Background: an optimization exercise with open tools, aiming at small area. Do not read the settings as production practice.
RTL that was checked went through simulation tests only; none was proved equivalent to the original.
Not every run is shown, and edits may drop behaviour that the tests do not exercise.
The RTL of run 10 was laid out without a check of its function.
Power is estimated from default activity; no workload was simulated.

--- flow/run.sh ---
#!/bin/bash
# synth_recipe.tcl (not shown) runs the flow's synth.tcl, then flattens the netlist and writes it again
# the make line also repeats each setting of config.mk as NAME=value (left out here)
make -C /OpenROAD-flow-scripts/flow DESIGN_CONFIG=/design/flow/config.mk WORK_HOME=/design/flow/orfs CLKGATE_MAP_FILE= SYNTH_SCRIPT=/design/flow/synth_recipe.tcl finish
--- flow/config.mk ---
export PLATFORM = sky130hd
export DESIGN_NAME = CPU
export DESIGN_NICKNAME = CPU
export VERILOG_FILES = /design/flow/design.v
export SDC_FILE = /design/flow/constraint.sdc
export NUM_CORES = 4
export LEC_CHECK = 0
export CAP_MARGIN = 20
export CORE_MARGIN = 2
export CORE_UTILIZATION = 40
export SLEW_MARGIN = 20
--- flow/constraint.sdc ---
create_clock -name core_clock -period 14.0 [get_ports {clk}]
set_input_delay 2.8000 -clock core_clock [delete_from_list [all_inputs] [get_ports {clk}]]
set_output_delay 2.8000 -clock core_clock [all_outputs]
set_load 0.01 [all_outputs]
--- flow/design.v ---
module mux16b2(
    input[15:0] a,
    input[15:0] b,
    input[0:0] s,
    output[15:0] r
);
assign r = (s == 0) ? a : b;
endmodule
module mux16b4(
    input[15:0] a,
    input[15:0] b,
    input[15:0] c,
    input[15:0] d,
    input[1:0] s,
    output[15:0] r
    );
assign r = s[1] ? (s[0] ? d : c) : (s[0] ? b : a); 
endmodule
module decoder3b8(
    input [2:0] in,
    output [7:0] out
);
assign out[0] = (in == 3'b000) ? 1 : 0;
assign out[1] = (in == 3'b001) ? 1 : 0;
assign out[2] = (in == 3'b010) ? 1 : 0;
assign out[3] = (in == 3'b011) ? 1 : 0;
assign out[4] = (in == 3'b100) ? 1 : 0;
assign out[5] = (in == 3'b101) ? 1 : 0;
assign out[6] = (in == 3'b110) ? 1 : 0;
assign out[7] = (in == 3'b111) ? 1 : 0;
endmodule
module Register(
    input [15:0] reg_input,
    input [0:0] reg_write,
    input [0:0] reset,
    input [0:0] CLK,
    output reg [15:0] reg_output
);
always @ (posedge(CLK))
begin
    if (reset != 1) begin
        if (reg_write == 1) begin
            reg_output <= reg_input;
        end
    end else begin 
        reg_output <= 'h0000;
    end
end
endmodule
module Register_neg(
    input [15:0] reg_input,
    input [0:0] reg_write,
    input [0:0] reset,
    input [0:0] CLK,
    output reg [15:0] reg_output
);
always @ (negedge(CLK))
begin
    if (reset != 1) begin
        if (reg_write == 1) begin
            reg_output <= reg_input;
        end
    end else begin 
        reg_output <= 'h0000;
    end
end
endmodule
module Register_File(
    input [2:0] Reg_address1,
    input [2:0] Reg_address2,
    input [2:0] Reg_address3,
    input [2:0] Reg_input_address,
    input [15:0] Reg_input_data,
    input CLK,
    input Reset,
    input Reg_Write,
    output [15:0] Reg_output1,
    output [15:0] Reg_output2,
    output [15:0] Reg_output3
);
wire [15:0] registers[7:0];
wire [7:0] decoder_output;
decoder3b8 decoder_inst (.in(Reg_input_address), .out(decoder_output));
Register_neg reg0(.reg_input(Reg_input_data), .reg_write(decoder_output[0] && Reg_Write),
    .reset(1'b1), .CLK(CLK), .reg_output(registers[0]));
Register_neg reg1(.reg_input(Reg_input_data), .reg_write(decoder_output[1] && Reg_Write),
    .reset(Reset), .CLK(CLK), .reg_output(registers[1]));
Register_neg reg2(.reg_input(Reg_input_data), .reg_write(decoder_output[2] && Reg_Write),
    .reset(Reset), .CLK(CLK), .reg_output(registers[2]));
Register_neg reg3(.reg_input(Reg_input_data), .reg_write(decoder_output[3] && Reg_Write),
    .reset(Reset), .CLK(CLK), .reg_output(registers[3]));
Register_neg reg4(.reg_input(Reg_input_data), .reg_write(decoder_output[4] && Reg_Write),
    .reset(Reset), .CLK(CLK), .reg_output(registers[4]));
Register_neg reg5(.reg_input(Reg_input_data), .reg_write(decoder_output[5] && Reg_Write),
    .reset(Reset), .CLK(CLK), .reg_output(registers[5]));
Register_neg reg6(.reg_input(Reg_input_data), .reg_write(decoder_output[6] && Reg_Write),
    .reset(Reset), .CLK(CLK), .reg_output(registers[6]));
Register_neg reg7(.reg_input(Reg_input_data), .reg_write(decoder_output[7] && Reg_Write),
    .reset(Reset), .CLK(CLK), .reg_output(registers[7]));
    wire [15:0] mux_connection1[1:0];
    wire [15:0] output1;
    mux16b4 lower1_mux1(.a(registers[0]), .b(registers[1]), .c(registers[2]), .d(registers[3]), 
                .s(Reg_address1[1:0]), .r(mux_connection1[0]));
    mux16b4 lower2_mux1(.a(registers[4]), .b(registers[5]), .c(registers[6]), .d(registers[7]), 
                .s(Reg_address1[1:0]), .r(mux_connection1[1]));
    mux16b2 upper_mux1(.a(mux_connection1[0]), .b(mux_connection1[1]), .s(Reg_address1[2]), .r(output1));
    wire [15:0] mux_connection2[1:0];
    wire [15:0] output2;
    mux16b4 lower1_mux2(.a(registers[0]), .b(registers[1]), .c(registers[2]), .d(registers[3]), 
                .s(Reg_address2[1:0]), .r(mux_connection2[0]));
    mux16b4 lower2_mux2(.a(registers[4]), .b(registers[5]), .c(registers[6]), .d(registers[7]), 
                .s(Reg_address2[1:0]), .r(mux_connection2[1]));
    mux16b2 upper_mux2(.a(mux_connection2[0]), .b(mux_connection2[1]), .s(Reg_address2[2]), .r(output2));
    wire [15:0] mux_connection3[1:0];
    wire [15:0] output3;
    mux16b4 lower1_mux3(.a(registers[0]), .b(registers[1]), .c(registers[2]), .d(registers[3]), 
                .s(Reg_address3[1:0]), .r(mux_connection3[0]));
    mux16b4 lower2_mux3(.a(registers[4]), .b(registers[5]), .c(registers[6]), .d(registers[7]), 
                .s(Reg_address3[1:0]), .r(mux_connection3[1]));
    mux16b2 upper_mux3(.a(mux_connection3[0]), .b(mux_connection3[1]), .s(Reg_address3[2]), .r(output3));
assign Reg_output1 = output1;
assign Reg_output2 = output2;
assign Reg_output3 = output3;
endmodule
module IF_ID(
    input [15:0] IPCP2,
    input [15:0] IPC,
    input [15:0] IIR,
    input CLK,
    input Reset,
    input RegWrite,
    output reg [15:0] OPCP2,
    output reg [15:0] OPC,
    output reg [15:0] OIR
);
always @ (posedge(CLK))
begin
    if (Reset != 1) begin
        if(RegWrite == 1) begin
            OPC <= IPC;
            OPCP2 <= IPCP2;
            OIR <= IIR;
        end
    end else begin 
        OPCP2 <= 'h0000;
        OPC <= 'h0000;
        OIR <= 'h0000;
    end
end
endmodule
module ID_EX(
    input [0:0] IRegWrite,
    input [0:0] IALUSrc,
    input [2:0] IALUOP,
    input [0:0] IMemWrite,
    input [0:0] IMemRead,
    input [1:0] IRegStore,
    input [15:0] IPCP2,
    input [15:0] I1stArg,
    input [15:0] I2ndArg,
    input [15:0] I3rdArg,
    input [15:0] IImm,
    input [2:0] IRs1,
    input [2:0] IRs2,
    input [2:0] IRd,
    input CLK,
    input Reset,
    input RB_write,
    output reg[0:0] ORegWrite,
    output reg[0:0] OALUSrc,
    output reg[2:0] OALUOP,
    output reg[0:0] OMemWrite,
    output reg[0:0] OMemRead,
    output reg[1:0] ORegStore,
    output reg[15:0] OPCP2,
    output reg[15:0] O1stArg,
    output reg[15:0] O2ndArg,
    output reg[15:0] O3rdArg,
    output reg[15:0] OImm,
    output reg[2:0] ORs1,
    output reg[2:0] ORs2,
    output reg[2:0] ORd
);
always @ (posedge(CLK))
begin
    if (Reset != 1) begin
        if(RB_write == 1) begin
            ORegWrite <= IRegWrite;
            OALUSrc <= IALUSrc;
            OALUOP <= IALUOP;
            OMemWrite <= IMemWrite;
            OMemRead <= IMemRead;
            ORegStore <= IRegStore;
            OPCP2 <= IPCP2;
            O1stArg <= I1stArg;
            O2ndArg <= I2ndArg;
            O3rdArg <= I3rdArg;
            OImm <= IImm;
            ORs1 <= IRs1;
            ORs2 <= IRs2;
            ORd <= IRd;
        end
    end else begin 
            ORegWrite <= 0;
            OALUSrc <= 0;
            OALUOP <= 0;
            OMemWrite <= 0;
            OMemRead <= 0;
            ORegStore <= 0;
            OPCP2 <= 0;
            O1stArg <= 0;
            O2ndArg <= 0;
            O3rdArg <= 0;
            OImm <= 0;
            ORs1 <= 0;
            ORs2 <= 0;
            ORd <= 0;
    end
end
endmodule
module EX_MEM(
    input [0:0] IRegWrite,
    input [0:0] IMemWrite,
    input [0:0] IMemRead,
    input [1:0] IRegStore,
    input [15:0] IPCP2,
    input [15:0] IALUResult,
    input [15:0] I3rdArg,
    input [2:0] IRd,
    input CLK,
    input Reset,
    input RegWrite,
    output reg[0:0] ORegWrite,
    output reg[0:0] OMemWrite,
    output reg[0:0] OMemRead,
    output reg[1:0] ORegStore,
    output reg[15:0] OPCP2,
    output reg[15:0] OALUResult,
    output reg[15:0] O3rdArg,
    output reg[2:0] ORd
);
always @ (posedge(CLK))
begin
    if (Reset != 1) begin
        if(RegWrite == 1) begin
            ORegWrite <= IRegWrite;
            OMemWrite <= IMemWrite;
            OMemRead <= IMemRead;
            ORegStore <= IRegStore;
            OPCP2 <= IPCP2;
            OALUResult <= IALUResult;
            O3rdArg <= I3rdArg;
            ORd <= IRd;
        end
    end else begin 
            ORegWrite <= 0;
            OMemWrite <= 0;
            OMemRead <= 0;
            ORegStore <= 0;
            OPCP2 <= 0;
            OALUResult <= 0;
            O3rdArg <= 0;
            ORd <= 0;
    end
end
endmodule
module MEM_WB(
    input [0:0] IRegWrite,
    input [1:0] IRegStore,
    input [15:0] IPCP2,
    input [15:0] IALUResult,
    input [15:0] IStoreMem,
    input [2:0] IRd,
    input CLK,
    input Reset,
    input RegWrite,
    output reg[0:0] ORegWrite,
    output reg[1:0] ORegStore,
    output reg[15:0] OPCP2,
    output reg[15:0] OALUResult,
    output reg[15:0] OStoreMem,
    output reg[2:0] ORd
);
always @ (posedge(CLK))
begin
    if (Reset != 1) begin
        if(RegWrite == 1) begin
            ORegWrite <= IRegWrite;
            ORegStore <= IRegStore;
            OPCP2 <= IPCP2;
            OALUResult <= IALUResult;
            OStoreMem <= IStoreMem;
            ORd <= IRd;
        end
    end else begin 
            ORegWrite <= 0;
            ORegStore <= 0;
            OPCP2 <= 0;
            OALUResult <= 0;
            OStoreMem <= 0;
            ORd <= 0;
    end
end
endmodule
module Control(
    input [2:0] opcode,
    input [3:0] func,
    input reset,
	input CLK,
    output reg RegWrite,
    output reg ALUsrc,
    output reg [2:0] ALUop,
    output reg MemWrite,
    output reg MemRead,
    output reg [1:0] RegStore,
    output reg Branch,
	output reg JumpOut
);
always @ *
begin
    RegWrite = 0;
    ALUsrc = 0;
    ALUop = 0;
    MemWrite = 0;
    MemRead = 0;
    RegStore = 0;
    Branch = 0;
    JumpOut = 0;
    if(opcode == 0) begin  
		ALUsrc = 1;
		RegStore = 1;
		RegWrite = 1;
		MemRead = 0;
		MemWrite = 0;
		Branch = 0;
		JumpOut = 0;
		if(func == 0) begin
			ALUop = 1;
		end
		if(func == 1) begin
			ALUop = 2;
		end
		if(func == 2) begin
			ALUop = 3;
		end
		if(func == 3) begin
			ALUop = 4;
		end
	 end
	 if(opcode == 1) begin  
		ALUsrc = 0;
		RegStore = 1;
		RegWrite = 1;
		MemRead = 0;
		MemWrite = 0;
		Branch = 0;
		JumpOut = 0;
		if(func[3:2] == 0) begin
			ALUop = 1;
		end
		if(func[3:2] == 1) begin
			ALUop = 5;
		end
		if(func[3:2] == 2) begin
			ALUop = 6;
		end
		if(func[3:2] == 3) begin
			ALUop = 7;
		end
	 end
	 if(opcode == 2) begin  
		ALUsrc = 0;
		RegStore = 0;
		RegWrite = 1;
		MemRead = 1;
		MemWrite = 0;
		Branch = 0;
		JumpOut = 0;
		ALUop = 1;
	 end
	 if(opcode == 3) begin  
		ALUsrc = 0;
		RegStore = 0;
		RegWrite = 0;
		MemRead = 0;
		MemWrite = 1;
		Branch = 0;
		JumpOut = 0;
		ALUop = 1;
	 end
	 if(opcode == 4 || opcode == 5) begin  
		ALUsrc = 0;
		RegStore = 0;
		RegWrite = 0;
		MemRead = 0;
		MemWrite = 0;
		Branch = 1;
		JumpOut = 0;
		ALUop = 2;
	 end
	 if(opcode == 6) begin  
		ALUsrc = 0;
		RegStore = 2;
		RegWrite = 1	;
		MemRead = 0;
		MemWrite = 0;
		Branch = 1;
		JumpOut = 0;
		ALUop = 0;
	 end
	 if(opcode == 7) begin  
		ALUsrc = 0;
		RegStore = 0;
		RegWrite = 0;
		MemRead = 0;
		MemWrite = 0;
		Branch = 1;
		JumpOut = 1;
		ALUop = 0;
	 end
	 if(reset == 1) begin  
		ALUsrc = 0;
		RegStore = 0;
		RegWrite = 0;
		MemRead = 0;
		MemWrite = 0;
		Branch = 0;
		JumpOut = 0;
		ALUop = 0;
	end
end
endmodule
module Comparator(
	input [15:0] FirstInput,
	input [15:0] SecondInput,
   	input [0:0] CLK,
	input [2:0] OPCode,
   	output reg [0:0]BranchComparison
);
always @ (*)
begin
	if (OPCode > 5) begin
		BranchComparison = 1;
	end
	else begin
		if (OPCode[0] == 0) begin
			if (FirstInput == SecondInput) begin 
			BranchComparison = 1;
			end
			else BranchComparison = 0;
		end
		else begin
			if (FirstInput < SecondInput) begin
				BranchComparison = 1;
			end
			else BranchComparison = 0;
		end
	end
end
endmodule
module Imm_Gen(
    input [15:0] instruction,
    output reg [15:0] immediate
);
wire [2:0] opcode = instruction[2:0];
always @* begin
    case (opcode)
        3'b001: immediate = {{11{instruction[13]}}, {instruction[13:9]}};
        3'b010: immediate = {{9{instruction[15]}}, {instruction[15:9]}};
        3'b011: immediate = {{9{instruction[15]}}, {instruction[15:9]}};
        3'b100: immediate = {{9{instruction[15]}}, {instruction[15:12]}, {instruction[5:3]}, 1'b0};
        3'b101: immediate = {{8{instruction[15]}}, {instruction[15:12]}, {instruction[5:3]}, 1'b0};
        3'b110: immediate = {{5{instruction[15]}}, {instruction[15:6]}, 1'b0};
        3'b111: immediate = {{5{instruction[15]}}, {instruction[15:6]}, 1'b0};
        default: immediate = 16'b0;
endcase
end
endmodule
module ALU(
	input signed [15:0] FirstInput,
	input signed [15:0] SecondInput,
	input [2:0] ALUOp,
    output reg signed[15:0]OutputData
);
always @ (*)
    begin
        OutputData = 0;  
        if (ALUOp == 0) begin 
                    OutputData = 0;
        end else if (ALUOp == 1) begin 
            OutputData = SecondInput + FirstInput;
        end else if (ALUOp == 2) begin 
                    OutputData = FirstInput - SecondInput;
        end else if (ALUOp == 3) begin 
                    OutputData = FirstInput | SecondInput;
        end else if (ALUOp == 4) begin 
                    OutputData = FirstInput & SecondInput;
        end else if (ALUOp == 5) begin 
                    OutputData = FirstInput << SecondInput;
        end else if (ALUOp == 6) begin 
                    OutputData = FirstInput >> SecondInput;
        end else if (ALUOp == 7) begin 
                    OutputData = (FirstInput | SecondInput) & ~(FirstInput & SecondInput);
        end 
    end
endmodule
module Forward(
	input [2:0] rs1EX,
	input [2:0] rs2EX,
	input [2:0] rdEX,
	input [2:0] rdMEM,
	input [2:0] rdWB,
	input [2:0] rs1,
	input [2:0] rs2,
	input RegWriteMEM,
	input RegWriteWB,
	output reg [1:0] fwd1EX,
	output reg [1:0] fwd2EX,
	output reg [0:0] fwd3EX,
	output reg [1:0] Bfwd1,
	output reg [1:0] Bfwd2,
	output reg [0:0] fwdMEM
);
	always @(*) begin
		fwd1EX = 2;
		fwd2EX = 2;
		fwd3EX = 1;
		fwdMEM = 1;
		Bfwd1 = 2;
		Bfwd2 = 2;
		if (rs1EX == rdMEM && RegWriteMEM == 1 && rs1EX != 0) begin
			fwd1EX = 0;
		end
		if (rs2EX == rdMEM && RegWriteMEM == 1 && rs2EX != 0) begin
			fwd2EX = 0;
		end
		if (rdEX == rdWB && RegWriteWB == 1 && rdEX != 0) begin
			fwd3EX = 0;
		end
		if (rdMEM == rdWB && RegWriteWB == 1 && rdMEM != 0) begin
			fwdMEM = 0;
		end
		if (rs1EX == rdWB && rs1EX != rdMEM && RegWriteWB == 1 && rs1EX != 0) begin
			fwd1EX = 1;
		end
		if (rs2EX == rdWB && rs2EX != rdMEM && RegWriteWB == 1 && rs2EX != 0) begin
			fwd2EX = 1;
		end
		if (rs1 == rdMEM && rs1 != 0 && RegWriteMEM == 1) begin
			Bfwd1 = 0;
		end
		if (rs2 == rdMEM && RegWriteMEM == 1 && rs2 != 0) begin
			Bfwd2 = 0;
		end
		if (rs1 == rdWB && RegWriteWB == 1 && rs1 != 0) begin
			Bfwd1 = 1;
		end
		if (rs2 == rdWB && RegWriteWB == 1 && rs2 != 0) begin
			Bfwd2 = 1;
		end
	end
endmodule
module Memory_Text
(
	input [15:0] data,
	input [15:0] addr,
	input we, clk,
	output [15:0] q,
	output [7:0] mem_addr,
	input [15:0] mem_q
);
wire[8:0] modified_addr;
assign modified_addr = {1'b0, addr[8:1]};
	reg [8:0] addr_reg;
	always @ (posedge clk)
	begin
		addr_reg <= modified_addr;
	end
	assign mem_addr = addr_reg[7:0];
	assign q = mem_q;
endmodule
module Memory_Data
(
	input [15:0] data,
	input [15:0] addr,
	input [15:0] in,
	input we, clk,
	output [15:0] out,
	output [15:0] q,
	output [7:0] mem_addr,
	output [15:0] mem_data,
	output mem_we,
	input [15:0] mem_q
);
wire[15:0] mem_in;
wire[15:0] mem_out;
assign mem_in = (addr == 0) ? 0 : data;
assign out = ((addr == 0) && (we == 1)) ? data : 0;  
assign mem_addr = addr[8:1];
assign mem_data = mem_in;
assign mem_we = we;
assign mem_out = mem_q;
assign q = (addr == 0) ? in : mem_out;
endmodule
module Fetch_Stage(
    input [15:0] pc_in,
    input reset,
    input clk,
    output reg [15:0] new_pc,
    output [15:0] old_pcp2,
    output reg [15:0] old_pc,
    output [15:0] ir,
    output [7:0] imem_addr,
    input [15:0] imem_data
);
wire [15:0] pc_out;
Register_neg pc (
    .reg_input(pc_in),
    .reg_write(1'b1),
    .reset(reset),
    .CLK(clk),
    .reg_output(pc_out)
);
wire [15:0] delayed_pc;
Register current_pc(
    .reg_input(pc_out),
    .reg_write(1'b1),
    .reset(reset),
    .CLK(clk),
    .reg_output(delayed_pc)
);
wire [15:0] current_pcp2_con;
assign current_pcp2_con = pc_out + 2;
Register current_pcp2(
    .reg_input(current_pcp2_con),
    .reg_write(1'b1),
    .reset(reset),
    .CLK(clk),
    .reg_output(old_pcp2)
);
Memory_Text instruction_memory(
    .data(16'h0000),
    .addr(pc_out),
    .we(1'b0),
    .clk(clk),
    .q(ir),
    .mem_addr(imem_addr),
    .mem_q(imem_data)
);
always @(*) begin
    if (reset == 0) begin
        new_pc = pc_out + 2;
        old_pc = delayed_pc;
    end
    else begin
        new_pc = 2;
        old_pc = 0;
    end
end
endmodule
module Decode_Stage(
    input [15:0] IPCP2,
    input [15:0] pc_in,
    input [15:0] ir_in,
    input [2:0] loadAddr,
    input [15:0] loadData,
    input [1:0] comparatorMux1Control,
    input [1:0] comparatorMux2Control,
    input [15:0] comparatorMuxForwardMEM,
    input [15:0] comparatorMuxForwardWB,
    input rf_write,
    input reset,
    input clk,
    input RB_write,
    output RegWrite,
    output ALUSrc,
    output [2:0] ALUOp,
    output [0:0] MemWrite,
    output [0:0] MemRead,
    output [1:0] RegStore,
    output [15:0] OPCP2,
    output [15:0] Arg1,
    output [15:0] Arg2,
    output [15:0] Arg3,
    output [15:0] Imm,
    output [2:0] Rs1,
    output [2:0] Rs2,
    output [2:0] Rd,
    output [15:0] new_pc,
    output [0:0] jump
);
wire [15:0] pc;
wire [15:0] ir;
IF_ID IFIDRB(
    .IPCP2(IPCP2),
    .IPC(pc_in),
    .IIR(ir_in),
    .CLK(clk),
    .Reset(reset),
    .RegWrite(RB_write),
    .OPCP2(OPCP2),
    .OPC(pc),
    .OIR(ir)
);
assign Rs1 = ir[8:6];
assign Rs2 = ir[11:9];
assign Rd = ir[5:3];
wire BranchCon;
wire JumpCon;
Control CUnit(
    .opcode(ir[2:0]),
    .func(ir[15:12]),
    .reset(reset),
    .CLK(clk),
    .RegWrite(RegWrite),
    .ALUsrc(ALUSrc),
    .ALUop(ALUOp),
    .MemWrite(MemWrite),
    .MemRead(MemRead),
    .RegStore(RegStore),
    .Branch(BranchCon),
    .JumpOut(JumpCon)
);
wire [15:0] arg1;
wire [15:0] arg2;
wire [15:0] arg3;
Register_File Regs(
    .Reg_address1(ir[8:6]),
    .Reg_address2(ir[11:9]),
    .Reg_address3(ir[5:3]),
    .Reg_input_address(loadAddr),
    .Reg_input_data(loadData),
    .CLK(clk),
    .Reset(reset),
    .Reg_Write(rf_write),
    .Reg_output1(arg1),
    .Reg_output2(arg2),
    .Reg_output3(arg3)
);
wire [15:0] immCon;
Imm_Gen genie(
    .instruction(ir),
    .immediate(immCon)
);
assign Imm = immCon;
wire [15:0] comparatorData1;
wire [15:0] comparatorData2;
mux16b4 comparatorMux1(
    .a(comparatorMuxForwardMEM),
    .b(comparatorMuxForwardWB),
    .c(arg1),
    .d(16'b0),
    .s(comparatorMux1Control),
    .r(comparatorData1)
);
mux16b4 comparatorMux2(
    .a(comparatorMuxForwardMEM),
    .b(comparatorMuxForwardWB),
    .c(arg2),
    .d(16'b0),
    .s(comparatorMux2Control),
    .r(comparatorData2)
);
reg [15:0] pc_added;
wire branchCompCon;
Comparator comp(
    .FirstInput(comparatorData1),
    .SecondInput(comparatorData2),
    .CLK(clk),
    .OPCode(ir[2:0]),
    .BranchComparison(branchCompCon)
);
assign jump = ~(BranchCon && branchCompCon);
always @ * begin
    pc_added = pc + immCon;
end
mux16b2 jumpMux(
    .a(pc_added),
    .b(arg3),
    .s(JumpCon),
    .r(new_pc)
);
assign Arg1 = arg1;
assign Arg2 = arg2;
assign Arg3 = arg3;
endmodule
module Execute_Stage(
    input IRegWrite,
    input IALUSrc,
    input [2:0] IALUOp,
    input IMemWrite,
    input IMemRead,
    input [1:0] IRegStore,
    input [15:0] IPCP2,
    input [15:0] I1stArg,
    input [15:0] I2ndArg,
    input [15:0] I3rdArg,
    input [15:0] Imm,
    input [2:0] IRs1,
    input [2:0] IRs2,
    input [2:0] IRd,
    input [15:0] ALUResultMEM,
    input [15:0] loadDataWB,
    input [1:0] muxFwd1select,
    input [1:0] muxFwd2select,
    input [0:0] muxFwd3select,
    input reset,
    input clk,
    input RB_write,
    output ORegWrite,
    output [1:0] ORegStore,
    output OMemWrite,
    output OMemRead,
    output [15:0] OPCP2,
    output [15:0] OALUResult,
    output [15:0] O3rdArg,
    output [2:0] ORs1,
    output [2:0] ORs2,
    output [2:0] ORd
);
wire ALUSrcCon;
wire [2:0] ALUOpCon;
wire [15:0] arg1;
wire [15:0] arg2;
wire [15:0] arg3;
wire [15:0] immCon;
ID_EX IDEXRB (
    .IRegWrite(IRegWrite),
    .IALUSrc(IALUSrc),
    .IALUOP(IALUOp),
    .IMemWrite(IMemWrite),
    .IMemRead(IMemRead),
    .IRegStore(IRegStore),
    .IPCP2(IPCP2),
    .I1stArg(I1stArg),
    .I2ndArg(I2ndArg),
    .I3rdArg(I3rdArg),
    .IImm(Imm),
    .IRs1(IRs1),
    .IRs2(IRs2),
    .IRd(IRd),
    .CLK(clk),
    .Reset(reset),
    .RB_write(RB_write),
    .ORegWrite(ORegWrite),
    .OALUSrc(ALUSrcCon),
    .OALUOP(ALUOpCon),
    .OMemWrite(OMemWrite),
    .OMemRead(OMemRead),
    .ORegStore(ORegStore),
    .OPCP2(OPCP2),
    .O1stArg(arg1),
    .O2ndArg(arg2),
    .O3rdArg(arg3),
    .OImm(immCon),
    .ORs1(ORs1),
    .ORs2(ORs2),
    .ORd(ORd)
);
wire [15:0] arg1MuxCon;
wire [15:0] arg2MuxCon;
mux16b4 arg1mux(
    .a(ALUResultMEM),
    .b(loadDataWB),
    .c(arg1),
    .d(16'b0),
    .s(muxFwd1select),
    .r(arg1MuxCon)
);
mux16b4 arg2mux(
    .a(ALUResultMEM),
    .b(loadDataWB),
    .c(arg2),
    .d(16'b0),
    .s(muxFwd2select),
    .r(arg2MuxCon)
);
mux16b2 fwd3rdargData(
    .a(loadDataWB),
    .b(arg3),
    .s(muxFwd3select),
    .r(O3rdArg)
);
wire [15:0] ALUIn2;
mux16b2 ALUIn2Mux(
    .a(immCon),
    .b(arg2MuxCon),
    .s(ALUSrcCon),
    .r(ALUIn2)
);
ALU exALU(
    .FirstInput(arg1MuxCon),
    .SecondInput(ALUIn2),
    .ALUOp(ALUOpCon),
    .OutputData(OALUResult)
);
endmodule
module Memory_Stage(
    input reset,
    input clk,
    input IRegWrite,
    input [1:0] IRegStore,
    input MemWrite,
    input MemRead,
    input [15:0] IPCP2,
    input [15:0] IALUResult,
    input [15:0] thirdArg,
    input [2:0] rdMem,
    input [15:0] loadData,
    input DataInSelect,
    input [15:0] in,
    output ORegWrite,
    output [1:0] ORegStore,
    output [15:0] OPCP2,
    output [15:0] OALUResult,
    output [15:0] OStoreMem,
    output [2:0] rdWB,
    output [15:0] out,
    output [7:0] dmem_addr,
    output [15:0] dmem_wdata,
    output dmem_we,
    input [15:0] dmem_rdata
);
wire [0:0] MemWriteCon;
wire [0:0] MemReadCon;
wire [15:0] thirdArgCon;
wire [15:0] ALUResultCon;
EX_MEM EXMEMRB(
    .IRegWrite(IRegWrite),
    .IMemWrite(MemWrite),
    .IMemRead(MemRead),
    .IRegStore(IRegStore),
    .IPCP2(IPCP2),
    .IALUResult(IALUResult),
    .I3rdArg(thirdArg),
    .IRd(rdMem),
    .CLK(clk),
    .Reset(reset),
    .RegWrite(1'b1),
    .ORegWrite(ORegWrite),
    .OMemWrite(MemWriteCon),
    .OMemRead(MemReadCon),
    .ORegStore(ORegStore),
    .OPCP2(OPCP2),
    .OALUResult(ALUResultCon),
    .O3rdArg(thirdArgCon),
    .ORd(rdWB)
);
assign OALUResult = ALUResultCon;
wire [15:0] dataInCon;
mux16b2 dataInMux(
    .a(loadData),
    .b(thirdArgCon),
    .s(DataInSelect),
    .r(dataInCon)
);
wire [15:0] StoreMemCon;
Memory_Data mem (
	.data(dataInCon),
	.addr(ALUResultCon),
	.we(MemWriteCon),
    .in(in),
	.clk(clk),
    .out(out),
	.q(StoreMemCon),
	.mem_addr(dmem_addr),
	.mem_data(dmem_wdata),
	.mem_we(dmem_we),
	.mem_q(dmem_rdata)
);
assign OStoreMem = StoreMemCon;
endmodule
module Write_Stage(
    input reset,
    input clk,
    input RegWrite,
    input [1:0] RegStore,
    input [15:0] IPCP2,
    input [15:0] ALUResult,
    input [15:0] StoreMem,
    input [2:0] rdWB,
    output [15:0] loadData,
    output [2:0] loadAddr,
    output [0:0] regWriteOut
);
wire [15:0] StoreMemCon;
wire [15:0] ALUResultCon;
wire [1:0] RegStoreCon;
wire [15:0] PCP2Con;
MEM_WB MEMWBRB(
    .IRegWrite(RegWrite),
    .IRegStore(RegStore),
    .IPCP2(IPCP2),
    .IALUResult(ALUResult),
    .IStoreMem(StoreMem),
    .IRd(rdWB),
    .CLK(clk),
    .Reset(reset),
    .RegWrite(1'b1),
    .ORegWrite(regWriteOut),
    .ORegStore(RegStoreCon),
    .OPCP2(PCP2Con),
    .OALUResult(ALUResultCon),
    .OStoreMem(StoreMemCon),
    .ORd(loadAddr)
);
mux16b4 RegStoreMux(
    .a(StoreMemCon),
    .b(ALUResultCon),
    .c(PCP2Con),
    .d(16'b0),
    .s(RegStoreCon),
    .r(loadData)
);
endmodule
module CPU(
    input [0:0] clk,
    input [0:0] reset,
    input [15:0] in,
    output [15:0] out,
    output [7:0] imem_addr,
    input [15:0] imem_data,
    output [7:0] dmem_addr,
    output [15:0] dmem_wdata,
    output dmem_we,
    input [15:0] dmem_rdata
);
wire [15:0] FnewPCCon;
wire [15:0] FPCP2Con;
wire [15:0] FPCCon;
wire [15:0] irCon;
wire jumpCon;
wire [15:0] newPCInCon;
wire [2:0] loadAddrWB;
wire [15:0] loadDataWB;
wire RegWriteDE;
wire ALUSrcDE;
wire [2:0] ALUOpDE;
wire [0:0] MemWriteDE;
wire [0:0] MemReadDE;
wire [1:0] RegStoreDE;
wire [15:0] OPCP2DE;
wire [15:0] Arg1DE;
wire [15:0] Arg2DE;
wire [15:0] Arg3DE;
wire [15:0] ImmDE;
wire [2:0] Rs1DE;
wire [2:0] Rs2DE;
wire [2:0] RdDE;
wire [15:0] new_pcDE;
wire ORegWriteEX;
wire [1:0] ORegStoreEX;
wire OMemWriteEX;
wire OMemReadEX;
wire [15:0] OPCP2EX;
wire [15:0] OALUResultEX;
wire [15:0] O3rdArgEX;
wire [2:0] ORs1EX;
wire [2:0] ORs2EX;
wire [2:0] ORdEX;
wire ORegWriteMEM;
wire [1:0] ORegStoreMEM;
wire [15:0] OPCP2MEM;
wire [15:0] OALUResultMEM;
wire [15:0] StoreMemMEM;
wire [2:0] rdMEM;
wire RegWriteWB;
wire [1:0] fwd1EX;
wire [1:0] fwd2EX;
wire [0:0] fwd3EX;
wire [1:0] Bfwd1;
wire [1:0] Bfwd2;
wire [0:0] fwdMEM;
mux16b2 pcMux (
    .a(new_pcDE),
    .b(FnewPCCon),
    .s(jumpCon),
    .r(newPCInCon)
);
Fetch_Stage fetch (
    .pc_in(newPCInCon),
    .reset(reset),
    .clk(clk),
    .new_pc(FnewPCCon),
    .old_pcp2(FPCP2Con),
    .old_pc(FPCCon),
    .ir(irCon),
    .imem_addr(imem_addr),
    .imem_data(imem_data)
);
Decode_Stage DeStage (
    .IPCP2(FPCP2Con),
    .pc_in(FPCCon),
    .ir_in(irCon),
    .loadAddr(loadAddrWB), 
    .loadData(loadDataWB),  
    .comparatorMux1Control(Bfwd1),
    .comparatorMux2Control(Bfwd2),
    .comparatorMuxForwardMEM(loadDataWB),
    .comparatorMuxForwardWB(loadDataWB),
    .rf_write(RegWriteWB),
    .reset(reset),
    .clk(clk),
    .RB_write(1'b1),
    .RegWrite(RegWriteDE),
    .ALUSrc(ALUSrcDE),
    .ALUOp(ALUOpDE),
    .MemWrite(MemWriteDE),
    .MemRead(MemReadDE),
    .RegStore(RegStoreDE),
    .OPCP2(OPCP2DE),
    .Arg1(Arg1DE),
    .Arg2(Arg2DE),
    .Arg3(Arg3DE),
    .Imm(ImmDE),
    .Rs1(Rs1DE),
    .Rs2(Rs2DE),
    .Rd(RdDE),
    .new_pc(new_pcDE),
    .jump(jumpCon)
);
Execute_Stage EXStage (
    .IRegWrite(RegWriteDE),
    .IALUSrc(ALUSrcDE),
    .IALUOp(ALUOpDE),
    .IMemWrite(MemWriteDE),
    .IMemRead(MemReadDE),
    .IRegStore(RegStoreDE),
    .IPCP2(OPCP2DE),
    .I1stArg(Arg1DE),
    .I2ndArg(Arg2DE),
    .I3rdArg(Arg3DE),
    .Imm(ImmDE),
    .IRs1(Rs1DE),
    .IRs2(Rs2DE),
    .IRd(RdDE),
    .ALUResultMEM(OALUResultMEM),
    .loadDataWB(loadDataWB),
    .muxFwd1select(fwd1EX),
    .muxFwd2select(fwd2EX),
    .muxFwd3select(fwd3EX),
    .reset(reset),
    .clk(clk),
    .RB_write(1'b1),
    .ORegWrite(ORegWriteEX),
    .ORegStore(ORegStoreEX),
    .OMemWrite(OMemWriteEX),
    .OMemRead(OMemReadEX),
    .OPCP2(OPCP2EX),
    .OALUResult(OALUResultEX),
    .O3rdArg(O3rdArgEX),
    .ORs1(ORs1EX),
    .ORs2(ORs2EX),
    .ORd(ORdEX)
);
Memory_Stage MEMStage (
    .reset(reset),
    .clk(clk),
    .IRegWrite(ORegWriteEX),
    .IRegStore(ORegStoreEX),
    .MemWrite(OMemWriteEX),
    .MemRead(OMemReadEX),
    .IPCP2(OPCP2EX),
    .IALUResult(OALUResultEX),
    .thirdArg(O3rdArgEX),
    .rdMem(ORdEX),
    .loadData(loadDataWB),
    .DataInSelect(fwdMEM),
    .in(in),
    .ORegWrite(ORegWriteMEM),
    .ORegStore(ORegStoreMEM),
    .OPCP2(OPCP2MEM),
    .OALUResult(OALUResultMEM),
    .OStoreMem(StoreMemMEM),
    .rdWB(rdMEM),
    .out(out),
    .dmem_addr(dmem_addr),
    .dmem_wdata(dmem_wdata),
    .dmem_we(dmem_we),
    .dmem_rdata(dmem_rdata)
);
Write_Stage WBStage (
    .reset(reset),
    .clk(clk),
    .RegWrite(ORegWriteMEM),
    .RegStore(ORegStoreMEM),
    .IPCP2(OPCP2MEM),
    .ALUResult(OALUResultMEM),
    .StoreMem(StoreMemMEM),
    .rdWB(rdMEM),
    .loadData(loadDataWB),
    .loadAddr(loadAddrWB),
    .regWriteOut(RegWriteWB)
);
Forward Forward_Unit (
    .rs1EX(ORs1EX),
    .rs2EX(ORs2EX),
    .rdEX(ORdEX),
    .rdMEM(rdMEM),
    .rdWB(loadAddrWB),
    .rs1(Rs1DE),
    .rs2(Rs2DE),
    .RegWriteMEM(ORegWriteMEM),
	.RegWriteWB(RegWriteWB),
    .fwd1EX(fwd1EX),
    .fwd2EX(fwd2EX),
    .fwd3EX(fwd3EX),
    .Bfwd1(Bfwd1),
    .Bfwd2(Bfwd2),
    .fwdMEM(fwdMEM)
);
endmodule
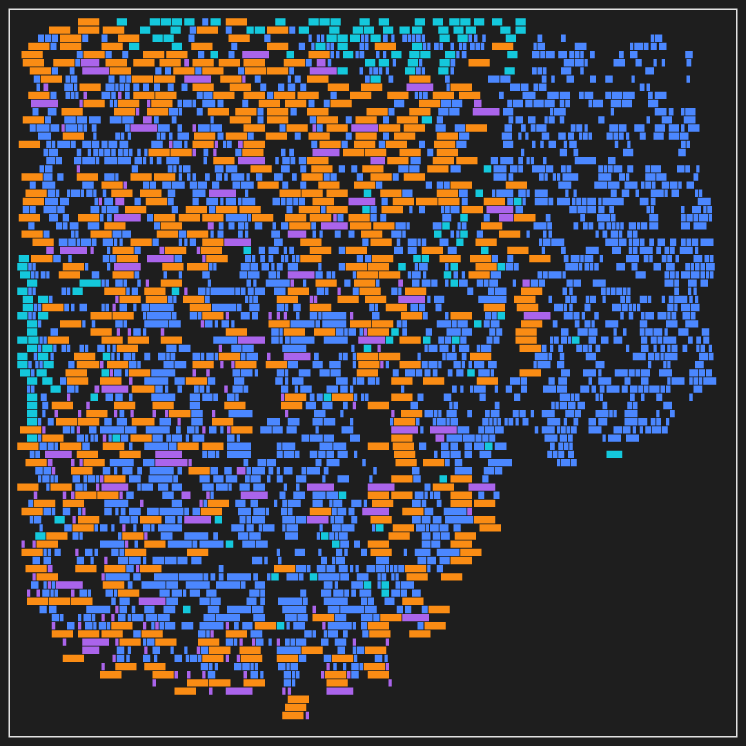
**Above:** run 1 (cells colored by class).
(3 px per um)
class	color	cells	share of their area
remaining buffers and delay cells	cyan	151	5.6%
clock drivers and dummy loads	purple	206	7.5%
remaining logic cells	blue	1912	54%
registers	orange	415	33%
Seq area share: 0.3199
final core occ: 0.4625
FP Rows: 87
core area: 56170 um2
final non-filler cell area: 25980 um2

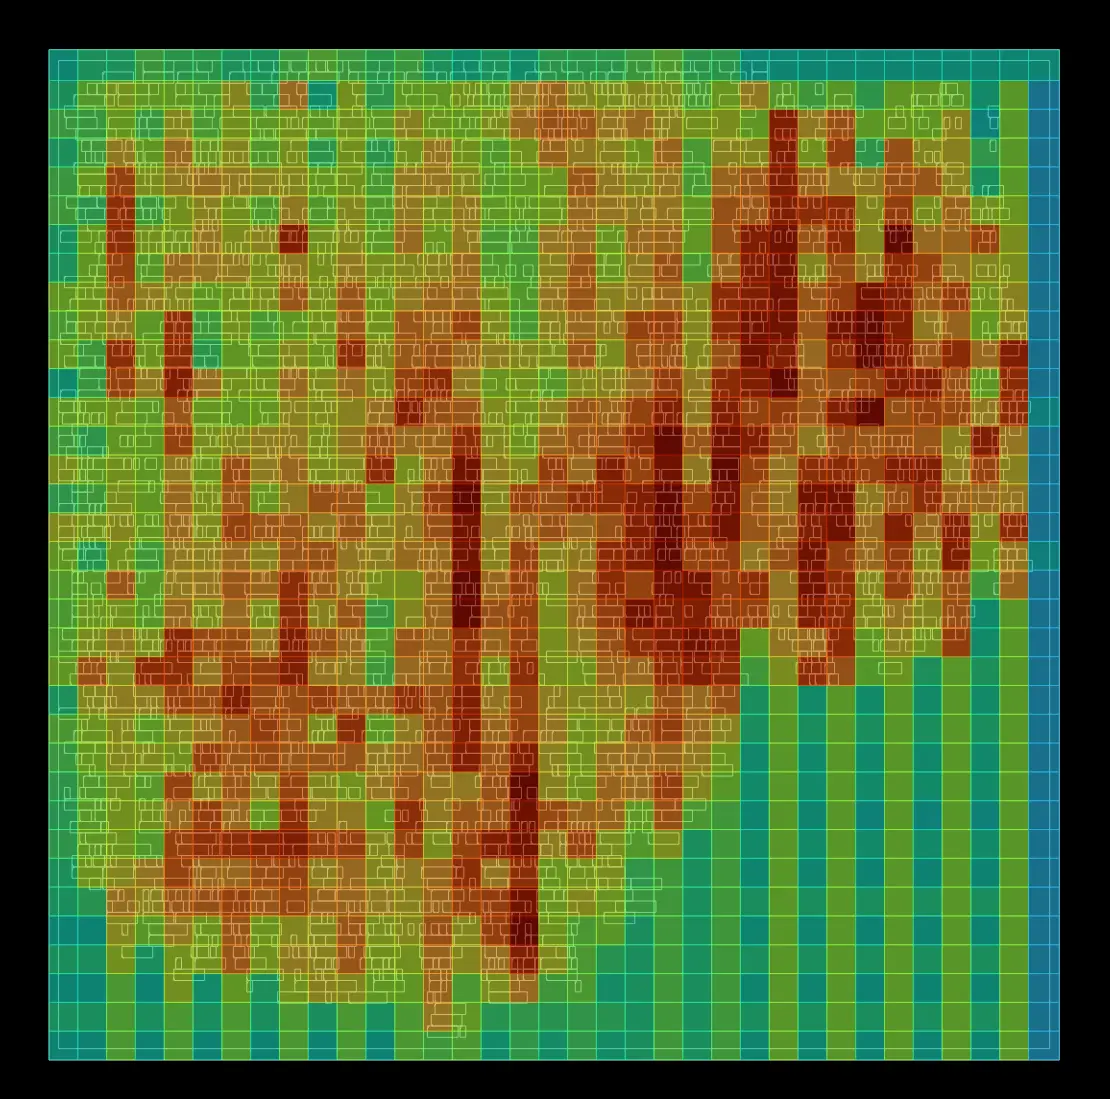
**Above:** run 1 (routing congestion).
met3 Use GR: 0.04453
Routed WL per cell: 22.68 um

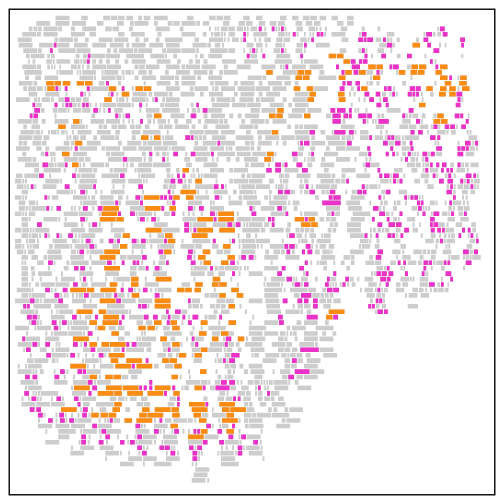
**Above:** run 1 (gate families picked out).
(2 px per um)
family	color	cells	where
mux cells	orange	208	spread over the die
aoi and oai cells	magenta	548	spread over the die
final cell count without fillers: 3440
share of cell area taken by multi-input logic gates: 0.5082
most common cell after layout, fill and taps aside: dfxtp_1

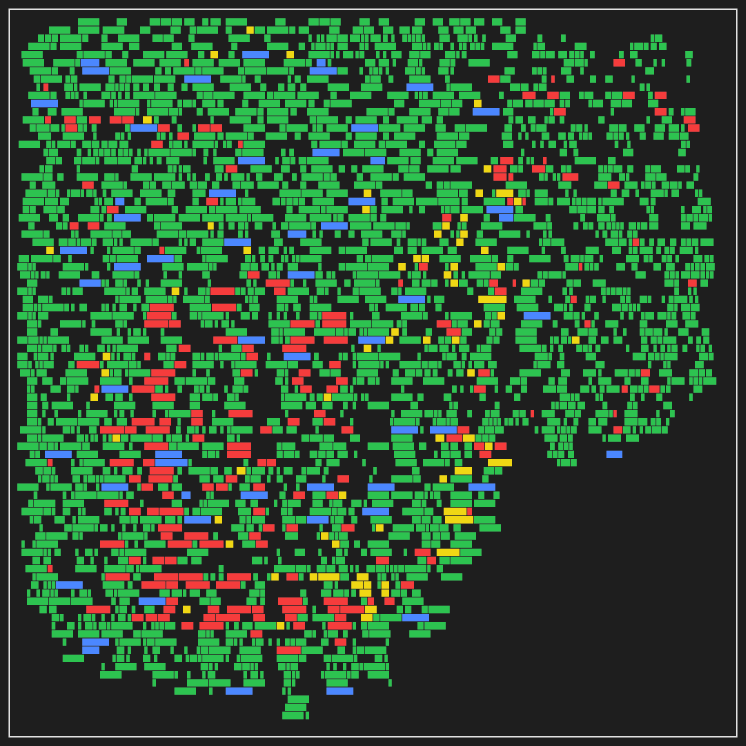
**Above:** run 1 (cell sizes after repair).
(3 px per um)
size	color	cells	share
x6 and larger	blue	56	2.1%
x1 and smaller	green	2357	88%
x2	red	198	7.4%
x3 and x4	yellow	73	2.7%
Final WS setup: 2072 ps
count of non-CTS buffers in the layout: 151
Area Overhead vs Synth: 14.67%

run 1: power by group:
| group | leakage [nW] | internal, mW | total [mW] | switching, mW |
|---|---|---|---|---|
| clock network | 1.36 | 0.680 | 1.27 | 0.593 |
| logic | 5.30 | 0.185 | 0.536 | 0.352 |
| registers | 3.37 | 1.22 | 1.25 | 0.0284 |
run 1: logic make-up (layout without fill, tap and decap cells):
group,count (synthesis),after routing,synth area share
DFF,415,415,0.3667
buffers and inverters,300,425,0.05435
and+or+nand+nor,817,817,0.1710
muxes,208,208,0.1247
xor gates and xnor gates,65,65,0.02513
AOI/OAI and AO/OA,671,671,0.2113
adders and majority gates,83,83,0.04684
run 1: cells in the final DEF (no fill, tap or decap), types with 11 or more instances in the layout:
| cell | instances |
|---|---|
| xor2_1 | 33 |
| inv_1 | 188 |
| a31oi_1 | 15 |
| a21oi_1 | 110 |
| o22ai_1 | 12 |
| xnor2_1 | 32 |
| mux2_2 | 87 |
| mux4_2 | 49 |
| or3_1 | 12 |
| nand2_1 | 142 |
| dfxtp_1 | 412 |
| nor2_1 | 340 |
| nor2b_1 | 176 |
| a221o_1 | 59 |
| nand3_1 | 32 |
| a211oi_1 | 152 |
| clkbuf_16 | 44 |
| ha_1 | 80 |
| clkdlybuf4s50_1 | 97 |
| o21ai_0 | 133 |
| and2_1 | 15 |
| o211ai_1 | 23 |
| nand2b_1 | 11 |
| nor3_1 | 27 |
| a21o_1 | 19 |
| buf_4 | 52 |
| mux2i_1 | 69 |
run 1: final cells by class:
| type | count | share of cell area |
|---|---|---|
| sequential | 415 | 0.3199 |
| inverter | 68 | 0.009873 |
| multi-input combinational | 1844 | 0.5082 |
| clock inverter | 156 | 0.02784 |
| clock buffer | 50 | 0.04402 |
| tap | 756 | 0.03641 |
| timing repair buffer | 151 | 0.05375 |
run 1: metal layers:
metal | part of all wire | routed length [um]
met1 | 0.42 | 32470
met3 | 0.077 | 6018
met4 | 0.049 | 3819
met5 | 0.00029 | 23
met2 | 0.46 | 35700
run 1: worst max-delay path, cell delays in order, from the launching register on:
cell     delay, ps
dfxtp_1        930
nor2b_2        340
a21oi_1        960
mux2i_1        220
ha_1           380
nand4_1        130
o41ai_1        450
a31oi_1         80
or3b_2         460
a21oi_2        200
buf_4          300
mux2_2         370
==> flow_summary.yaml, run 1 <==
run_status:
  status: "no timing/DRC/antenna violations"
placed_design:
  dp_slack_ps: 1953
  port_buffers: 98
  dpl.hpwl_um: 54930
  numPlacedInstances: 3235
  place.gp.congestion: 1.014
  placed_cell_area_um2: 24100
worst_setup_path:
  reg2reg_setup_slack_ps: 2070
  worstRegToRegCells: 11
  critPathRequiredTime_ps: 7470
  crit_path_end: "fetch.pc.reg_output[0]"
  crit_type: "reg -> reg"
  startpoint: "WBStage.MEMWBRB.ORegStore[1]"
  cp_data_arrival_time_ps: 5400
  r2r_start: "WBStage.MEMWBRB.ORegStore[1]"
  path_max_fanout: 17
  rr_endpoint: "fetch.pc.reg_output[0]"
  end_kind: "flip-flop"
  critPathLaunchType: "flip-flop"
cells_and_area:
  antenna_cells: 0
  drive_gt1_frac: 0.1218
  n_fill_cell: 5537
  multiInputGateArea_um2: 13200
  ff_latch_area_um2: 8312
  layout.nets: 2784
synthesis:
  ys_seq_elements: 415
  syn_area_um2: 22650
  synth_top_cell_area_share: 0.3667
  synth.area.top_cells: "dfxtp_1, nor2_1, a211oi_1"
  synth_warnings: 15
  yosysMostFrequentCell: "dfxtp_1"
  synth_top_area_cell: "dfxtp_1"
  synth_nets: 2692
  synthTopCellsByCount: "dfxtp_1, nor2_1, nor2b_1, clkbuf_1, a211oi_1"
  seq_area_frac_synth: 0.3667
  synth.distinct_cells: 96
  synthCells: 2559
  syn_area_per_cell_um2: 8.853
  ys_async_sr_fraction: 0
  synth_enable_flop_cells: 0
  synth_ff_type: "dfxtp_1"
hold_path:
  holdPathStages: 1
  hp-class: "reg -> reg"
  hp-start: "MEMStage.EXMEMRB.OPCP2[9]"
  holdPathEnd: "WBStage.MEMWBRB.OPCP2[9]"
timing:
  worst_slew_pin_slew_ps: 1209
  finalHoldViolations: 0
  finalSetupViolations: 0
  holdWs_ps: 428.9
  drv_slew: 0
  fin_skew_ps: 86.23
  slew_headroom: 0.1855
  rsz0062_at_grt: "no"
  setup_tns_ps: 0
routing:
  vias_per_cell: 5.835
  drtAntennaViolNets: 0
  drc_errors: 0
  drt_wl_total_um: 78030
  via_count: 20070
  first_iter_violations: 2280
  drt-pass1-iter-count: 6
global_routing:
  busiest_layer: "met2"
  use_met2: 0.4168
  grt_max_degree: 144
  grt_pass1_wl_um: 117700
  gr-usage-all-layers: 0.2573
  antenna_found_initial: 2
  overflow: 0
  grt_util_met1: 0.3313
  grt_pass1_vias: 19380
clock_tree:
  clkSinkCount: 415
  cts_made_buffers: 43
  clock_latency_ps: 630
  postCtsSetupBuffers: 0
  cts_tree: "done"
  clk_pin_slew_worst_paths_ps: 60
  postCtsResizedCells: 0
  cts_root_buf: "clkbuf_16"
  holdBufCountCts: 0
  cts_max_path_buffers: 3
  htree_levels: 2
power:
  ir_drop_v: 0.0001053
  powerDensity_nw_per_um2: 117.6
  finalPower_mw: 3.056
  p_leak_nw: 10.03
die:
  io_pins: 99
  die_h_um: 242.0
  initial_core_util: 0.4033
  die-area_um2: 58550
  die_w_um: 242.0
run:
  cap_violations: 0
--- run 2 (changed files replaced; the others as in run 1) ---
==> flow/design.v <==
module CPU(
    input [0:0] clk,
    input [0:0] reset,
    input [15:0] in,
    output [15:0] out,
    output [7:0] imem_addr,
    input [15:0] imem_data,
    output [7:0] dmem_addr,
    output [15:0] dmem_wdata,
    output dmem_we,
    input [15:0] dmem_rdata
);
reg [15:0] pc;       
reg [15:0] fpc;      
reg [15:0] ir;       
reg        v;        
reg        lz;       
reg [15:0] A, B;     
reg [15:3] irE;      
reg [2:0]  opE;      
reg [15:0] resM;     
reg [15:0] dM;       
reg [2:0]  rdM;
reg        rwM, mwM, msM, jalM;
reg [15:0] valW;     
reg [2:0]  rdW;
reg        rwW;
reg [15:0] rf [1:7];  
wire [2:0] opD  = ir[2:0];
wire [2:0] rs1D = ir[8:6];
wire [2:0] rs2D = ir[11:9];
wire [2:0] rdD  = ir[5:3];
wire       useRd = (opD == 3'd3) || (opD == 3'd7);
wire [2:0] rbD   = useRd ? rdD : rs2D;
wire [15:0] ra = (rs1D == 3'd0) ? 16'd0 : rf[rs1D];
wire [15:0] rb = (rbD  == 3'd0) ? 16'd0 : rf[rbD];
wire c1f = (rs1D != 3'd0) && ((rs1D == rdM && rwM) || (rs1D == rdW && rwW));
wire c2f = (rs2D != 3'd0) && ((rs2D == rdM && rwM) || (rs2D == rdW && rwW));
wire [15:0] c1 = c1f ? valW : ra;
wire [15:0] c2 = c2f ? valW : rb;
wire isJalD = (opD == 3'd6);
wire take = v && (opD[2] && (opD[1] || (opD[0] ? (c1 < c2) : (c1 == c2))));
wire [15:0] immB = isJalD ? {{5{ir[15]}}, ir[15:6], 1'b0}
                          : {{8{ir[15]}}, ir[15:12], ir[5:3], 1'b0};
wire [15:0] target = (opD == 3'd7) ? rb : fpc + immB;
wire [15:0] inc = pc + {14'd0, ~(lz && v && isJalD), 1'b0};
always @(negedge clk) begin
    if (reset) pc <= 16'd0;
    else pc <= take ? target : inc;
    fpc <= pc;
end
assign imem_addr = fpc[8:1];
always @(posedge clk) begin
    ir <= imem_data;
    v  <= ~reset;
    lz <= ~v;
end
always @(posedge clk) begin
    A   <= isJalD ? inc : ra;
    B   <= rb;
    irE <= {ir[15], ir[14] | ~v, ir[13:6], ir[5:3] & {3{v}}};
    opE <= opD & {3{v}};
end
wire isR   = (opE == 3'd0);
wire isI   = (opE == 3'd1);
wire isL   = (opE == 3'd2);
wire isS   = (opE == 3'd3);
wire isBr  = (opE == 3'd4) || (opE == 3'd5);
wire isJal = (opE == 3'd6);
wire isJr  = (opE == 3'd7);
wire rwE   = isR || isI || isL || isJal;
wire msE   = !(isR || isI || isJal);    
wire [2:0] rs1E = irE[8:6];
wire [2:0] rs2E = irE[11:9];
wire [2:0] rdE  = irE[5:3];
wire [2:0] rsBE = isS ? rdE : rs2E;
wire [15:0] resMf = jalM ? 16'd0 : resM;
wire mA = !isJal && rs1E != 3'd0 && rs1E == rdM && rwM;
wire wA = !isJal && rs1E != 3'd0 && rs1E == rdW && rwW && rs1E != rdM;
wire [15:0] Af = mA ? resMf : (wA ? valW : A);
wire mB = !isS && rsBE != 3'd0 && rsBE == rdM && rwM;
wire wB = rsBE != 3'd0 && rsBE == rdW && rwW && (isS || rsBE != rdM);
wire [15:0] Bf = mB ? resMf : (wB ? valW : B);
wire [15:0] imm = isI   ? {{11{irE[13]}}, irE[13:9]} :
                  isJal ? {{5{irE[15]}}, irE[15:6], 1'b0} :
                  isBr  ? {{8{irE[15]}}, irE[15:12], irE[5:3], 1'b0} :
                          {{9{irE[15]}}, irE[15:9]};
wire [15:0] bin = isR ? Bf : imm;
wire [3:0] func = irE[15:12];
wire sub = (isR && func == 4'd1) || isJal || isBr;
wire [15:0] sum = Af + (sub ? ~bin : bin) + {15'd0, sub};
reg [15:0] alu;
always @(*) begin
    alu = sum;
    if (isJr) alu = 16'd0;
    else if (isR) begin
        case (func)
            4'd0, 4'd1: alu = sum;
            4'd2: alu = Af | Bf;
            4'd3: alu = Af & Bf;
            default: alu = 16'd0;
        endcase
    end else if (isI) begin
        case (irE[15:14])
            2'd0: alu = sum;
            2'd1: alu = irE[13] ? 16'd0 : (Af << irE[12:9]);
            2'd2: alu = irE[13] ? 16'd0 : (Af >> irE[12:9]);
            default: alu = Af ^ imm;
        endcase
    end
end
always @(posedge clk) begin
    resM <= alu;
    dM   <= Bf;
    rdM  <= rdE;
    msM  <= msE;
    jalM <= isJal;
    rwM  <= ~reset & rwE;
    mwM  <= ~reset & isS;
end
wire z = (resM == 16'd0);
wire fwdM = rdM != 3'd0 && rdM == rdW && rwW;
wire [15:0] sdata = fwdM ? valW : dM;
assign dmem_addr  = resM[8:1];
assign dmem_we    = mwM;
assign dmem_wdata = z ? 16'd0 : sdata;
assign out        = (z && mwM) ? sdata : 16'd0;
always @(posedge clk) begin
    valW <= msM ? (z ? in : dmem_rdata) : resM;
    rdW  <= rdM;
    rwW  <= rwM;
end
genvar gi;
generate
    for (gi = 1; gi < 8; gi = gi + 1) begin : regs
        always @(negedge clk) begin
            if (reset) rf[gi] <= 16'd0;
            else if (rwW && rdW == gi) rf[gi] <= valW;
        end
    end
endgenerate
endmodule
==> flow/config.mk <==
export PLATFORM = sky130hd
export DESIGN_NAME = CPU
export DESIGN_NICKNAME = CPU
export VERILOG_FILES = /design/flow/design.v
export SDC_FILE = /design/flow/constraint.sdc
export NUM_CORES = 4
export LEC_CHECK = 0
export ABC_AREA = 1
export CAP_MARGIN = 20
export CORE_MARGIN = 2
export CORE_UTILIZATION = 40
export CTS_BUF_LIST = sky130_fd_sc_hd__clkbuf_4
export SLEW_MARGIN = 20
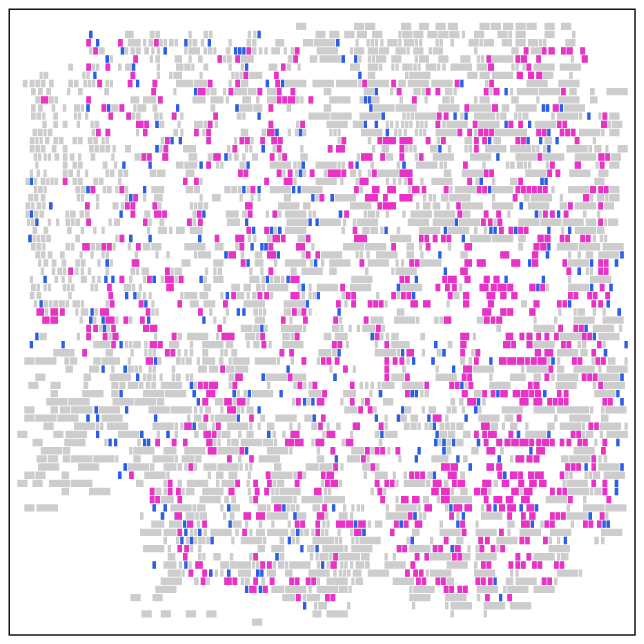
**Above:** run 2 (gate families picked out).
(3 px per um)
family	color	cells	where
inv cells	blue	306	spread over the die
aoi and oai cells	magenta	769	spread over the die
share of cell area taken by multi-input logic gates: 0.4888
most common cell after layout, fill and taps aside: nand2_1
final cell count without fillers: 3293

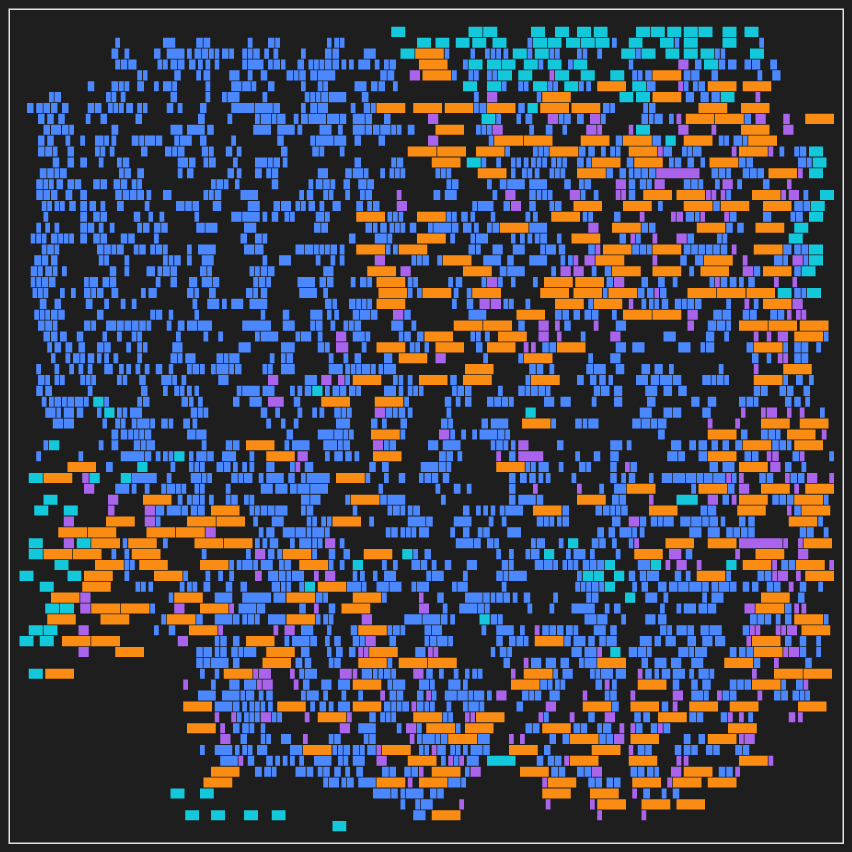
**Above:** run 2 (cells colored by class).
(4 px per um)
class	color	cells	share of their area
remaining buffers and delay cells	cyan	126	6.5%
registers	orange	269	29%
clock drivers and dummy loads	purple	278	8.1%
remaining logic cells	blue	2087	57%
final core occ: 0.4734
final non-filler cell area: 19420 um2
Seq area share: 0.2774

==> run 2 against run 1 <==
- sequential power down 26%
- sequential share of layout area is 4.3 points lower
- clock skew down 2.9 ps
- register-to-register slack got worse by 900 ps
- total power shrank 17%
- final area is 25% lower
- non-clock buffer count shrank 25
- worst hold slack lost 66 ps
- worst setup slack got worse by 900 ps
- largest cell class unchanged
==> flow_summary.yaml, run 2 <==
run_status:
  status: "no timing/DRC/antenna violations"
synthesis:
  synth.distinct_cells: 61
  synthTopCellsByCount: "nand2_1, o21ai_0, inv_1, dfxtp_1, a21oi_1"
  synth_ff_type: "dfxtp_1"
  synthMuxAreaShare: 0
  synth-simple-area-share: 0.2333
  synth_top_area_cell: "dfxtp_1"
  synthAdderAreaFrac: 0.03920
  yosysMostFrequentCell: "nand2_1"
  seq_area_frac_synth: 0.3232
  syn_area_um2: 16660
  synth.area.top_cells: "dfxtp_1, nand2_1, o21ai_0"
  synth_compound_area_frac: 0.2687
  synth_xor_area_frac: 0.02621
  synth_warnings: 18
  synth_nets: 2608
  syn_area_per_cell_um2: 6.647
  synth_top_cell_area_share: 0.3232
  synth_enable_flop_cells: 0
  synthCells: 2507
  ys_seq_elements: 269
  ys_async_sr_fraction: 0
  synth_top_family_by_area: "compound AO/OA/AOI/OAI gates"
timing:
  slew_headroom: 0.2479
  worst_slew_pin_slew_ps: 1125
  fin_skew_ps: 83.30
  finalHoldViolations: 0
  setup_tns_ps: 0
  rsz0062_at_grt: "no"
  drv_slew: 0
  finalSetupViolations: 0
routing:
  wl_met2_um: 31300
  drc_errors: 0
  drt_wl_total_um: 71630
  top_layer: "met5"
  vias_per_cell: 5.750
  drt-met1-wl_um: 30230
  first_iter_violations: 2180
  via_count: 18940
  drt-pass1-iter-count: 5
  dr_wl_met3_um: 6321
  drtAntennaViolNets: 0
  wire_per_inst_um: 21.75
worst_setup_path:
  crit_path_end: "pc[2]"
  path_max_fanout: 30
  startpoint: "ir[7]"
  reg2reg_setup_slack_ps: 1170
  crit_type: "reg -> reg"
  r2r_start: "ir[7]"
  cp_data_arrival_time_ps: 6410
  rr_endpoint: "pc[2]"
  end_kind: "flip-flop"
  critPathLaunchType: "flip-flop"
  critPathRequiredTime_ps: 7590
  worstRegToRegCells: 20
die:
  design.core.area_um2: 41020
  row_count: 74
  die-area_um2: 43310
  initial_core_util: 0.4063
  die_h_um: 208.1
  die_w_um: 208.1
  io_pins: 99
global_routing:
  grt_pass1_wl_um: 108000
  overflow: 0
  gr-usage-all-layers: 0.3241
  grt_max_degree: 66
  antenna_found_initial: 2
  grt_pass1_vias: 18180
clock_tree:
  clk_pin_slew_worst_paths_ps: 60
  htree_levels: 3
  clock_latency_ps: 800
  postCtsSetupBuffers: 0
  cts_root_buf: "clkbuf_4"
  holdBufCountCts: 0
  cts_max_path_buffers: 3
  clkSinkCount: 269
  cts_made_buffers: 78
  postCtsResizedCells: 0
  cts_tree: "done"
cells_and_area:
  regMostFlops: "rf"
  layout.nets: 2807
  largest_reg_flops: 112
  drive_gt1_frac: 0.07899
  syn_to_final_growth_pct: 16.52
  final_cell_mix: "nand2_1, inv_1, o21ai_0, dfxtp_1, a21oi_1"
  n_fill_cell: 4371
  multiInputGateArea_um2: 9490
power:
  finalPower_mw: 2.538
  ir_drop_v: 0.00005187
  p_leak_nw: 8.915
  powerDensity_nw_per_um2: 130.7
placed_design:
  place.gp.congestion: 1.037
  placed_cell_area_um2: 17900
  dpl.hpwl_um: 53530
  port_buffers: 98
  numPlacedInstances: 3015
run:
  cap_violations: 0
hold_path:
  hp-start: "pc[15]"
  hp-class: "reg -> reg"
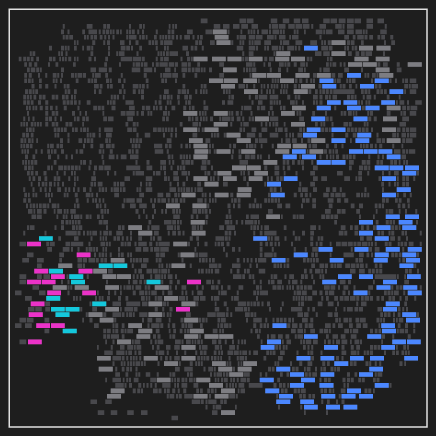
**Above:** run 2 (where the registers sit).
(2 px per um) Other sequential cells in the stronger gray, the rest of the logic in the fainter gray.
signal	color	flops
rf	blue	112
ir	magenta	16
irE	cyan	13
register area: 5385 um2
Seq. pwr: 0.920 mW

-- run 2: cell count changes after synthesis, sizes merged, moves of 72 or more --
cell | previous run | this run
nor2 | 348 | 173
dfxtp | 415 | 269
mux2 | 87 | 0
inv | 67 | 302
nand2 | 142 | 481
nand3 | 32 | 183
a21oi | 113 | 229
nor2b | 177 | 0
a211oi | 157 | 4
mux2i | 72 | 0
o21ai | 141 | 339
-- run 2: metal layers --
layer  GRT usage  up-vias
li1            -     8928
met1      0.4231     8767
met2      0.4957     1029
met3     0.07019      209
met4      0.1833        2
met5           0        -
-- run 2: worst min-delay path by stage --
stage               slack [ps]  endpoint  depth (start not counted)
floorplan                  330    rdW[2]                          0
global placement           360   fpc[15]                          0
detailed placement         360   fpc[15]                          0
CTS                        360   fpc[15]                          0
global route               370   fpc[15]                          0
finish                     360   fpc[15]                          0
-- run 2: critical path: stages (launching register included) --
cell and delay (ps):
dfxtp_1 650, nor2_1 80, buf_4 200, inv_1 590, nor2_1 170, inv_1 450
nand2_1 170, inv_1 630, o21ai_0 300, ha_1 340, nand2_1 40, inv_1 70
nand3_1 110, o211ai_1 210, nand2_1 70, o2111ai_1 70, nand2_1 90, nand2_1 430
clkinv_1 580, o21ai_0 320, a31oi_1 70
-- run 2: cell families after synthesis --
logic type                 after synthesis
and+or+nand+nor                        904
DFF                                    269
AOI/OAI and AO/OA                      777
buffers and inverters                  457
xor gates and xnor gates                49
adders and majority gates               51
-- run 2: per-stage QoR --
stage / setup slack, ps / utilization / hold WS (ps)
after floorplan: 3263 / - / 325.8
after global placement: 1545 / 0.4360 / 355.2
after detailed placement: 1482 / 0.4364 / 359.9
after CTS: 1447 / 0.4732 / 360.6
after global routing: 620.4 / 0.4734 / 365.9
final: 1174 / 0.4734 / 363.3
-- run 2: final cells by class --
cell class / instances / area share
sequential: 269 / 0.2774
timing repair buffer: 126 / 0.06238
multi-input combinational: 1781 / 0.4888
antenna: 1 / 0.0001289
tap: 532 / 0.03428
clock inverter: 181 / 0.04040
clock buffer: 97 / 0.03750
inverter: 306 / 0.05916
-- run 2: where the power goes --
group / switching, mW / total, mW / internal [mW]
Combinational: 0.476 / 0.697 / 0.221
Sequential: 0.0851 / 0.920 / 0.835
Clock: 0.488 / 0.921 / 0.433
==> run 3, diff against run 2 <==
--- a/flow/config.mk
+++ b/flow/config.mk
@@ -7,3 +7,2 @@
 export LEC_CHECK = 0
-export ABC_AREA = 1
 export CAP_MARGIN = 20
@@ -11,3 +10,2 @@
 export CORE_UTILIZATION = 40
-export CTS_BUF_LIST = sky130_fd_sc_hd__clkbuf_4
 export SLEW_MARGIN = 20
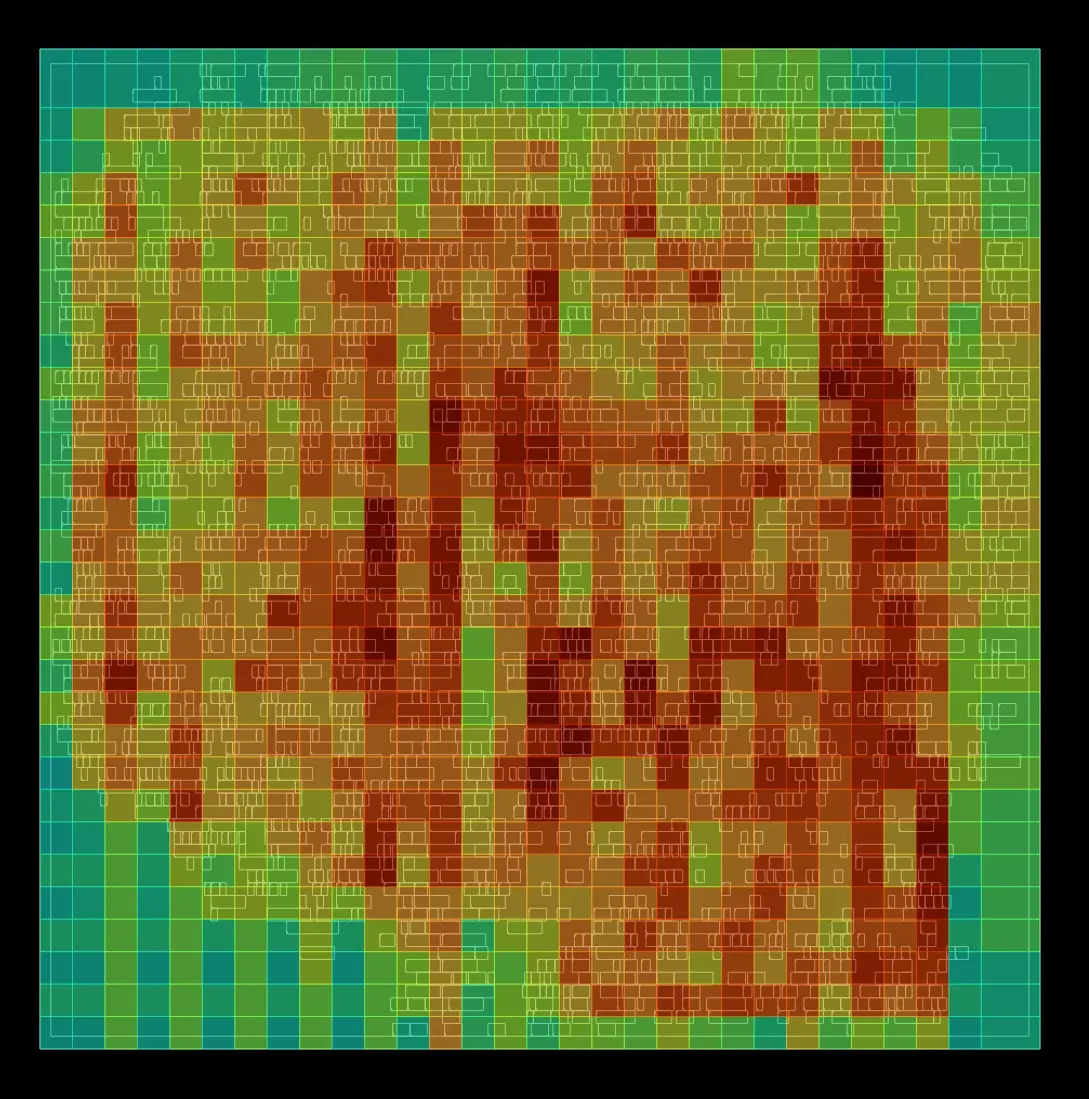
**Above:** run 3 (routing congestion).
grt met2 use: 0.5480
Routed WL per cell: 25.45 um
met1 Use GR: 0.4221
final core occ: 0.4750
Total Routing Usage GR: 0.3348

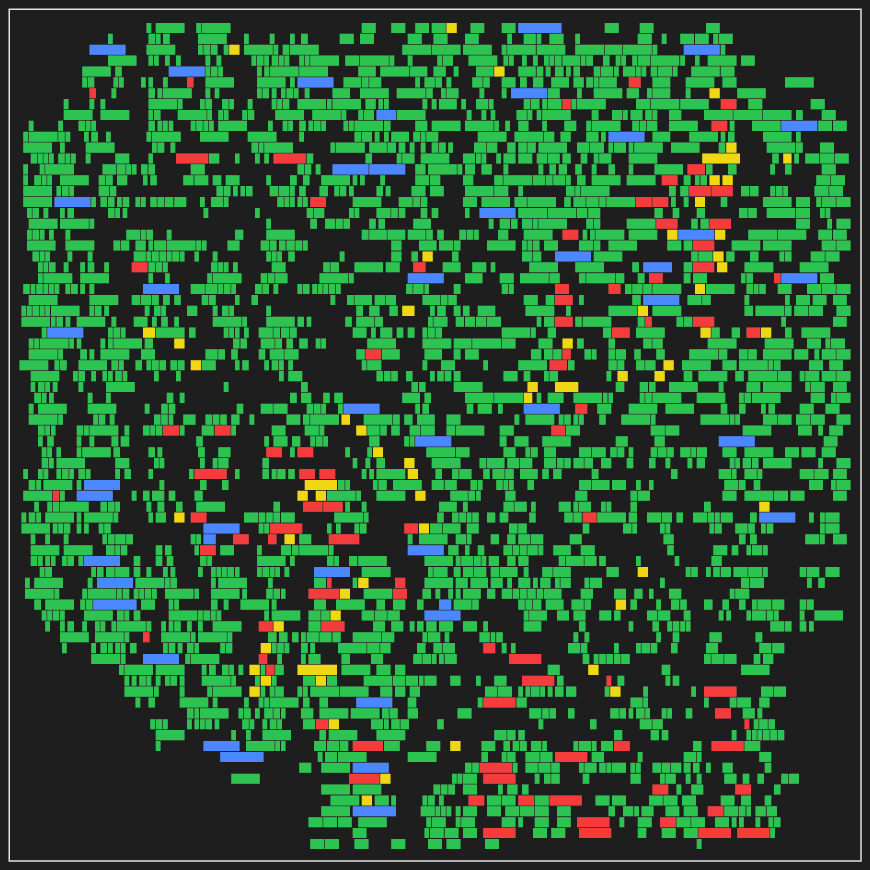
**Above:** run 3 (cell sizes after repair).
(4 px per um)
size	color	cells	share
x2	red	92	3.8%
x6 and larger	blue	43	1.8%
x3 and x4	yellow	61	2.5%
x1 and smaller	green	2240	92%
final non-filler cell area: 20410 um2
count of non-CTS buffers in the layout: 148
Final WS setup: 1640 ps
Area Overhead vs Synth: 17.32%

==> run 3 against run 2 <==
- sequential share of layout area is 1.3 points lower
- via count decreased by 3.8%
- total power up 9.6%
- die area up 4.3%
- clock power up 16%
- critical path depth decreased by 1
- combinational power grew 6.2%
- synthesized cell count decreased by 9.3%
- final area up 5.1%
- worst setup slack better by 470 ps
- global-route usage grew 1.1 points
- largest cell class unchanged
- largest power group unchanged
- highest routed layer is now met4
==> flow_summary.yaml, run 3 <==
die:
  die_w_um: 212.6
  row_count: 76
  io_pins: 99
  design.core.area_um2: 42980
  die_h_um: 212.6
  initial_core_util: 0.4048
placed_design:
  place.gp.congestion: 0.9773
  port_buffers: 98
  dpl.hpwl_um: 55880
clock_tree:
  cts_made_buffers: 34
  clkSinkCount: 269
  postCtsSetupBuffers: 0
  htree_levels: 2
  clk_pin_slew_worst_paths_ps: 70
  clock_latency_ps: 610
  holdBufCountCts: 0
  cts_max_path_buffers: 3
power:
  p_int_mw: 1.717
  powerDensity_nw_per_um2: 136.2
  swShare: 0.3823
  p_seq_frac: 0.349
  p_clk_frac: 0.385
  p_leak_nw: 8.113
worst_setup_path:
  path_max_fanout: 32
  critPathLaunchType: "flip-flop"
  crit_path_end: "pc[15]"
  critPathRequiredTime_ps: 7520
  end_kind: "flip-flop"
  r2r_start: "ir[0]"
  crit_type: "reg -> reg"
  rr_endpoint: "pc[15]"
cells_and_area:
  multiInputGateArea_um2: 11140
  n_fill_cell: 4316
  layout.nets: 2513
  antenna_cells: 0
  final_cell_mix: "nand2_1, a21oi_1, dfxtp_1, inv_1, nor2_1"
  layout_commonest_cell: "nand2_1"
  largest_reg_flops: 112
  regMostFlops: "rf"
hold_path:
  hp-class: "reg -> reg"
run:
  cap_violations: 0
run_status:
  status: "no timing/DRC/antenna violations"
routing:
  drc_errors: 0
  vias_per_cell: 6.031
  drt-pass1-iter-count: 5
  via_count: 18220
global_routing:
  grt_pass1_wl_um: 112000
  overflow: 0
synthesis:
  synth_warnings: 18
  synth_top_area_cell: "dfxtp_1"
  syn_area_um2: 17400
  synthTopCellsByCount: "nand2_1, a21oi_1, dfxtp_1, nor2_1, clkbuf_1"
  synth_enable_flop_cells: 0
  ys_seq_elements: 269
  synth.distinct_cells: 84
  yosysMostFrequentCell: "nand2_1"
  synth_ff_type: "dfxtp_1"
  synthCells: 2275
  synth.area.top_cells: "dfxtp_1, nand2_1, a21oi_1"
timing:
  slew_headroom: 0.2383
  worst_slew_pin_slew_ps: 1141
  rsz0062_at_grt: "no"
  setup_tns_ps: 0
  fin_skew_ps: 77.75
  finalSetupViolations: 0
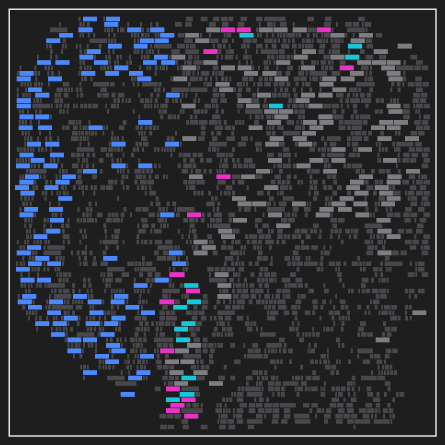
**Above:** run 3 (where the registers sit).
(2 px per um) Other sequential cells in the stronger gray, the rest of the logic in the fainter gray.
signal	color	flops
ir	magenta	16
irE	cyan	13
rf	blue	112
not colored	128
Seq area share: 0.2640
register area: 5390 um2
Seq. pwr: 0.971 mW

## run 3: cells by family after synthesis
kind of cell | Yosys count | synth area share
compound gates | 643 | 0.2273
xor+xnor | 90 | 0.04530
fa+ha+maj | 68 | 0.04731
buf+inv | 228 | 0.05501
flops | 269 | 0.3095
mux | 167 | 0.1108
simple gates | 810 | 0.2048
## run 3: layout make-up
class | count | share of cell area
flip-flops and latches | 269 | 0.2640
clock buffers | 39 | 0.04413
well taps | 585 | 0.03585
multi-input cells | 1778 | 0.5455
inverters | 37 | 0.006803
repair buffers | 148 | 0.06632
clock inverters | 165 | 0.03739
## run 3: through the flow
stage               hold WS [ps]  utilization  std cells  total power [mW]  cell area [um2]
floorplan                  325.8            -       2275             1.464            17400
global placement           362.7       0.4363       2818             1.756            18750
detailed placement         359.4       0.4363       2818             1.758            18750
CTS                        356.3       0.4749       3021             2.775            20410
global route               353.3       0.4750       3021             2.911            20410
finish                     358.0       0.4750       3021             2.780            20410
## run 3: per-layer routing
metal,up-vias,GRT usage,wire (um)
li1,8347,-,-
met1,8775,0.4221,31290
met2,907,0.5480,35590
met3,191,0.06071,5924
met4,0,0.1695,4090
met5,-,0,0
## run 3: critical path: stages (launching register included)
cell and delay (ps):
dfxtp_1 480, nand2_1 310, mux2_2 520, nor2_1 630
a221oi_1 220, nor3_1 440, mux2i_1 150, ha_1 340
nor2b_1 130, o21a_1 160, o21a_1 160, o21a_1 170
o21a_1 160, o21a_1 160, o21ai_0 160, a21o_1 150
a21oi_2 50, buf_4 240, or4_1 550, a21oi_1 140
## run 3: worst min-delay path by stage
stage          startpoint  endpoint  slack [ps]  cells past startpoint
2_1_floorplan      rdM[0]    rdW[0]         330                      0
3_3_place_gp        pc[1]    fpc[1]         360                      0
3_5_place_dp        pc[1]    fpc[1]         360                      0
4_1_cts             pc[1]    fpc[1]         360                      0
5_1_grt             pc[1]    fpc[1]         350                      0
6_report            pc[1]    fpc[1]         360                      0
## run 3: power groups by stage
stage / combinational [mW] / clock (mW) / sequential, mW
floorplan: 0.520 / 0.0626 / 0.882
global placement: 0.717 / 0.0626 / 0.977
detailed placement: 0.720 / 0.0626 / 0.976
CTS: 0.724 / 1.09 / 0.965
global route: 0.789 / 1.15 / 0.975
finish: 0.740 / 1.07 / 0.971
==> run 4, diff against run 3 <==
--- a/flow/config.mk
+++ b/flow/config.mk
@@ -7,2 +7,3 @@
 export LEC_CHECK = 0
+export ABC_AREA = 1
 export CAP_MARGIN = 20
@@ -10,2 +11,5 @@
 export CORE_UTILIZATION = 40
+export CTS_BUF_LIST = sky130_fd_sc_hd__clkbuf_16
+export CTS_CLUSTER_DIAMETER = 60
+export CTS_CLUSTER_SIZE = 25
 export SLEW_MARGIN = 20
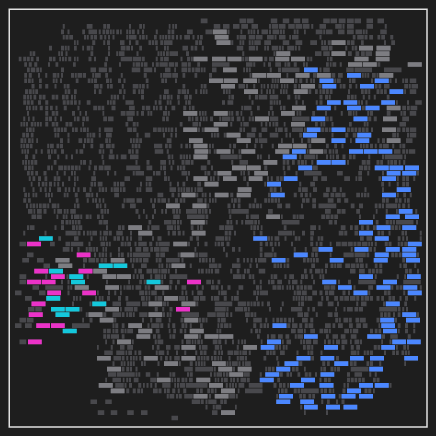
**Above:** run 4 (where the registers sit).
(2 px per um) Other sequential cells in the stronger gray, the rest of the logic in the fainter gray.
signal	color	flops
irE	cyan	13
ir	magenta	16
rf	blue	112
final core occ: 0.4729
Seq area share: 0.2777
register area: 5385 um2
Seq. pwr: 0.918 mW

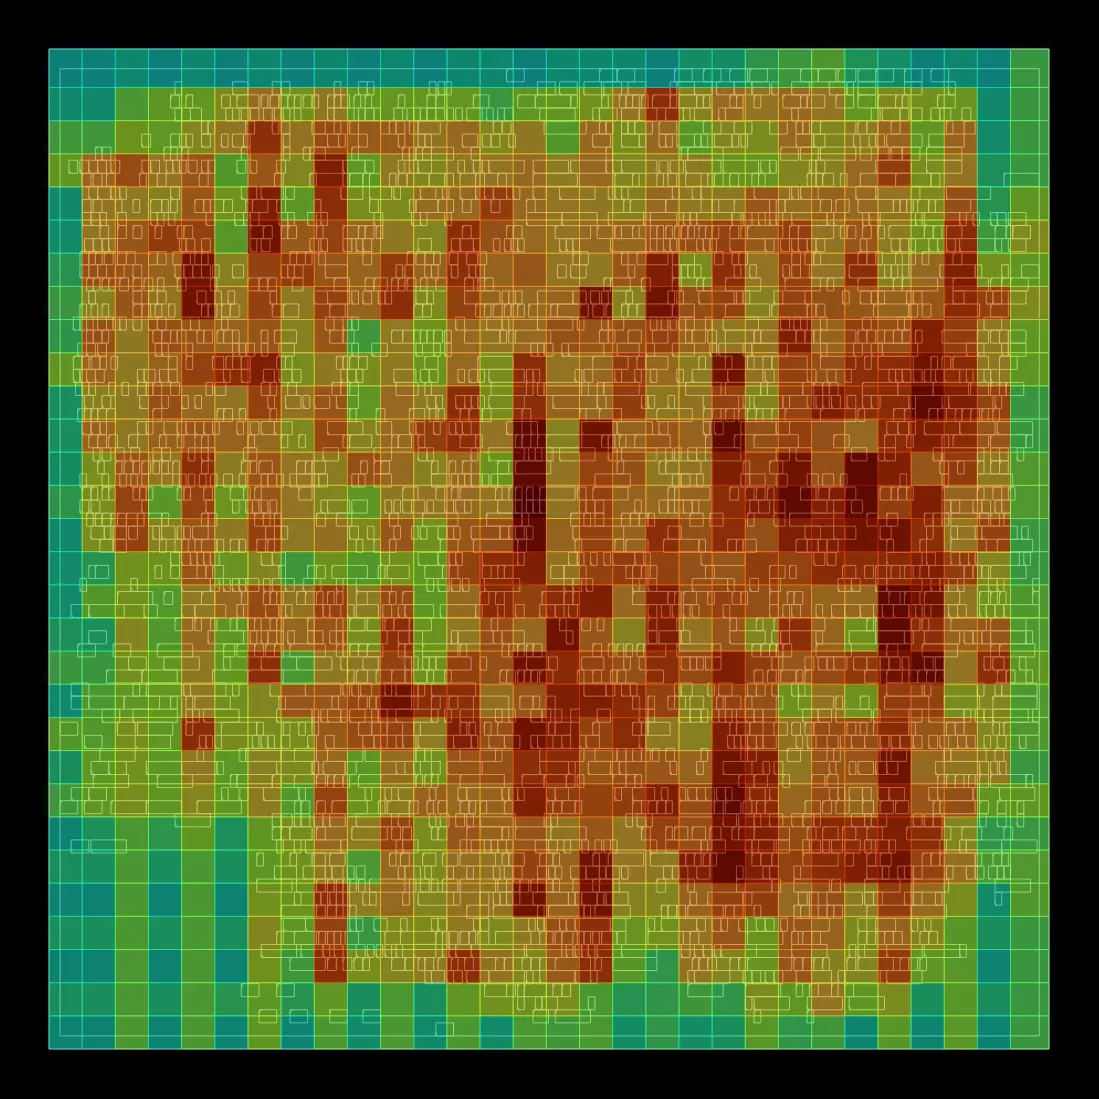
**Above:** run 4 (routing congestion).
Routed WL per cell: 22.03 um
met3 Use GR: 0.05479
grt met2 use: 0.4931

==> run 4 against run 3 <==
- die area shrank 4.2%
- flip-flop and latch count is the same
- sequential share of layout area grew 1.4 points
- synthesized cell count grew 10%
- clock skew shrank 5.4 ps
- synthesized area shrank 4.2%
- non-clock buffer count shrank 22
- critical endpoint is now pc[9]
- final area shrank 5.0%
- worst setup slack lost 350 ps
==> flow_summary.yaml, run 4 <==
synthesis:
  synthTopCellsByCount: "nand2_1, o21ai_0, inv_1, dfxtp_1, a21oi_1"
  syn_area_per_cell_um2: 6.647
  synth.area.top_cells: "dfxtp_1, nand2_1, o21ai_0"
  synth.distinct_cells: 61
  ys_async_sr_fraction: 0
  synth_ff_type: "dfxtp_1"
  syn_area_um2: 16660
  synth_enable_flop_cells: 0
  synth_nets: 2608
  yosysMostFrequentCell: "nand2_1"
  synth_top_cell_area_share: 0.3232
  seq_area_frac_synth: 0.3232
  synth_warnings: 18
  ys_seq_elements: 269
  synthCells: 2507
  synth_top_area_cell: "dfxtp_1"
run_status:
  status: "no timing/DRC/antenna violations"
global_routing:
  grt_pass1_wl_um: 106900
  grt_max_degree: 66
  antenna_found_initial: 0
  gr-usage-all-layers: 0.3191
  overflow: 0
  grt_pass1_vias: 17650
die:
  io_pins: 99
  die_w_um: 208.1
  die_h_um: 208.1
  initial_core_util: 0.4063
  die-area_um2: 43310
  design.core.area_um2: 41020
routing:
  first_iter_violations: 2280
  vias_per_cell: 5.804
  drt_wl_total_um: 70670
  via_count: 18620
  drc_errors: 0
  drtAntennaViolNets: 0
  drt-pass1-iter-count: 7
cells_and_area:
  antenna_cells: 0
  n_fill_cell: 4299
  layout.nets: 2756
  layout_commonest_cell: "nand2_1"
  drive_gt1_frac: 0.05643
  final_cell_mix: "nand2_1, inv_1, o21ai_0, dfxtp_1, a21oi_1"
  syn_to_final_growth_pct: 16.39
  regMostFlops: "rf"
  largest_reg_flops: 112
clock_tree:
  cts_made_buffers: 27
  cts_tree: "done"
  cts_root_buf: "clkbuf_16"
  cts_max_path_buffers: 3
  htree_levels: 1
  postCtsResizedCells: 0
  clkSinkCount: 269
  clock_latency_ps: 640
  holdBufCountCts: 0
  postCtsSetupBuffers: 0
  clk_pin_slew_worst_paths_ps: 70
power:
  p_comb_frac: 0.271
  finalPower_mw: 2.568
  p_clk_frac: 0.371
  p_int_mw: 1.509
  power.switching_mw: 1.059
  powerDensity_nw_per_um2: 132.4
  swShare: 0.4122
  p_leak_nw: 8.775
  p_seq_frac: 0.358
  ir_drop_v: 0.00008487
timing:
  fin_skew_ps: 72.40
  holdWs_ps: 362.6
  finalSetupViolations: 0
  rsz0062_at_grt: "no"
  finalHoldViolations: 0
  worst_slew_pin_slew_ps: 1112
  setup_tns_ps: 0
  slew_headroom: 0.2578
  drv_slew: 0
worst_setup_path:
  path_buf_inv: 7
  crit_type: "reg -> reg"
  crit_path_end: "pc[9]"
  path_max_fanout: 30
  startpoint: "ir[7]"
  worstRegToRegCells: 22
  r2r_start: "ir[7]"
  cp_top_family: "buffers and inverters"
  rr_endpoint: "pc[9]"
  critPathSlowestCell: "dfxtp_1"
  cp_cell_sequence: "nor2_1, buf_4, inv_1, nor2_1, inv_1, nand2_1, inv_1, o21ai_0, ha_1, nand2_1, inv_1, nand3_1, o211ai_1, nand2_1, o2111ai_1, nand2_1, nand2_1, clkinv_1, nor2_1, nor2_1, o21ai_0, inv_1"
  critPathLaunchType: "flip-flop"
  reg2reg_setup_slack_ps: 1290
  cp_data_arrival_time_ps: 6210
  critPathMaxStageDelay_ps: 640
  cp.depth: 22
  end_kind: "flip-flop"
  critPathRequiredTime_ps: 7500
hold_path:
  hp-class: "reg -> reg"
  holdPathEnd: "fpc[15]"
  hp-start: "pc[15]"
  holdPathStages: 0
placed_design:
  dpl.hpwl_um: 53530
  place.gp.congestion: 1.037
  port_buffers: 98
run:
  cap_violations: 0
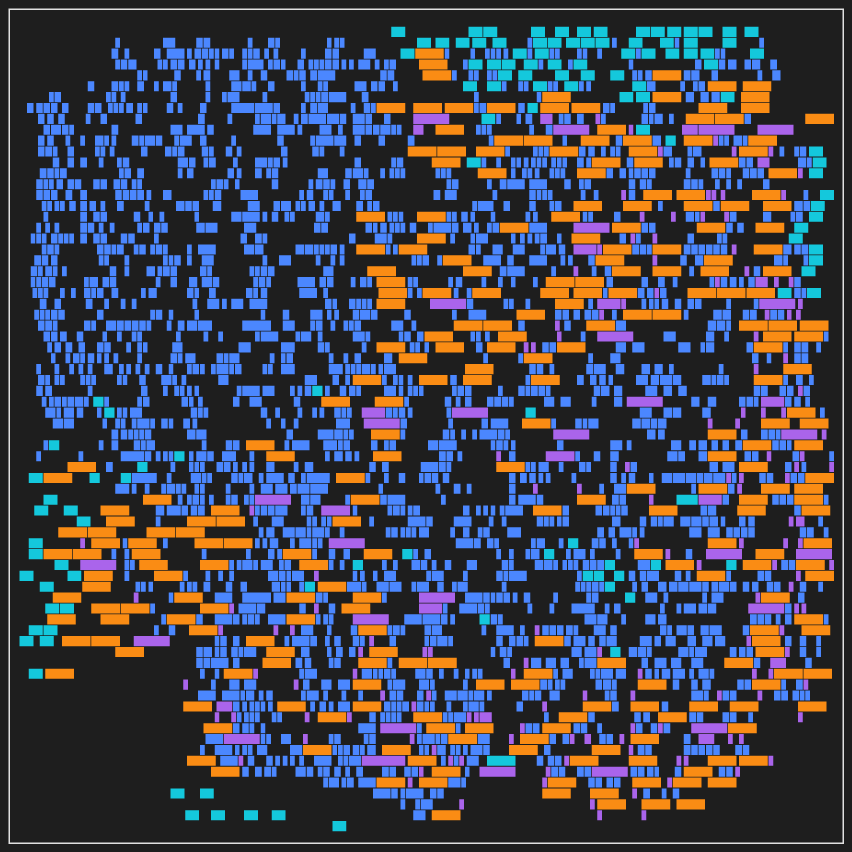
**Above:** run 4 (cells colored by class).
(4 px per um)
class	color	cells	share of their area
registers	orange	269	29%
remaining buffers and delay cells	cyan	126	6.5%
remaining logic cells	blue	2087	57%
clock drivers and dummy loads	purple	194	8.0%
final non-filler cell area: 19390 um2
FP Rows: 74

[run 4: cell types whose count changed after synthesis, moves of 21 or more]
| cell | previous run | this run |
|---|---|---|
| mux2_2 | 23 | 0 |
| clkbuf_1 | 138 | 105 |
| nand2_1 | 419 | 476 |
| xnor2_1 | 65 | 15 |
| o211ai_1 | 14 | 48 |
| o22ai_1 | 27 | 63 |
| a211oi_1 | 25 | 4 |
| a21oi_1 | 291 | 229 |
| o21ai_0 | 106 | 304 |
| mux2i_1 | 124 | 0 |
| nand3_1 | 57 | 175 |
| inv_1 | 34 | 289 |
[run 4: per-layer routing]
| metal | vias to the layer above | routed length, um | GRT usage |
|---|---|---|---|
| met3 | 180 | 6334 | 0.05479 |
| met5 | - | 0 | 0 |
| li1 | 8773 | - | - |
| met2 | 992 | 30770 | 0.4931 |
| met4 | 0 | 3680 | 0.1620 |
| met1 | 8675 | 29890 | 0.4285 |
[run 4: cell families (layout without fill, tap and decap cells)]
family | Yosys count | in the layout | share of synthesized area
AOI/OAI and AO/OA | 777 | 777 | 0.2687
xor gates and xnor gates | 49 | 49 | 0.02621
adders and majority gates | 51 | 51 | 0.03920
buffers and inverters | 457 | 626 | 0.1094
DFF | 269 | 269 | 0.3232
and+or+nand+nor | 904 | 904 | 0.2333
[run 4: final cells by class]
class                      instances  area [um2]  share of cell area
multi-input combinational       1781        9490              0.4893
clock buffer                      27       675.6             0.03484
tap                              532       665.6             0.03432
inverter                         306        1149             0.05922
clock inverter                   167       818.3             0.04219
timing repair buffer             126        1211             0.06245
sequential                       269        5385              0.2777
[run 4: power groups by stage]
| stage | Clock [mW] | Sequential (mW) | Combinational (mW) |
|---|---|---|---|
| CTS | 0.968 | 0.915 | 0.680 |
| global placement | 0.0626 | 0.929 | 0.676 |
| finish | 0.954 | 0.918 | 0.696 |
| floorplan | 0.0626 | 0.877 | 0.449 |
| detailed placement | 0.0626 | 0.929 | 0.676 |
| global route | 1.03 | 0.922 | 0.758 |
[run 4: metrics by stage]
stage / cells / util / setup slack, ps / cell area, um2
finish: 3208 / 0.4729 / 1295 / 19390
global route: 3208 / 0.4729 / 680.8 / 19390
CTS: 3208 / 0.4727 / 1510 / 19390
detailed placement: 3015 / 0.4364 / 1482 / 17900
global placement: 3014 / 0.4360 / 1545 / 17880
floorplan: 2507 / - / 3263 / 16660
==> run 5, diff against run 4 <==
--- a/flow/config.mk
+++ b/flow/config.mk
@@ -11,5 +11,5 @@
 export CORE_UTILIZATION = 40
-export CTS_BUF_LIST = sky130_fd_sc_hd__clkbuf_16
-export CTS_CLUSTER_DIAMETER = 60
-export CTS_CLUSTER_SIZE = 25
+export CTS_BUF_LIST = sky130_fd_sc_hd__clkbuf_8
+export CTS_CLUSTER_DIAMETER = 50
+export CTS_CLUSTER_SIZE = 20
 export SLEW_MARGIN = 20
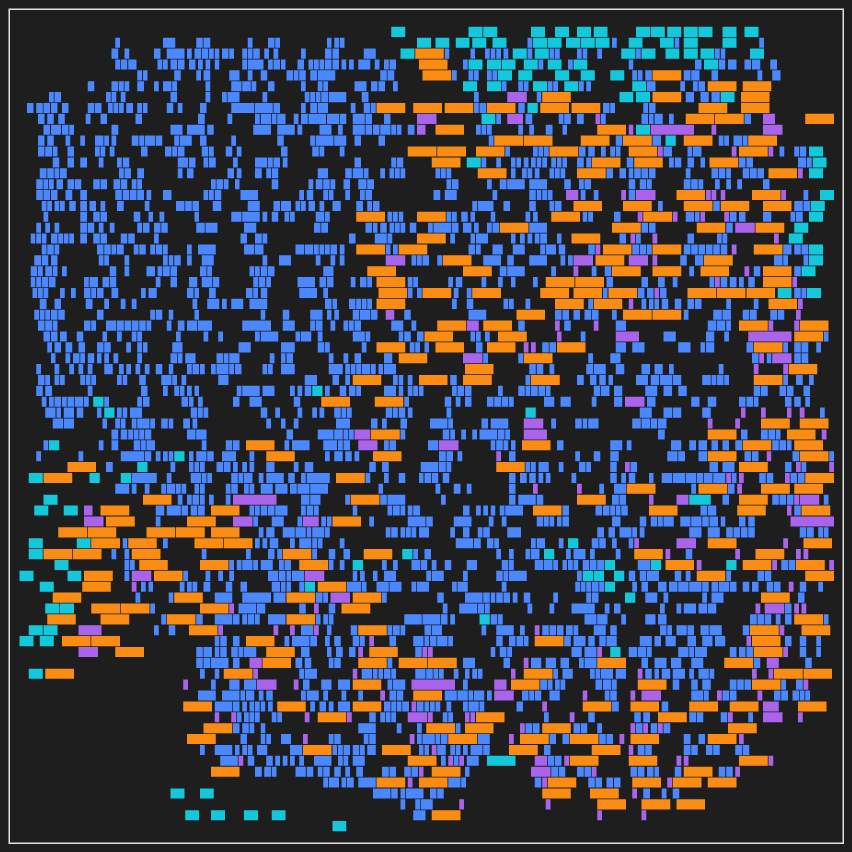
**Above:** run 5 (cells colored by class).
(4 px per um)
class	color	cells	share of their area
clock drivers and dummy loads	purple	198	6.9%
remaining buffers and delay cells	cyan	126	6.5%
remaining logic cells	blue	2087	57%
registers	orange	269	29%
final non-filler cell area: 19180 um2
final core occ: 0.4676
core area: 41020 um2
Seq area share: 0.2808

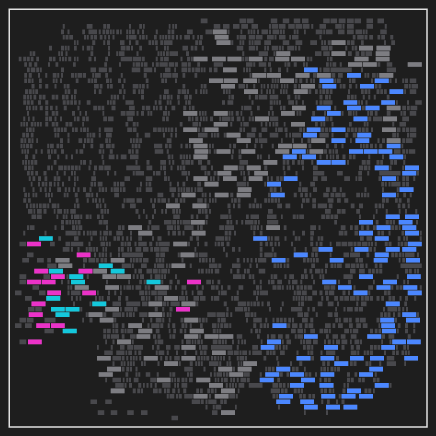
**Above:** run 5 (where the registers sit).
(2 px per um) Other sequential cells in the stronger gray, the rest of the logic in the fainter gray.
signal	color	flops
irE	cyan	13
rf	blue	112
ir	magenta	16
not colored	128
Seq. pwr: 0.917 mW

==> run 5 against run 4 <==
- clock skew up 1.4 ps
- sequential power about the same
- combinational power about the same
- largest cell class unchanged
- largest power group is now sequential cells
==> flow_summary.yaml, run 5 <==
timing:
  rsz0062_at_grt: "no"
  slew_headroom: 0.2477
  finalHoldViolations: 0
  finalSetupViolations: 0
  fin_skew_ps: 73.84
  worst_slew_pin_slew_ps: 1126
  drv_slew: 0
  setup_tns_ps: 0
synthesis:
  ys_async_sr_fraction: 0
  yosysMostFrequentCell: "nand2_1"
  synth_top_area_cell: "dfxtp_1"
  synth_ff_type: "dfxtp_1"
  syn_area_um2: 16660
  synth_top_cell_area_share: 0.3232
  synth.area.top_cells: "dfxtp_1, nand2_1, o21ai_0"
  synth.distinct_cells: 61
  synth_enable_flop_cells: 0
  seq_area_frac_synth: 0.3232
  synthTopCellsByCount: "nand2_1, o21ai_0, inv_1, dfxtp_1, a21oi_1"
  synthCells: 2507
  synth_nets: 2608
  syn_area_per_cell_um2: 6.647
  ys_seq_elements: 269
  synth_warnings: 18
global_routing:
  grt_pass1_vias: 17670
  busiest_layer: "met2"
  met3_usage: 0.05449
  grt_max_degree: 66
  grt_util_met1: 0.4274
  antenna_found_initial: 0
  grt_pass1_wl_um: 106600
  overflow: 0
  use_met2: 0.4879
  gr-usage-all-layers: 0.3186
worst_setup_path:
  crit_type: "reg -> reg"
  reg2reg_setup_slack_ps: 1240
  critPathLaunchType: "flip-flop"
  end_kind: "flip-flop"
  cp_data_arrival_time_ps: 6280
  path_max_fanout: 30
  critPathRequiredTime_ps: 7520
clock_tree:
  cts_made_buffers: 29
  postCtsSetupBuffers: 0
  cts_tree: "done"
  postCtsResizedCells: 0
  holdBufCountCts: 0
  clock_latency_ps: 700
  cts_max_path_buffers: 3
  clk_pin_slew_worst_paths_ps: 90
  cts_root_buf: "clkbuf_8"
  clkSinkCount: 269
  htree_levels: 1
cells_and_area:
  drive_gt1_frac: 0.05746
  syn_to_final_growth_pct: 15.11
  regMostFlops: "rf"
  fin_cells: 3212
  largest_reg_flops: 112
  layout.nets: 2758
  final_cell_mix: "nand2_1, inv_1, o21ai_0, dfxtp_1, a21oi_1"
  antenna_cells: 0
  layout_commonest_cell: "nand2_1"
hold_path:
  hp-class: "reg -> reg"
routing:
  first_iter_violations: 2145
  drtAntennaViolNets: 0
  drc_errors: 0
  drt-pass1-iter-count: 7
  drt_wl_total_um: 70580
  wire_per_inst_um: 21.97
  vias_per_cell: 5.784
  via_count: 18580
placed_design:
  place.gp.congestion: 1.037
  dp_slack_ps: 1482
  port_buffers: 98
  numPlacedInstances: 3015
  dpl.hpwl_um: 53530
die:
  row_count: 74
  initial_core_util: 0.4063
  die_w_um: 208.1
  die-area_um2: 43310
  die_h_um: 208.1
  io_pins: 99
power:
  p_leak_nw: 8.691
  finalPower_mw: 2.443
  powerDensity_nw_per_um2: 127.4
  ir_drop_v: 0.00006274
run_status:
  status: "no timing/DRC/antenna violations"
run:
  cap_violations: 0
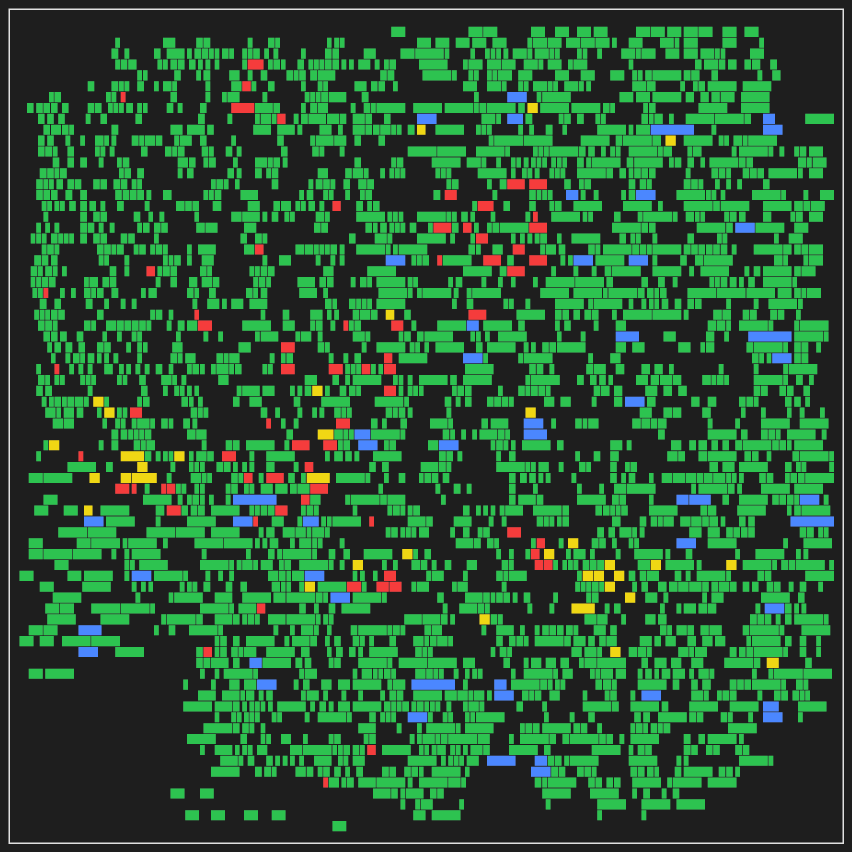
**Above:** run 5 (cell sizes after repair).
(4 px per um)
size	color	cells	share
x1 and smaller	green	2526	94%
x6 and larger	blue	50	1.9%
x2	red	69	2.6%
x3 and x4	yellow	35	1.3%
count of non-CTS buffers in the layout: 126
Final WS setup: 1243 ps

## run 5: kinds of logic after synthesis
family / count (synthesis) / share of synthesized area
XOR/XNOR: 49 / 0.02621
AND/OR/NAND/NOR: 904 / 0.2333
AO/OA/AOI/OAI: 777 / 0.2687
buffers and inverters: 457 / 0.1094
adder cells (fa/ha/maj): 51 / 0.03920
flip-flops: 269 / 0.3232
## run 5: final timing paths
| check | cells past startpoint | from | end |
|---|---|---|---|
| setup / recovery | 22 | ir[7] | pc[9] |
| hold / removal | 0 | pc[15] | fpc[15] |
| setup reg to reg | 22 | ir[7] | pc[9] |
| hold reg to reg | 0 | pc[15] | fpc[15] |
## run 5: area by class of cell
class	instances	area [um2]
Clock buffer	29	399.1
Clock inverter	169	880.8
Fill cell	4331	21840
Inverter	306	1149
Multi-Input combinational cell	1781	9490
Sequential cell	269	5385
Tap cell	532	665.6
Timing Repair Buffer	126	1211
## run 5: through the flow
| stage | instance area, um2 | hold WS (ps) |
|---|---|---|
| 2_1_floorplan | 16660 | 325.8 |
| 3_3_place_gp | 17880 | 355.2 |
| 3_5_place_dp | 17900 | 359.9 |
| 4_1_cts | 19180 | 314.1 |
| 5_1_grt | 19180 | 327.9 |
| 6_report | 19180 | 313.8 |
## run 5: power breakdown
group,internal [mW],leakage (nW),switching (mW)
combinational,0.221,5.33,0.475
sequential,0.833,2.21,0.0841
clock,0.365,1.15,0.465
## run 5: critical path, cell delays in order (launching register included)
cell	delay (ps)
dfxtp_1	650
nor2_1	80
buf_4	200
inv_1	580
nor2_1	170
inv_1	440
nand2_1	160
inv_1	610
o21ai_0	290
ha_1	340
nand2_1	40
inv_1	70
nand3_1	110
o211ai_1	220
nand2_1	80
o2111ai_1	70
nand2_1	90
nand2_1	420
clkinv_1	570
nor2_1	220
nor2_1	50
o21ai_0	100
inv_1	50
## run 5: per-layer routing
layer,up-vias,wire (um)
li1,8778,-
met3,185,5962
met2,921,30610
met1,8695,30140
met5,-,0
met4,0,3871
## Run 6: files that changed since run 5, shown whole
==> flow/design.v <==
module CPU(
    input [0:0] clk,
    input [0:0] reset,
    input [15:0] in,
    output [15:0] out,
    output [7:0] imem_addr,
    input [15:0] imem_data,
    output [7:0] dmem_addr,
    output [15:0] dmem_wdata,
    output dmem_we,
    input [15:0] dmem_rdata
);
reg [15:0] pc;       
reg [15:0] fpc;      
reg [15:0] ir;       
reg        v;        
reg        lz;       
reg [15:0] A, B;     
reg [15:3] irE;      
reg [2:0]  opE;      
reg [15:0] resM;     
reg [15:0] dM;       
reg [2:0]  rdM;
reg        rwM, mwM, msM, jalM;
reg [15:0] valW;     
reg [2:0]  rdW;
reg        rwW;
reg [15:0] rf [1:7];  
wire [2:0] opD  = ir[2:0];
wire [2:0] rs1D = ir[8:6];
wire [2:0] rs2D = ir[11:9];
wire [2:0] rdD  = ir[5:3];
wire isJalD = (opD == 3'd6);
wire isJrD  = (opD == 3'd7);
wire useRd  = (opD == 3'd3) || isJrD;
wire [2:0] rbD = useRd ? rdD : rs2D;
wire [15:0] inc = pc + {14'd0, ~(lz && v && isJalD), 1'b0};
reg [15:0] ra, rb;
integer k;
always @(*) begin
    ra = inc & {16{isJalD}};
    rb = 16'd0;
    for (k = 1; k < 8; k = k + 1) begin
        ra = ra | (rf[k] & {16{rs1D == k && !isJalD}});
        rb = rb | (rf[k] & {16{rbD == k}});
    end
end
wire c1f = (rs1D != 3'd0) && ((rs1D == rdM && rwM) || (rs1D == rdW && rwW));
wire c2f = (rs2D != 3'd0) && ((rs2D == rdM && rwM) || (rs2D == rdW && rwW));
wire [15:0] c1 = c1f ? valW : ra;
wire [15:0] c2 = c2f ? valW : rb;
wire take = v && (opD[2] && (opD[1] || (opD[0] ? (c1 < c2) : (c1 == c2))));
wire [15:0] immB = isJalD ? {{5{ir[15]}}, ir[15:6], 1'b0}
                          : {{8{ir[15]}}, ir[15:12], ir[5:3], 1'b0};
wire [15:0] tgt = fpc + immB;
wire selJr  = !reset && take && isJrD;
wire selTgt = !reset && take && !isJrD;
wire selInc = !reset && !take;
always @(negedge clk) begin
    pc  <= (rb & {16{selJr}}) | (tgt & {16{selTgt}}) | (inc & {16{selInc}});
    fpc <= pc;
end
assign imem_addr = fpc[8:1];
always @(posedge clk) begin
    ir <= imem_data;
    v  <= ~reset;
    lz <= ~v;
end
always @(posedge clk) begin
    A   <= ra;
    B   <= rb;
    irE <= {ir[15], ir[14] | ~v, ir[13:6], ir[5:3] & {3{v}}};
    opE <= opD & {3{v}};
end
wire isR   = (opE == 3'd0);
wire isI   = (opE == 3'd1);
wire isL   = (opE == 3'd2);
wire isS   = (opE == 3'd3);
wire isBr  = (opE == 3'd4) || (opE == 3'd5);
wire isJal = (opE == 3'd6);
wire isJr  = (opE == 3'd7);
wire rwE   = isR || isI || isL || isJal;
wire msE   = !(isR || isI || isJal);    
wire [2:0] rs1E = irE[8:6];
wire [2:0] rs2E = irE[11:9];
wire [2:0] rdE  = irE[5:3];
wire [2:0] rsBE = isS ? rdE : rs2E;
wire mA = !isJal && rs1E != 3'd0 && rs1E == rdM && rwM;
wire wA = !isJal && rs1E != 3'd0 && rs1E == rdW && rwW && rs1E != rdM;
wire mAv = mA && !jalM;
wire nA = !mA && !wA;
wire [15:0] Af = (resM & {16{mAv}}) | (valW & {16{wA}}) | (A & {16{nA}});
wire mB = !isS && rsBE != 3'd0 && rsBE == rdM && rwM;
wire wB = rsBE != 3'd0 && rsBE == rdW && rwW && (isS || rsBE != rdM);
wire mBv = mB && !jalM;
wire nB = !mB && !wB;
wire [15:0] Bf = (resM & {16{mBv}}) | (valW & {16{wB}}) | (B & {16{nB}});
wire [15:0] imm = isI   ? {{11{irE[13]}}, irE[13:9]} :
                  isJal ? {{5{irE[15]}}, irE[15:6], 1'b0} :
                  isBr  ? {{8{irE[15]}}, irE[15:12], irE[5:3], 1'b0} :
                          {{9{irE[15]}}, irE[15:9]};
wire [15:0] bin = isR ? Bf : imm;
wire [3:0] func = irE[15:12];
wire sub = (isR && func == 4'd1) || isJal || isBr;
wire [15:0] sum = Af + (bin ^ {16{sub}}) + {15'd0, sub};
wire shr = irE[15];
wire [15:0] shin, shout, shrev;
genvar gi;
generate
    for (gi = 0; gi < 16; gi = gi + 1) begin : rev
        assign shin[gi]  = shr ? Af[15 - gi] : Af[gi];
        assign shrev[gi] = shout[15 - gi];
    end
endgenerate
assign shout = shin << irE[12:9];
wire opSum = (isR && func[3:1] == 3'd0) || (isI && irE[15:14] == 2'd0) ||
             isL || isS || isBr || isJal;
wire opOr  = isR && func == 4'd2;
wire opAnd = isR && func == 4'd3;
wire opXor = isI && irE[15:14] == 2'd3;
wire opShl = isI && irE[15:14] == 2'd1 && !irE[13];
wire opShr = isI && irE[15:14] == 2'd2 && !irE[13];
wire [15:0] alu = (sum   & {16{opSum}}) |
                  ((Af | bin) & {16{opOr}}) |
                  ((Af & bin) & {16{opAnd}}) |
                  ((Af ^ bin) & {16{opXor}}) |
                  (shout & {16{opShl}}) |
                  (shrev & {16{opShr}});
always @(posedge clk) begin
    resM <= alu;
    dM   <= Bf;
    rdM  <= rdE;
    msM  <= msE;
    jalM <= isJal;
    rwM  <= ~reset & rwE;
    mwM  <= ~reset & isS;
end
wire z = (resM == 16'd0);
wire fwdM = rdM != 3'd0 && rdM == rdW && rwW;
wire [15:0] sdata = fwdM ? valW : dM;
assign dmem_addr  = resM[8:1];
assign dmem_we    = mwM;
assign dmem_wdata = sdata & {16{~z}};
assign out        = sdata & {16{z && mwM}};
wire selIn  = msM && z;
wire selMem = msM && !z;
always @(posedge clk) begin
    valW <= (in & {16{selIn}}) | (dmem_rdata & {16{selMem}}) | (resM & {16{!msM}});
    rdW  <= rdM;
    rwW  <= rwM;
end
generate
    for (gi = 1; gi < 8; gi = gi + 1) begin : regs
        always @(negedge clk) begin
            if (reset) rf[gi] <= 16'd0;
            else if (rwW && rdW == gi) rf[gi] <= valW;
        end
    end
endgenerate
endmodule
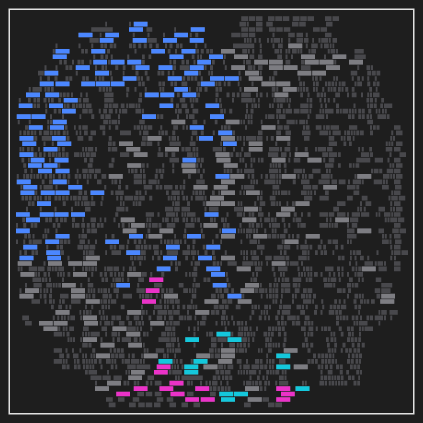
**Above:** run 6 (where the registers sit).
(2 px per um) Other sequential cells in the stronger gray, the rest of the logic in the fainter gray.
signal	color	flops
irE	cyan	13
rf	blue	112
ir	magenta	16
not colored	128
Seq. pwr: 0.889 mW
final core occ: 0.4766

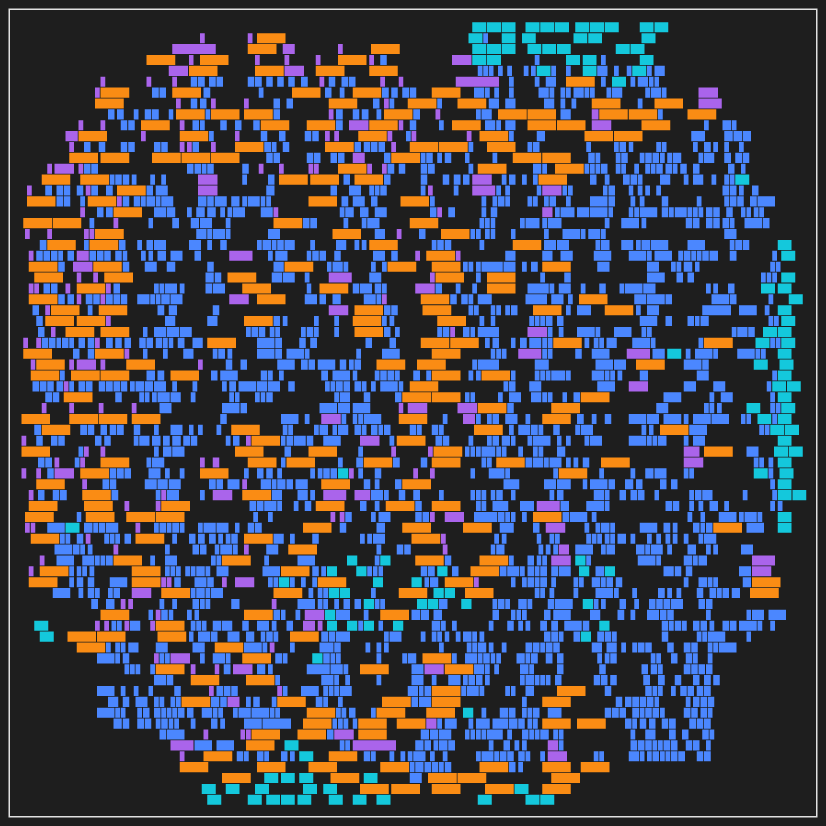
**Above:** run 6 (cells colored by class).
(4 px per um)
class	color	cells	share of their area
clock drivers and dummy loads	purple	210	8.1%
remaining buffers and delay cells	cyan	128	6.8%
registers	orange	269	30%
remaining logic cells	blue	1822	55%
FP Rows: 72
core area: 38560 um2
Seq area share: 0.2930
final non-filler cell area: 18380 um2

==> run 6 against run 5 <==
- still clean on timing, DRC and antenna
- synthesized cell count fell by 12%
- flip-flop and latch count did not move
- via count fell by 9.7%
- count of clock-buffer cells in the layout rose by 8
- combinational power fell by 31%
- total power fell by 7.3%
- synthesized area fell by 6.3%
- worst setup slack got worse by 16 ps
- final area fell by 4.2%
- sequential power fell by 3.1%
==> flow_summary.yaml, run 6 <==
run_status:
  status: "no timing/DRC/antenna violations"
die:
  io_pins: 99
  initial_core_util: 0.4048
  die_w_um: 201.5
  die-area_um2: 40610
placed_design:
  dp_slack_ps: 1347
  port_buffers: 98
  place.gp.congestion: 0.9808
  dpl.hpwl_um: 47130
synthesis:
  synth_xor_area_frac: 0.02020
  ys_seq_elements: 269
  synth.distinct_cells: 60
  synth_top_family_by_area: "simple AND/OR/NAND/NOR gates"
  synth_ff_type: "dfxtp_1"
  seq_area_frac_synth: 0.3450
  synth_compound_area_frac: 0.2309
  synthTopCellsByCount: "nand2_1, dfxtp_1, inv_1, o21ai_0, a21oi_1"
  synth-simple-area-share: 0.2425
  synthAdderAreaFrac: 0.06510
  ys_async_sr_fraction: 0
  yosysMostFrequentCell: "nand2_1"
  synthCells: 2210
  synth.area.top_cells: "dfxtp_1, nand2_1, o21ai_0"
  syn_area_per_cell_um2: 7.062
  synth_top_area_cell: "dfxtp_1"
  synth_enable_flop_cells: 0
  synth_nets: 2340
  synth_warnings: 2
  synthMuxAreaShare: 0
routing:
  drc_errors: 0
  first_iter_violations: 1679
  wire_per_inst_um: 21.29
  via_count: 16780
  drt-pass1-iter-count: 6
  vias_per_cell: 5.689
  drtAntennaViolNets: 0
  drt_wl_total_um: 62790
power:
  p_leak_nw: 8.113
  power.switching_mw: 0.8951
  p_int_mw: 1.369
  p_clk_frac: 0.395
  power-top-group: "clock"
  powerDensity_nw_per_um2: 123.2
  p_comb_frac: 0.212
  p_seq_frac: 0.393
  swShare: 0.3954
  powerComb_mw: 0.480
timing:
  worst_slew_pin_slew_ps: 1033
  slew_headroom: 0.3074
  finalSetupViolations: 0
  finalHoldViolations: 0
  fin_skew_ps: 40.57
  drv_slew: 0
  holdWs_ps: 361.1
  rsz0062_at_grt: "no"
cells_and_area:
  largest_reg_flops: 112
  drive_gt1_frac: 0.08399
  layout.nets: 2531
  layout_commonest_cell: "nand2_1"
  final_cell_mix: "nand2_1, inv_1, dfxtp_1, o21ai_0, a21oi_1"
  regMostFlops: "rf"
  n_fill_cell: 4035
global_routing:
  gr-usage-all-layers: 0.3028
  antenna_found_initial: 0
  grt_max_degree: 114
  overflow: 0
  grt_pass1_wl_um: 94200
  grt_pass1_vias: 16000
worst_setup_path:
  crit_type: "reg -> reg"
  reg2reg_setup_slack_ps: 1230
  path_max_fanout: 16
  end_kind: "flip-flop"
  critPathLaunchType: "flip-flop"
  cp_data_arrival_time_ps: 6330
  critPathRequiredTime_ps: 7560
clock_tree:
  cts_root_buf: "clkbuf_8"
  clkSinkCount: 269
  postCtsSetupBuffers: 0
  holdBufCountCts: 0
  postCtsResizedCells: 0
  cts_max_path_buffers: 3
  htree_levels: 2
  clock_latency_ps: 630
run:
  cap_violations: 0
hold_path:
  hp-class: "reg -> reg"
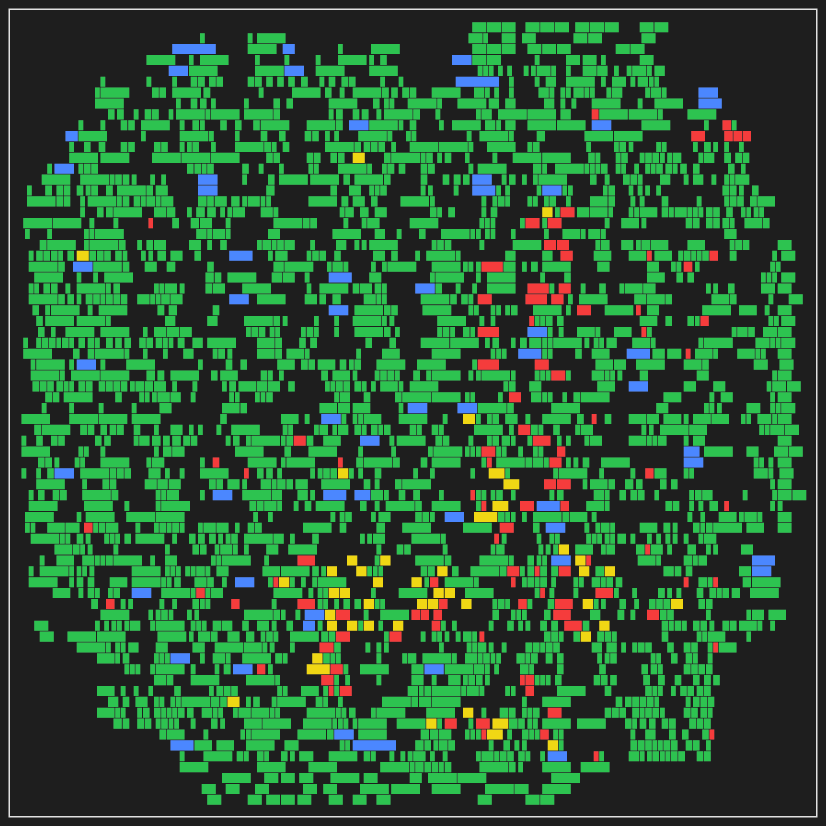
**Above:** run 6 (cell sizes after repair).
(4 px per um)
size	color	cells	share
x6 and larger	blue	55	2.3%
x2	red	103	4.2%
x1 and smaller	green	2225	92%
x3 and x4	yellow	46	1.9%
Area Overhead vs Synth: 17.74%
Final WS setup: 1227 ps
count of non-CTS buffers in the layout: 128

[run 6: cell count changes after synthesis, moves of 10 or more]
cell | previous run | this run
o21ai_0 | 304 | 201
inv_1 | 289 | 209
a21oi_1 | 229 | 193
nor2_1 | 169 | 135
o22ai_1 | 63 | 29
nand2_1 | 476 | 445
a221oi_1 | 17 | 46
ha_1 | 49 | 78
clkbuf_1 | 105 | 77
inv_2 | 13 | 28
o211ai_1 | 48 | 34
clkinv_1 | 5 | 18
o21ai_1 | 25 | 14
nand4_1 | 19 | 29
[run 6: critical path, cell delays in order, from the launching register on]
cell and delay (ps):
dfxtp_1 440, nand2_1 240, o21ai_2 320, inv_2 100
nor3_2 780, inv_2 310, o2111ai_1 560, o21ai_0 190
ha_1 350, inv_1 60, o21bai_1 60, a221oi_1 240
o211ai_1 130, nand2_1 80, nand2_1 60, a21oi_2 430
nand2_1 200, nor3b_2 840, a21oi_1 180, o21ai_1 120
[run 6: kinds of logic after synthesis]
family,after synthesis
XOR/XNOR,36
adder cells (fa/ha/maj),80
flip-flops,269
buffers and inverters,373
AND/OR/NAND/NOR,854
AO/OA/AOI/OAI,598
[run 6: layout make-up]
cell class,instances,area [um2],area share
Antenna cell,2,5.005,0.0002723
Clock buffer,37,509.2,0.02771
Clock inverter,173,920.9,0.05011
Inverter,254,953.4,0.05188
Multi-Input combinational cell,1568,8748,0.4761
Sequential cell,269,5385,0.2930
Tap cell,518,648.1,0.03527
Timing Repair Buffer,128,1206,0.06564
[run 6: through the flow]
| step | power, mW | instances | instance area (um2) |
|---|---|---|---|
| 6_report | 2.264 | 2949 | 18380 |
| 5_1_grt | 2.392 | 2947 | 18370 |
| 4_1_cts | 2.272 | 2947 | 18370 |
| 3_5_place_dp | 1.432 | 2738 | 16950 |
| 3_3_place_gp | 1.432 | 2738 | 16950 |
| 2_1_floorplan | 1.240 | 2210 | 15610 |
[run 6: metal layers]
metal	vias to the layer above	wire, um	track usage
met3	212	4941	0.05539
met5	-	0	0
li1	7931	-	-
met1	7788	25560	0.3782
met2	846	28180	0.4833
met4	0	4107	0.1888
[run 6: path summary, 6_finish.rpt]
path | startpoint | end | cells past startpoint
max reg2reg | ir[1] | pc[13] | 19
max | ir[1] | pc[13] | 19
min | pc[7] | fpc[7] | 0
min reg2reg | pc[7] | fpc[7] | 0
==> run 7, diff against run 6 <==
--- a/flow/design.v
+++ b/flow/design.v
@@ -54,3 +54,4 @@
                           : {{8{ir[15]}}, ir[15:12], ir[5:3], 1'b0};
-wire [15:0] tgt = fpc + immB;
+wire [15:0] tgt;
+ripple_add #(16) tgt_add (.a(fpc), .b(immB), .ci(1'b0), .s(tgt));
 wire selJr  = !reset && take && isJrD;
@@ -104,3 +105,4 @@
 wire sub = (isR && func == 4'd1) || isJal || isBr;
-wire [15:0] sum = Af + (bin ^ {16{sub}}) + {15'd0, sub};
+wire [15:0] sum;
+ripple_add #(16) alu_add (.a(Af), .b(bin ^ {16{sub}}), .ci(sub), .s(sum));
 wire shr = irE[15];
@@ -122,6 +124,7 @@
 wire opShr = isI && irE[15:14] == 2'd2 && !irE[13];
+wire logAnd = opAnd || opOr;
+wire logXor = opOr || opXor;
 wire [15:0] alu = (sum   & {16{opSum}}) |
-                  ((Af | bin) & {16{opOr}}) |
-                  ((Af & bin) & {16{opAnd}}) |
-                  ((Af ^ bin) & {16{opXor}}) |
+                  ((Af & bin) & {16{logAnd}}) |
+                  ((Af ^ bin) & {16{logXor}}) |
                   (shout & {16{opShl}}) |
@@ -160 +163,17 @@
 endmodule
+module ripple_add #(parameter W = 16) (
+    input [W-1:0] a,
+    input [W-1:0] b,
+    input ci,
+    output [W-1:0] s
+);
+wire [W:0] c;
+assign c[0] = ci;
+genvar i;
+generate
+    for (i = 0; i < W; i = i + 1) begin : bit_
+        assign s[i] = a[i] ^ b[i] ^ c[i];
+        assign c[i+1] = (a[i] & b[i]) | (c[i] & (a[i] ^ b[i]));
+    end
+endgenerate
+endmodule
--- a/flow/config.mk
+++ b/flow/config.mk
@@ -10,3 +10,3 @@
 export CORE_MARGIN = 2
-export CORE_UTILIZATION = 40
+export CORE_UTILIZATION = 65
 export CTS_BUF_LIST = sky130_fd_sc_hd__clkbuf_8
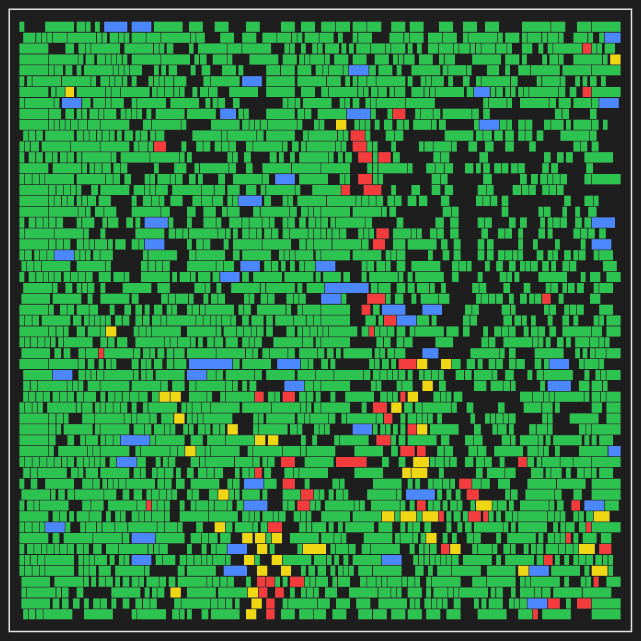
**Above:** run 7 (cell sizes after repair).
(4 px per um)
size	color	cells	share
x3 and x4	yellow	45	2.0%
x2	red	61	2.7%
x1 and smaller	green	2082	93%
x6 and larger	blue	50	2.2%
Area Overhead vs Synth: 15.77%
Final WS setup: 288.2 ps
count of non-CTS buffers in the layout: 131
final non-filler cell area: 17190 um2

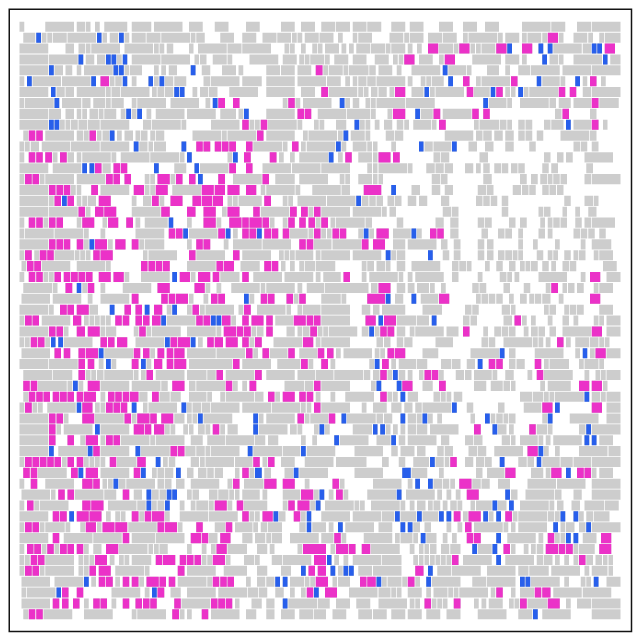
**Above:** run 7 (gate families picked out).
(4 px per um)
family	color	cells	where
aoi and oai cells	magenta	506	spread over the die
inv cells	blue	200	spread over the die
share of cell area taken by multi-input logic gates: 0.4755
final cell count without fillers: 2523

==> run 7 against run 6 <==
- still clean on timing, DRC and antenna
- combinational power is 12% lower
- final area is 6.4% lower
- clock skew is 20 ps higher
- critical path type unchanged
- largest cell class unchanged
- highest routed layer unchanged
==> flow_summary.yaml, run 7 <==
run_status:
  status: "no timing/DRC/antenna violations"
cells_and_area:
  layout.nets: 2327
  final_cell_mix: "nand2_1, inv_1, dfxtp_1, nand3_1, o21ai_0"
  antenna_cells: 0
  regMostFlops: "rf"
  postLayoutCoreUtil: 0.7641
  layout_commonest_cell: "nand2_1"
  largest_reg_flops: 112
power:
  power.switching_mw: 0.8559
  p_leak_nw: 7.681
  swShare: 0.3995
  ir_drop_v: 0.0001382
  p_comb_frac: 0.196
  powerDensity_nw_per_um2: 124.6
  p_int_mw: 1.287
  p_seq_frac: 0.415
  p_clk_frac: 0.388
global_routing:
  grt_pass1_vias: 15830
  overflow: 0
  antenna_found_initial: 0
  grt_max_degree: 61
  gr-usage-all-layers: 0.4705
  grt_pass1_wl_um: 87770
routing:
  drtAntennaViolNets: 0
  drc_errors: 0
  drt-pass1-iter-count: 9
  wire_per_inst_um: 22.89
  via_count: 16650
die:
  die_w_um: 155.2
  die_h_um: 155.2
  row_count: 55
  io_pins: 99
  initial_core_util: 0.6600
worst_setup_path:
  critPathSlowestCell: "fa_1"
  end_kind: "flip-flop"
  critPathRequiredTime_ps: 7550
  crit_path_end: "pc[15]"
  reg2reg_setup_slack_ps: 290
  critPathLaunchType: "flip-flop"
  r2r_start: "ir[0]"
  startpoint: "ir[0]"
  path_max_fanout: 6
  crit_type: "reg -> reg"
  cp_data_arrival_time_ps: 7260
  rr_endpoint: "pc[15]"
synthesis:
  ys_seq_elements: 269
  synth_ff_type: "dfxtp_1"
  synth_top_cell_area_share: 0.3626
  synth_nets: 2152
  synthTopCellsByCount: "nand2_1, dfxtp_1, nand3_1, o21ai_0, inv_1"
  synth.distinct_cells: 49
  syn_area_um2: 14850
  synth_enable_flop_cells: 0
  yosysMostFrequentCell: "nand2_1"
  synthCells: 2040
  seq_area_frac_synth: 0.3626
  synth_top_area_cell: "dfxtp_1"
  synth_warnings: 2
  synth.area.top_cells: "dfxtp_1, nand2_1, nand3_1"
clock_tree:
  postCtsSetupBuffers: 0
  cts_tree: "done"
  clkSinkCount: 269
  holdBufCountCts: 0
  cts_made_buffers: 29
  postCtsResizedCells: 0
  cts_root_buf: "clkbuf_8"
  htree_levels: 1
  clk_pin_slew_worst_paths_ps: 110
run:
  cap_violations: 0
hold_path:
  holdPathStages: 0
  holdPathEnd: "fpc[9]"
  hp-class: "reg -> reg"
timing:
  worst_slew_pin_slew_ps: 961.1
  setup_tns_ps: 0
  fin_skew_ps: 60.46
  rsz0062_at_grt: "no"
  slew_headroom: 0.3584
  finalSetupViolations: 0
  finalHoldViolations: 0
placed_design:
  place.gp.congestion: 1.015
  dpl.hpwl_um: 40320
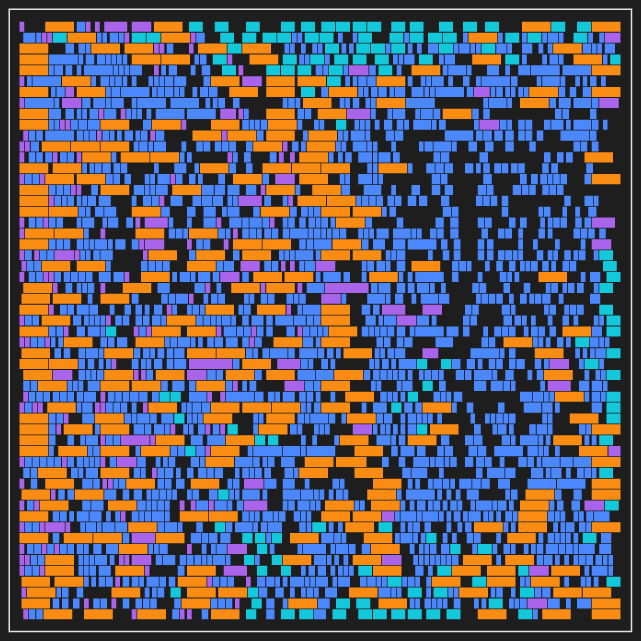
**Above:** run 7 (cells colored by class).
(4 px per um)
class	color	cells	share of their area
remaining logic cells	blue	1640	53%
registers	orange	269	32%
clock drivers and dummy loads	purple	198	7.7%
remaining buffers and delay cells	cyan	131	7.3%
Seq area share: 0.3133
core area: 22500 um2

[run 7: cell count changes in the layout (fill, tap and decap cells not counted), sizes merged, moves of 12 or more]
cell	previous run	this run
a21oi	202	169
fa	2	27
ha	78	35
inv	390	339
nand2	455	376
nand3	184	209
nand4	29	116
nor2	141	116
nor3	22	10
o21ai	223	210
[run 7: logic make-up (layout without fill, tap and decap cells)]
family | count (synthesis) | after routing | synth area share
fa+ha+maj | 62 | 62 | 0.06588
flops | 269 | 269 | 0.3626
buf+inv | 331 | 529 | 0.09082
compound gates | 511 | 511 | 0.2016
simple gates | 835 | 835 | 0.2602
xor+xnor | 32 | 32 | 0.01887
[run 7: final cells by class]
| type | instances | area [um2] |
|---|---|---|
| clock inverters | 168 | 879.6 |
| fillers | 1643 | 5309 |
| repair buffers | 131 | 1229 |
| multi-input cells | 1440 | 8175 |
| clock buffers | 30 | 412.9 |
| flip-flops and latches | 269 | 5386 |
| inverters | 200 | 754.5 |
| well taps | 285 | 356.6 |
[run 7: metrics by stage]
stage	power [mW]	std cells	instance area (um2)	worst slack, ps	hold slack [ps]
3_3_place_gp	1.353	2326	15890	407.0	334.4
2_1_floorplan	1.196	2040	14850	281.5	325.8
5_1_grt	2.224	2523	17190	1.464	353.3
3_5_place_dp	1.360	2326	15890	214.2	342.8
4_1_cts	2.115	2523	17180	228.0	355.0
6_report	2.143	2523	17190	288.2	352.7
[run 7: metal layers]
| layer | track usage | up-vias | part of all wire |
|---|---|---|---|
| met3 | 0.1281 | 338 | 0.13 |
| li1 | - | 7410 | - |
| met4 | 0.3347 | 0 | 0.080 |
| met1 | 0.5701 | 7570 | 0.35 |
| met2 | 0.7253 | 1332 | 0.43 |
| met5 | 0 | - | 0 |
[run 7: power by group through the flow]
stage | logic [mW] | registers, mW | clock network [mW]
final | 0.421 | 0.890 | 0.832
after global routing | 0.452 | 0.890 | 0.882
after CTS | 0.404 | 0.884 | 0.827
after detailed placement | 0.400 | 0.897 | 0.0626
after global placement | 0.392 | 0.898 | 0.0626
after floorplan | 0.272 | 0.862 | 0.0626
[run 7: critical path, delay by kind of cell (launching register included)]
| family | cells | cell delay [ps] |
|---|---|---|
| fa+ha+maj | 14 | 5040 |
| buf+inv | 4 | 290 |
| simple gates | 4 | 390 |
| flops | 1 | 360 |
| compound gates | 1 | 110 |
| xor+xnor | 2 | 410 |
==> run 8, diff against run 7 <==
--- a/flow/config.mk
+++ b/flow/config.mk
@@ -10,3 +10,3 @@
 export CORE_MARGIN = 2
-export CORE_UTILIZATION = 65
+export CORE_UTILIZATION = 40
 export CTS_BUF_LIST = sky130_fd_sc_hd__clkbuf_8
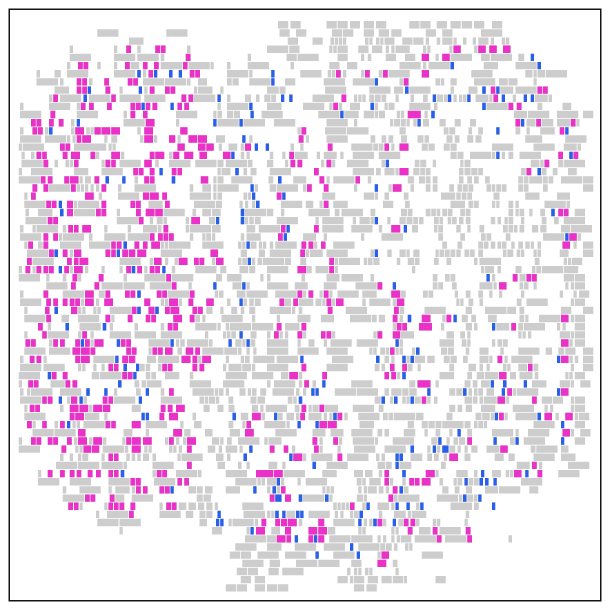
**Above:** run 8 (gate families picked out).
(3 px per um)
family	color	cells	where
aoi and oai cells	magenta	506	spread over the die
inv cells	blue	200	spread over the die
share of cell area taken by multi-input logic gates: 0.4703
final cell count without fillers: 2712

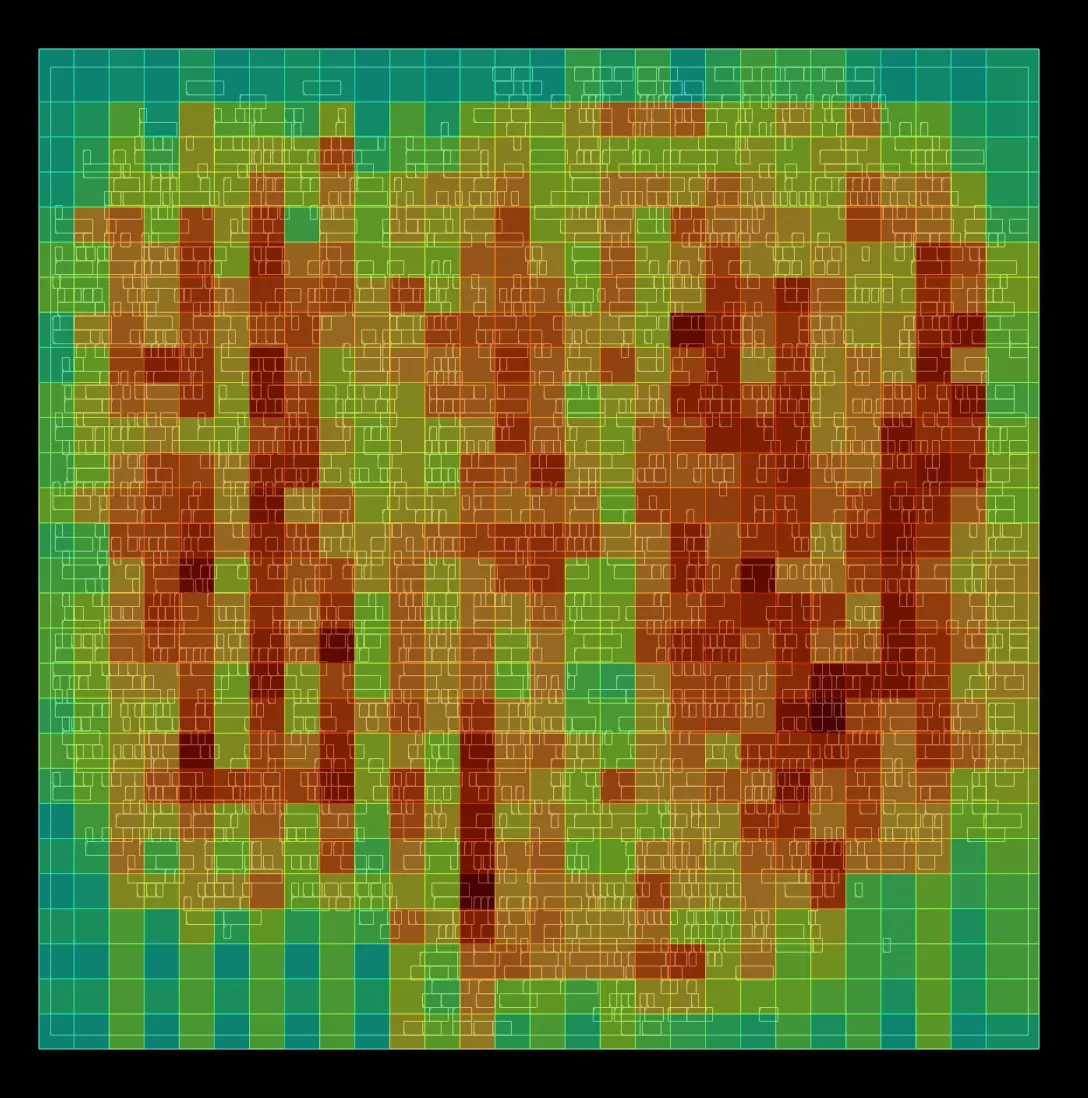
**Above:** run 8 (routing congestion).
met1 Use GR: 0.3687
met3 Use GR: 0.06314
final core occ: 0.4747
grt met2 use: 0.4888

==> run 8 against run 7 <==
- still clean
- sequential share of layout area down 0.34 points
- worst hold slack worse by 4.1 ps
- register-to-register slack better by 100 ps
- critical endpoint unchanged
- largest power group unchanged
==> flow_summary.yaml, run 8 <==
routing:
  drt-pass1-iter-count: 9
  via_count: 15760
  first_iter_violations: 1698
  drtAntennaViolNets: 0
  drt_wl_total_um: 57940
  drc_errors: 0
  wire_per_inst_um: 21.36
  vias_per_cell: 5.811
die:
  die_h_um: 196.7
  io_pins: 99
  die-area_um2: 38690
  initial_core_util: 0.4057
  die_w_um: 196.7
timing:
  slew_headroom: 0.2756
  rsz0062_at_grt: "no"
  worst_slew_pin_slew_ps: 1085
  fin_skew_ps: 62.47
  finalSetupViolations: 0
  finalHoldViolations: 0
  setup_tns_ps: 0
  drv_slew: 0
placed_design:
  dpl.hpwl_um: 42210
  place.gp.congestion: 0.9867
  port_buffers: 98
synthesis:
  synthTopCellsByCount: "nand2_1, dfxtp_1, nand3_1, o21ai_0, inv_1"
  synth.area.top_cells: "dfxtp_1, nand2_1, nand3_1"
  syn_area_um2: 14850
  syn_area_per_cell_um2: 7.280
  synth_enable_flop_cells: 0
  synth_top_area_cell: "dfxtp_1"
  ys_async_sr_fraction: 0
  ys_seq_elements: 269
  synthCells: 2040
  synth_nets: 2152
  synth.distinct_cells: 49
  synth_ff_type: "dfxtp_1"
  yosysMostFrequentCell: "nand2_1"
  synth_warnings: 2
  synth_top_cell_area_share: 0.3626
  seq_area_frac_synth: 0.3626
power:
  ir_drop_v: 0.0001004
  powerDensity_nw_per_um2: 120.4
  finalPower_mw: 2.092
  p_leak_nw: 7.675
global_routing:
  gr-usage-all-layers: 0.2969
  grt_pass1_wl_um: 87730
  grt_pass1_vias: 15090
  grt_max_degree: 83
  busiest_layer: "met2"
  antenna_found_initial: 0
  overflow: 0
worst_setup_path:
  critPathRequiredTime_ps: 7480
  cp_data_arrival_time_ps: 7090
  cp_top_family: "adder cells"
  end_kind: "flip-flop"
  critPathMaxStageDelay_ps: 450
  critPathLaunchType: "flip-flop"
  path_max_fanout: 6
  critPathMostFrequentCell: "fa_1"
  critPathSlowestCell: "fa_1"
  crit_type: "reg -> reg"
  path_buf_inv: 4
cells_and_area:
  drive_gt1_frac: 0.07086
  antenna_cells: 0
  layout.nets: 2331
  n_fill_cell: 3818
  largest_reg_flops: 112
  multiInputGateArea_um2: 8173
  layout_commonest_cell: "nand2_1"
  regMostFlops: "rf"
  final_cell_mix: "nand2_1, inv_1, dfxtp_1, nand3_1, o21ai_0"
  ff_latch_area_um2: 5385
  syn_to_final_growth_pct: 17.01
clock_tree:
  clk_pin_slew_worst_paths_ps: 100
  clock_latency_ps: 620
  clkSinkCount: 269
  cts_max_path_buffers: 3
  holdBufCountCts: 0
  cts_made_buffers: 35
  postCtsResizedCells: 0
  htree_levels: 2
  postCtsSetupBuffers: 0
  cts_root_buf: "clkbuf_8"
  cts_tree: "done"
run_status:
  status: "no timing/DRC/antenna violations"
hold_path:
  hp-class: "reg -> reg"
run:
  cap_violations: 0
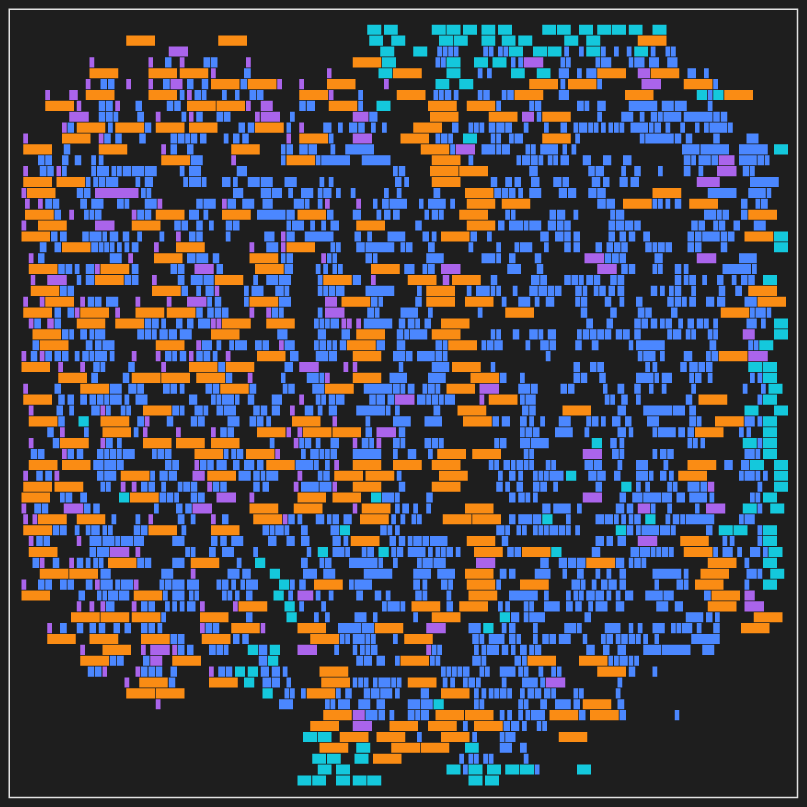
**Above:** run 8 (cells colored by class).
(4 px per um)
class	color	cells	share of their area
remaining logic cells	blue	1640	53%
clock drivers and dummy loads	purple	206	7.5%
remaining buffers and delay cells	cyan	129	7.2%
registers	orange	269	32%
Seq area share: 0.3099
final non-filler cell area: 17380 um2
core area: 36610 um2
FP Rows: 70

run 8: cell counts after synthesis:
Identical to the previous run, type by type.
run 8: kinds of logic after synthesis:
family	synth area share
xor+xnor	0.01887
flops	0.3626
compound gates	0.2016
simple gates	0.2602
buf+inv	0.09082
fa+ha+maj	0.06588
run 8: through the flow:
stage / area [um2] / hold slack (ps) / instances / setup WS [ps]
2_1_floorplan: 14850 / 325.8 / 2040 / 281.5
3_3_place_gp: 16110 / 342.3 / 2507 / 392.0
3_5_place_dp: 16110 / 340.7 / 2507 / 344.7
4_1_cts: 17370 / 350.7 / 2712 / 345.8
5_1_grt: 17380 / 358.7 / 2712 / 63.95
6_report: 17380 / 348.6 / 2712 / 392.5
run 8: power breakdown:
part,total (mW),internal (mW),switching (mW)
registers,0.886,0.820,0.0665
logic,0.417,0.140,0.277
clock network,0.789,0.336,0.453
total,2.09,1.30,0.797
run 8: final cells by class:
cell class	count	share of cell area
sequential	269	0.3099
multi-input combinational	1440	0.4703
inverter	200	0.04349
clock buffer	37	0.02930
clock inverter	169	0.04349
timing repair buffer	129	0.06984
tap	468	0.03370
run 8: routing by layer:
layer  share of wire  vias up
li1                -     7426
met1            0.41     7407
met2            0.46      764
met3           0.079      163
met4           0.047        0
met5               0        -
run 8: path summary, 6_finish.rpt:
check	depth (start not counted)	to	slack, ps	start
max reg2reg	25	pc[15]	390	ir[0]
max	25	pc[15]	390	ir[0]
min	0	rdM[2]	350	irE[5]
min reg2reg	0	rdM[2]	350	irE[5]
==> run 9, diff against run 8 <==
==> flow/config.mk (replaced) <==
export PLATFORM = sky130hd
export DESIGN_NAME = CPU
export DESIGN_NICKNAME = CPU
export VERILOG_FILES = /design/flow/design.v
export SDC_FILE = /design/flow/constraint.sdc
export NUM_CORES = 4
export LEC_CHECK = 0
export ABC_AREA = 1
export CAP_MARGIN = 0
export CORE_MARGIN = 2
export CORE_UTILIZATION = 40
export CTS_BUF_LIST = sky130_fd_sc_hd__clkbuf_4
export CTS_CLUSTER_DIAMETER = 40
export CTS_CLUSTER_SIZE = 12
export SLEW_MARGIN = 0
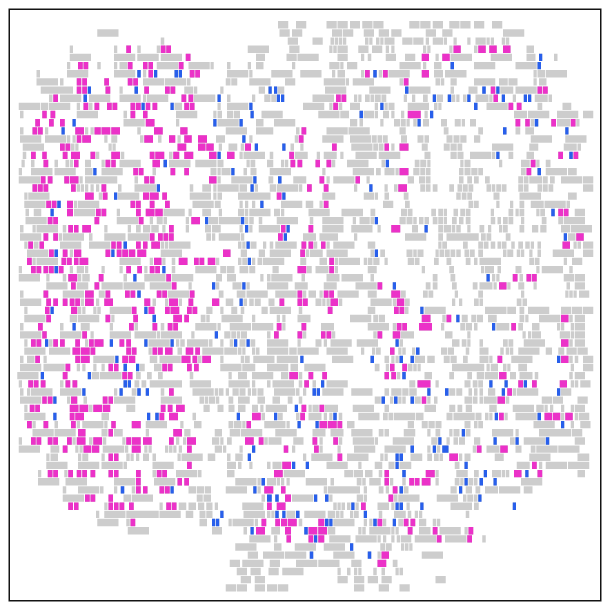
**Above:** run 9 (gate families picked out).
(3 px per um)
family	color	cells	where
inv cells	blue	200	spread over the die
aoi and oai cells	magenta	506	spread over the die
share of cell area taken by multi-input logic gates: 0.4672
final cell count without fillers: 2730

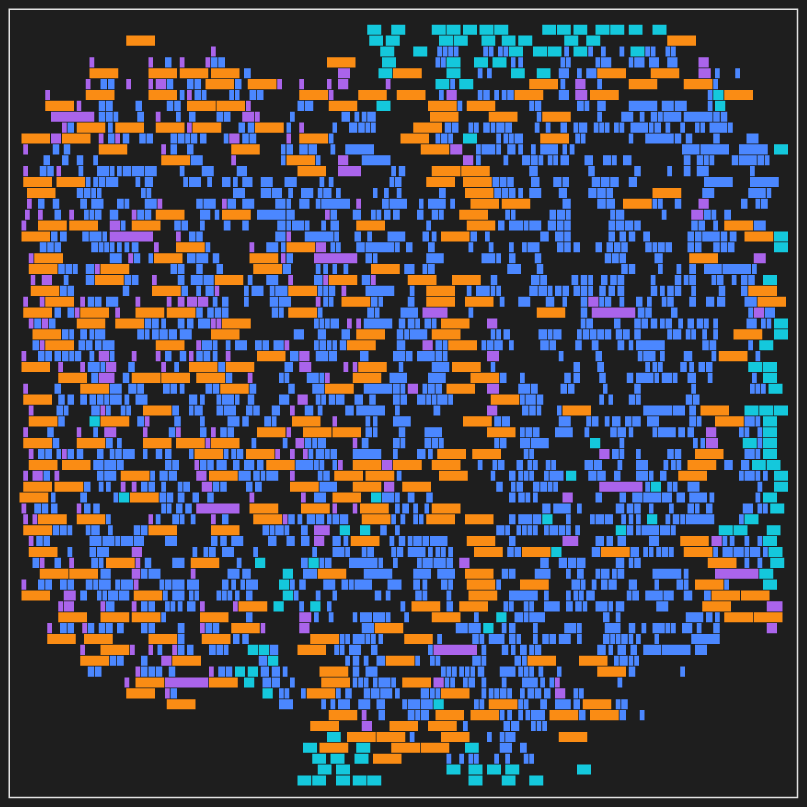
**Above:** run 9 (cells colored by class).
(4 px per um)
class	color	cells	share of their area
clock drivers and dummy loads	purple	223	8.1%
remaining buffers and delay cells	cyan	129	7.2%
registers	orange	269	32%
remaining logic cells	blue	1640	53%
Seq area share: 0.3080
final non-filler cell area: 17480 um2
final core occ: 0.4775

==> run 9 against run 8 <==
- final area grew 0.60%
- worst setup slack worse by 26 ps
- first-iteration DRC count up 6.8%
- clock skew is 23 ps lower
- wire length increased by 0.23%
- worst hold slack about the same
- sequential power is essentially flat
- count of clock-buffer cells in the layout is 7 higher
- register-to-register slack got worse by 30 ps
- final cell count grew 0.66%
- total power increased by 4.5%
- still clean on timing, DRC and antenna
- sequential share of layout area down 0.18 points
==> flow_summary.yaml, run 9 <==
synthesis:
  synthCells: 2040
  synth_top_cell_area_share: 0.3626
  synth_top_area_cell: "dfxtp_1"
  ys_seq_elements: 269
  synthTopCellsByCount: "nand2_1, dfxtp_1, nand3_1, o21ai_0, inv_1"
  synth_ff_type: "dfxtp_1"
  synth_warnings: 2
  syn_area_per_cell_um2: 7.280
  seq_area_frac_synth: 0.3626
  synth.area.top_cells: "dfxtp_1, nand2_1, nand3_1"
  synth_enable_flop_cells: 0
  yosysMostFrequentCell: "nand2_1"
  synth.distinct_cells: 49
  synth_nets: 2152
  syn_area_um2: 14850
  ys_async_sr_fraction: 0
die:
  design.core.area_um2: 36610
  die_w_um: 196.7
  die-area_um2: 38690
  row_count: 70
  initial_core_util: 0.4057
  die_h_um: 196.7
  io_pins: 99
power:
  powerDensity_nw_per_um2: 125.0
  finalPower_mw: 2.186
  p_leak_nw: 7.736
  ir_drop_v: 0.00008417
worst_setup_path:
  reg2reg_setup_slack_ps: 370
  crit_type: "reg -> reg"
  critPathLaunchType: "flip-flop"
  critPathRequiredTime_ps: 7620
  path_max_fanout: 6
  cp_data_arrival_time_ps: 7250
  end_kind: "flip-flop"
  startpoint: "ir[1]"
  r2r_start: "ir[1]"
timing:
  holdWs_ps: 348.6
  rsz0062_at_grt: "no"
  drv_slew: 0
  worst_slew_pin_slew_ps: 1159
  finalSetupViolations: 0
  fin_skew_ps: 39.57
  setup_tns_ps: 0
  setup_ws_ps: 366.8
  slew_headroom: 0.2275
  finalHoldViolations: 0
clock_tree:
  clkSinkCount: 269
  cts_made_buffers: 43
  postCtsSetupBuffers: 0
  clk_pin_slew_worst_paths_ps: 130
  cts_tree: "done"
  clock_latency_ps: 750
  htree_levels: 2
  cts_max_path_buffers: 3
  postCtsResizedCells: 0
  holdBufCountCts: 0
  cts_root_buf: "clkbuf_4"
global_routing:
  antenna_found_initial: 1
  grt_max_degree: 83
  grt_pass1_wl_um: 87710
  grt_pass1_vias: 15080
  overflow: 0
hold_path:
  hp-class: "reg -> reg"
  hp-start: "irE[5]"
cells_and_area:
  final_cell_mix: "nand2_1, inv_1, dfxtp_1, nand3_1, o21ai_0"
  syn_to_final_growth_pct: 17.71
  drive_gt1_frac: 0.07873
  layout_commonest_cell: "nand2_1"
  largest_reg_flops: 112
  layout.nets: 2339
  regMostFlops: "rf"
  n_fill_cell: 3750
routing:
  dr_wl_met3_um: 4728
  drtAntennaViolNets: 0
  drt_wl_total_um: 58070
  wl_met2_um: 26910
  top_layer: "met4"
  via_count: 15820
  drt-pass1-iter-count: 8
  drc_errors: 0
  drt-met1-wl_um: 23820
  wire_per_inst_um: 21.27
  vias_per_cell: 5.796
  first_iter_violations: 1814
run:
  cap_violations: 0
placed_design:
  dpl.hpwl_um: 42200
  port_buffers: 98
  dp_slack_ps: 324.9
  place.gp.congestion: 0.9867
run_status:
  status: "no timing/DRC/antenna violations"
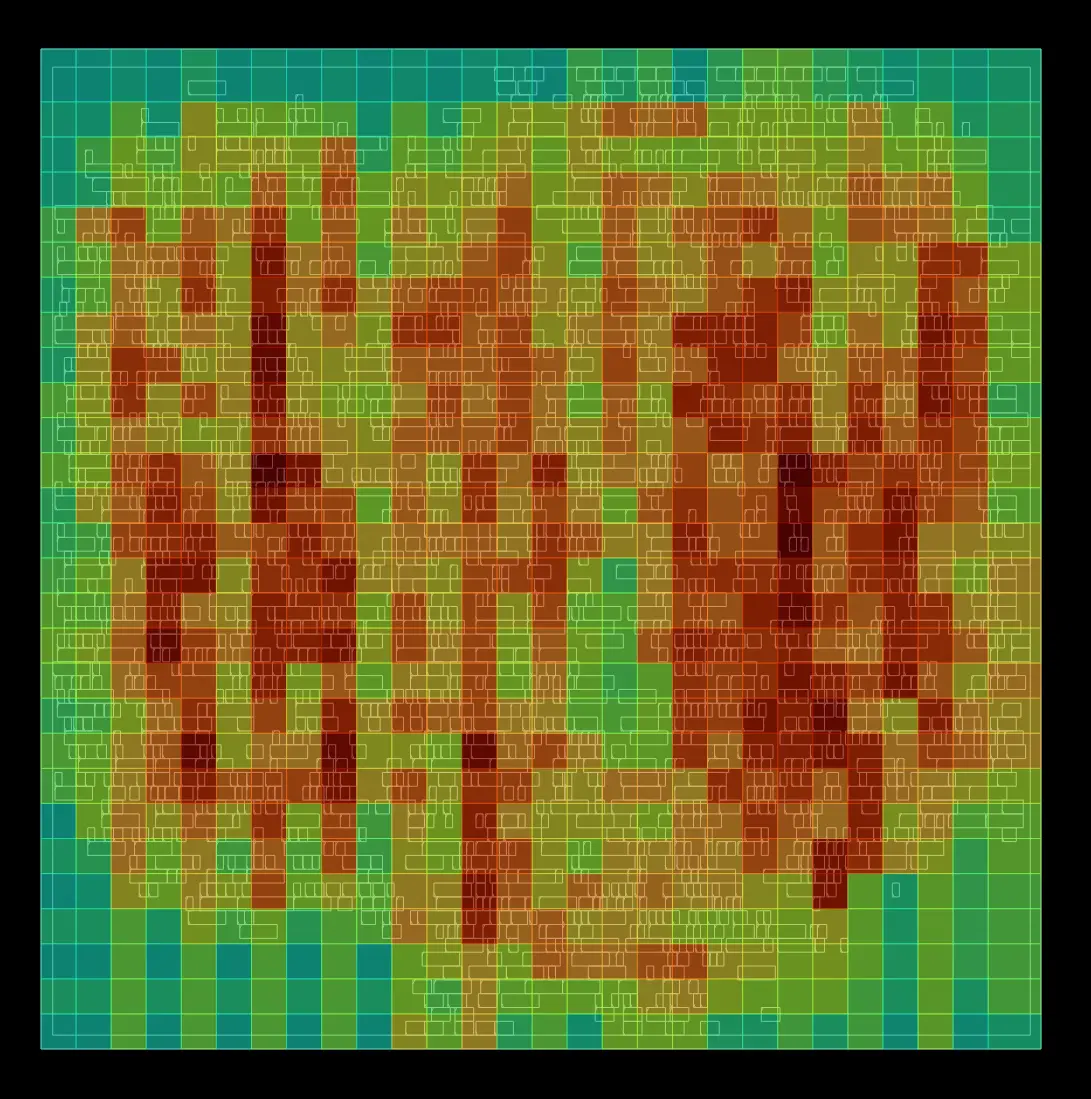
**Above:** run 9 (routing congestion).
met1 Use GR: 0.3715
Total Routing Usage GR: 0.2967
met3 Use GR: 0.05852
Most Used Layer, Global Route: met2

## run 9: cell type report
type	instances	area [um2]	area share
clock buffer	44	330.3	0.01889
clock inverter	179	1042	0.05962
sequential	269	5385	0.3080
timing repair buffer	129	1214	0.06942
tap	468	585.6	0.03350
multi-input combinational	1440	8168	0.4672
antenna	1	2.502	0.0001431
inverter	200	754.5	0.04316
## run 9: metal layers
metal  track usage  up-vias
li1              -     7461
met3       0.05852      168
met2        0.4898      826
met1        0.3715     7367
met4        0.1454        0
met5             0        -
## run 9: final timing paths
check | endpoint | cells past startpoint
worst max register to register | pc[15] | 24
worst max-delay path | pc[15] | 24
worst min-delay path | rdM[2] | 0
worst min register to register | rdM[2] | 0
## run 9: worst max-delay path: stages, from the launching register on
cell and delay, ps:
dfxtp_1 440, nand3_2 170, nand2_1 80, o21ai_0 80, ha_1 200, fa_1 410, fa_1 450, fa_1 440
fa_1 430, fa_1 440, fa_1 440, fa_1 440, fa_1 400, inv_1 90, fa_1 180, fa_1 200
fa_1 170, inv_1 50, fa_1 380, fa_1 400, xnor2_1 190, xor2_1 160, inv_1 50, nand4_1 80
nand3_1 110
## run 9: power breakdown
group,internal (mW),switching (mW),leakage (nW)
clock,0.411,0.471,1.21
combinational,0.140,0.279,4.32
sequential,0.819,0.0666,2.20
total,1.37,0.816,7.74
## run 9: stage by stage
step	area [um2]	util	std cells
after floorplan	14850	-	2040
after global placement	16110	0.4399	2507
after detailed placement	16110	0.4399	2507
after CTS	17470	0.4773	2729
after global routing	17480	0.4775	2730
final	17480	0.4775	2730
## run 9: kinds of logic (layout without fill, tap and decap cells)
kind of cell | count (synthesis) | count (layout) | share of synthesized area
xor gates and xnor gates | 32 | 32 | 0.01887
and+or+nand+nor | 835 | 835 | 0.2602
other | 0 | 1 | 0
AOI/OAI and AO/OA | 511 | 511 | 0.2016
DFF | 269 | 269 | 0.3626
buffers and inverters | 331 | 552 | 0.09082
adders and majority gates | 62 | 62 | 0.06588
==> run 10, diff against run 9 <==
--- a/flow/design.v
+++ b/flow/design.v
@@ -36,3 +36,5 @@
 wire [2:0] rbD = useRd ? rdD : rs2D;
-wire [15:0] inc = pc + {14'd0, ~(lz && v && isJalD), 1'b0};
+wire [15:0] inc = pc + 16'd2;
+wire byA = !isJalD && rs1D != 3'd0 && rs1D == rdW && rwW;
+wire byB = !isJrD  && rbD  != 3'd0 && rbD  == rdW && rwW;
 reg [15:0] ra, rb;
@@ -40,7 +42,7 @@
 always @(*) begin
-    ra = inc & {16{isJalD}};
-    rb = 16'd0;
+    ra = (fpc & {16{isJalD}}) | (valW & {16{byA}});
+    rb = valW & {16{byB}};
     for (k = 1; k < 8; k = k + 1) begin
-        ra = ra | (rf[k] & {16{rs1D == k && !isJalD}});
-        rb = rb | (rf[k] & {16{rbD == k}});
+        ra = ra | (rf[k] & {16{rs1D == k && !isJalD && !byA}});
+        rb = rb | (rf[k] & {16{rbD == k && !byB}});
     end
@@ -59,3 +61,3 @@
 wire selInc = !reset && !take;
-always @(negedge clk) begin
+always @(posedge clk) begin
     pc  <= (rb & {16{selJr}}) | (tgt & {16{selTgt}}) | (inc & {16{selInc}});
@@ -63,3 +65,3 @@
 end
-assign imem_addr = fpc[8:1];
+assign imem_addr = pc[8:1];
 always @(posedge clk) begin
@@ -72,3 +74,3 @@
     B   <= rb;
-    irE <= {ir[15], ir[14] | ~v, ir[13:6], ir[5:3] & {3{v}}};
+    irE <= {ir[15], ir[14] | ~v, ir[13:10], isJalD ? ~lz : ir[9], ir[8:6], ir[5:3] & {3{v}}};
     opE <= opD & {3{v}};
@@ -99,3 +101,3 @@
 wire [15:0] imm = isI   ? {{11{irE[13]}}, irE[13:9]} :
-                  isJal ? {{5{irE[15]}}, irE[15:6], 1'b0} :
+                  isJal ? {14'd0, irE[9], 1'b0} :
                   isBr  ? {{8{irE[15]}}, irE[15:12], irE[5:3], 1'b0} :
@@ -104,3 +106,3 @@
 wire [3:0] func = irE[15:12];
-wire sub = (isR && func == 4'd1) || isJal || isBr;
+wire sub = (isR && func == 4'd1) || isBr;
 wire [15:0] sum;
@@ -156,3 +158,3 @@
     for (gi = 1; gi < 8; gi = gi + 1) begin : regs
-        always @(negedge clk) begin
+        always @(posedge clk) begin
             if (reset) rf[gi] <= 16'd0;
==> flow/config.mk (replaced) <==
export PLATFORM = sky130hd
export DESIGN_NAME = CPU
export DESIGN_NICKNAME = CPU
export VERILOG_FILES = /design/flow/design.v
export SDC_FILE = /design/flow/constraint.sdc
export NUM_CORES = 4
export LEC_CHECK = 0
export ABC_AREA = 1
export CAP_MARGIN = 20
export CORE_MARGIN = 2
export CORE_UTILIZATION = 40
export CTS_BUF_LIST = sky130_fd_sc_hd__clkbuf_8
export CTS_CLUSTER_DIAMETER = 50
export CTS_CLUSTER_SIZE = 20
export SLEW_MARGIN = 20
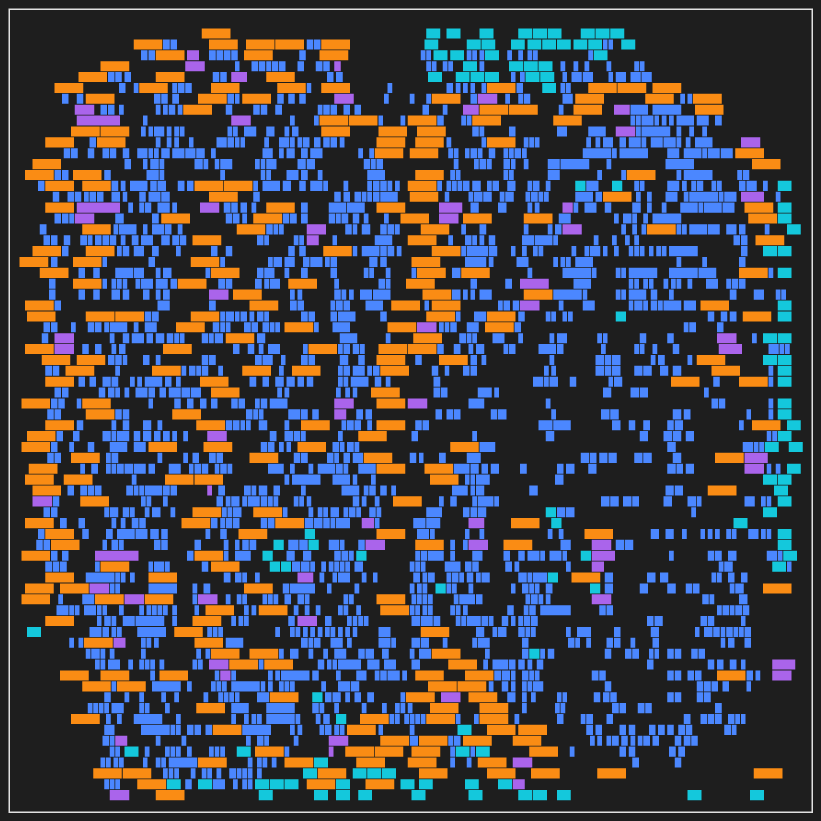
**Above:** run 10 (cells colored by class).
(4 px per um)
class	color	cells	share of their area
remaining logic cells	blue	1780	56%
clock drivers and dummy loads	purple	65	5.2%
registers	orange	269	32%
remaining buffers and delay cells	cyan	117	6.7%
Seq area share: 0.3093
final non-filler cell area: 17410 um2

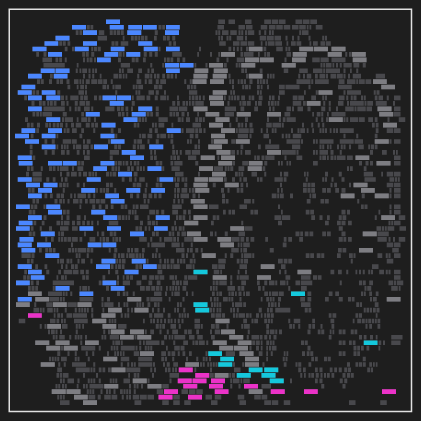
**Above:** run 10 (where the registers sit).
(2 px per um) Other sequential cells in the stronger gray, the rest of the logic in the fainter gray.
signal	color	flops
ir	magenta	16
irE	cyan	13
rf	blue	112
not colored	128
Seq. pwr: 0.904 mW
final core occ: 0.4600

==> run 10 against run 9 <==
- still clean on timing, DRC and antenna
- total power shrank 3.1%
- worst setup slack better by 3800 ps
- combinational power up 16%
- synthesized area increased by 3.9%
- flip-flop and latch count did not move
- largest cell class unchanged
==> flow_summary.yaml, run 10 <==
cells_and_area:
  antenna_cells: 0
  layout_commonest_cell: "nand2_1"
  largest_reg_flops: 112
  final_cell_mix: "nand2_1, dfxtp_1, inv_1, nand3_1, a21oi_1"
  drive_gt1_frac: 0.07844
  n_fill_cell: 3978
  layout.nets: 2315
  regMostFlops: "rf"
worst_setup_path:
  cp.depth: 37
  critPathSlowestCell: "dfxtp_1"
  critPathLaunchType: "flip-flop"
  critPathRequiredTime_ps: 14510
  crit_type: "reg -> reg"
  r2r_start: "irE[11]"
  worstRegToRegCells: 37
  reg2reg_setup_slack_ps: 4200
  critPathMaxStageDelay_ps: 730
  rr_endpoint: "resM[15]"
  path_buf_inv: 5
  cp_data_arrival_time_ps: 10310
  end_kind: "flip-flop"
  critPathMostFrequentCell: "fa_1"
  cp_top_family: "adder cells"
  path_max_fanout: 21
hold_path:
  holdPathStages: 0
  hp-start: "pc[0]"
  hp-class: "reg -> reg"
  holdPathEnd: "fpc[0]"
clock_tree:
  postCtsResizedCells: 0
  cts_max_path_buffers: 3
  htree_levels: 2
  holdBufCountCts: 0
  clock_latency_ps: 650
  cts_tree: "done"
  postCtsSetupBuffers: 0
  cts_root_buf: "clkbuf_8"
  clk_pin_slew_worst_paths_ps: 80
  clkSinkCount: 269
  cts_made_buffers: 36
timing:
  finalSetupViolations: 0
  worst_slew_pin_slew_ps: 1096
  slew_headroom: 0.2641
  holdWs_ps: 354.5
  fmax_mhz: 102.1
  setup_tns_ps: 0
  fin_crit_ps: 9796
  drv_slew: 0
  finalHoldViolations: 0
  post-route-period-util: 0.6997
  rsz0062_at_grt: "no"
  fin_skew_ps: 37.74
power:
  powerDensity_nw_per_um2: 121.7
  ir_drop_v: 0.00009350
  p_leak_nw: 7.141
synthesis:
  yosysMostFrequentCell: "nand2_1"
  syn_area_per_cell_um2: 7.046
  synthCells: 2189
  syn_area_um2: 15420
  ys_async_sr_fraction: 0
  synthAdderAreaFrac: 0.06263
  synth_warnings: 2
  synth.distinct_cells: 55
  synth_enable_flop_cells: 0
  synth_nets: 2300
  seq_area_frac_synth: 0.3492
  synthMuxAreaShare: 0
  synth.area.top_cells: "dfxtp_1, nand2_1, nand3_1"
  synth_compound_area_frac: 0.1947
  synth_xor_area_frac: 0.01420
  synth_top_cell_area_share: 0.3492
  synthTopCellsByCount: "nand2_1, dfxtp_1, inv_1, nand3_1"
  synth_top_family_by_area: "simple AND/OR/NAND/NOR gates"
  synth-simple-area-share: 0.2760
  synth_ff_type: "dfxtp_1"
  synth_top_area_cell: "dfxtp_1"
  ys_seq_elements: 269
routing:
  drt-pass1-iter-count: 5
  drtAntennaViolNets: 0
  via_count: 15700
  wire_per_inst_um: 23.86
  first_iter_violations: 1439
  drc_errors: 0
  vias_per_cell: 5.726
  drt_wl_total_um: 65410
run:
  cap_violations: 0
run_status:
  status: "no timing/DRC/antenna violations"
die:
  die_h_um: 200.4
  die_w_um: 200.4
  row_count: 71
  initial_core_util: 0.4076
  die-area_um2: 40150
  design.core.area_um2: 37840
  io_pins: 99
placed_design:
  place.gp.congestion: 0.9790
  dpl.hpwl_um: 49310
  port_buffers: 98
global_routing:
  gr-usage-all-layers: 0.3209
  grt_pass1_vias: 14870
  overflow: 0
  antenna_found_initial: 0
  grt_max_degree: 116
  grt_pass1_wl_um: 96320
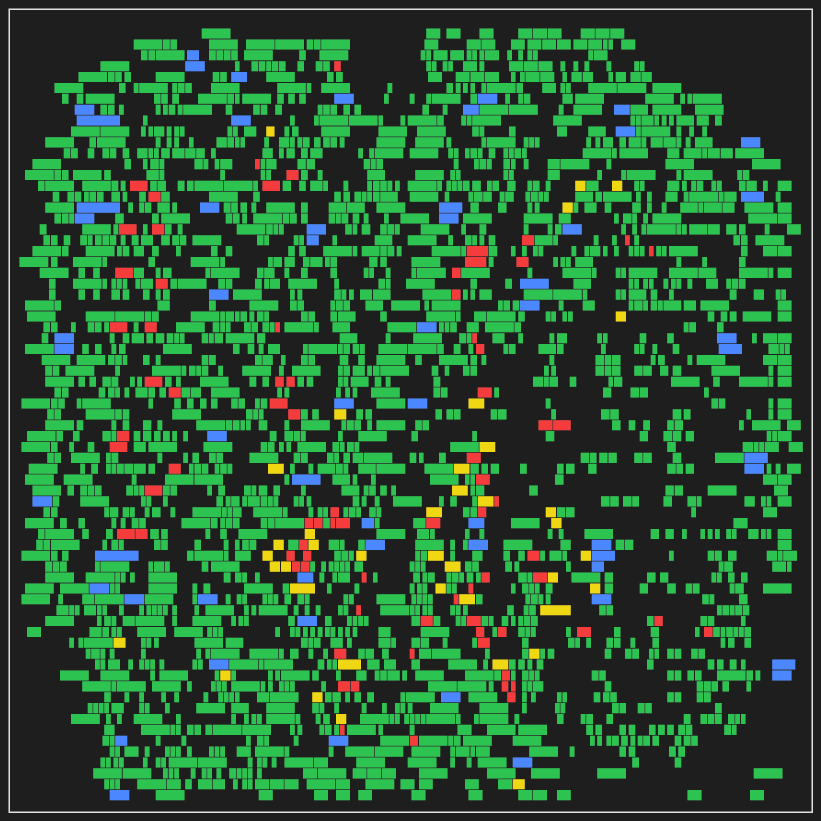
**Above:** run 10 (cell sizes after repair).
(4 px per um)
size	color	cells	share
x2	red	78	3.5%
x6 and larger	blue	58	2.6%
x1 and smaller	green	2056	92%
x3 and x4	yellow	39	1.7%
Area Overhead vs Synth: 12.87%
Final WS setup: 4204 ps
count of non-CTS buffers in the layout: 117

## run 10: cell types whose count changed after synthesis, sizes merged, moves of 27 or more
cell and change:
nor2 +73, nand2 +66, inv +52, a221oi -27
nand4 -27
## run 10: layout make-up
class	instances	area, um2	area share
well taps	511	639.4	0.03673
repair buffers	117	1124	0.06454
clock buffers	37	509.2	0.02925
flip-flops and latches	269	5385	0.3093
multi-input cells	1538	8478	0.4870
clock inverters	28	361.6	0.02077
inverters	242	912.1	0.05239
## run 10: report_power, final
part           switching, mW  internal (mW)
logic                  0.330          0.156
clock network          0.392          0.337
registers             0.0833          0.820
## run 10: cells by family after synthesis
family / count (synthesis)
adder cells (fa/ha/maj): 61
buffers and inverters: 382
XOR/XNOR: 25
AO/OA/AOI/OAI: 520
flip-flops: 269
AND/OR/NAND/NOR: 932
## run 10: worst max-delay path by stage
stage / startpoint / to / slack [ps]
after global routing: irE[11] / resM[15] / 3650
after floorplan: opE[1] / resM[15] / 5620
after detailed placement: irE[11] / resM[15] / 4340
after global placement: irE[11] / resM[15] / 4340
final: irE[11] / resM[15] / 4200
after CTS: irE[11] / resM[15] / 4280
## run 10: metrics by stage
stage	total power [mW]	cells	area [um2]	setup WS [ps]	utilization
final	2.118	2742	17410	4204	0.4600
after global placement	1.389	2677	16540	4339	0.4370
after detailed placement	1.391	2677	16540	4338	0.4370
after floorplan	1.186	2189	15420	5622	-
after global routing	2.202	2742	17410	3650	0.4600
after CTS	2.115	2742	17410	4277	0.4600
## run 10: layer usage
| metal | up-vias | global-route usage | share of wire |
|---|---|---|---|
| li1 | 7418 | - | - |
| met1 | 7402 | 0.3963 | 0.40 |
| met2 | 682 | 0.5217 | 0.46 |
| met4 | 0 | 0.2164 | 0.078 |
| met3 | 199 | 0.04458 | 0.066 |
| met5 | - | 0 | 0 |
==> run 11, diff against run 10 <==
--- a/flow/design.v
+++ b/flow/design.v
@@ -49,4 +49,4 @@
 end
-wire c1f = (rs1D != 3'd0) && ((rs1D == rdM && rwM) || (rs1D == rdW && rwW));
-wire c2f = (rs2D != 3'd0) && ((rs2D == rdM && rwM) || (rs2D == rdW && rwW));
+wire c1f = (rs1D != 3'd0) && rs1D == rdM && rwM;
+wire c2f = (rs2D != 3'd0) && rs2D == rdM && rwM;
 wire [15:0] c1 = c1f ? valW : ra;
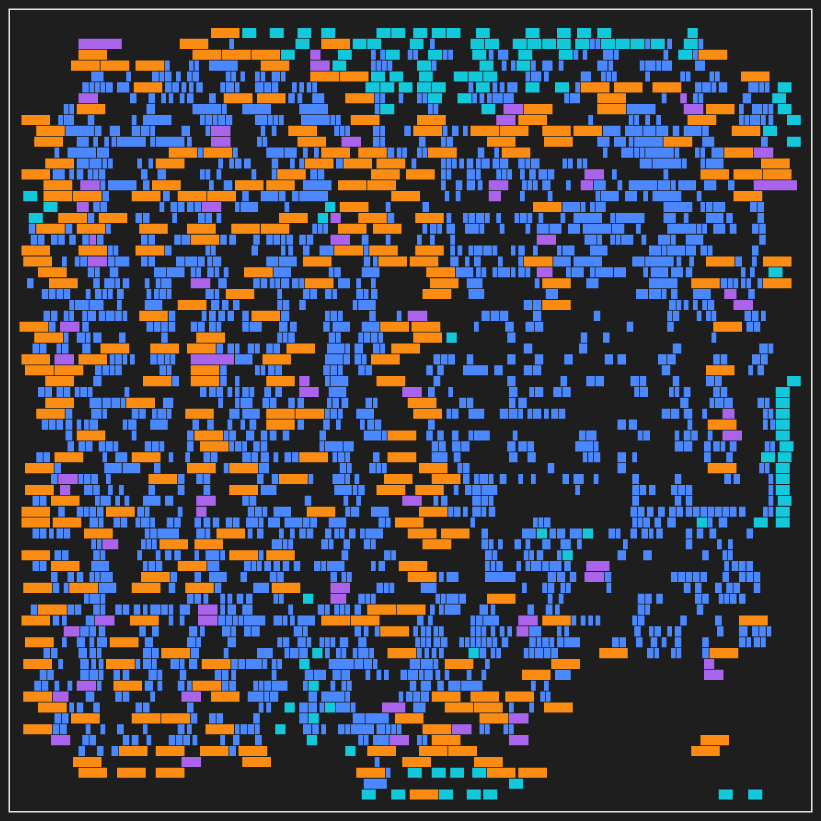
**Above:** run 11 (cells colored by class).
(4 px per um)
class	color	cells	share of their area
remaining buffers and delay cells	cyan	117	6.7%
remaining logic cells	blue	1727	56%
clock drivers and dummy loads	purple	66	5.2%
registers	orange	269	32%
final core occ: 0.4603
final non-filler cell area: 17380 um2
core area: 37760 um2
Seq area share: 0.3098
FP Rows: 71

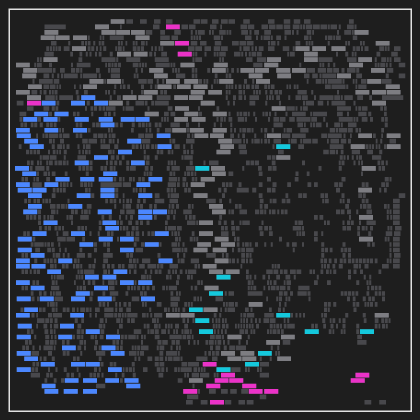
**Above:** run 11 (where the registers sit).
(2 px per um) Other sequential cells in the stronger gray, the rest of the logic in the fainter gray.
signal	color	flops
rf	blue	112
irE	cyan	13
ir	magenta	16
Seq. pwr: 0.914 mW

==> run 11 against run 10 <==
- global-route usage down 0.74 points
- critical path type unchanged
- die area fell by 0.14%
- wire length down 2.1%
- clock power fell by 2%
- still clean on timing, DRC and antenna
- highest routed layer unchanged
- combinational power decreased by 6.2%
==> flow_summary.yaml, run 11 <==
worst_setup_path:
  path_max_fanout: 21
  cp_data_arrival_time_ps: 10110
  end_kind: "flip-flop"
  critPathMostFrequentCell: "fa_1"
  crit_type: "reg -> reg"
  critPathRequiredTime_ps: 14500
  critPathSlowestCell: "dfxtp_1"
  critPathLaunchType: "flip-flop"
  critPathMaxStageDelay_ps: 680
synthesis:
  syn_area_um2: 15400
  synth_xor_area_frac: 0.01527
  synth-simple-area-share: 0.2778
  synth_top_area_cell: "dfxtp_1"
  synth_ff_type: "dfxtp_1"
  syn_area_per_cell_um2: 7.210
  synthMuxAreaShare: 0
  seq_area_frac_synth: 0.3497
  synth.distinct_cells: 58
  synthCells: 2136
  yosysMostFrequentCell: "nand2_1"
  synth_top_family_by_area: "simple AND/OR/NAND/NOR gates"
  ys_async_sr_fraction: 0
  synthAdderAreaFrac: 0.06272
  synth_compound_area_frac: 0.1960
  synth_enable_flop_cells: 0
  synth_top_cell_area_share: 0.3497
  synth_nets: 2247
  synthTopCellsByCount: "nand2_1, dfxtp_1, nand3_1, inv_1, o21ai_0"
  synth.area.top_cells: "dfxtp_1, nand2_1, nand3_1"
  ys_seq_elements: 269
  synth_warnings: 2
routing:
  drt_wl_total_um: 64050
  drtAntennaViolNets: 0
  first_iter_violations: 1497
  drc_errors: 0
  via_count: 15680
  vias_per_cell: 5.828
  drt-pass1-iter-count: 6
  wire_per_inst_um: 23.80
timing:
  rsz0062_at_grt: "no"
  fin_skew_ps: 74.42
  drv_slew: 0
  fmax_mhz: 104.1
  slew_headroom: 0.3008
  finalHoldViolations: 0
  worst_slew_pin_slew_ps: 1046
  finalSetupViolations: 0
  post-route-period-util: 0.6860
  setup_tns_ps: 0
  fin_crit_ps: 9604
cells_and_area:
  drive_gt1_frac: 0.09316
  multiInputGateArea_um2: 8558
  largest_reg_flops: 112
  layout.nets: 2262
  regMostFlops: "rf"
  final_cell_mix: "nand2_1, dfxtp_1, nand3_1, inv_1, o21ai_0"
  ff_latch_area_um2: 5385
  layout_commonest_cell: "nand2_1"
  n_fill_cell: 3870
power:
  ir_drop_v: 0.00008706
  powerDensity_nw_per_um2: 120.0
  finalPower_mw: 2.086
  p_leak_nw: 6.971
global_routing:
  overflow: 0
  grt_pass1_vias: 14700
  grt_max_degree: 114
  gr-usage-all-layers: 0.3135
  grt_pass1_wl_um: 94610
  antenna_found_initial: 0
hold_path:
  hp-class: "reg -> reg"
die:
  die-area_um2: 40090
  die_h_um: 200.2
  io_pins: 99
  initial_core_util: 0.4079
  die_w_um: 200.2
clock_tree:
  clk_pin_slew_worst_paths_ps: 80
  postCtsSetupBuffers: 0
  cts_max_path_buffers: 3
  cts_made_buffers: 36
  clkSinkCount: 269
  holdBufCountCts: 0
  htree_levels: 2
  postCtsResizedCells: 0
  cts_tree: "done"
  cts_root_buf: "clkbuf_8"
  clock_latency_ps: 650
placed_design:
  port_buffers: 98
  place.gp.congestion: 1.009
  dpl.hpwl_um: 47980
run:
  cap_violations: 0
run_status:
  status: "no timing/DRC/antenna violations"
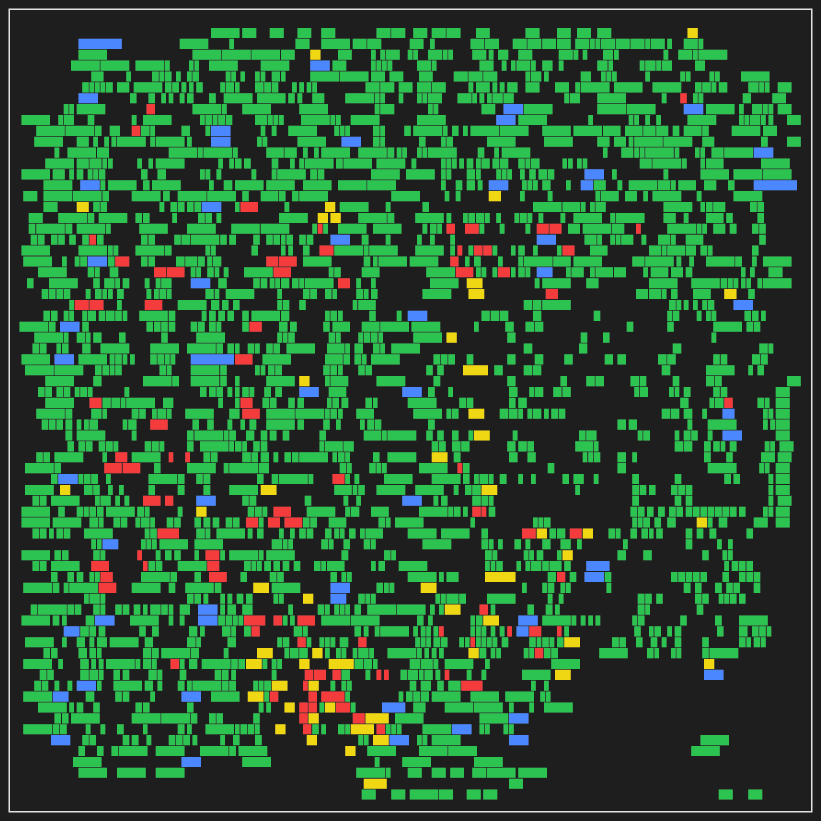
**Above:** run 11 (cell sizes after repair).
(4 px per um)
size	color	cells	share
x6 and larger	blue	55	2.5%
x1 and smaller	green	1976	91%
x2	red	96	4.4%
x3 and x4	yellow	52	2.4%
Area Overhead vs Synth: 12.85%
Final WS setup: 4396 ps

## run 11: final cells by class
type | instances | area share
Multi-Input combinational cell | 1512 | 0.4924
Tap cell | 511 | 0.03679
Clock inverter | 24 | 0.01649
Sequential cell | 269 | 0.3098
Inverter | 215 | 0.04643
Timing Repair Buffer | 117 | 0.06465
Clock buffer | 42 | 0.03326
Antenna cell | 1 | 0.0001440
## run 11: path summary, 6_finish.rpt
check	startpoint	endpoint	slack [ps]	depth (start not counted)
max	irE[11]	resM[15]	4400	35
min	rwM	rwW	340	0
max reg2reg	irE[11]	resM[15]	4400	35
min reg2reg	rwM	rwW	340	0
## run 11: routing by layer
metal / part of all wire / track usage
met1: 0.40 / 0.3852
met2: 0.46 / 0.5089
met3: 0.077 / 0.04995
met4: 0.071 / 0.2066
met5: 0 / 0
## run 11: through the flow
stage | std cells | instance area, um2 | worst slack (ps) | hold WS, ps
after floorplan | 2136 | 15400 | 5702 | 325.8
final | 2691 | 17380 | 4396 | 338.7
after global routing | 2690 | 17380 | 3846 | 359.6
after global placement | 2623 | 16510 | 4515 | 336.8
after CTS | 2689 | 17370 | 4388 | 355.7
after detailed placement | 2623 | 16510 | 4431 | 340.4
## run 11: power breakdown
group          total [mW]  switching [mW]  leakage, nW  internal, mW
Sequential          0.914          0.0926         2.20         0.821
Combinational       0.455           0.306         4.35         0.148
Clock               0.717           0.366        0.423         0.352
## run 11: critical path, delay by kind of cell (launching register included)
family / cells / cell delay [ps]
XOR/XNOR: 3 / 390
buffers and inverters: 5 / 860
adder cells (fa/ha/maj): 14 / 5920
AND/OR/NAND/NOR: 10 / 1170
AO/OA/AOI/OAI: 3 / 490
flip-flops: 1 / 680
## run 11: cell families (layout without fill, tap and decap cells)
kind of cell             count (synthesis)  after routing
AND/OR/NAND/NOR                        911            911
AO/OA/AOI/OAI                          514            514
buffers and inverters                  355            398
flip-flops                             269            269
adder cells (fa/ha/maj)                 61             61
XOR/XNOR                                26             26
other                                    0              1
==> run 12, diff against run 11 <==
--- a/flow/config.mk
+++ b/flow/config.mk
@@ -12,4 +12,4 @@
 export CTS_BUF_LIST = sky130_fd_sc_hd__clkbuf_8
-export CTS_CLUSTER_DIAMETER = 50
-export CTS_CLUSTER_SIZE = 20
+export CTS_CLUSTER_DIAMETER = 70
+export CTS_CLUSTER_SIZE = 12
 export SLEW_MARGIN = 20
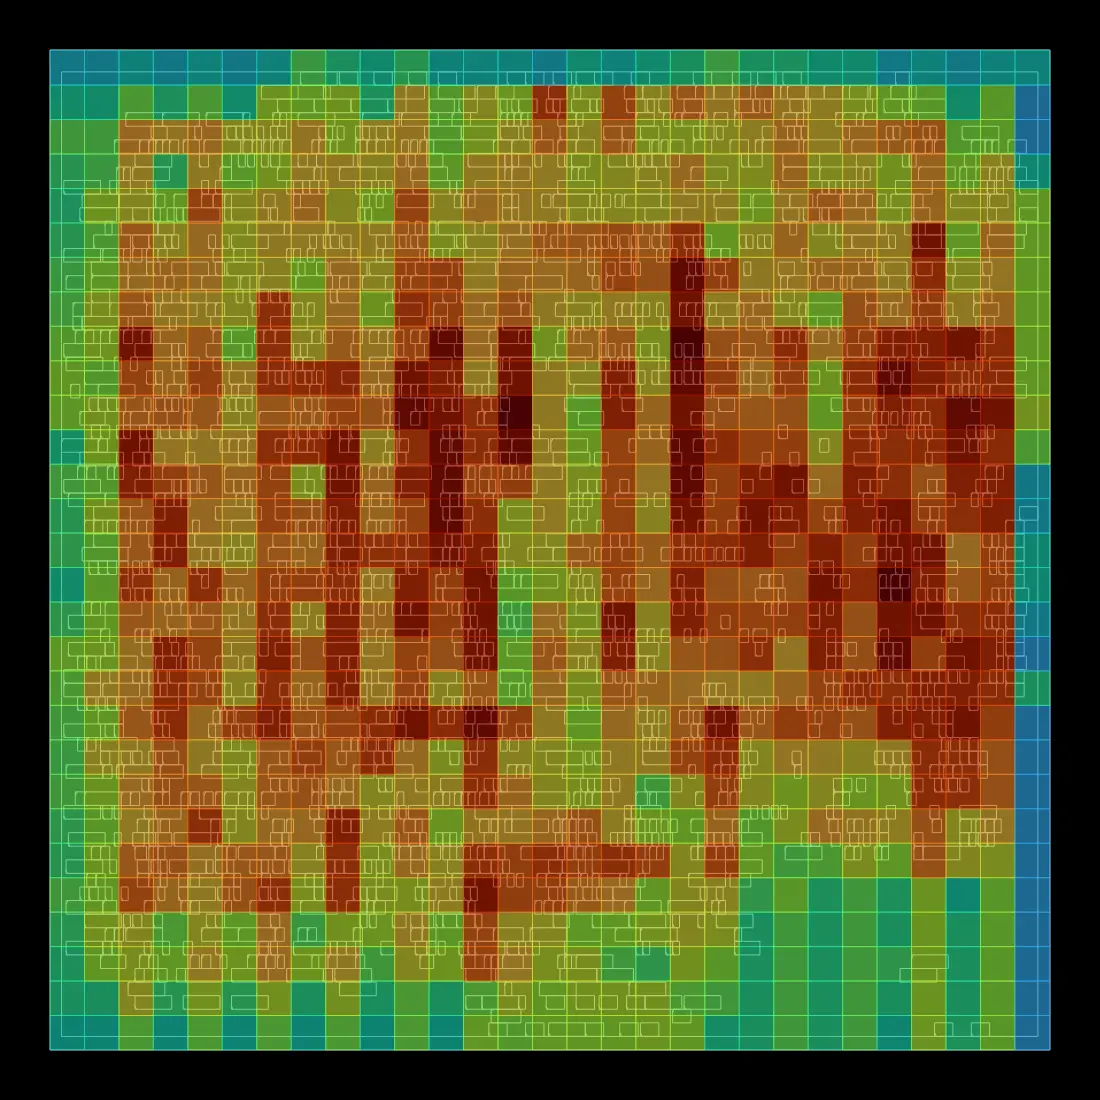
**Above:** run 12 (routing congestion).
final core occ: 0.4493
grt met2 use: 0.5068
Total Routing Usage GR: 0.3111
Routed WL per cell: 23.95 um

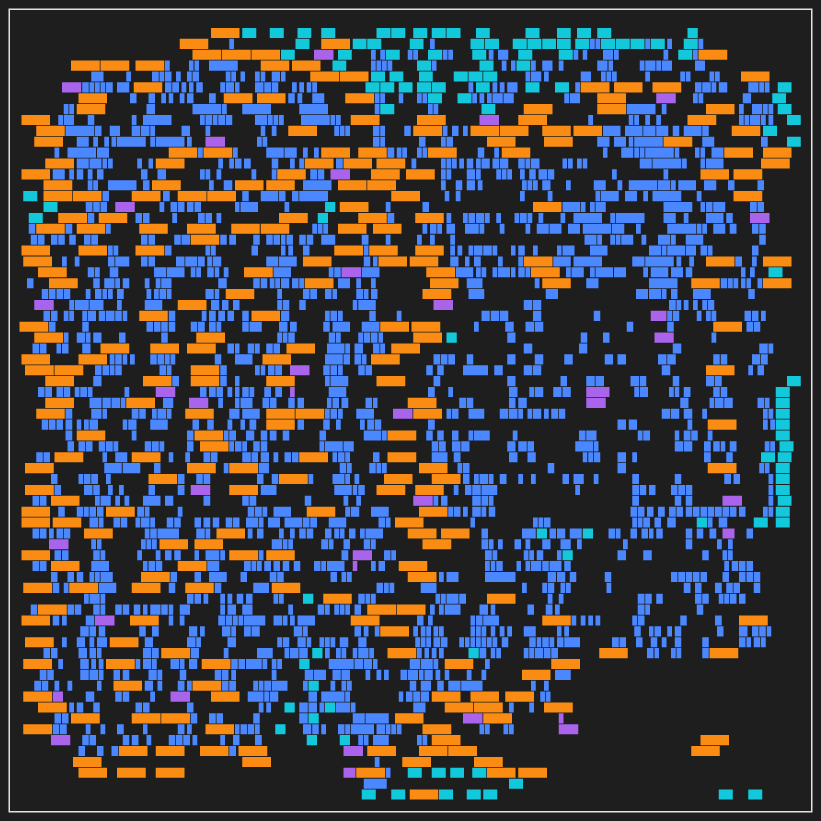
**Above:** run 12 (cells colored by class).
(4 px per um)
class	color	cells	share of their area
remaining logic cells	blue	1727	57%
remaining buffers and delay cells	cyan	117	6.9%
clock drivers and dummy loads	purple	36	2.8%
registers	orange	269	33%
final non-filler cell area: 16970 um2
Seq area share: 0.3174

==> run 12 against run 11 <==
- largest power group unchanged
- clock power shrank 33%
- clock skew grew 7.5 ps
- sequential share of layout area grew 0.76 points
- via count shrank 0.94%
- critical path depth is the same
- non-clock buffer count is the same
- final cell count shrank 1.1%
- synthesized cell count is the same
- first-iteration DRC count shrank 6.1%
- final area shrank 2.4%
- synthesized area is the same
- worst setup slack lost 15 ps
==> flow_summary.yaml, run 12 <==
run_status:
  status: "no timing/DRC/antenna violations"
worst_setup_path:
  critPathSlowestCell: "dfxtp_1"
  critPathMaxStageDelay_ps: 680
  critPathRequiredTime_ps: 14510
  critPathMostFrequentCell: "fa_1"
  end_kind: "flip-flop"
  cp_data_arrival_time_ps: 10130
  critPathLaunchType: "flip-flop"
  crit_type: "reg -> reg"
  path_max_fanout: 21
timing:
  fin_crit_ps: 9618
  finalHoldViolations: 0
  finalSetupViolations: 0
  drv_slew: 0
  fin_skew_ps: 81.91
  fmax_mhz: 104.0
  setup_tns_ps: 0
  post-route-period-util: 0.6870
  slew_headroom: 0.2830
  worst_slew_pin_slew_ps: 1072
  rsz0062_at_grt: "no"
routing:
  top_layer: "met4"
  dr_wl_met3_um: 4998
  drt_wl_total_um: 63740
  via_count: 15540
  wl_met2_um: 29060
  drtAntennaViolNets: 0
  drt-met1-wl_um: 25240
  vias_per_cell: 5.839
  drc_errors: 0
  drt-pass1-iter-count: 6
  first_iter_violations: 1406
power:
  swShare: 0.3742
  p_comb_frac: 0.246
  p_clk_frac: 0.260
  power.switching_mw: 0.6913
  finalPower_mw: 1.847
  p_seq_frac: 0.494
  ir_drop_v: 0.00008783
  p_int_mw: 1.156
  powerDensity_nw_per_um2: 108.9
  p_leak_nw: 6.788
clock_tree:
  holdBufCountCts: 0
  htree_levels: 1
  cts_made_buffers: 28
  postCtsSetupBuffers: 0
  postCtsResizedCells: 0
  clk_pin_slew_worst_paths_ps: 90
  clock_latency_ps: 690
  cts_tree: "done"
  cts_root_buf: "clkbuf_8"
  clkSinkCount: 269
  cts_max_path_buffers: 3
synthesis:
  synth.distinct_cells: 58
  synthCells: 2136
  synth_warnings: 2
  seq_area_frac_synth: 0.3497
  synth_top_area_cell: "dfxtp_1"
  synth.area.top_cells: "dfxtp_1, nand2_1, nand3_1"
  synth_ff_type: "dfxtp_1"
  synth_nets: 2247
  synth_top_cell_area_share: 0.3497
  ys_seq_elements: 269
  yosysMostFrequentCell: "nand2_1"
  synth_enable_flop_cells: 0
  syn_area_um2: 15400
  syn_area_per_cell_um2: 7.210
  synthTopCellsByCount: "nand2_1, dfxtp_1, nand3_1, inv_1, o21ai_0"
  ys_async_sr_fraction: 0
cells_and_area:
  layout_commonest_cell: "nand2_1"
  drive_gt1_frac: 0.07911
  regMostFlops: "rf"
  final_cell_mix: "nand2_1, dfxtp_1, nand3_1, inv_1, o21ai_0"
  largest_reg_flops: 112
  n_fill_cell: 3907
  layout.nets: 2254
placed_design:
  dpl.hpwl_um: 47980
  place.gp.congestion: 1.009
  port_buffers: 98
run:
  cap_violations: 0
die:
  die-area_um2: 40090
  io_pins: 99
  design.core.area_um2: 37760
  row_count: 71
  initial_core_util: 0.4079
  die_w_um: 200.2
  die_h_um: 200.2
global_routing:
  grt_pass1_vias: 14540
  overflow: 0
  antenna_found_initial: 0
  grt_pass1_wl_um: 94500
  grt_max_degree: 114
hold_path:
  hp-class: "reg -> reg"
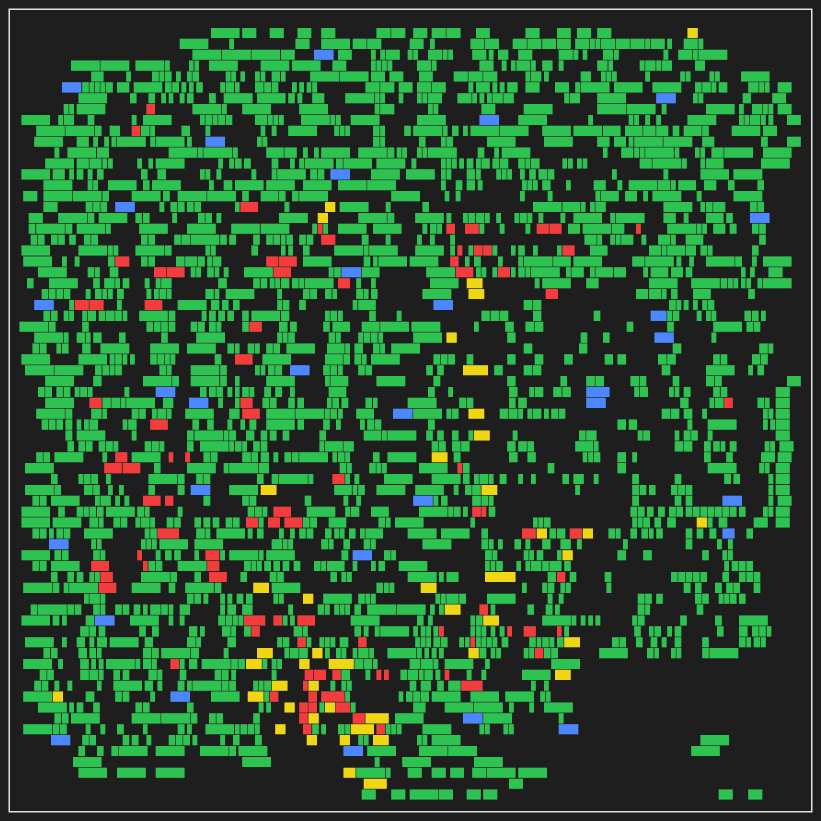
**Above:** run 12 (cell sizes after repair).
(4 px per um)
size	color	cells	share
x6 and larger	blue	31	1.4%
x1 and smaller	green	1979	92%
x2	red	94	4.4%
x3 and x4	yellow	45	2.1%
Final WS setup: 4382 ps
Area Overhead vs Synth: 10.16%

[run 12: changes by cell type in the layout (fill, tap and decap cells not counted), sizes merged]
cell,change
bufinv,-3
clkbuf,-14
clkinv,-6
clkinvlp,-5
inv,-2
[run 12: power groups by stage]
| stage | logic [mW] | clock network [mW] | registers [mW] |
|---|---|---|---|
| floorplan | 0.306 | 0 | 0.869 |
| global placement | 0.442 | 0 | 0.930 |
| detailed placement | 0.445 | 0 | 0.927 |
| CTS | 0.448 | 0.493 | 0.910 |
| global route | 0.496 | 0.521 | 0.916 |
| finish | 0.454 | 0.480 | 0.913 |
[run 12: cell families (layout without fill, tap and decap cells)]
family,after synthesis,count (layout),share of synthesized area
other cells,0,1,0
buf+inv,355,368,0.09846
simple gates,911,911,0.2778
compound gates,514,514,0.1960
xor+xnor,26,26,0.01527
fa+ha+maj,61,61,0.06272
flops,269,269,0.3497
[run 12: cell type report]
cell class                      count  area, um2  share of cell area
Antenna cell                        1      2.502           0.0001475
Clock buffer                       28      385.4             0.02272
Clock inverter                      8      63.81            0.003761
Inverter                          215      807.0             0.04757
Multi-Input combinational cell   1512       8558              0.5045
Sequential cell                   269       5385              0.3174
Tap cell                          511      639.4             0.03769
Timing Repair Buffer              117       1124             0.06623
[run 12: per-layer routing]
metal / up-vias / track usage
li1: 7266 / -
met1: 7311 / 0.3868
met2: 772 / 0.5068
met3: 188 / 0.05060
met4: 0 / 0.1876
met5: - / 0
[run 12: stage by stage]
stage                     setup WS, ps  hold slack [ps]  instance area (um2)  std cells
after floorplan                   5702            325.8                15400       2136
after detailed placement          4431            340.4                16510       2623
after CTS                         4391            341.3                16960       2659
final                             4382            327.3                16970       2661
after global placement            4515            336.8                16510       2623
after global routing              3834            357.8                16960       2660
[run 12: worst max-delay path: cells and delay by family, from the launching register on]
family	cells	cell delay [ps]
adder cells (fa/ha/maj)	14	5920
AND/OR/NAND/NOR	10	1150
buffers and inverters	5	850
flip-flops	1	680
AO/OA/AOI/OAI	3	480
XOR/XNOR	3	390
[run 12: path summary, 6_finish.rpt]
path,startpoint,endpoint,slack (ps),cells past startpoint
min,rwM,rwW,330,0
max,irE[11],resM[15],4380,35
min reg2reg,rwM,rwW,330,0
max reg2reg,irE[11],resM[15],4380,35
==> run 13, diff against run 12 <==
--- a/flow/config.mk
+++ b/flow/config.mk
@@ -12,4 +12,4 @@
 export CTS_BUF_LIST = sky130_fd_sc_hd__clkbuf_8
-export CTS_CLUSTER_DIAMETER = 70
-export CTS_CLUSTER_SIZE = 12
+export CTS_CLUSTER_DIAMETER = 60
+export CTS_CLUSTER_SIZE = 14
 export SLEW_MARGIN = 20
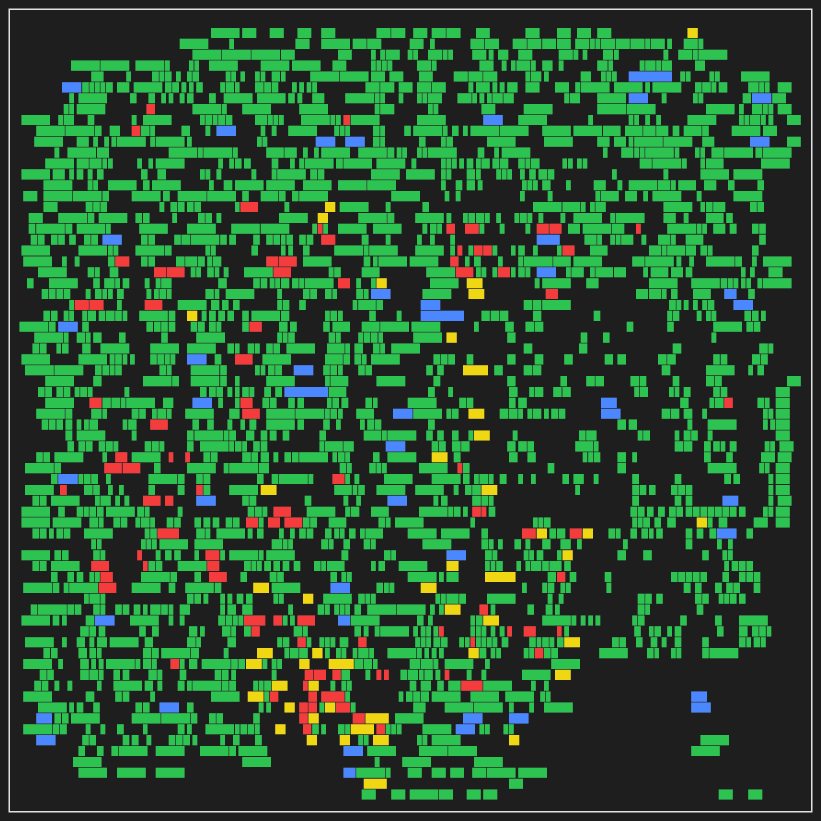
**Above:** run 13 (cell sizes after repair).
(4 px per um)
size	color	cells	share
x3 and x4	yellow	47	2.2%
x6 and larger	blue	45	2.1%
x2	red	97	4.5%
x1 and smaller	green	1977	91%
Area Overhead vs Synth: 11.74%
Final WS setup: 4355 ps
final non-filler cell area: 17210 um2

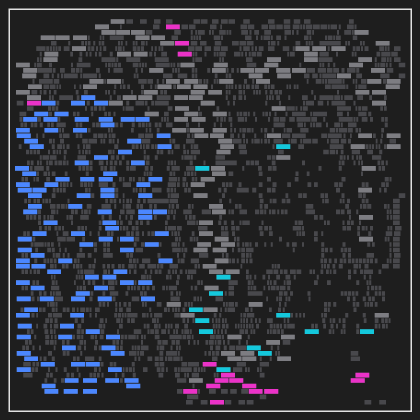
**Above:** run 13 (where the registers sit).
(2 px per um) Other sequential cells in the stronger gray, the rest of the logic in the fainter gray.
signal	color	flops
irE	cyan	13
rf	blue	112
ir	magenta	16
not colored	128
final core occ: 0.4558
Seq area share: 0.3129

==> run 13 against run 12 <==
- sequential power hardly changed
- clock power is about 30% higher
- clock skew is 41 ps lower
- flip-flop and latch count stayed put
- worst setup slack worse by 27 ps
- global-route usage about the same
- final area rose by 1.4%
- critical path depth did not move
- sequential share of layout area down 0.45 points
- highest routed layer unchanged
==> flow_summary.yaml, run 13 <==
timing:
  rsz0062_at_grt: "no"
  worst_slew_pin_slew_ps: 1103
  finalHoldViolations: 0
  post-route-period-util: 0.6889
  setup_tns_ps: 0
  drv_slew: 0
  finalSetupViolations: 0
  slew_headroom: 0.2612
  fin_skew_ps: 41.08
  fin_crit_ps: 9645
  fmax_mhz: 103.7
  holdWs_ps: 342.7
cells_and_area:
  largest_reg_flops: 112
  fin_cells: 2677
  drive_gt1_frac: 0.08726
  final_cell_mix: "nand2_1, dfxtp_1, nand3_1, inv_1, o21ai_0"
  antenna_cells: 0
  layout_commonest_cell: "nand2_1"
  regMostFlops: "rf"
worst_setup_path:
  rr_endpoint: "resM[15]"
  reg2reg_setup_slack_ps: 4360
  critPathLaunchType: "flip-flop"
  critPathMostFrequentCell: "fa_1"
  end_kind: "flip-flop"
  critPathSlowestCell: "dfxtp_1"
  crit_type: "reg -> reg"
  path_max_fanout: 21
  r2r_start: "irE[11]"
  worstRegToRegCells: 35
  critPathRequiredTime_ps: 14550
  critPathMaxStageDelay_ps: 680
routing:
  drt-pass1-iter-count: 6
  via_count: 15520
  drtAntennaViolNets: 0
  wire_per_inst_um: 23.86
  vias_per_cell: 5.799
  drt_wl_total_um: 63860
  first_iter_violations: 1529
  drc_errors: 0
placed_design:
  place.gp.congestion: 1.009
  dpl.hpwl_um: 47980
  dp_slack_ps: 4431
  placed_cell_area_um2: 16510
  numPlacedInstances: 2623
  port_buffers: 98
clock_tree:
  cts_made_buffers: 31
  postCtsSetupBuffers: 0
  holdBufCountCts: 0
  cts_tree: "done"
  cts_max_path_buffers: 3
  clock_latency_ps: 690
  clk_pin_slew_worst_paths_ps: 90
  htree_levels: 1
  cts_root_buf: "clkbuf_8"
  postCtsResizedCells: 0
synthesis:
  yosysMostFrequentCell: "nand2_1"
  synthCells: 2136
  synth_warnings: 2
  seq_area_frac_synth: 0.3497
  ys_async_sr_fraction: 0
  synth.distinct_cells: 58
  synth_nets: 2247
  synthTopCellsByCount: "nand2_1, dfxtp_1, nand3_1, inv_1, o21ai_0"
  ys_seq_elements: 269
  syn_area_per_cell_um2: 7.210
  synth_top_cell_area_share: 0.3497
  synth_ff_type: "dfxtp_1"
  syn_area_um2: 15400
  synth.area.top_cells: "dfxtp_1, nand2_1, nand3_1"
  synth_enable_flop_cells: 0
global_routing:
  overflow: 0
  grt_pass1_vias: 14610
  grt_max_degree: 114
power:
  powerDensity_nw_per_um2: 115.8
  ir_drop_v: 0.00007897
  p_leak_nw: 6.902
  finalPower_mw: 1.993
hold_path:
  hp-start: "irE[5]"
  holdPathEnd: "rdM[2]"
  holdPathStages: 0
  hp-class: "reg -> reg"
die:
  die_w_um: 200.2
  row_count: 71
  design.core.area_um2: 37760
  initial_core_util: 0.4079
  die_h_um: 200.2
  die-area_um2: 40090
  io_pins: 99
run_status:
  status: "no timing/DRC/antenna violations"
run:
  cap_violations: 0
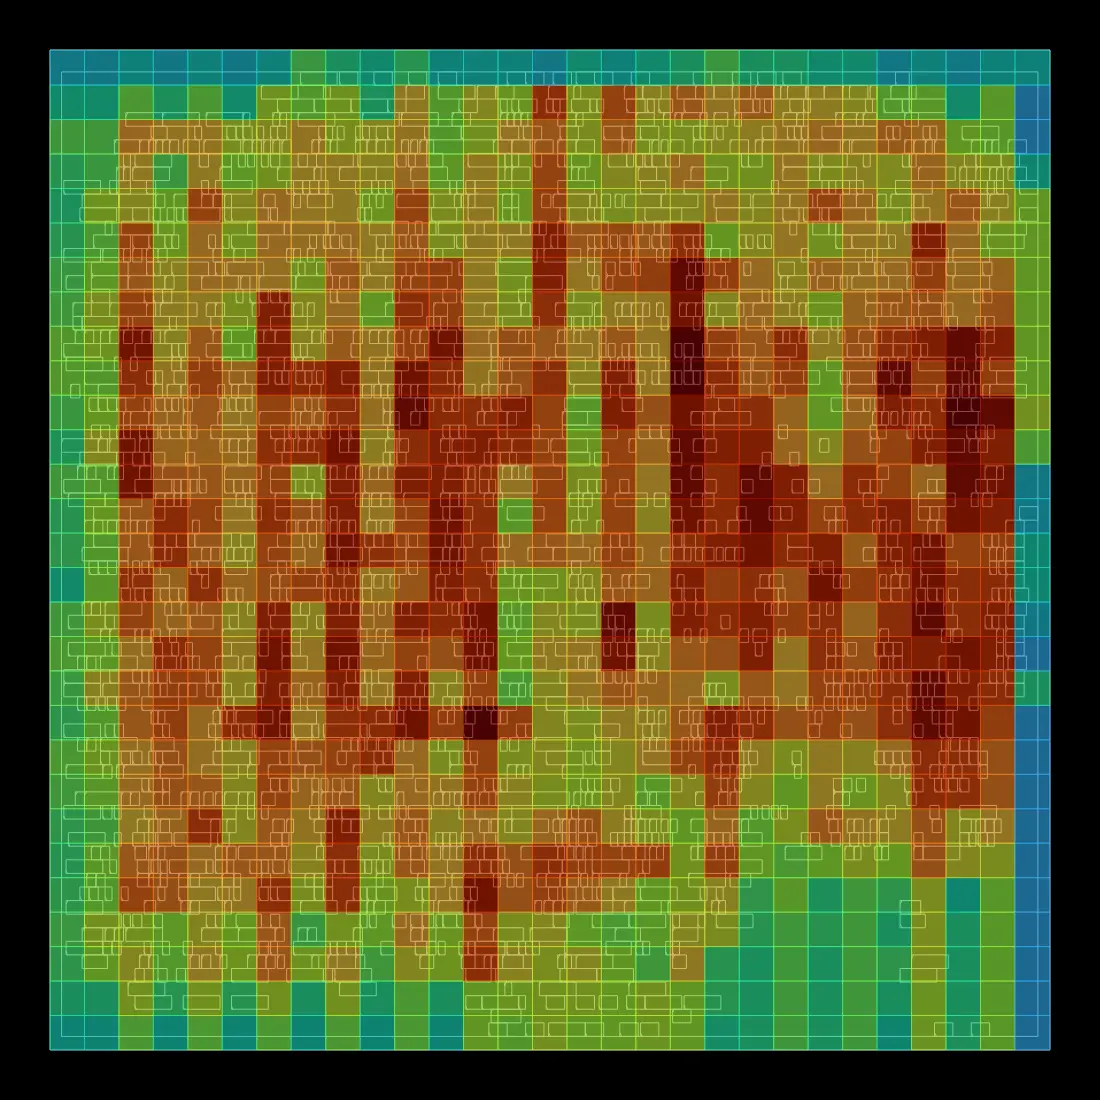
**Above:** run 13 (routing congestion).
met1 Use GR: 0.3846
met3 Use GR: 0.05386

-- run 13: cell counts after synthesis --
No cell type changed its count.
-- run 13: worst max-delay path by stage --
stage                       start       end  slack (ps)  depth (start not counted)
after floorplan            opE[1]  resM[15]        5700                         41
after global placement    irE[11]  resM[15]        4520                         35
after detailed placement  irE[11]  resM[15]        4430                         35
after CTS                 irE[11]  resM[15]        4370                         35
after global routing      irE[11]  resM[15]        3820                         35
final                     irE[11]  resM[15]        4360                         35
-- run 13: where the power goes --
group          switching (mW)  internal (mW)
logic                   0.306          0.148
registers              0.0933          0.821
clock network           0.333          0.291
-- run 13: cell families (layout without fill, tap and decap cells) --
group / after synthesis / in the layout / share of synthesized area
buf+inv: 355 / 385 / 0.09846
xor+xnor: 26 / 26 / 0.01527
flops: 269 / 269 / 0.3497
compound gates: 514 / 514 / 0.1960
fa+ha+maj: 61 / 61 / 0.06272
simple gates: 911 / 911 / 0.2778
-- run 13: critical path: cells and delay by family, from the launching register on --
| kind | cells | cell delay, ps |
|---|---|---|
| buf+inv | 5 | 860 |
| compound gates | 3 | 490 |
| simple gates | 10 | 1160 |
| fa+ha+maj | 14 | 5930 |
| xor+xnor | 3 | 390 |
| flops | 1 | 680 |
-- run 13: layout make-up --
type	instances	area [um2]
fillers	3890	20550
inverters	215	807.0
clock buffers	34	467.9
flip-flops and latches	269	5385
repair buffers	117	1124
well taps	511	639.4
clock inverters	19	227.7
multi-input cells	1512	8558
-- run 13: layer usage --
layer	routed length (um)	share of wire	track usage
met1	25620	0.40	0.3846
met2	28910	0.45	0.5051
met3	4673	0.073	0.05386
met4	4653	0.073	0.1940
met5	0	0	0
==> run 14, diff against run 13 <==
--- a/flow/design.v
+++ b/flow/design.v
@@ -53,3 +53,6 @@
 wire [15:0] c2 = c2f ? valW : rb;
-wire take = v && (opD[2] && (opD[1] || (opD[0] ? (c1 < c2) : (c1 == c2))));
+wire [15:0] cdiff;
+wire cnb;
+ripple_add #(16) cmp_sub (.a(c1), .b(~c2), .ci(1'b1), .s(cdiff), .co(cnb));
+wire take = v && (opD[2] && (opD[1] || (opD[0] ? !cnb : (cdiff == 16'd0))));
 wire [15:0] immB = isJalD ? {{5{ir[15]}}, ir[15:6], 1'b0}
@@ -57,3 +60,3 @@
 wire [15:0] tgt;
-ripple_add #(16) tgt_add (.a(fpc), .b(immB), .ci(1'b0), .s(tgt));
+ripple_add #(16) tgt_add (.a(fpc), .b(immB), .ci(1'b0), .s(tgt), .co());
 wire selJr  = !reset && take && isJrD;
@@ -108,3 +111,5 @@
 wire [15:0] sum;
-ripple_add #(16) alu_add (.a(Af), .b(bin ^ {16{sub}}), .ci(sub), .s(sum));
+wire [15:0] gen;
+wire opLog;
+alu_add alu_add (.a(Af), .b(bin ^ {16{sub}}), .ci(sub), .kill(opLog), .s(sum), .g(gen));
 wire shr = irE[15];
@@ -126,7 +131,7 @@
 wire opShr = isI && irE[15:14] == 2'd2 && !irE[13];
-wire logAnd = opAnd || opOr;
-wire logXor = opOr || opXor;
-wire [15:0] alu = (sum   & {16{opSum}}) |
-                  ((Af & bin) & {16{logAnd}}) |
-                  ((Af ^ bin) & {16{logXor}}) |
+assign opLog = opOr || opAnd || opXor;
+wire selSum = opSum || opOr || opXor;
+wire selGen = opOr || opAnd;
+wire [15:0] alu = (sum   & {16{selSum}}) |
+                  (gen   & {16{selGen}}) |
                   (shout & {16{opShl}}) |
@@ -169,3 +174,4 @@
     input ci,
-    output [W-1:0] s
+    output [W-1:0] s,
+    output co
 );
@@ -180,2 +186,22 @@
 endgenerate
+assign co = c[W];
 endmodule
+module alu_add (
+    input [15:0] a,
+    input [15:0] b,
+    input ci,
+    input kill,
+    output [15:0] s,
+    output [15:0] g
+);
+wire [16:0] c;
+assign c[0] = ci;
+genvar i;
+generate
+    for (i = 0; i < 16; i = i + 1) begin : bit_
+        assign s[i] = a[i] ^ b[i] ^ c[i];
+        assign g[i] = (a[i] & b[i]) | (c[i] & (a[i] ^ b[i]));
+        assign c[i+1] = g[i] & ~kill;
+    end
+endgenerate
+endmodule
--- a/flow/config.mk
+++ b/flow/config.mk
@@ -12,4 +12,4 @@
 export CTS_BUF_LIST = sky130_fd_sc_hd__clkbuf_8
-export CTS_CLUSTER_DIAMETER = 60
-export CTS_CLUSTER_SIZE = 14
+export CTS_CLUSTER_DIAMETER = 70
+export CTS_CLUSTER_SIZE = 12
 export SLEW_MARGIN = 20
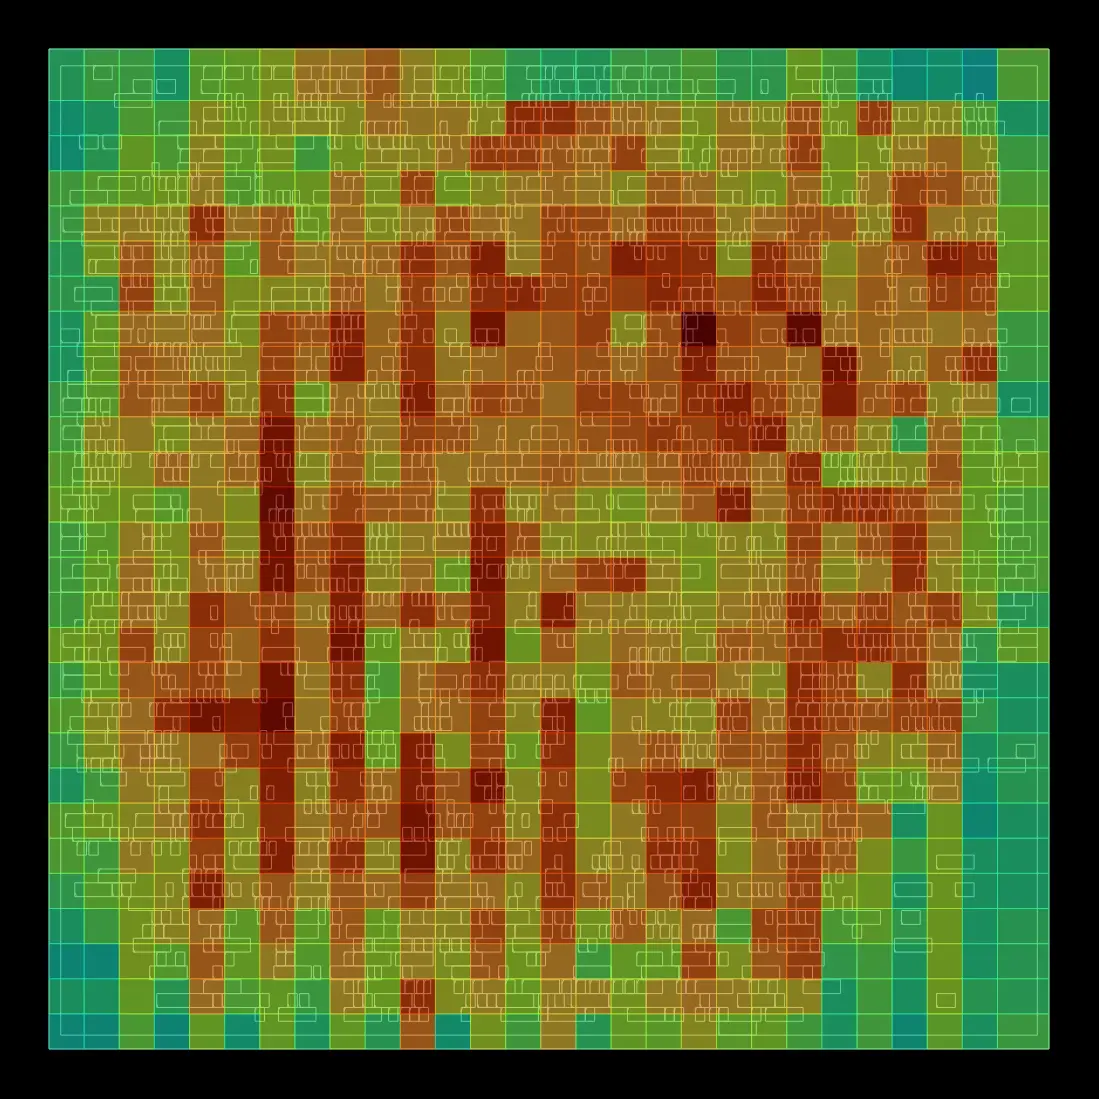
**Above:** run 14 (routing congestion).
final core occ: 0.4536
met1 Use GR: 0.4554
grt met2 use: 0.5202
Total Routing Usage GR: 0.3309
met3 Use GR: 0.06862

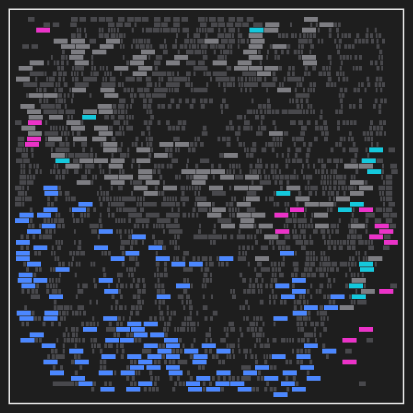
**Above:** run 14 (where the registers sit).
(2 px per um) Other sequential cells in the stronger gray, the rest of the logic in the fainter gray.
signal	color	flops
rf	blue	112
ir	magenta	16
irE	cyan	13
Seq area share: 0.3251
Seq. pwr: 0.909 mW

==> run 14 against run 13 <==
- critical path type unchanged
- wire length fell by 0.43%
- largest cell class unchanged
- first-iteration DRC count rose by 5.9%
- sequential share of layout area rose by 1.2 points
- die area fell by 3.8%
==> flow_summary.yaml, run 14 <==
die:
  die_h_um: 196.4
  die_w_um: 196.4
  initial_core_util: 0.4055
  die-area_um2: 38580
  io_pins: 99
run_status:
  status: "no timing/DRC/antenna violations"
synthesis:
  synth_top_cell_area_share: 0.3636
  synth.area.top_cells: "dfxtp_1, nand2_1, nand3_1"
  synthAdderAreaFrac: 0.06016
  syn_area_um2: 14810
  syn_area_per_cell_um2: 7.113
  synthTopCellsByCount: "nand2_1, dfxtp_1, nand3_1, a21oi_1, o21ai_0"
  synth-simple-area-share: 0.2841
  ys_seq_elements: 269
  synthCells: 2082
  ys_async_sr_fraction: 0
  synth_top_family_by_area: "simple AND/OR/NAND/NOR gates"
  synth.distinct_cells: 50
  synth_top_area_cell: "dfxtp_1"
  synth_enable_flop_cells: 0
  synth_nets: 2178
  synthMuxAreaShare: 0
  synth_xor_area_frac: 0.01597
  synth_warnings: 2
  yosysMostFrequentCell: "nand2_1"
  seq_area_frac_synth: 0.3636
  synth_compound_area_frac: 0.1848
  synth_ff_type: "dfxtp_1"
global_routing:
  overflow: 0
  grt_max_degree: 117
  grt_pass1_wl_um: 95300
  antenna_found_initial: 1
  grt_pass1_vias: 14600
clock_tree:
  cts_tree: "done"
  htree_levels: 1
  clk_pin_slew_worst_paths_ps: 80
  cts_made_buffers: 29
  clock_latency_ps: 640
  postCtsSetupBuffers: 0
  postCtsResizedCells: 0
  holdBufCountCts: 0
  cts_max_path_buffers: 3
  cts_root_buf: "clkbuf_8"
  clkSinkCount: 269
placed_design:
  place.gp.congestion: 1.054
  dpl.hpwl_um: 48950
  port_buffers: 98
  dp_slack_ps: 2014
timing:
  finalSetupViolations: 0
  holdWs_ps: 354.9
  setup_tns_ps: 0
  drv_slew: 0
  worst_slew_pin_slew_ps: 1070
  post-route-period-util: 0.8638
  fmax_mhz: 82.69
  rsz0062_at_grt: "no"
  fin_crit_ps: 12090
  finalHoldViolations: 0
  fin_skew_ps: 18.00
  setup_ws_ps: 1906
  slew_headroom: 0.2864
cells_and_area:
  largest_reg_flops: 112
  syn_to_final_growth_pct: 11.86
  multiInputGateArea_um2: 8118
  regMostFlops: "rf"
  n_fill_cell: 3746
  ff_latch_area_um2: 5385
  layout.nets: 2208
  layout_commonest_cell: "nand2_1"
  final_cell_mix: "nand2_1, dfxtp_1, nand3_1, a21oi_1, o21ai_0"
  drive_gt1_frac: 0.06695
power:
  ir_drop_v: 0.00006823
  finalPower_mw: 1.863
  powerDensity_nw_per_um2: 112.4
  p_leak_nw: 6.785
hold_path:
  hp-start: "irE[4]"
  hp-class: "reg -> reg"
worst_setup_path:
  critPathSlowestCell: "inv_1"
  critPathRequiredTime_ps: 14590
  critPathMaxStageDelay_ps: 530
  critPathLaunchType: "flip-flop"
  startpoint: "ir[0]"
  r2r_start: "ir[0]"
  path_max_fanout: 15
  cp_data_arrival_time_ps: 12690
  crit_type: "reg -> reg"
  end_kind: "flip-flop"
  critPathMostFrequentCell: "fa_1"
routing:
  first_iter_violations: 1619
  via_count: 15250
  drt_wl_total_um: 63580
  drc_errors: 0
  vias_per_cell: 5.887
  drtAntennaViolNets: 0
  drt-pass1-iter-count: 6
  wire_per_inst_um: 24.55
run:
  cap_violations: 0
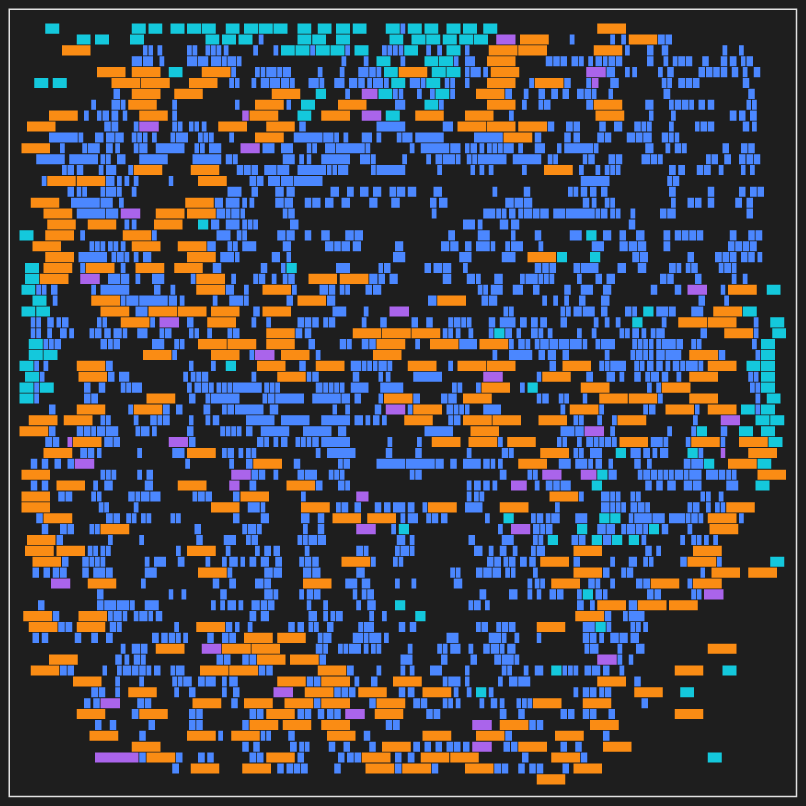
**Above:** run 14 (cells colored by class).
(4 px per um)
class	color	cells	share of their area
remaining buffers and delay cells	cyan	131	7.7%
registers	orange	269	34%
clock drivers and dummy loads	purple	40	3.2%
remaining logic cells	blue	1681	55%
FP Rows: 70
core area: 36520 um2

[run 14: cell count changes in the layout (fill, tap and decap cells not counted), sizes merged, moves of 14 or more]
cell	change
fa	+15
o22ai	-31
nand3	-33
nand4	+19
nand2	+40
buf	+14
ha	-30
inv	-36
[run 14: critical path: cells and delay by family, from the launching register on]
kind                     cells  cell delay (ps)
flip-flops                   1              390
buffers and inverters        6             1520
adder cells (fa/ha/maj)     15             6570
AND/OR/NAND/NOR             15             2660
AO/OA/AOI/OAI                6              890
[run 14: area by class of cell]
class                           count  area share
Sequential cell                   269      0.3251
Multi-Input combinational cell   1485      0.4900
Inverter                          196     0.04441
Antenna cell                        1   0.0001511
Tap cell                          468     0.03535
Clock inverter                     10    0.005891
Clock buffer                       30     0.02492
Timing Repair Buffer              131     0.07417
[run 14: final timing paths]
kind	to	cells after the start	slack, ps
worst max-delay path	pc[11]	42	1910
worst min-delay path	rdM[1]	0	350
worst max register to register	pc[11]	42	1910
worst min register to register	rdM[1]	0	350
[run 14: per-stage QoR]
stage               cells  instance area (um2)
floorplan            2082                14810
global placement     2549                16040
detailed placement   2549                16040
CTS                  2589                16550
global route         2589                16560
finish               2590                16570
[run 14: kinds of logic (layout without fill, tap and decap cells)]
family          count (synthesis)  in the layout
simple gates                  926            926
compound gates                486            486
buf+inv                       328            367
flops                         269            269
fa+ha+maj                      46             46
xor+xnor                       27             27
other cells                     0              1
[run 14: routing by layer]
metal,track usage,vias to the layer above,part of all wire
met2,0.5202,740,0.44
met4,0.1047,2,0.035
met5,0,-,0.00017
met3,0.06862,138,0.087
li1,-,7094,-
met1,0.4554,7273,0.44
[run 14: power breakdown]
group	leakage (nW)	internal, mW	switching, mW
combinational	4.31	0.147	0.296
sequential	2.20	0.818	0.0907
clock	0.271	0.218	0.292
total	6.78	1.18	0.679
==> run 15, diff against run 14 <==
--- a/flow/config.mk
+++ b/flow/config.mk
@@ -11,5 +11,6 @@
 export CORE_UTILIZATION = 40
-export CTS_BUF_LIST = sky130_fd_sc_hd__clkbuf_8
+export CTS_BUF_LIST = sky130_fd_sc_hd__clkbuf_4
 export CTS_CLUSTER_DIAMETER = 70
-export CTS_CLUSTER_SIZE = 12
+export CTS_CLUSTER_SIZE = 8
+export GPL_TIMING_DRIVEN = 0
 export SLEW_MARGIN = 20
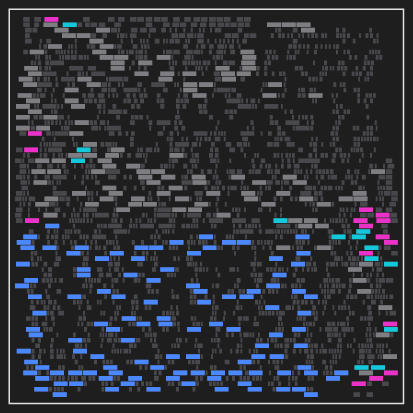
**Above:** run 15 (where the registers sit).
(2 px per um) Other sequential cells in the stronger gray, the rest of the logic in the fainter gray.
signal	color	flops
ir	magenta	16
rf	blue	112
irE	cyan	13
Seq area share: 0.3214
final core occ: 0.4588
Seq. pwr: 0.895 mW

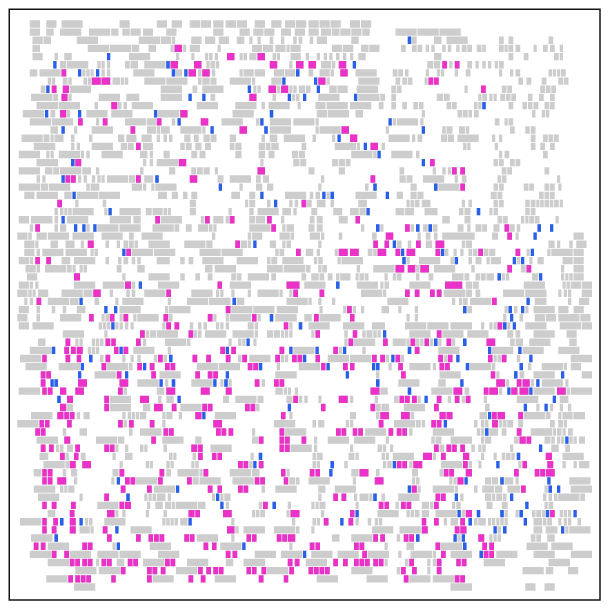
**Above:** run 15 (gate families picked out).
(3 px per um)
family	color	cells	where
aoi and oai cells	magenta	480	spread over the die
inv cells	blue	196	spread over the die
final cell count without fillers: 2697
share of cell area taken by multi-input logic gates: 0.4820

==> run 15 against run 14 <==
- still clean on timing, DRC and antenna
- wire length grew 7.7%
- final cell count is 4.1% higher
- count of clock-buffer cells in the layout rose by 12
- global-route usage is 2.2 points higher
- non-clock buffer count is 99 higher
- core utilization rose by 0.52 points
- via count up 4.4%
- clock skew rose by 48 ps
==> flow_summary.yaml, run 15 <==
clock_tree:
  cts_root_buf: "clkbuf_4"
  htree_levels: 2
  cts_made_buffers: 40
  clk_pin_slew_worst_paths_ps: 90
  cts_tree: "done"
  postCtsSetupBuffers: 0
  clock_latency_ps: 820
  holdBufCountCts: 0
  cts_max_path_buffers: 3
  clkSinkCount: 269
die:
  initial_core_util: 0.4055
  design.core.area_um2: 36520
  die_w_um: 196.4
  die-area_um2: 38580
  die_h_um: 196.4
  row_count: 70
worst_setup_path:
  critPathMostFrequentCell: "fa_1"
  crit_type: "reg -> reg"
  critPathSlowestCell: "nor4_1"
  end_kind: "flip-flop"
  critPathMaxStageDelay_ps: 720
  critPathRequiredTime_ps: 14740
  path_max_fanout: 10
  cp_data_arrival_time_ps: 13740
routing:
  dr_wl_met3_um: 6589
  top_layer: "met4"
  vias_per_cell: 5.904
  wire_per_inst_um: 25.40
  drt-met1-wl_um: 30300
  drt-pass1-iter-count: 6
  drt_wl_total_um: 68500
  drc_errors: 0
  first_iter_violations: 1790
synthesis:
  seq_area_frac_synth: 0.3636
  syn_area_um2: 14810
  synthTopCellsByCount: "nand2_1, dfxtp_1, nand3_1, a21oi_1, o21ai_0"
  ys_seq_elements: 269
  synth_top_area_cell: "dfxtp_1"
  synth_nets: 2178
  synth_enable_flop_cells: 0
  synth_warnings: 2
  synth_ff_type: "dfxtp_1"
  ys_async_sr_fraction: 0
  synthCells: 2082
  synth_top_cell_area_share: 0.3636
  synth.area.top_cells: "dfxtp_1, nand2_1, nand3_1"
  syn_area_per_cell_um2: 7.113
cells_and_area:
  multiInputGateArea_um2: 8078
  drive_gt1_frac: 0.06601
  regMostFlops: "rf"
  layout_commonest_cell: "nand2_1"
  largest_reg_flops: 112
  n_fill_cell: 3815
  final_cell_mix: "nand2_1, dfxtp_1, nand3_1, a21oi_1, o21ai_0"
  ff_latch_area_um2: 5385
  layout.nets: 2318
timing:
  finalHoldViolations: 0
  worst_slew_pin_slew_ps: 1185
  fin_skew_ps: 66.29
  fmax_mhz: 76.89
  rsz0062_at_grt: "no"
  post-route-period-util: 0.9290
  setup_tns_ps: 0
  holdWs_ps: 356.2
  slew_headroom: 0.2016
  setup_ws_ps: 993.9
  finalSetupViolations: 0
power:
  p_leak_nw: 6.867
  finalPower_mw: 1.835
  ir_drop_v: 0.00005880
global_routing:
  overflow: 0
  grt_max_degree: 12
  grt_pass1_wl_um: 99200
  grt_pass1_vias: 14970
  gr-usage-all-layers: 0.3527
  antenna_found_initial: 2
placed_design:
  port_buffers: 98
  place.gp.congestion: 0.9573
  dp_slack_ps: 1309
  placed_cell_area_um2: 16380
  dpl.hpwl_um: 55610
run:
  cap_violations: 0
hold_path:
  hp-class: "reg -> reg"
run_status:
  status: "no timing/DRC/antenna violations"
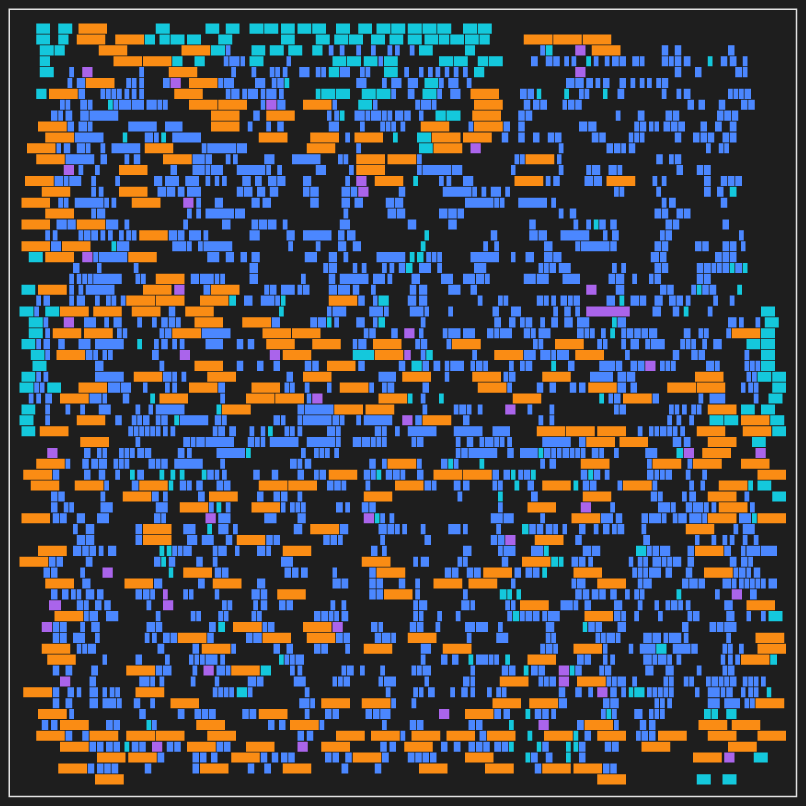
**Above:** run 15 (cells colored by class).
(4 px per um)
class	color	cells	share of their area
clock drivers and dummy loads	purple	47	2.3%
remaining logic cells	blue	1681	55%
registers	orange	269	33%
remaining buffers and delay cells	cyan	230	9.9%
final non-filler cell area: 16760 um2

run 15: cell counts after synthesis:
No cell type changed its count.
run 15: report_power, final:
part	leakage [nW]	internal [mW]	switching, mW	total (mW)
Clock	0.220	0.159	0.301	0.460
Combinational	4.45	0.162	0.317	0.479
Sequential	2.20	0.818	0.0776	0.895
Total	6.87	1.14	0.696	1.83
run 15: final cells by class:
type,count,share of cell area
clock buffers,42,0.01882
repair buffers,98,0.05854
multi-input cells,1485,0.4820
well taps,468,0.03494
inverters,196,0.04390
flip-flops and latches,269,0.3214
clock inverters,5,0.003285
diodes,2,0.0002987
plain buffers,132,0.03681
run 15: metal layers:
metal	vias up	GRT usage
met3	137	0.07016
met4	0	0.1207
met5	-	0
met1	7652	0.5001
li1	7345	-
met2	788	0.5344
run 15: worst paths after layout:
| path | startpoint | slack (ps) | endpoint | cells past startpoint |
|---|---|---|---|---|
| setup / recovery | ir[1] | 990 | pc[6] | 38 |
| hold / removal | ir[6] | 360 | irE[6] | 0 |
| setup reg to reg | ir[1] | 990 | pc[6] | 38 |
| hold reg to reg | ir[6] | 360 | irE[6] | 0 |
run 15: stage by stage:
stage          cells    util
6_report        2697  0.4588
5_1_grt         2696  0.4588
4_1_cts         2695  0.4585
3_5_place_dp    2648  0.4484
3_3_place_gp    2648  0.4484
2_1_floorplan   2082       -
run 15: logic make-up (layout without fill, tap and decap cells):
logic type,count (synthesis),in the layout,share of synthesized area
flops,269,269,0.3636
other cells,0,2,0
simple gates,926,926,0.2841
fa+ha+maj,46,46,0.06016
compound gates,486,486,0.1848
xor+xnor,27,27,0.01597
buf+inv,328,473,0.09133
run 15: worst max-delay path: cells and delay by family, from the launching register on:
family	cells	cell delay, ps
DFF	1	390
buffers and inverters	7	1850
AOI/OAI and AO/OA	4	710
adders and majority gates	15	6910
and+or+nand+nor	12	3040
==> run 16, diff against run 15 <==
--- a/flow/config.mk
+++ b/flow/config.mk
@@ -10,3 +10,3 @@
 export CORE_MARGIN = 2
-export CORE_UTILIZATION = 40
+export CORE_UTILIZATION = 50
 export CTS_BUF_LIST = sky130_fd_sc_hd__clkbuf_4
@@ -14,3 +14,2 @@
 export CTS_CLUSTER_SIZE = 8
-export GPL_TIMING_DRIVEN = 0
 export SLEW_MARGIN = 20
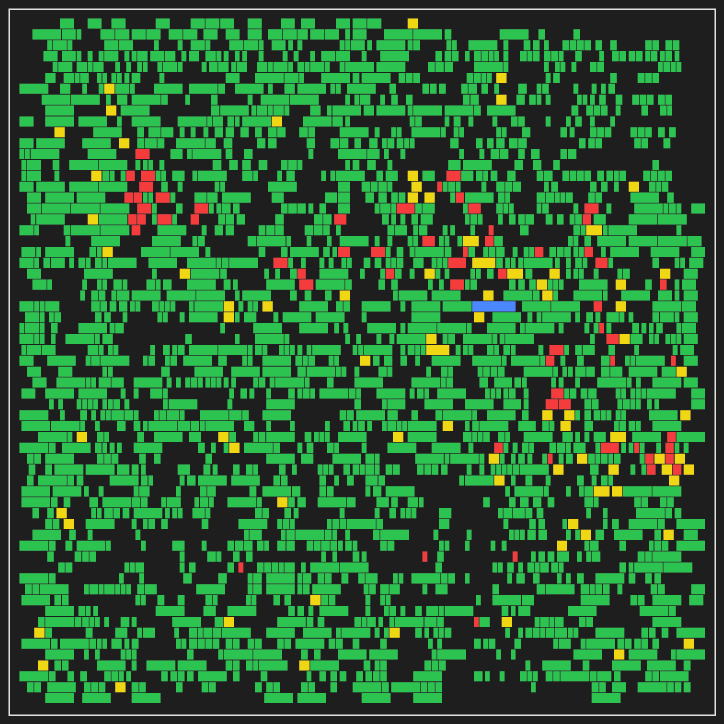
**Above:** run 16 (cell sizes after repair).
(4 px per um)
size	color	cells	share
x1 and smaller	green	1980	93%
x6 and larger	blue	1	0.047%
x2	red	63	3.0%
x3 and x4	yellow	78	3.7%
final non-filler cell area: 16280 um2
count of non-CTS buffers in the layout: 125
Area Overhead vs Synth: 9.928%

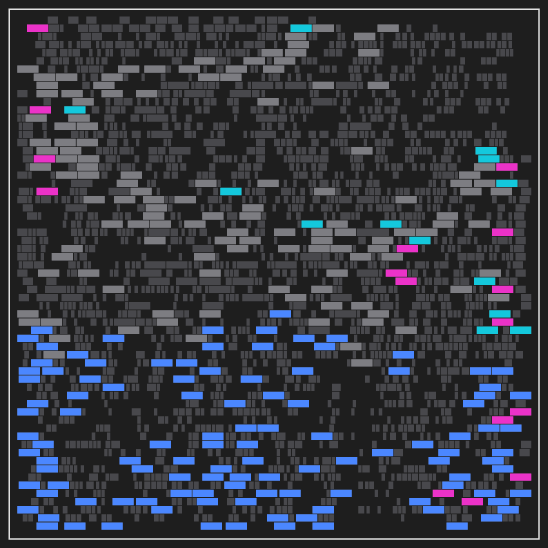
**Above:** run 16 (where the registers sit).
(3 px per um) Other sequential cells in the stronger gray, the rest of the logic in the fainter gray.
signal	color	flops
irE	cyan	13
ir	magenta	16
rf	blue	112
final core occ: 0.5537
Seq area share: 0.3308

==> run 16 against run 15 <==
- global-route usage increased by 3.8 points
- still clean on timing, DRC and antenna
- first-iteration DRC count up 46%
- maximum frequency is 6.1% higher
- flip-flop and latch count is the same
- synthesized cell count stayed put
- critical path depth increased by 23
- worst hold slack got worse by 8.6 ps
==> flow_summary.yaml, run 16 <==
timing:
  drv_slew: 0
  rsz0062_at_grt: "no"
  fin_skew_ps: 73.00
  setup_ws_ps: 1737
  slew_headroom: 0.3087
  post-route-period-util: 0.8760
  finalSetupViolations: 0
  worst_slew_pin_slew_ps: 1037
  fin_crit_ps: 12260
  fmax_mhz: 81.54
  finalHoldViolations: 0
  setup_tns_ps: 0
routing:
  first_iter_violations: 2619
  drc_errors: 0
  drt-pass1-iter-count: 8
  wire_per_inst_um: 24.30
  drtAntennaViolNets: 0
  vias_per_cell: 6.277
  via_count: 15780
  drt_wl_total_um: 61080
synthesis:
  syn_area_per_cell_um2: 7.113
  ys_async_sr_fraction: 0
  ys_seq_elements: 269
  synthTopCellsByCount: "nand2_1, dfxtp_1, nand3_1, a21oi_1, o21ai_0"
  synth_warnings: 2
  synth.distinct_cells: 50
  synthCells: 2082
  seq_area_frac_synth: 0.3636
  synth_top_area_cell: "dfxtp_1"
  synth_ff_type: "dfxtp_1"
  synth_nets: 2178
  synth.area.top_cells: "dfxtp_1, nand2_1, nand3_1"
  syn_area_um2: 14810
  yosysMostFrequentCell: "nand2_1"
  synth_enable_flop_cells: 0
  synth_top_cell_area_share: 0.3636
die:
  initial_core_util: 0.5037
  die_h_um: 176.1
  die-area_um2: 31010
  io_pins: 99
  die_w_um: 176.1
cells_and_area:
  ff_latch_area_um2: 5385
  drive_gt1_frac: 0.06692
  multiInputGateArea_um2: 8113
  largest_reg_flops: 112
  n_fill_cell: 2901
  final_cell_mix: "nand2_1, dfxtp_1, nand3_1, a21oi_1, o21ai_0"
  regMostFlops: "rf"
  layout.nets: 2213
  fin_cells: 2514
  layout_commonest_cell: "nand2_1"
hold_path:
  hp-class: "reg -> reg"
  hp-start: "rdM[1]"
clock_tree:
  cts_tree: "done"
  cts_root_buf: "clkbuf_4"
  cts_made_buffers: 40
  holdBufCountCts: 0
  cts_max_path_buffers: 3
  clkSinkCount: 269
  postCtsResizedCells: 0
  htree_levels: 2
  postCtsSetupBuffers: 0
  clock_latency_ps: 710
  clk_pin_slew_worst_paths_ps: 110
placed_design:
  place.gp.congestion: 1.059
  numPlacedInstances: 2465
  port_buffers: 98
  dpl.hpwl_um: 45220
  dp_slack_ps: 1958
worst_setup_path:
  cp_data_arrival_time_ps: 12890
  critPathSlowestCell: "dfxtp_1"
  startpoint: "irE[9]"
  r2r_start: "irE[9]"
  critPathLaunchType: "flip-flop"
  critPathMaxStageDelay_ps: 680
  critPathRequiredTime_ps: 14630
  end_kind: "flip-flop"
  crit_type: "reg -> reg"
  path_max_fanout: 19
run_status:
  status: "no timing/DRC/antenna violations"
global_routing:
  grt_pass1_vias: 14660
  antenna_found_initial: 2
  overflow: 0
  grt_pass1_wl_um: 91400
  grt_max_degree: 117
  gr-usage-all-layers: 0.3912
run:
  cap_violations: 0
power:
  ir_drop_v: 0.00008090
  p_leak_nw: 6.702
  powerDensity_nw_per_um2: 110.2
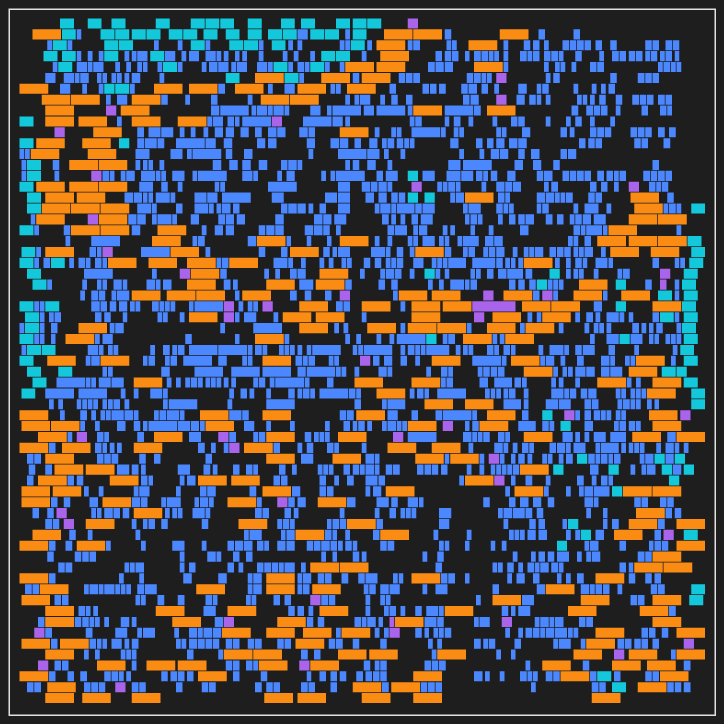
**Above:** run 16 (cells colored by class).
(4 px per um)
class	color	cells	share of their area
remaining buffers and delay cells	cyan	125	7.5%
remaining logic cells	blue	1681	56%
clock drivers and dummy loads	purple	47	2.3%
registers	orange	269	34%
core area: 29400 um2
FP Rows: 63

run 16: cell counts after synthesis:
No cell type changed its count.
run 16: worst paths after layout:
path / endpoint / slack, ps / cells past startpoint
min: rdW[1] / 350 / 0
max: resM[15] / 1740 / 61
max reg2reg: resM[15] / 1740 / 61
min reg2reg: rdW[1] / 350 / 0
run 16: logic make-up after synthesis:
| group | synth area share |
|---|---|
| and+or+nand+nor | 0.2841 |
| xor gates and xnor gates | 0.01597 |
| buffers and inverters | 0.09133 |
| adders and majority gates | 0.06016 |
| AOI/OAI and AO/OA | 0.1848 |
| DFF | 0.3636 |
run 16: final cells by class:
type,instances,area share
clock buffer,43,0.01983
tap,390,0.02997
multi-input combinational,1485,0.4983
antenna,2,0.0003074
timing repair buffer,125,0.07271
inverter,196,0.04519
clock inverter,4,0.002844
sequential,269,0.3308
run 16: critical path: cells and delay by family, from the launching register on:
family | cells | cell delay, ps
XOR/XNOR | 1 | 180
AO/OA/AOI/OAI | 3 | 630
buffers and inverters | 18 | 1880
adder cells (fa/ha/maj) | 15 | 6860
AND/OR/NAND/NOR | 24 | 2000
flip-flops | 1 | 680
run 16: layer usage:
metal	track usage	part of all wire	vias to the layer above
met4	0.1371	0.036	0
met3	0.09711	0.12	153
met5	0	0	-
met1	0.5580	0.42	7414
li1	-	-	7124
met2	0.5748	0.42	1089
run 16: stage by stage:
step	instance area, um2	hold WS, ps	power, mW
after floorplan	14810	325.8	1.154
after global placement	15900	339.0	1.346
after detailed placement	15910	345.5	1.348
after CTS	16270	367.4	1.775
after global routing	16280	344.4	1.866
final	16280	347.6	1.794
run 16: power by group:
group | internal [mW] | leakage (nW) | switching (mW)
clock | 0.161 | 0.218 | 0.279
combinational | 0.148 | 4.28 | 0.297
sequential | 0.818 | 2.20 | 0.0904
total | 1.13 | 6.70 | 0.667
==> run 17, diff against run 16 <==
--- a/flow/config.mk
+++ b/flow/config.mk
@@ -10,3 +10,3 @@
 export CORE_MARGIN = 2
-export CORE_UTILIZATION = 50
+export CORE_UTILIZATION = 40
 export CTS_BUF_LIST = sky130_fd_sc_hd__clkbuf_4
@@ -14,2 +14,3 @@
 export CTS_CLUSTER_SIZE = 8
+export PLACE_DENSITY = 0.92
 export SLEW_MARGIN = 20
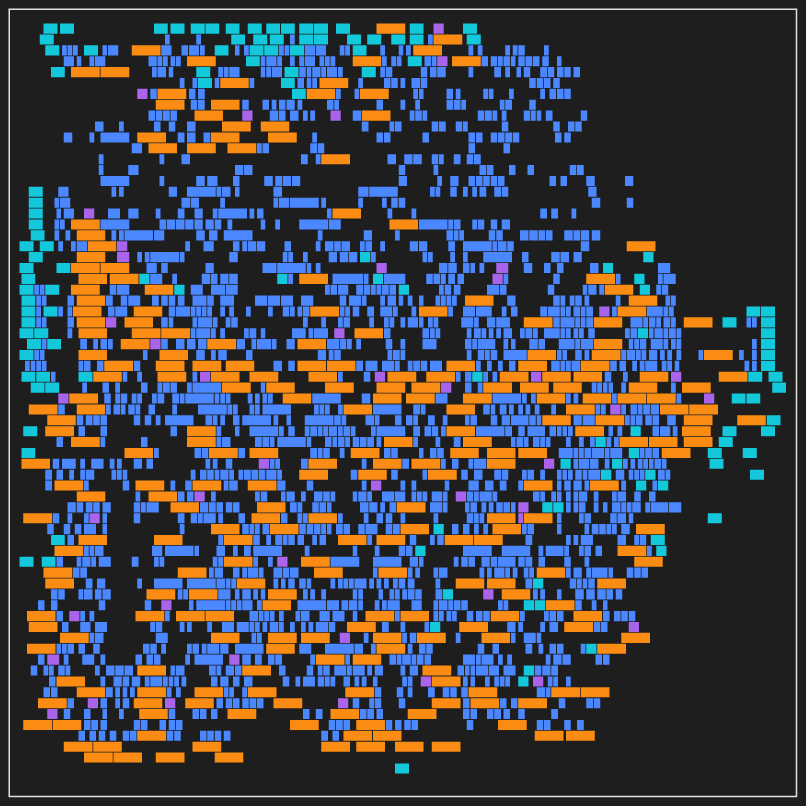
**Above:** run 17 (cells colored by class).
(4 px per um)
class	color	cells	share of their area
clock drivers and dummy loads	purple	45	2.1%
registers	orange	269	34%
remaining buffers and delay cells	cyan	132	7.8%
remaining logic cells	blue	1681	56%
Seq area share: 0.3285
final core occ: 0.4489
core area: 36520 um2
final non-filler cell area: 16390 um2

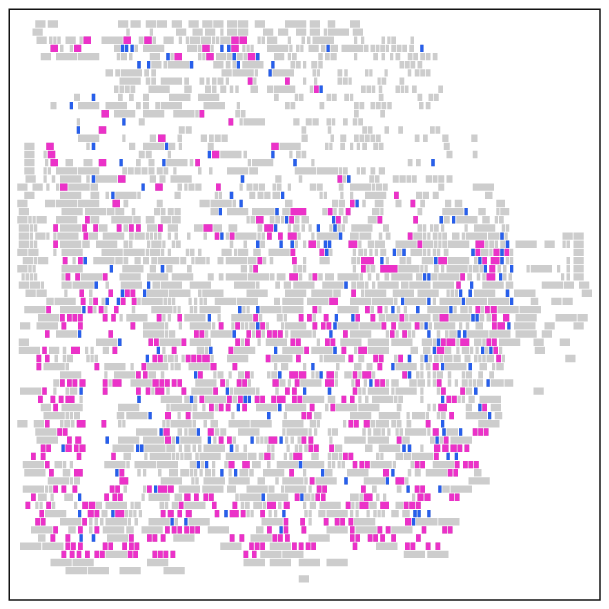
**Above:** run 17 (gate families picked out).
(3 px per um)
family	color	cells
aoi and oai cells	magenta	480
inv cells	blue	196
final cell count without fillers: 2597
share of cell area taken by multi-input logic gates: 0.4946

==> run 17 against run 16 <==
- critical path depth shrank 18
- synthesized area unchanged
- final cell count rose by 3.3%
- sequential power shrank 0.4%
- combinational power hardly changed
- clock power is 3% lower
- worst hold slack worse by 4.0 ps
- non-clock buffer count increased by 7
- final area up 0.71%
- wire length decreased by 0.86%
- clock skew increased by 49 ps
- critical path type unchanged
- largest cell class unchanged
- largest power group unchanged
==> flow_summary.yaml, run 17 <==
hold_path:
  hp-class: "reg -> reg"
  holdPathStages: 0
  holdPathEnd: "rdM[1]"
  hp-start: "irE[4]"
clock_tree:
  cts_tree: "done"
  cts_made_buffers: 40
  clkSinkCount: 269
  cts_root_buf: "clkbuf_4"
  postCtsResizedCells: 0
  postCtsSetupBuffers: 0
  holdBufCountCts: 0
  clock_latency_ps: 800
  clk_pin_slew_worst_paths_ps: 100
  htree_levels: 2
  cts_max_path_buffers: 3
timing:
  fmax_mhz: 81.87
  slew_headroom: 0.2982
  post-route-period-util: 0.8724
  drv_slew: 0
  finalHoldViolations: 0
  fin_crit_ps: 12210
  worst_slew_pin_slew_ps: 1053
  setup_tns_ps: 0
  finalSetupViolations: 0
  fin_skew_ps: 121.6
  holdWs_ps: 343.6
  rsz0062_at_grt: "no"
power:
  p_seq_frac: 0.509
  p_int_mw: 1.104
  power.switching_mw: 0.6728
  ir_drop_v: 0.00006772
  swShare: 0.3787
  p_comb_frac: 0.250
  finalPower_mw: 1.777
  p_clk_frac: 0.241
  p_leak_nw: 6.718
  powerDensity_nw_per_um2: 108.4
cells_and_area:
  multiInputGateArea_um2: 8109
  regMostFlops: "rf"
  ff_latch_area_um2: 5385
  syn_to_final_growth_pct: 10.70
  largest_reg_flops: 112
  n_fill_cell: 3623
  final_cell_mix: "nand2_1, dfxtp_1, nand3_1, a21oi_1, o21ai_0"
  drive_gt1_frac: 0.06817
  layout_commonest_cell: "nand2_1"
  layout.nets: 2220
synthesis:
  seq_area_frac_synth: 0.3636
  yosysMostFrequentCell: "nand2_1"
  syn_area_um2: 14810
  synth_ff_type: "dfxtp_1"
  synth_top_area_cell: "dfxtp_1"
  synth_enable_flop_cells: 0
  synthCells: 2082
  synth_top_cell_area_share: 0.3636
  synth_warnings: 2
  synth_nets: 2178
  ys_async_sr_fraction: 0
  synthTopCellsByCount: "nand2_1, dfxtp_1, nand3_1, a21oi_1, o21ai_0"
  synth.area.top_cells: "dfxtp_1, nand2_1, nand3_1"
  synth.distinct_cells: 50
  ys_seq_elements: 269
  syn_area_per_cell_um2: 7.113
routing:
  vias_per_cell: 6.084
  drt-pass1-iter-count: 7
  first_iter_violations: 2173
  drc_errors: 0
  drtAntennaViolNets: 0
  drt_wl_total_um: 60560
  via_count: 15800
  wire_per_inst_um: 23.32
die:
  die_w_um: 196.4
  die-area_um2: 38580
  die_h_um: 196.4
  initial_core_util: 0.4055
  row_count: 70
  io_pins: 99
worst_setup_path:
  path_buf_inv: 7
  cp_top_family: "adder cells"
  worstRegToRegCells: 43
  reg2reg_setup_slack_ps: 1790
  crit_type: "reg -> reg"
  path_max_fanout: 15
  critPathSlowestCell: "fa_1"
  critPathMaxStageDelay_ps: 500
  end_kind: "flip-flop"
  cp_data_arrival_time_ps: 12960
  r2r_start: "ir[0]"
  critPathLaunchType: "flip-flop"
  critPathRequiredTime_ps: 14750
  critPathMostFrequentCell: "fa_1"
  rr_endpoint: "pc[12]"
placed_design:
  dpl.hpwl_um: 44280
  place.gp.congestion: 1.001
  placed_cell_area_um2: 16050
  port_buffers: 98
run:
  cap_violations: 0
run_status:
  status: "no timing/DRC/antenna violations"
global_routing:
  overflow: 0
  gr-usage-all-layers: 0.3095
  antenna_found_initial: 2
  grt_max_degree: 117
  grt_pass1_wl_um: 90280
  grt_pass1_vias: 14740
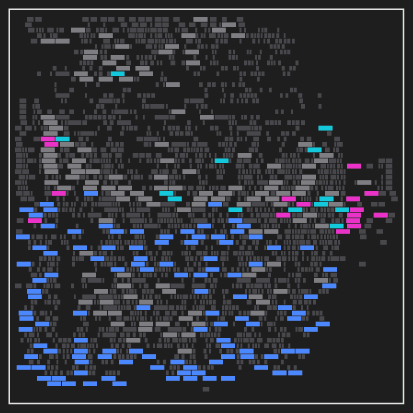
**Above:** run 17 (where the registers sit).
(2 px per um) Other sequential cells in the stronger gray, the rest of the logic in the fainter gray.
signal	color	flops
irE	cyan	13
ir	magenta	16
rf	blue	112
not colored	128
Seq. pwr: 0.904 mW

-- run 17: cell types whose count changed in the layout (fill, tap and decap cells not counted), moves of 2 or more --
cell | before | now
nor2_2 | 6 | 3
nor2_1 | 140 | 143
clkbuf_4 | 43 | 40
buf_4 | 27 | 34
clkinv_4 | 0 | 2
-- run 17: metrics by stage --
step / worst slack, ps / util / std cells
2_1_floorplan: 3771 / - / 2082
3_3_place_gp: 2198 / 0.4394 / 2550
3_5_place_dp: 2026 / 0.4394 / 2550
4_1_cts: 2018 / 0.4486 / 2595
5_1_grt: 1122 / 0.4488 / 2596
6_report: 1786 / 0.4489 / 2597
-- run 17: area by class of cell --
| class | instances | share of cell area |
|---|---|---|
| flip-flops and latches | 269 | 0.3285 |
| clock inverters | 5 | 0.002290 |
| diodes | 2 | 0.0003053 |
| clock buffers | 40 | 0.01832 |
| multi-input cells | 1485 | 0.4946 |
| well taps | 468 | 0.03572 |
| inverters | 196 | 0.04488 |
| repair buffers | 132 | 0.07540 |
-- run 17: routing by layer --
metal | track usage | wire, um | vias up
met4 | 0.1417 | 2889 | 2
met3 | 0.07991 | 7578 | 217
met5 | 0.006386 | 13 | -
met2 | 0.4563 | 25310 | 1088
li1 | - | - | 7138
met1 | 0.4236 | 24770 | 7356
-- run 17: worst max-delay path by stage --
stage,endpoint,start,cells after the start
detailed placement,pc[12],ir[0],44
CTS,pc[12],ir[0],44
floorplan,resM[15],irE[9],63
global placement,resM[15],irE[9],61
finish,pc[12],ir[0],43
global route,resM[15],irE[9],61
-- run 17: logic make-up (layout without fill, tap and decap cells) --
family	after synthesis	in the layout	share of synthesized area
compound gates	486	486	0.1848
xor+xnor	27	27	0.01597
fa+ha+maj	46	46	0.06016
buf+inv	328	373	0.09133
flops	269	269	0.3636
other cells	0	2	0
simple gates	926	926	0.2841
-- run 17: power by group through the flow --
stage / clock network, mW / logic [mW] / registers [mW]
2_1_floorplan: 0 / 0.286 / 0.867
3_3_place_gp: 0 / 0.425 / 0.918
3_5_place_dp: 0 / 0.432 / 0.916
4_1_cts: 0.430 / 0.434 / 0.899
5_1_grt: 0.457 / 0.483 / 0.905
6_report: 0.428 / 0.445 / 0.904
==> run 18, diff against run 17 <==
--- a/flow/config.mk
+++ b/flow/config.mk
@@ -14,3 +14,2 @@
 export CTS_CLUSTER_SIZE = 8
-export PLACE_DENSITY = 0.92
 export SLEW_MARGIN = 20
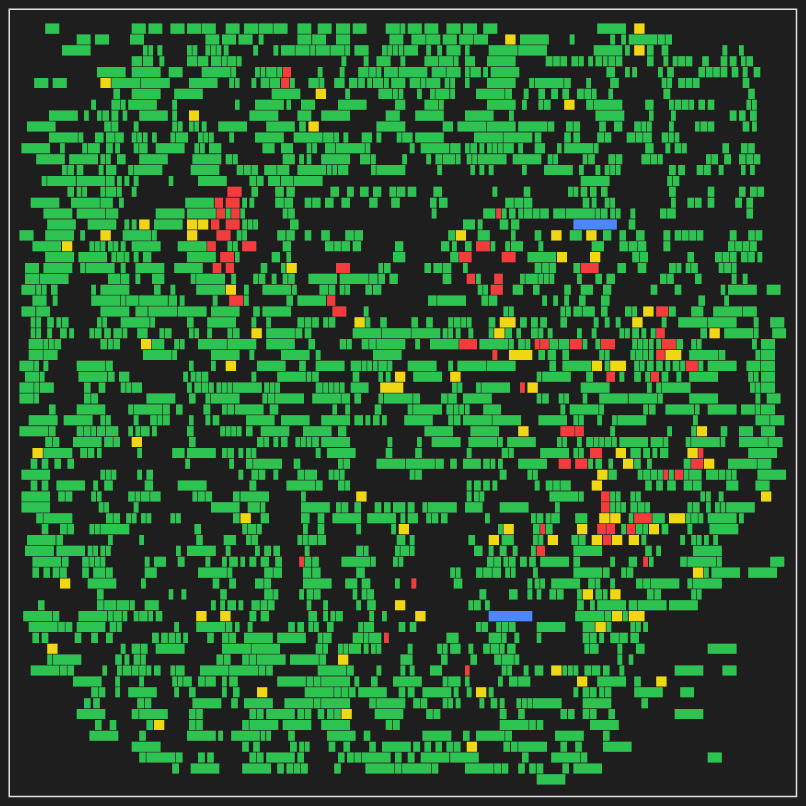
**Above:** run 18 (cell sizes after repair).
(4 px per um)
size	color	cells	share
x1 and smaller	green	1982	93%
x3 and x4	yellow	84	3.9%
x2	red	64	3.0%
x6 and larger	blue	2	0.094%
final non-filler cell area: 16470 um2
Area Overhead vs Synth: 11.21%
Final WS setup: 1881 ps
count of non-CTS buffers in the layout: 131

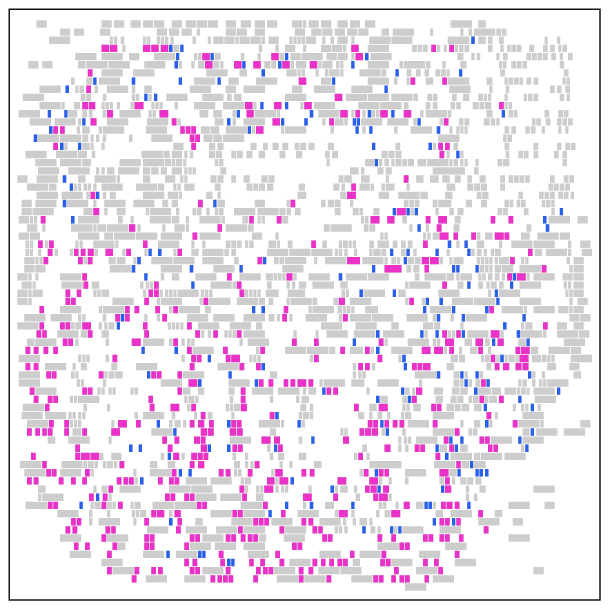
**Above:** run 18 (gate families picked out).
(3 px per um)
family	color	cells	where
inv cells	blue	196	spread over the die
aoi and oai cells	magenta	480	spread over the die
final cell count without fillers: 2603
share of cell area taken by multi-input logic gates: 0.4929

==> run 18 against run 17 <==
- still clean on timing, DRC and antenna
- clock skew decreased by 63 ps
- count of clock-buffer cells in the layout increased by 2
- maximum frequency increased by 0.78%
- first-iteration DRC count decreased by 24%
- sequential power increased by 0.6%
- sequential share of layout area decreased by 0.15 points
- largest cell class unchanged
- largest power group unchanged
- highest routed layer unchanged
==> flow_summary.yaml, run 18 <==
synthesis:
  synthTopCellsByCount: "nand2_1, dfxtp_1, nand3_1, a21oi_1, o21ai_0"
  ys_seq_elements: 269
  seq_area_frac_synth: 0.3636
  synth_enable_flop_cells: 0
  synth_ff_type: "dfxtp_1"
  synth_warnings: 2
  ys_async_sr_fraction: 0
  synthCells: 2082
  synth_top_cell_area_share: 0.3636
  syn_area_per_cell_um2: 7.113
  synth_top_area_cell: "dfxtp_1"
  synth_nets: 2178
  synth.area.top_cells: "dfxtp_1, nand2_1, nand3_1"
  yosysMostFrequentCell: "nand2_1"
  synth.distinct_cells: 50
  syn_area_um2: 14810
die:
  die-area_um2: 38580
  design.core.area_um2: 36520
  die_w_um: 196.4
  io_pins: 99
  die_h_um: 196.4
  initial_core_util: 0.4055
clock_tree:
  htree_levels: 2
  clk_pin_slew_worst_paths_ps: 90
  clkSinkCount: 269
  postCtsResizedCells: 0
  clock_latency_ps: 800
  cts_root_buf: "clkbuf_4"
  postCtsSetupBuffers: 0
  cts_made_buffers: 41
  holdBufCountCts: 0
  cts_max_path_buffers: 3
  cts_tree: "done"
worst_setup_path:
  critPathSlowestCell: "inv_1"
  crit_type: "reg -> reg"
  critPathRequiredTime_ps: 14710
  cp_data_arrival_time_ps: 12830
  critPathMostFrequentCell: "fa_1"
  end_kind: "flip-flop"
  path_max_fanout: 15
  critPathLaunchType: "flip-flop"
  critPathMaxStageDelay_ps: 520
power:
  p_leak_nw: 6.744
  powerDensity_nw_per_um2: 110.8
  ir_drop_v: 0.00007062
timing:
  drv_slew: 0
  fin_skew_ps: 58.92
  finalSetupViolations: 0
  fin_crit_ps: 12120
  worst_slew_pin_slew_ps: 1051
  finalHoldViolations: 0
  post-route-period-util: 0.8657
  fmax_mhz: 82.51
  slew_headroom: 0.2991
  setup_tns_ps: 0
  rsz0062_at_grt: "no"
  holdWs_ps: 355.5
placed_design:
  place.gp.congestion: 1.054
  port_buffers: 98
  dpl.hpwl_um: 48950
  dp_slack_ps: 2014
routing:
  drtAntennaViolNets: 0
  wire_per_inst_um: 24.61
  via_count: 15410
  vias_per_cell: 5.919
  first_iter_violations: 1661
  drt-pass1-iter-count: 6
  drt_wl_total_um: 64070
  drc_errors: 0
run_status:
  status: "no timing/DRC/antenna violations"
global_routing:
  gr-usage-all-layers: 0.3354
  grt_pass1_wl_um: 96250
  overflow: 0
  grt_pass1_vias: 14790
  antenna_found_initial: 4
  grt_max_degree: 117
hold_path:
  hp-class: "reg -> reg"
cells_and_area:
  regMostFlops: "rf"
  layout_commonest_cell: "nand2_1"
  largest_reg_flops: 112
  layout.nets: 2220
  drive_gt1_frac: 0.07036
  final_cell_mix: "nand2_1, dfxtp_1, nand3_1, a21oi_1, o21ai_0"
run:
  cap_violations: 0
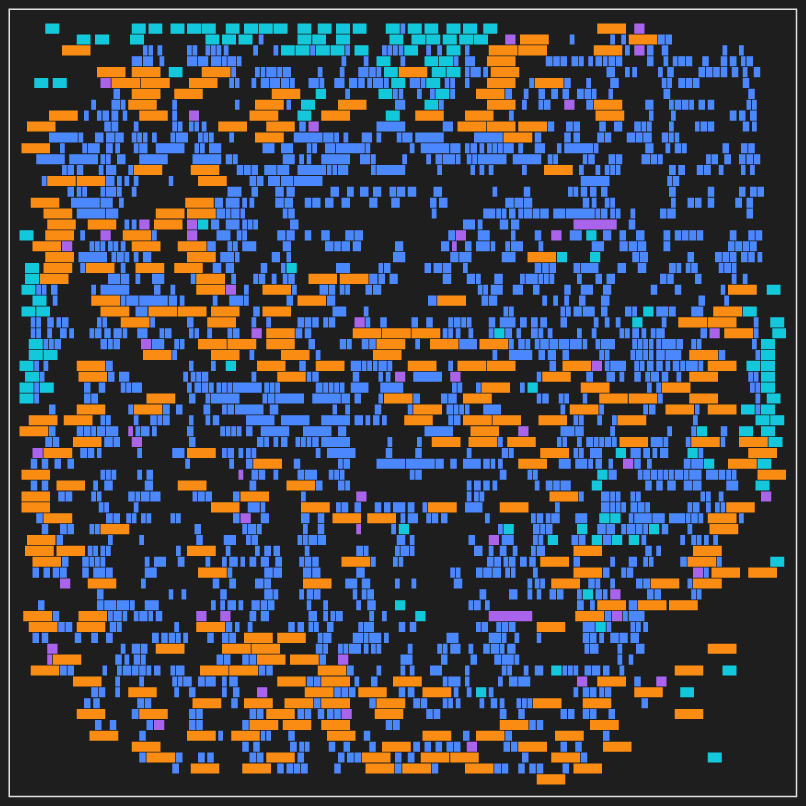
**Above:** run 18 (cells colored by class).
(4 px per um)
class	color	cells	share of their area
remaining logic cells	blue	1681	56%
registers	orange	269	34%
clock drivers and dummy loads	purple	51	2.6%
remaining buffers and delay cells	cyan	131	7.7%
final core occ: 0.4509
FP Rows: 70
Seq area share: 0.3270

==> run 18: final timing paths <==
path | start | end | slack, ps | depth (start not counted)
max | ir[0] | pc[11] | 1880 | 42
min | irE[4] | rdM[1] | 360 | 0
max reg2reg | ir[0] | pc[11] | 1880 | 42
min reg2reg | irE[4] | rdM[1] | 360 | 0
==> run 18: critical path, delay by kind of cell, from the launching register on <==
family	cells	cell delay [ps]
adder cells (fa/ha/maj)	15	6570
AND/OR/NAND/NOR	15	2650
buffers and inverters	6	1530
AO/OA/AOI/OAI	6	890
flip-flops	1	390
==> run 18: metal layers <==
| metal | up-vias | wire length, um | GRT usage |
|---|---|---|---|
| li1 | 7136 | - | - |
| met1 | 7404 | 28230 | 0.4594 |
| met2 | 715 | 28100 | 0.5209 |
| met3 | 147 | 5368 | 0.06828 |
| met4 | 4 | 2344 | 0.1277 |
| met5 | - | 25 | 0 |
==> run 18: cell type report <==
type / instances / area (um2)
Multi-Input combinational cell: 1485 / 8118
Sequential cell: 269 / 5385
Timing Repair Buffer: 131 / 1229
Clock buffer: 42 / 315.3
Inverter: 196 / 735.7
Fill cell: 3760 / 20050
Clock inverter: 9 / 93.84
Antenna cell: 3 / 7.507
Tap cell: 468 / 585.6
==> run 18: stage by stage <==
step	instance area, um2	power [mW]	cells
floorplan	14810	1.154	2082
global route	16470	1.913	2602
global placement	16040	1.358	2549
detailed placement	16040	1.355	2549
finish	16470	1.826	2603
CTS	16450	1.823	2600
==> run 18: cells by family (layout without fill, tap and decap cells) <==
| group | count (synthesis) | count (layout) | share of synthesized area |
|---|---|---|---|
| xor gates and xnor gates | 27 | 27 | 0.01597 |
| DFF | 269 | 269 | 0.3636 |
| adders and majority gates | 46 | 46 | 0.06016 |
| buffers and inverters | 328 | 378 | 0.09133 |
| AOI/OAI and AO/OA | 486 | 486 | 0.1848 |
| other | 0 | 3 | 0 |
| and+or+nand+nor | 926 | 926 | 0.2841 |
==> run 18: power by group <==
| group | total (mW) | switching (mW) | internal, mW | leakage, nW |
|---|---|---|---|---|
| clock | 0.473 | 0.295 | 0.178 | 0.230 |
| sequential | 0.909 | 0.0914 | 0.818 | 2.20 |
| combinational | 0.443 | 0.296 | 0.148 | 4.31 |
| total | 1.83 | 0.682 | 1.14 | 6.74 |

==> screenshots <==
Gate families picked out.
(3 px per um)
picture 1
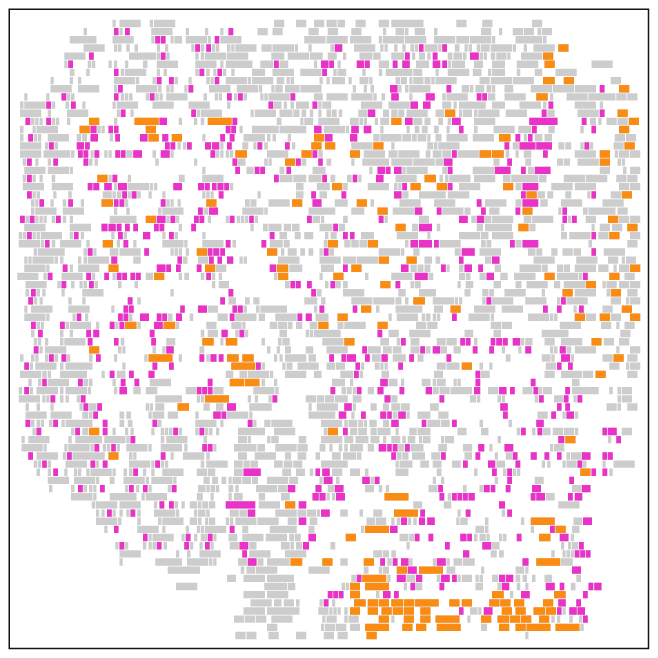
picture 2
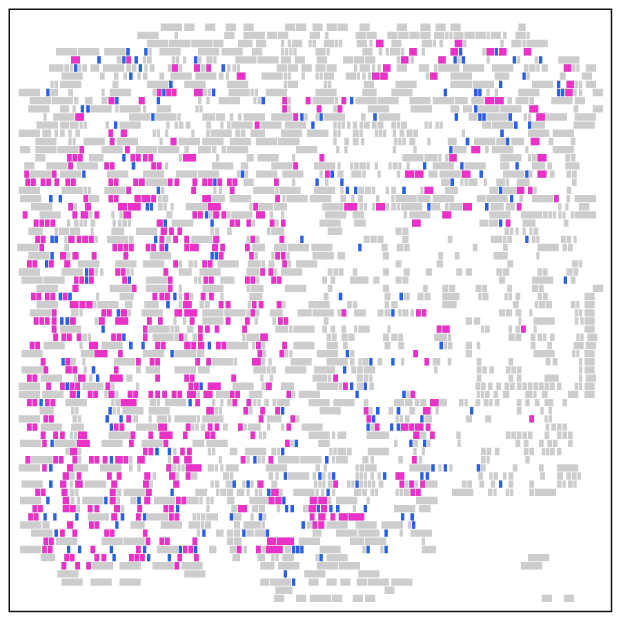
picture 3
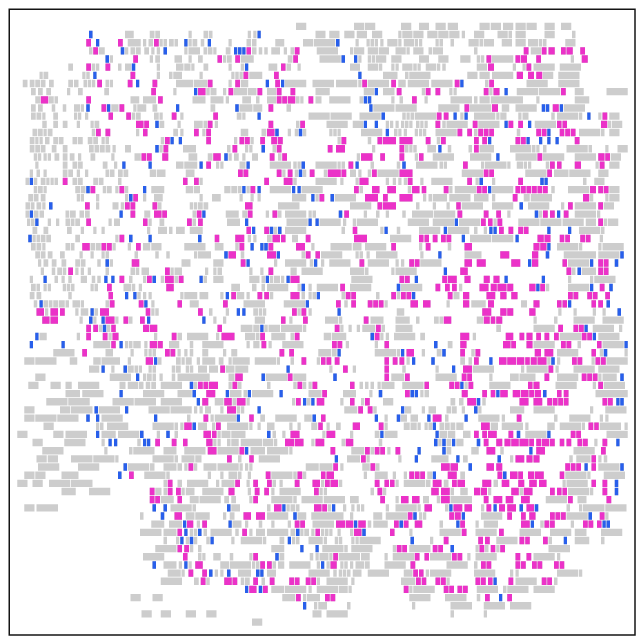
picture 4
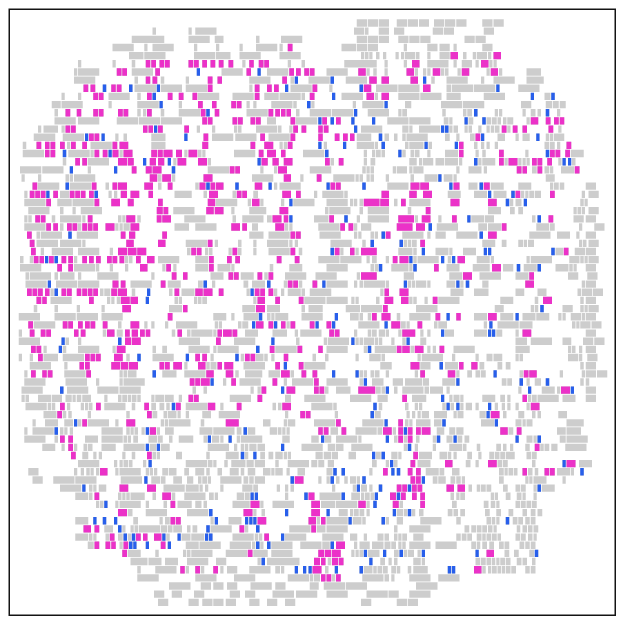
picture 5
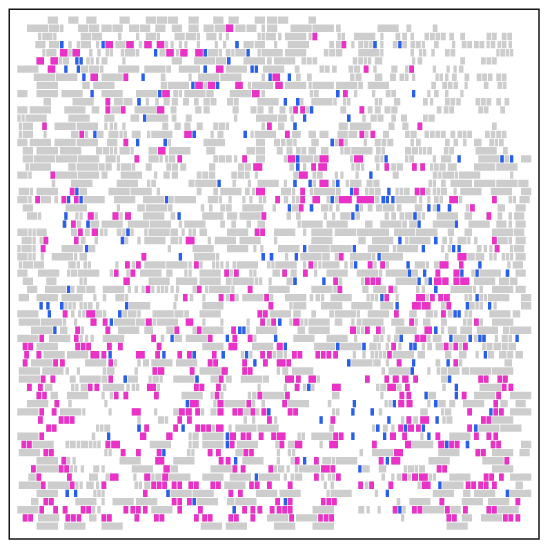
picture 6
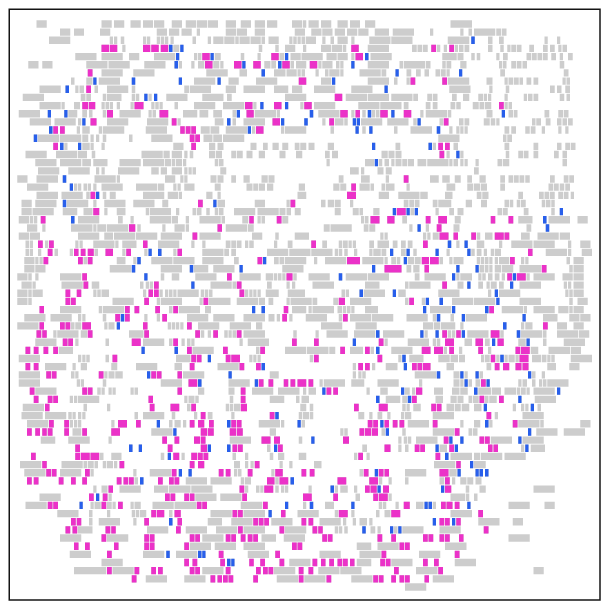
Run 12 is picture 2.
Run 16 is picture 5.
Run 6 is picture 4.
Run 3 is picture 1.
Run 5 is picture 3.
Run 14 is picture 6.

Key to picture 1:
family	color	cells	where
mux cells	orange	167	spread over the die
aoi and oai cells	magenta	578	spread over the die

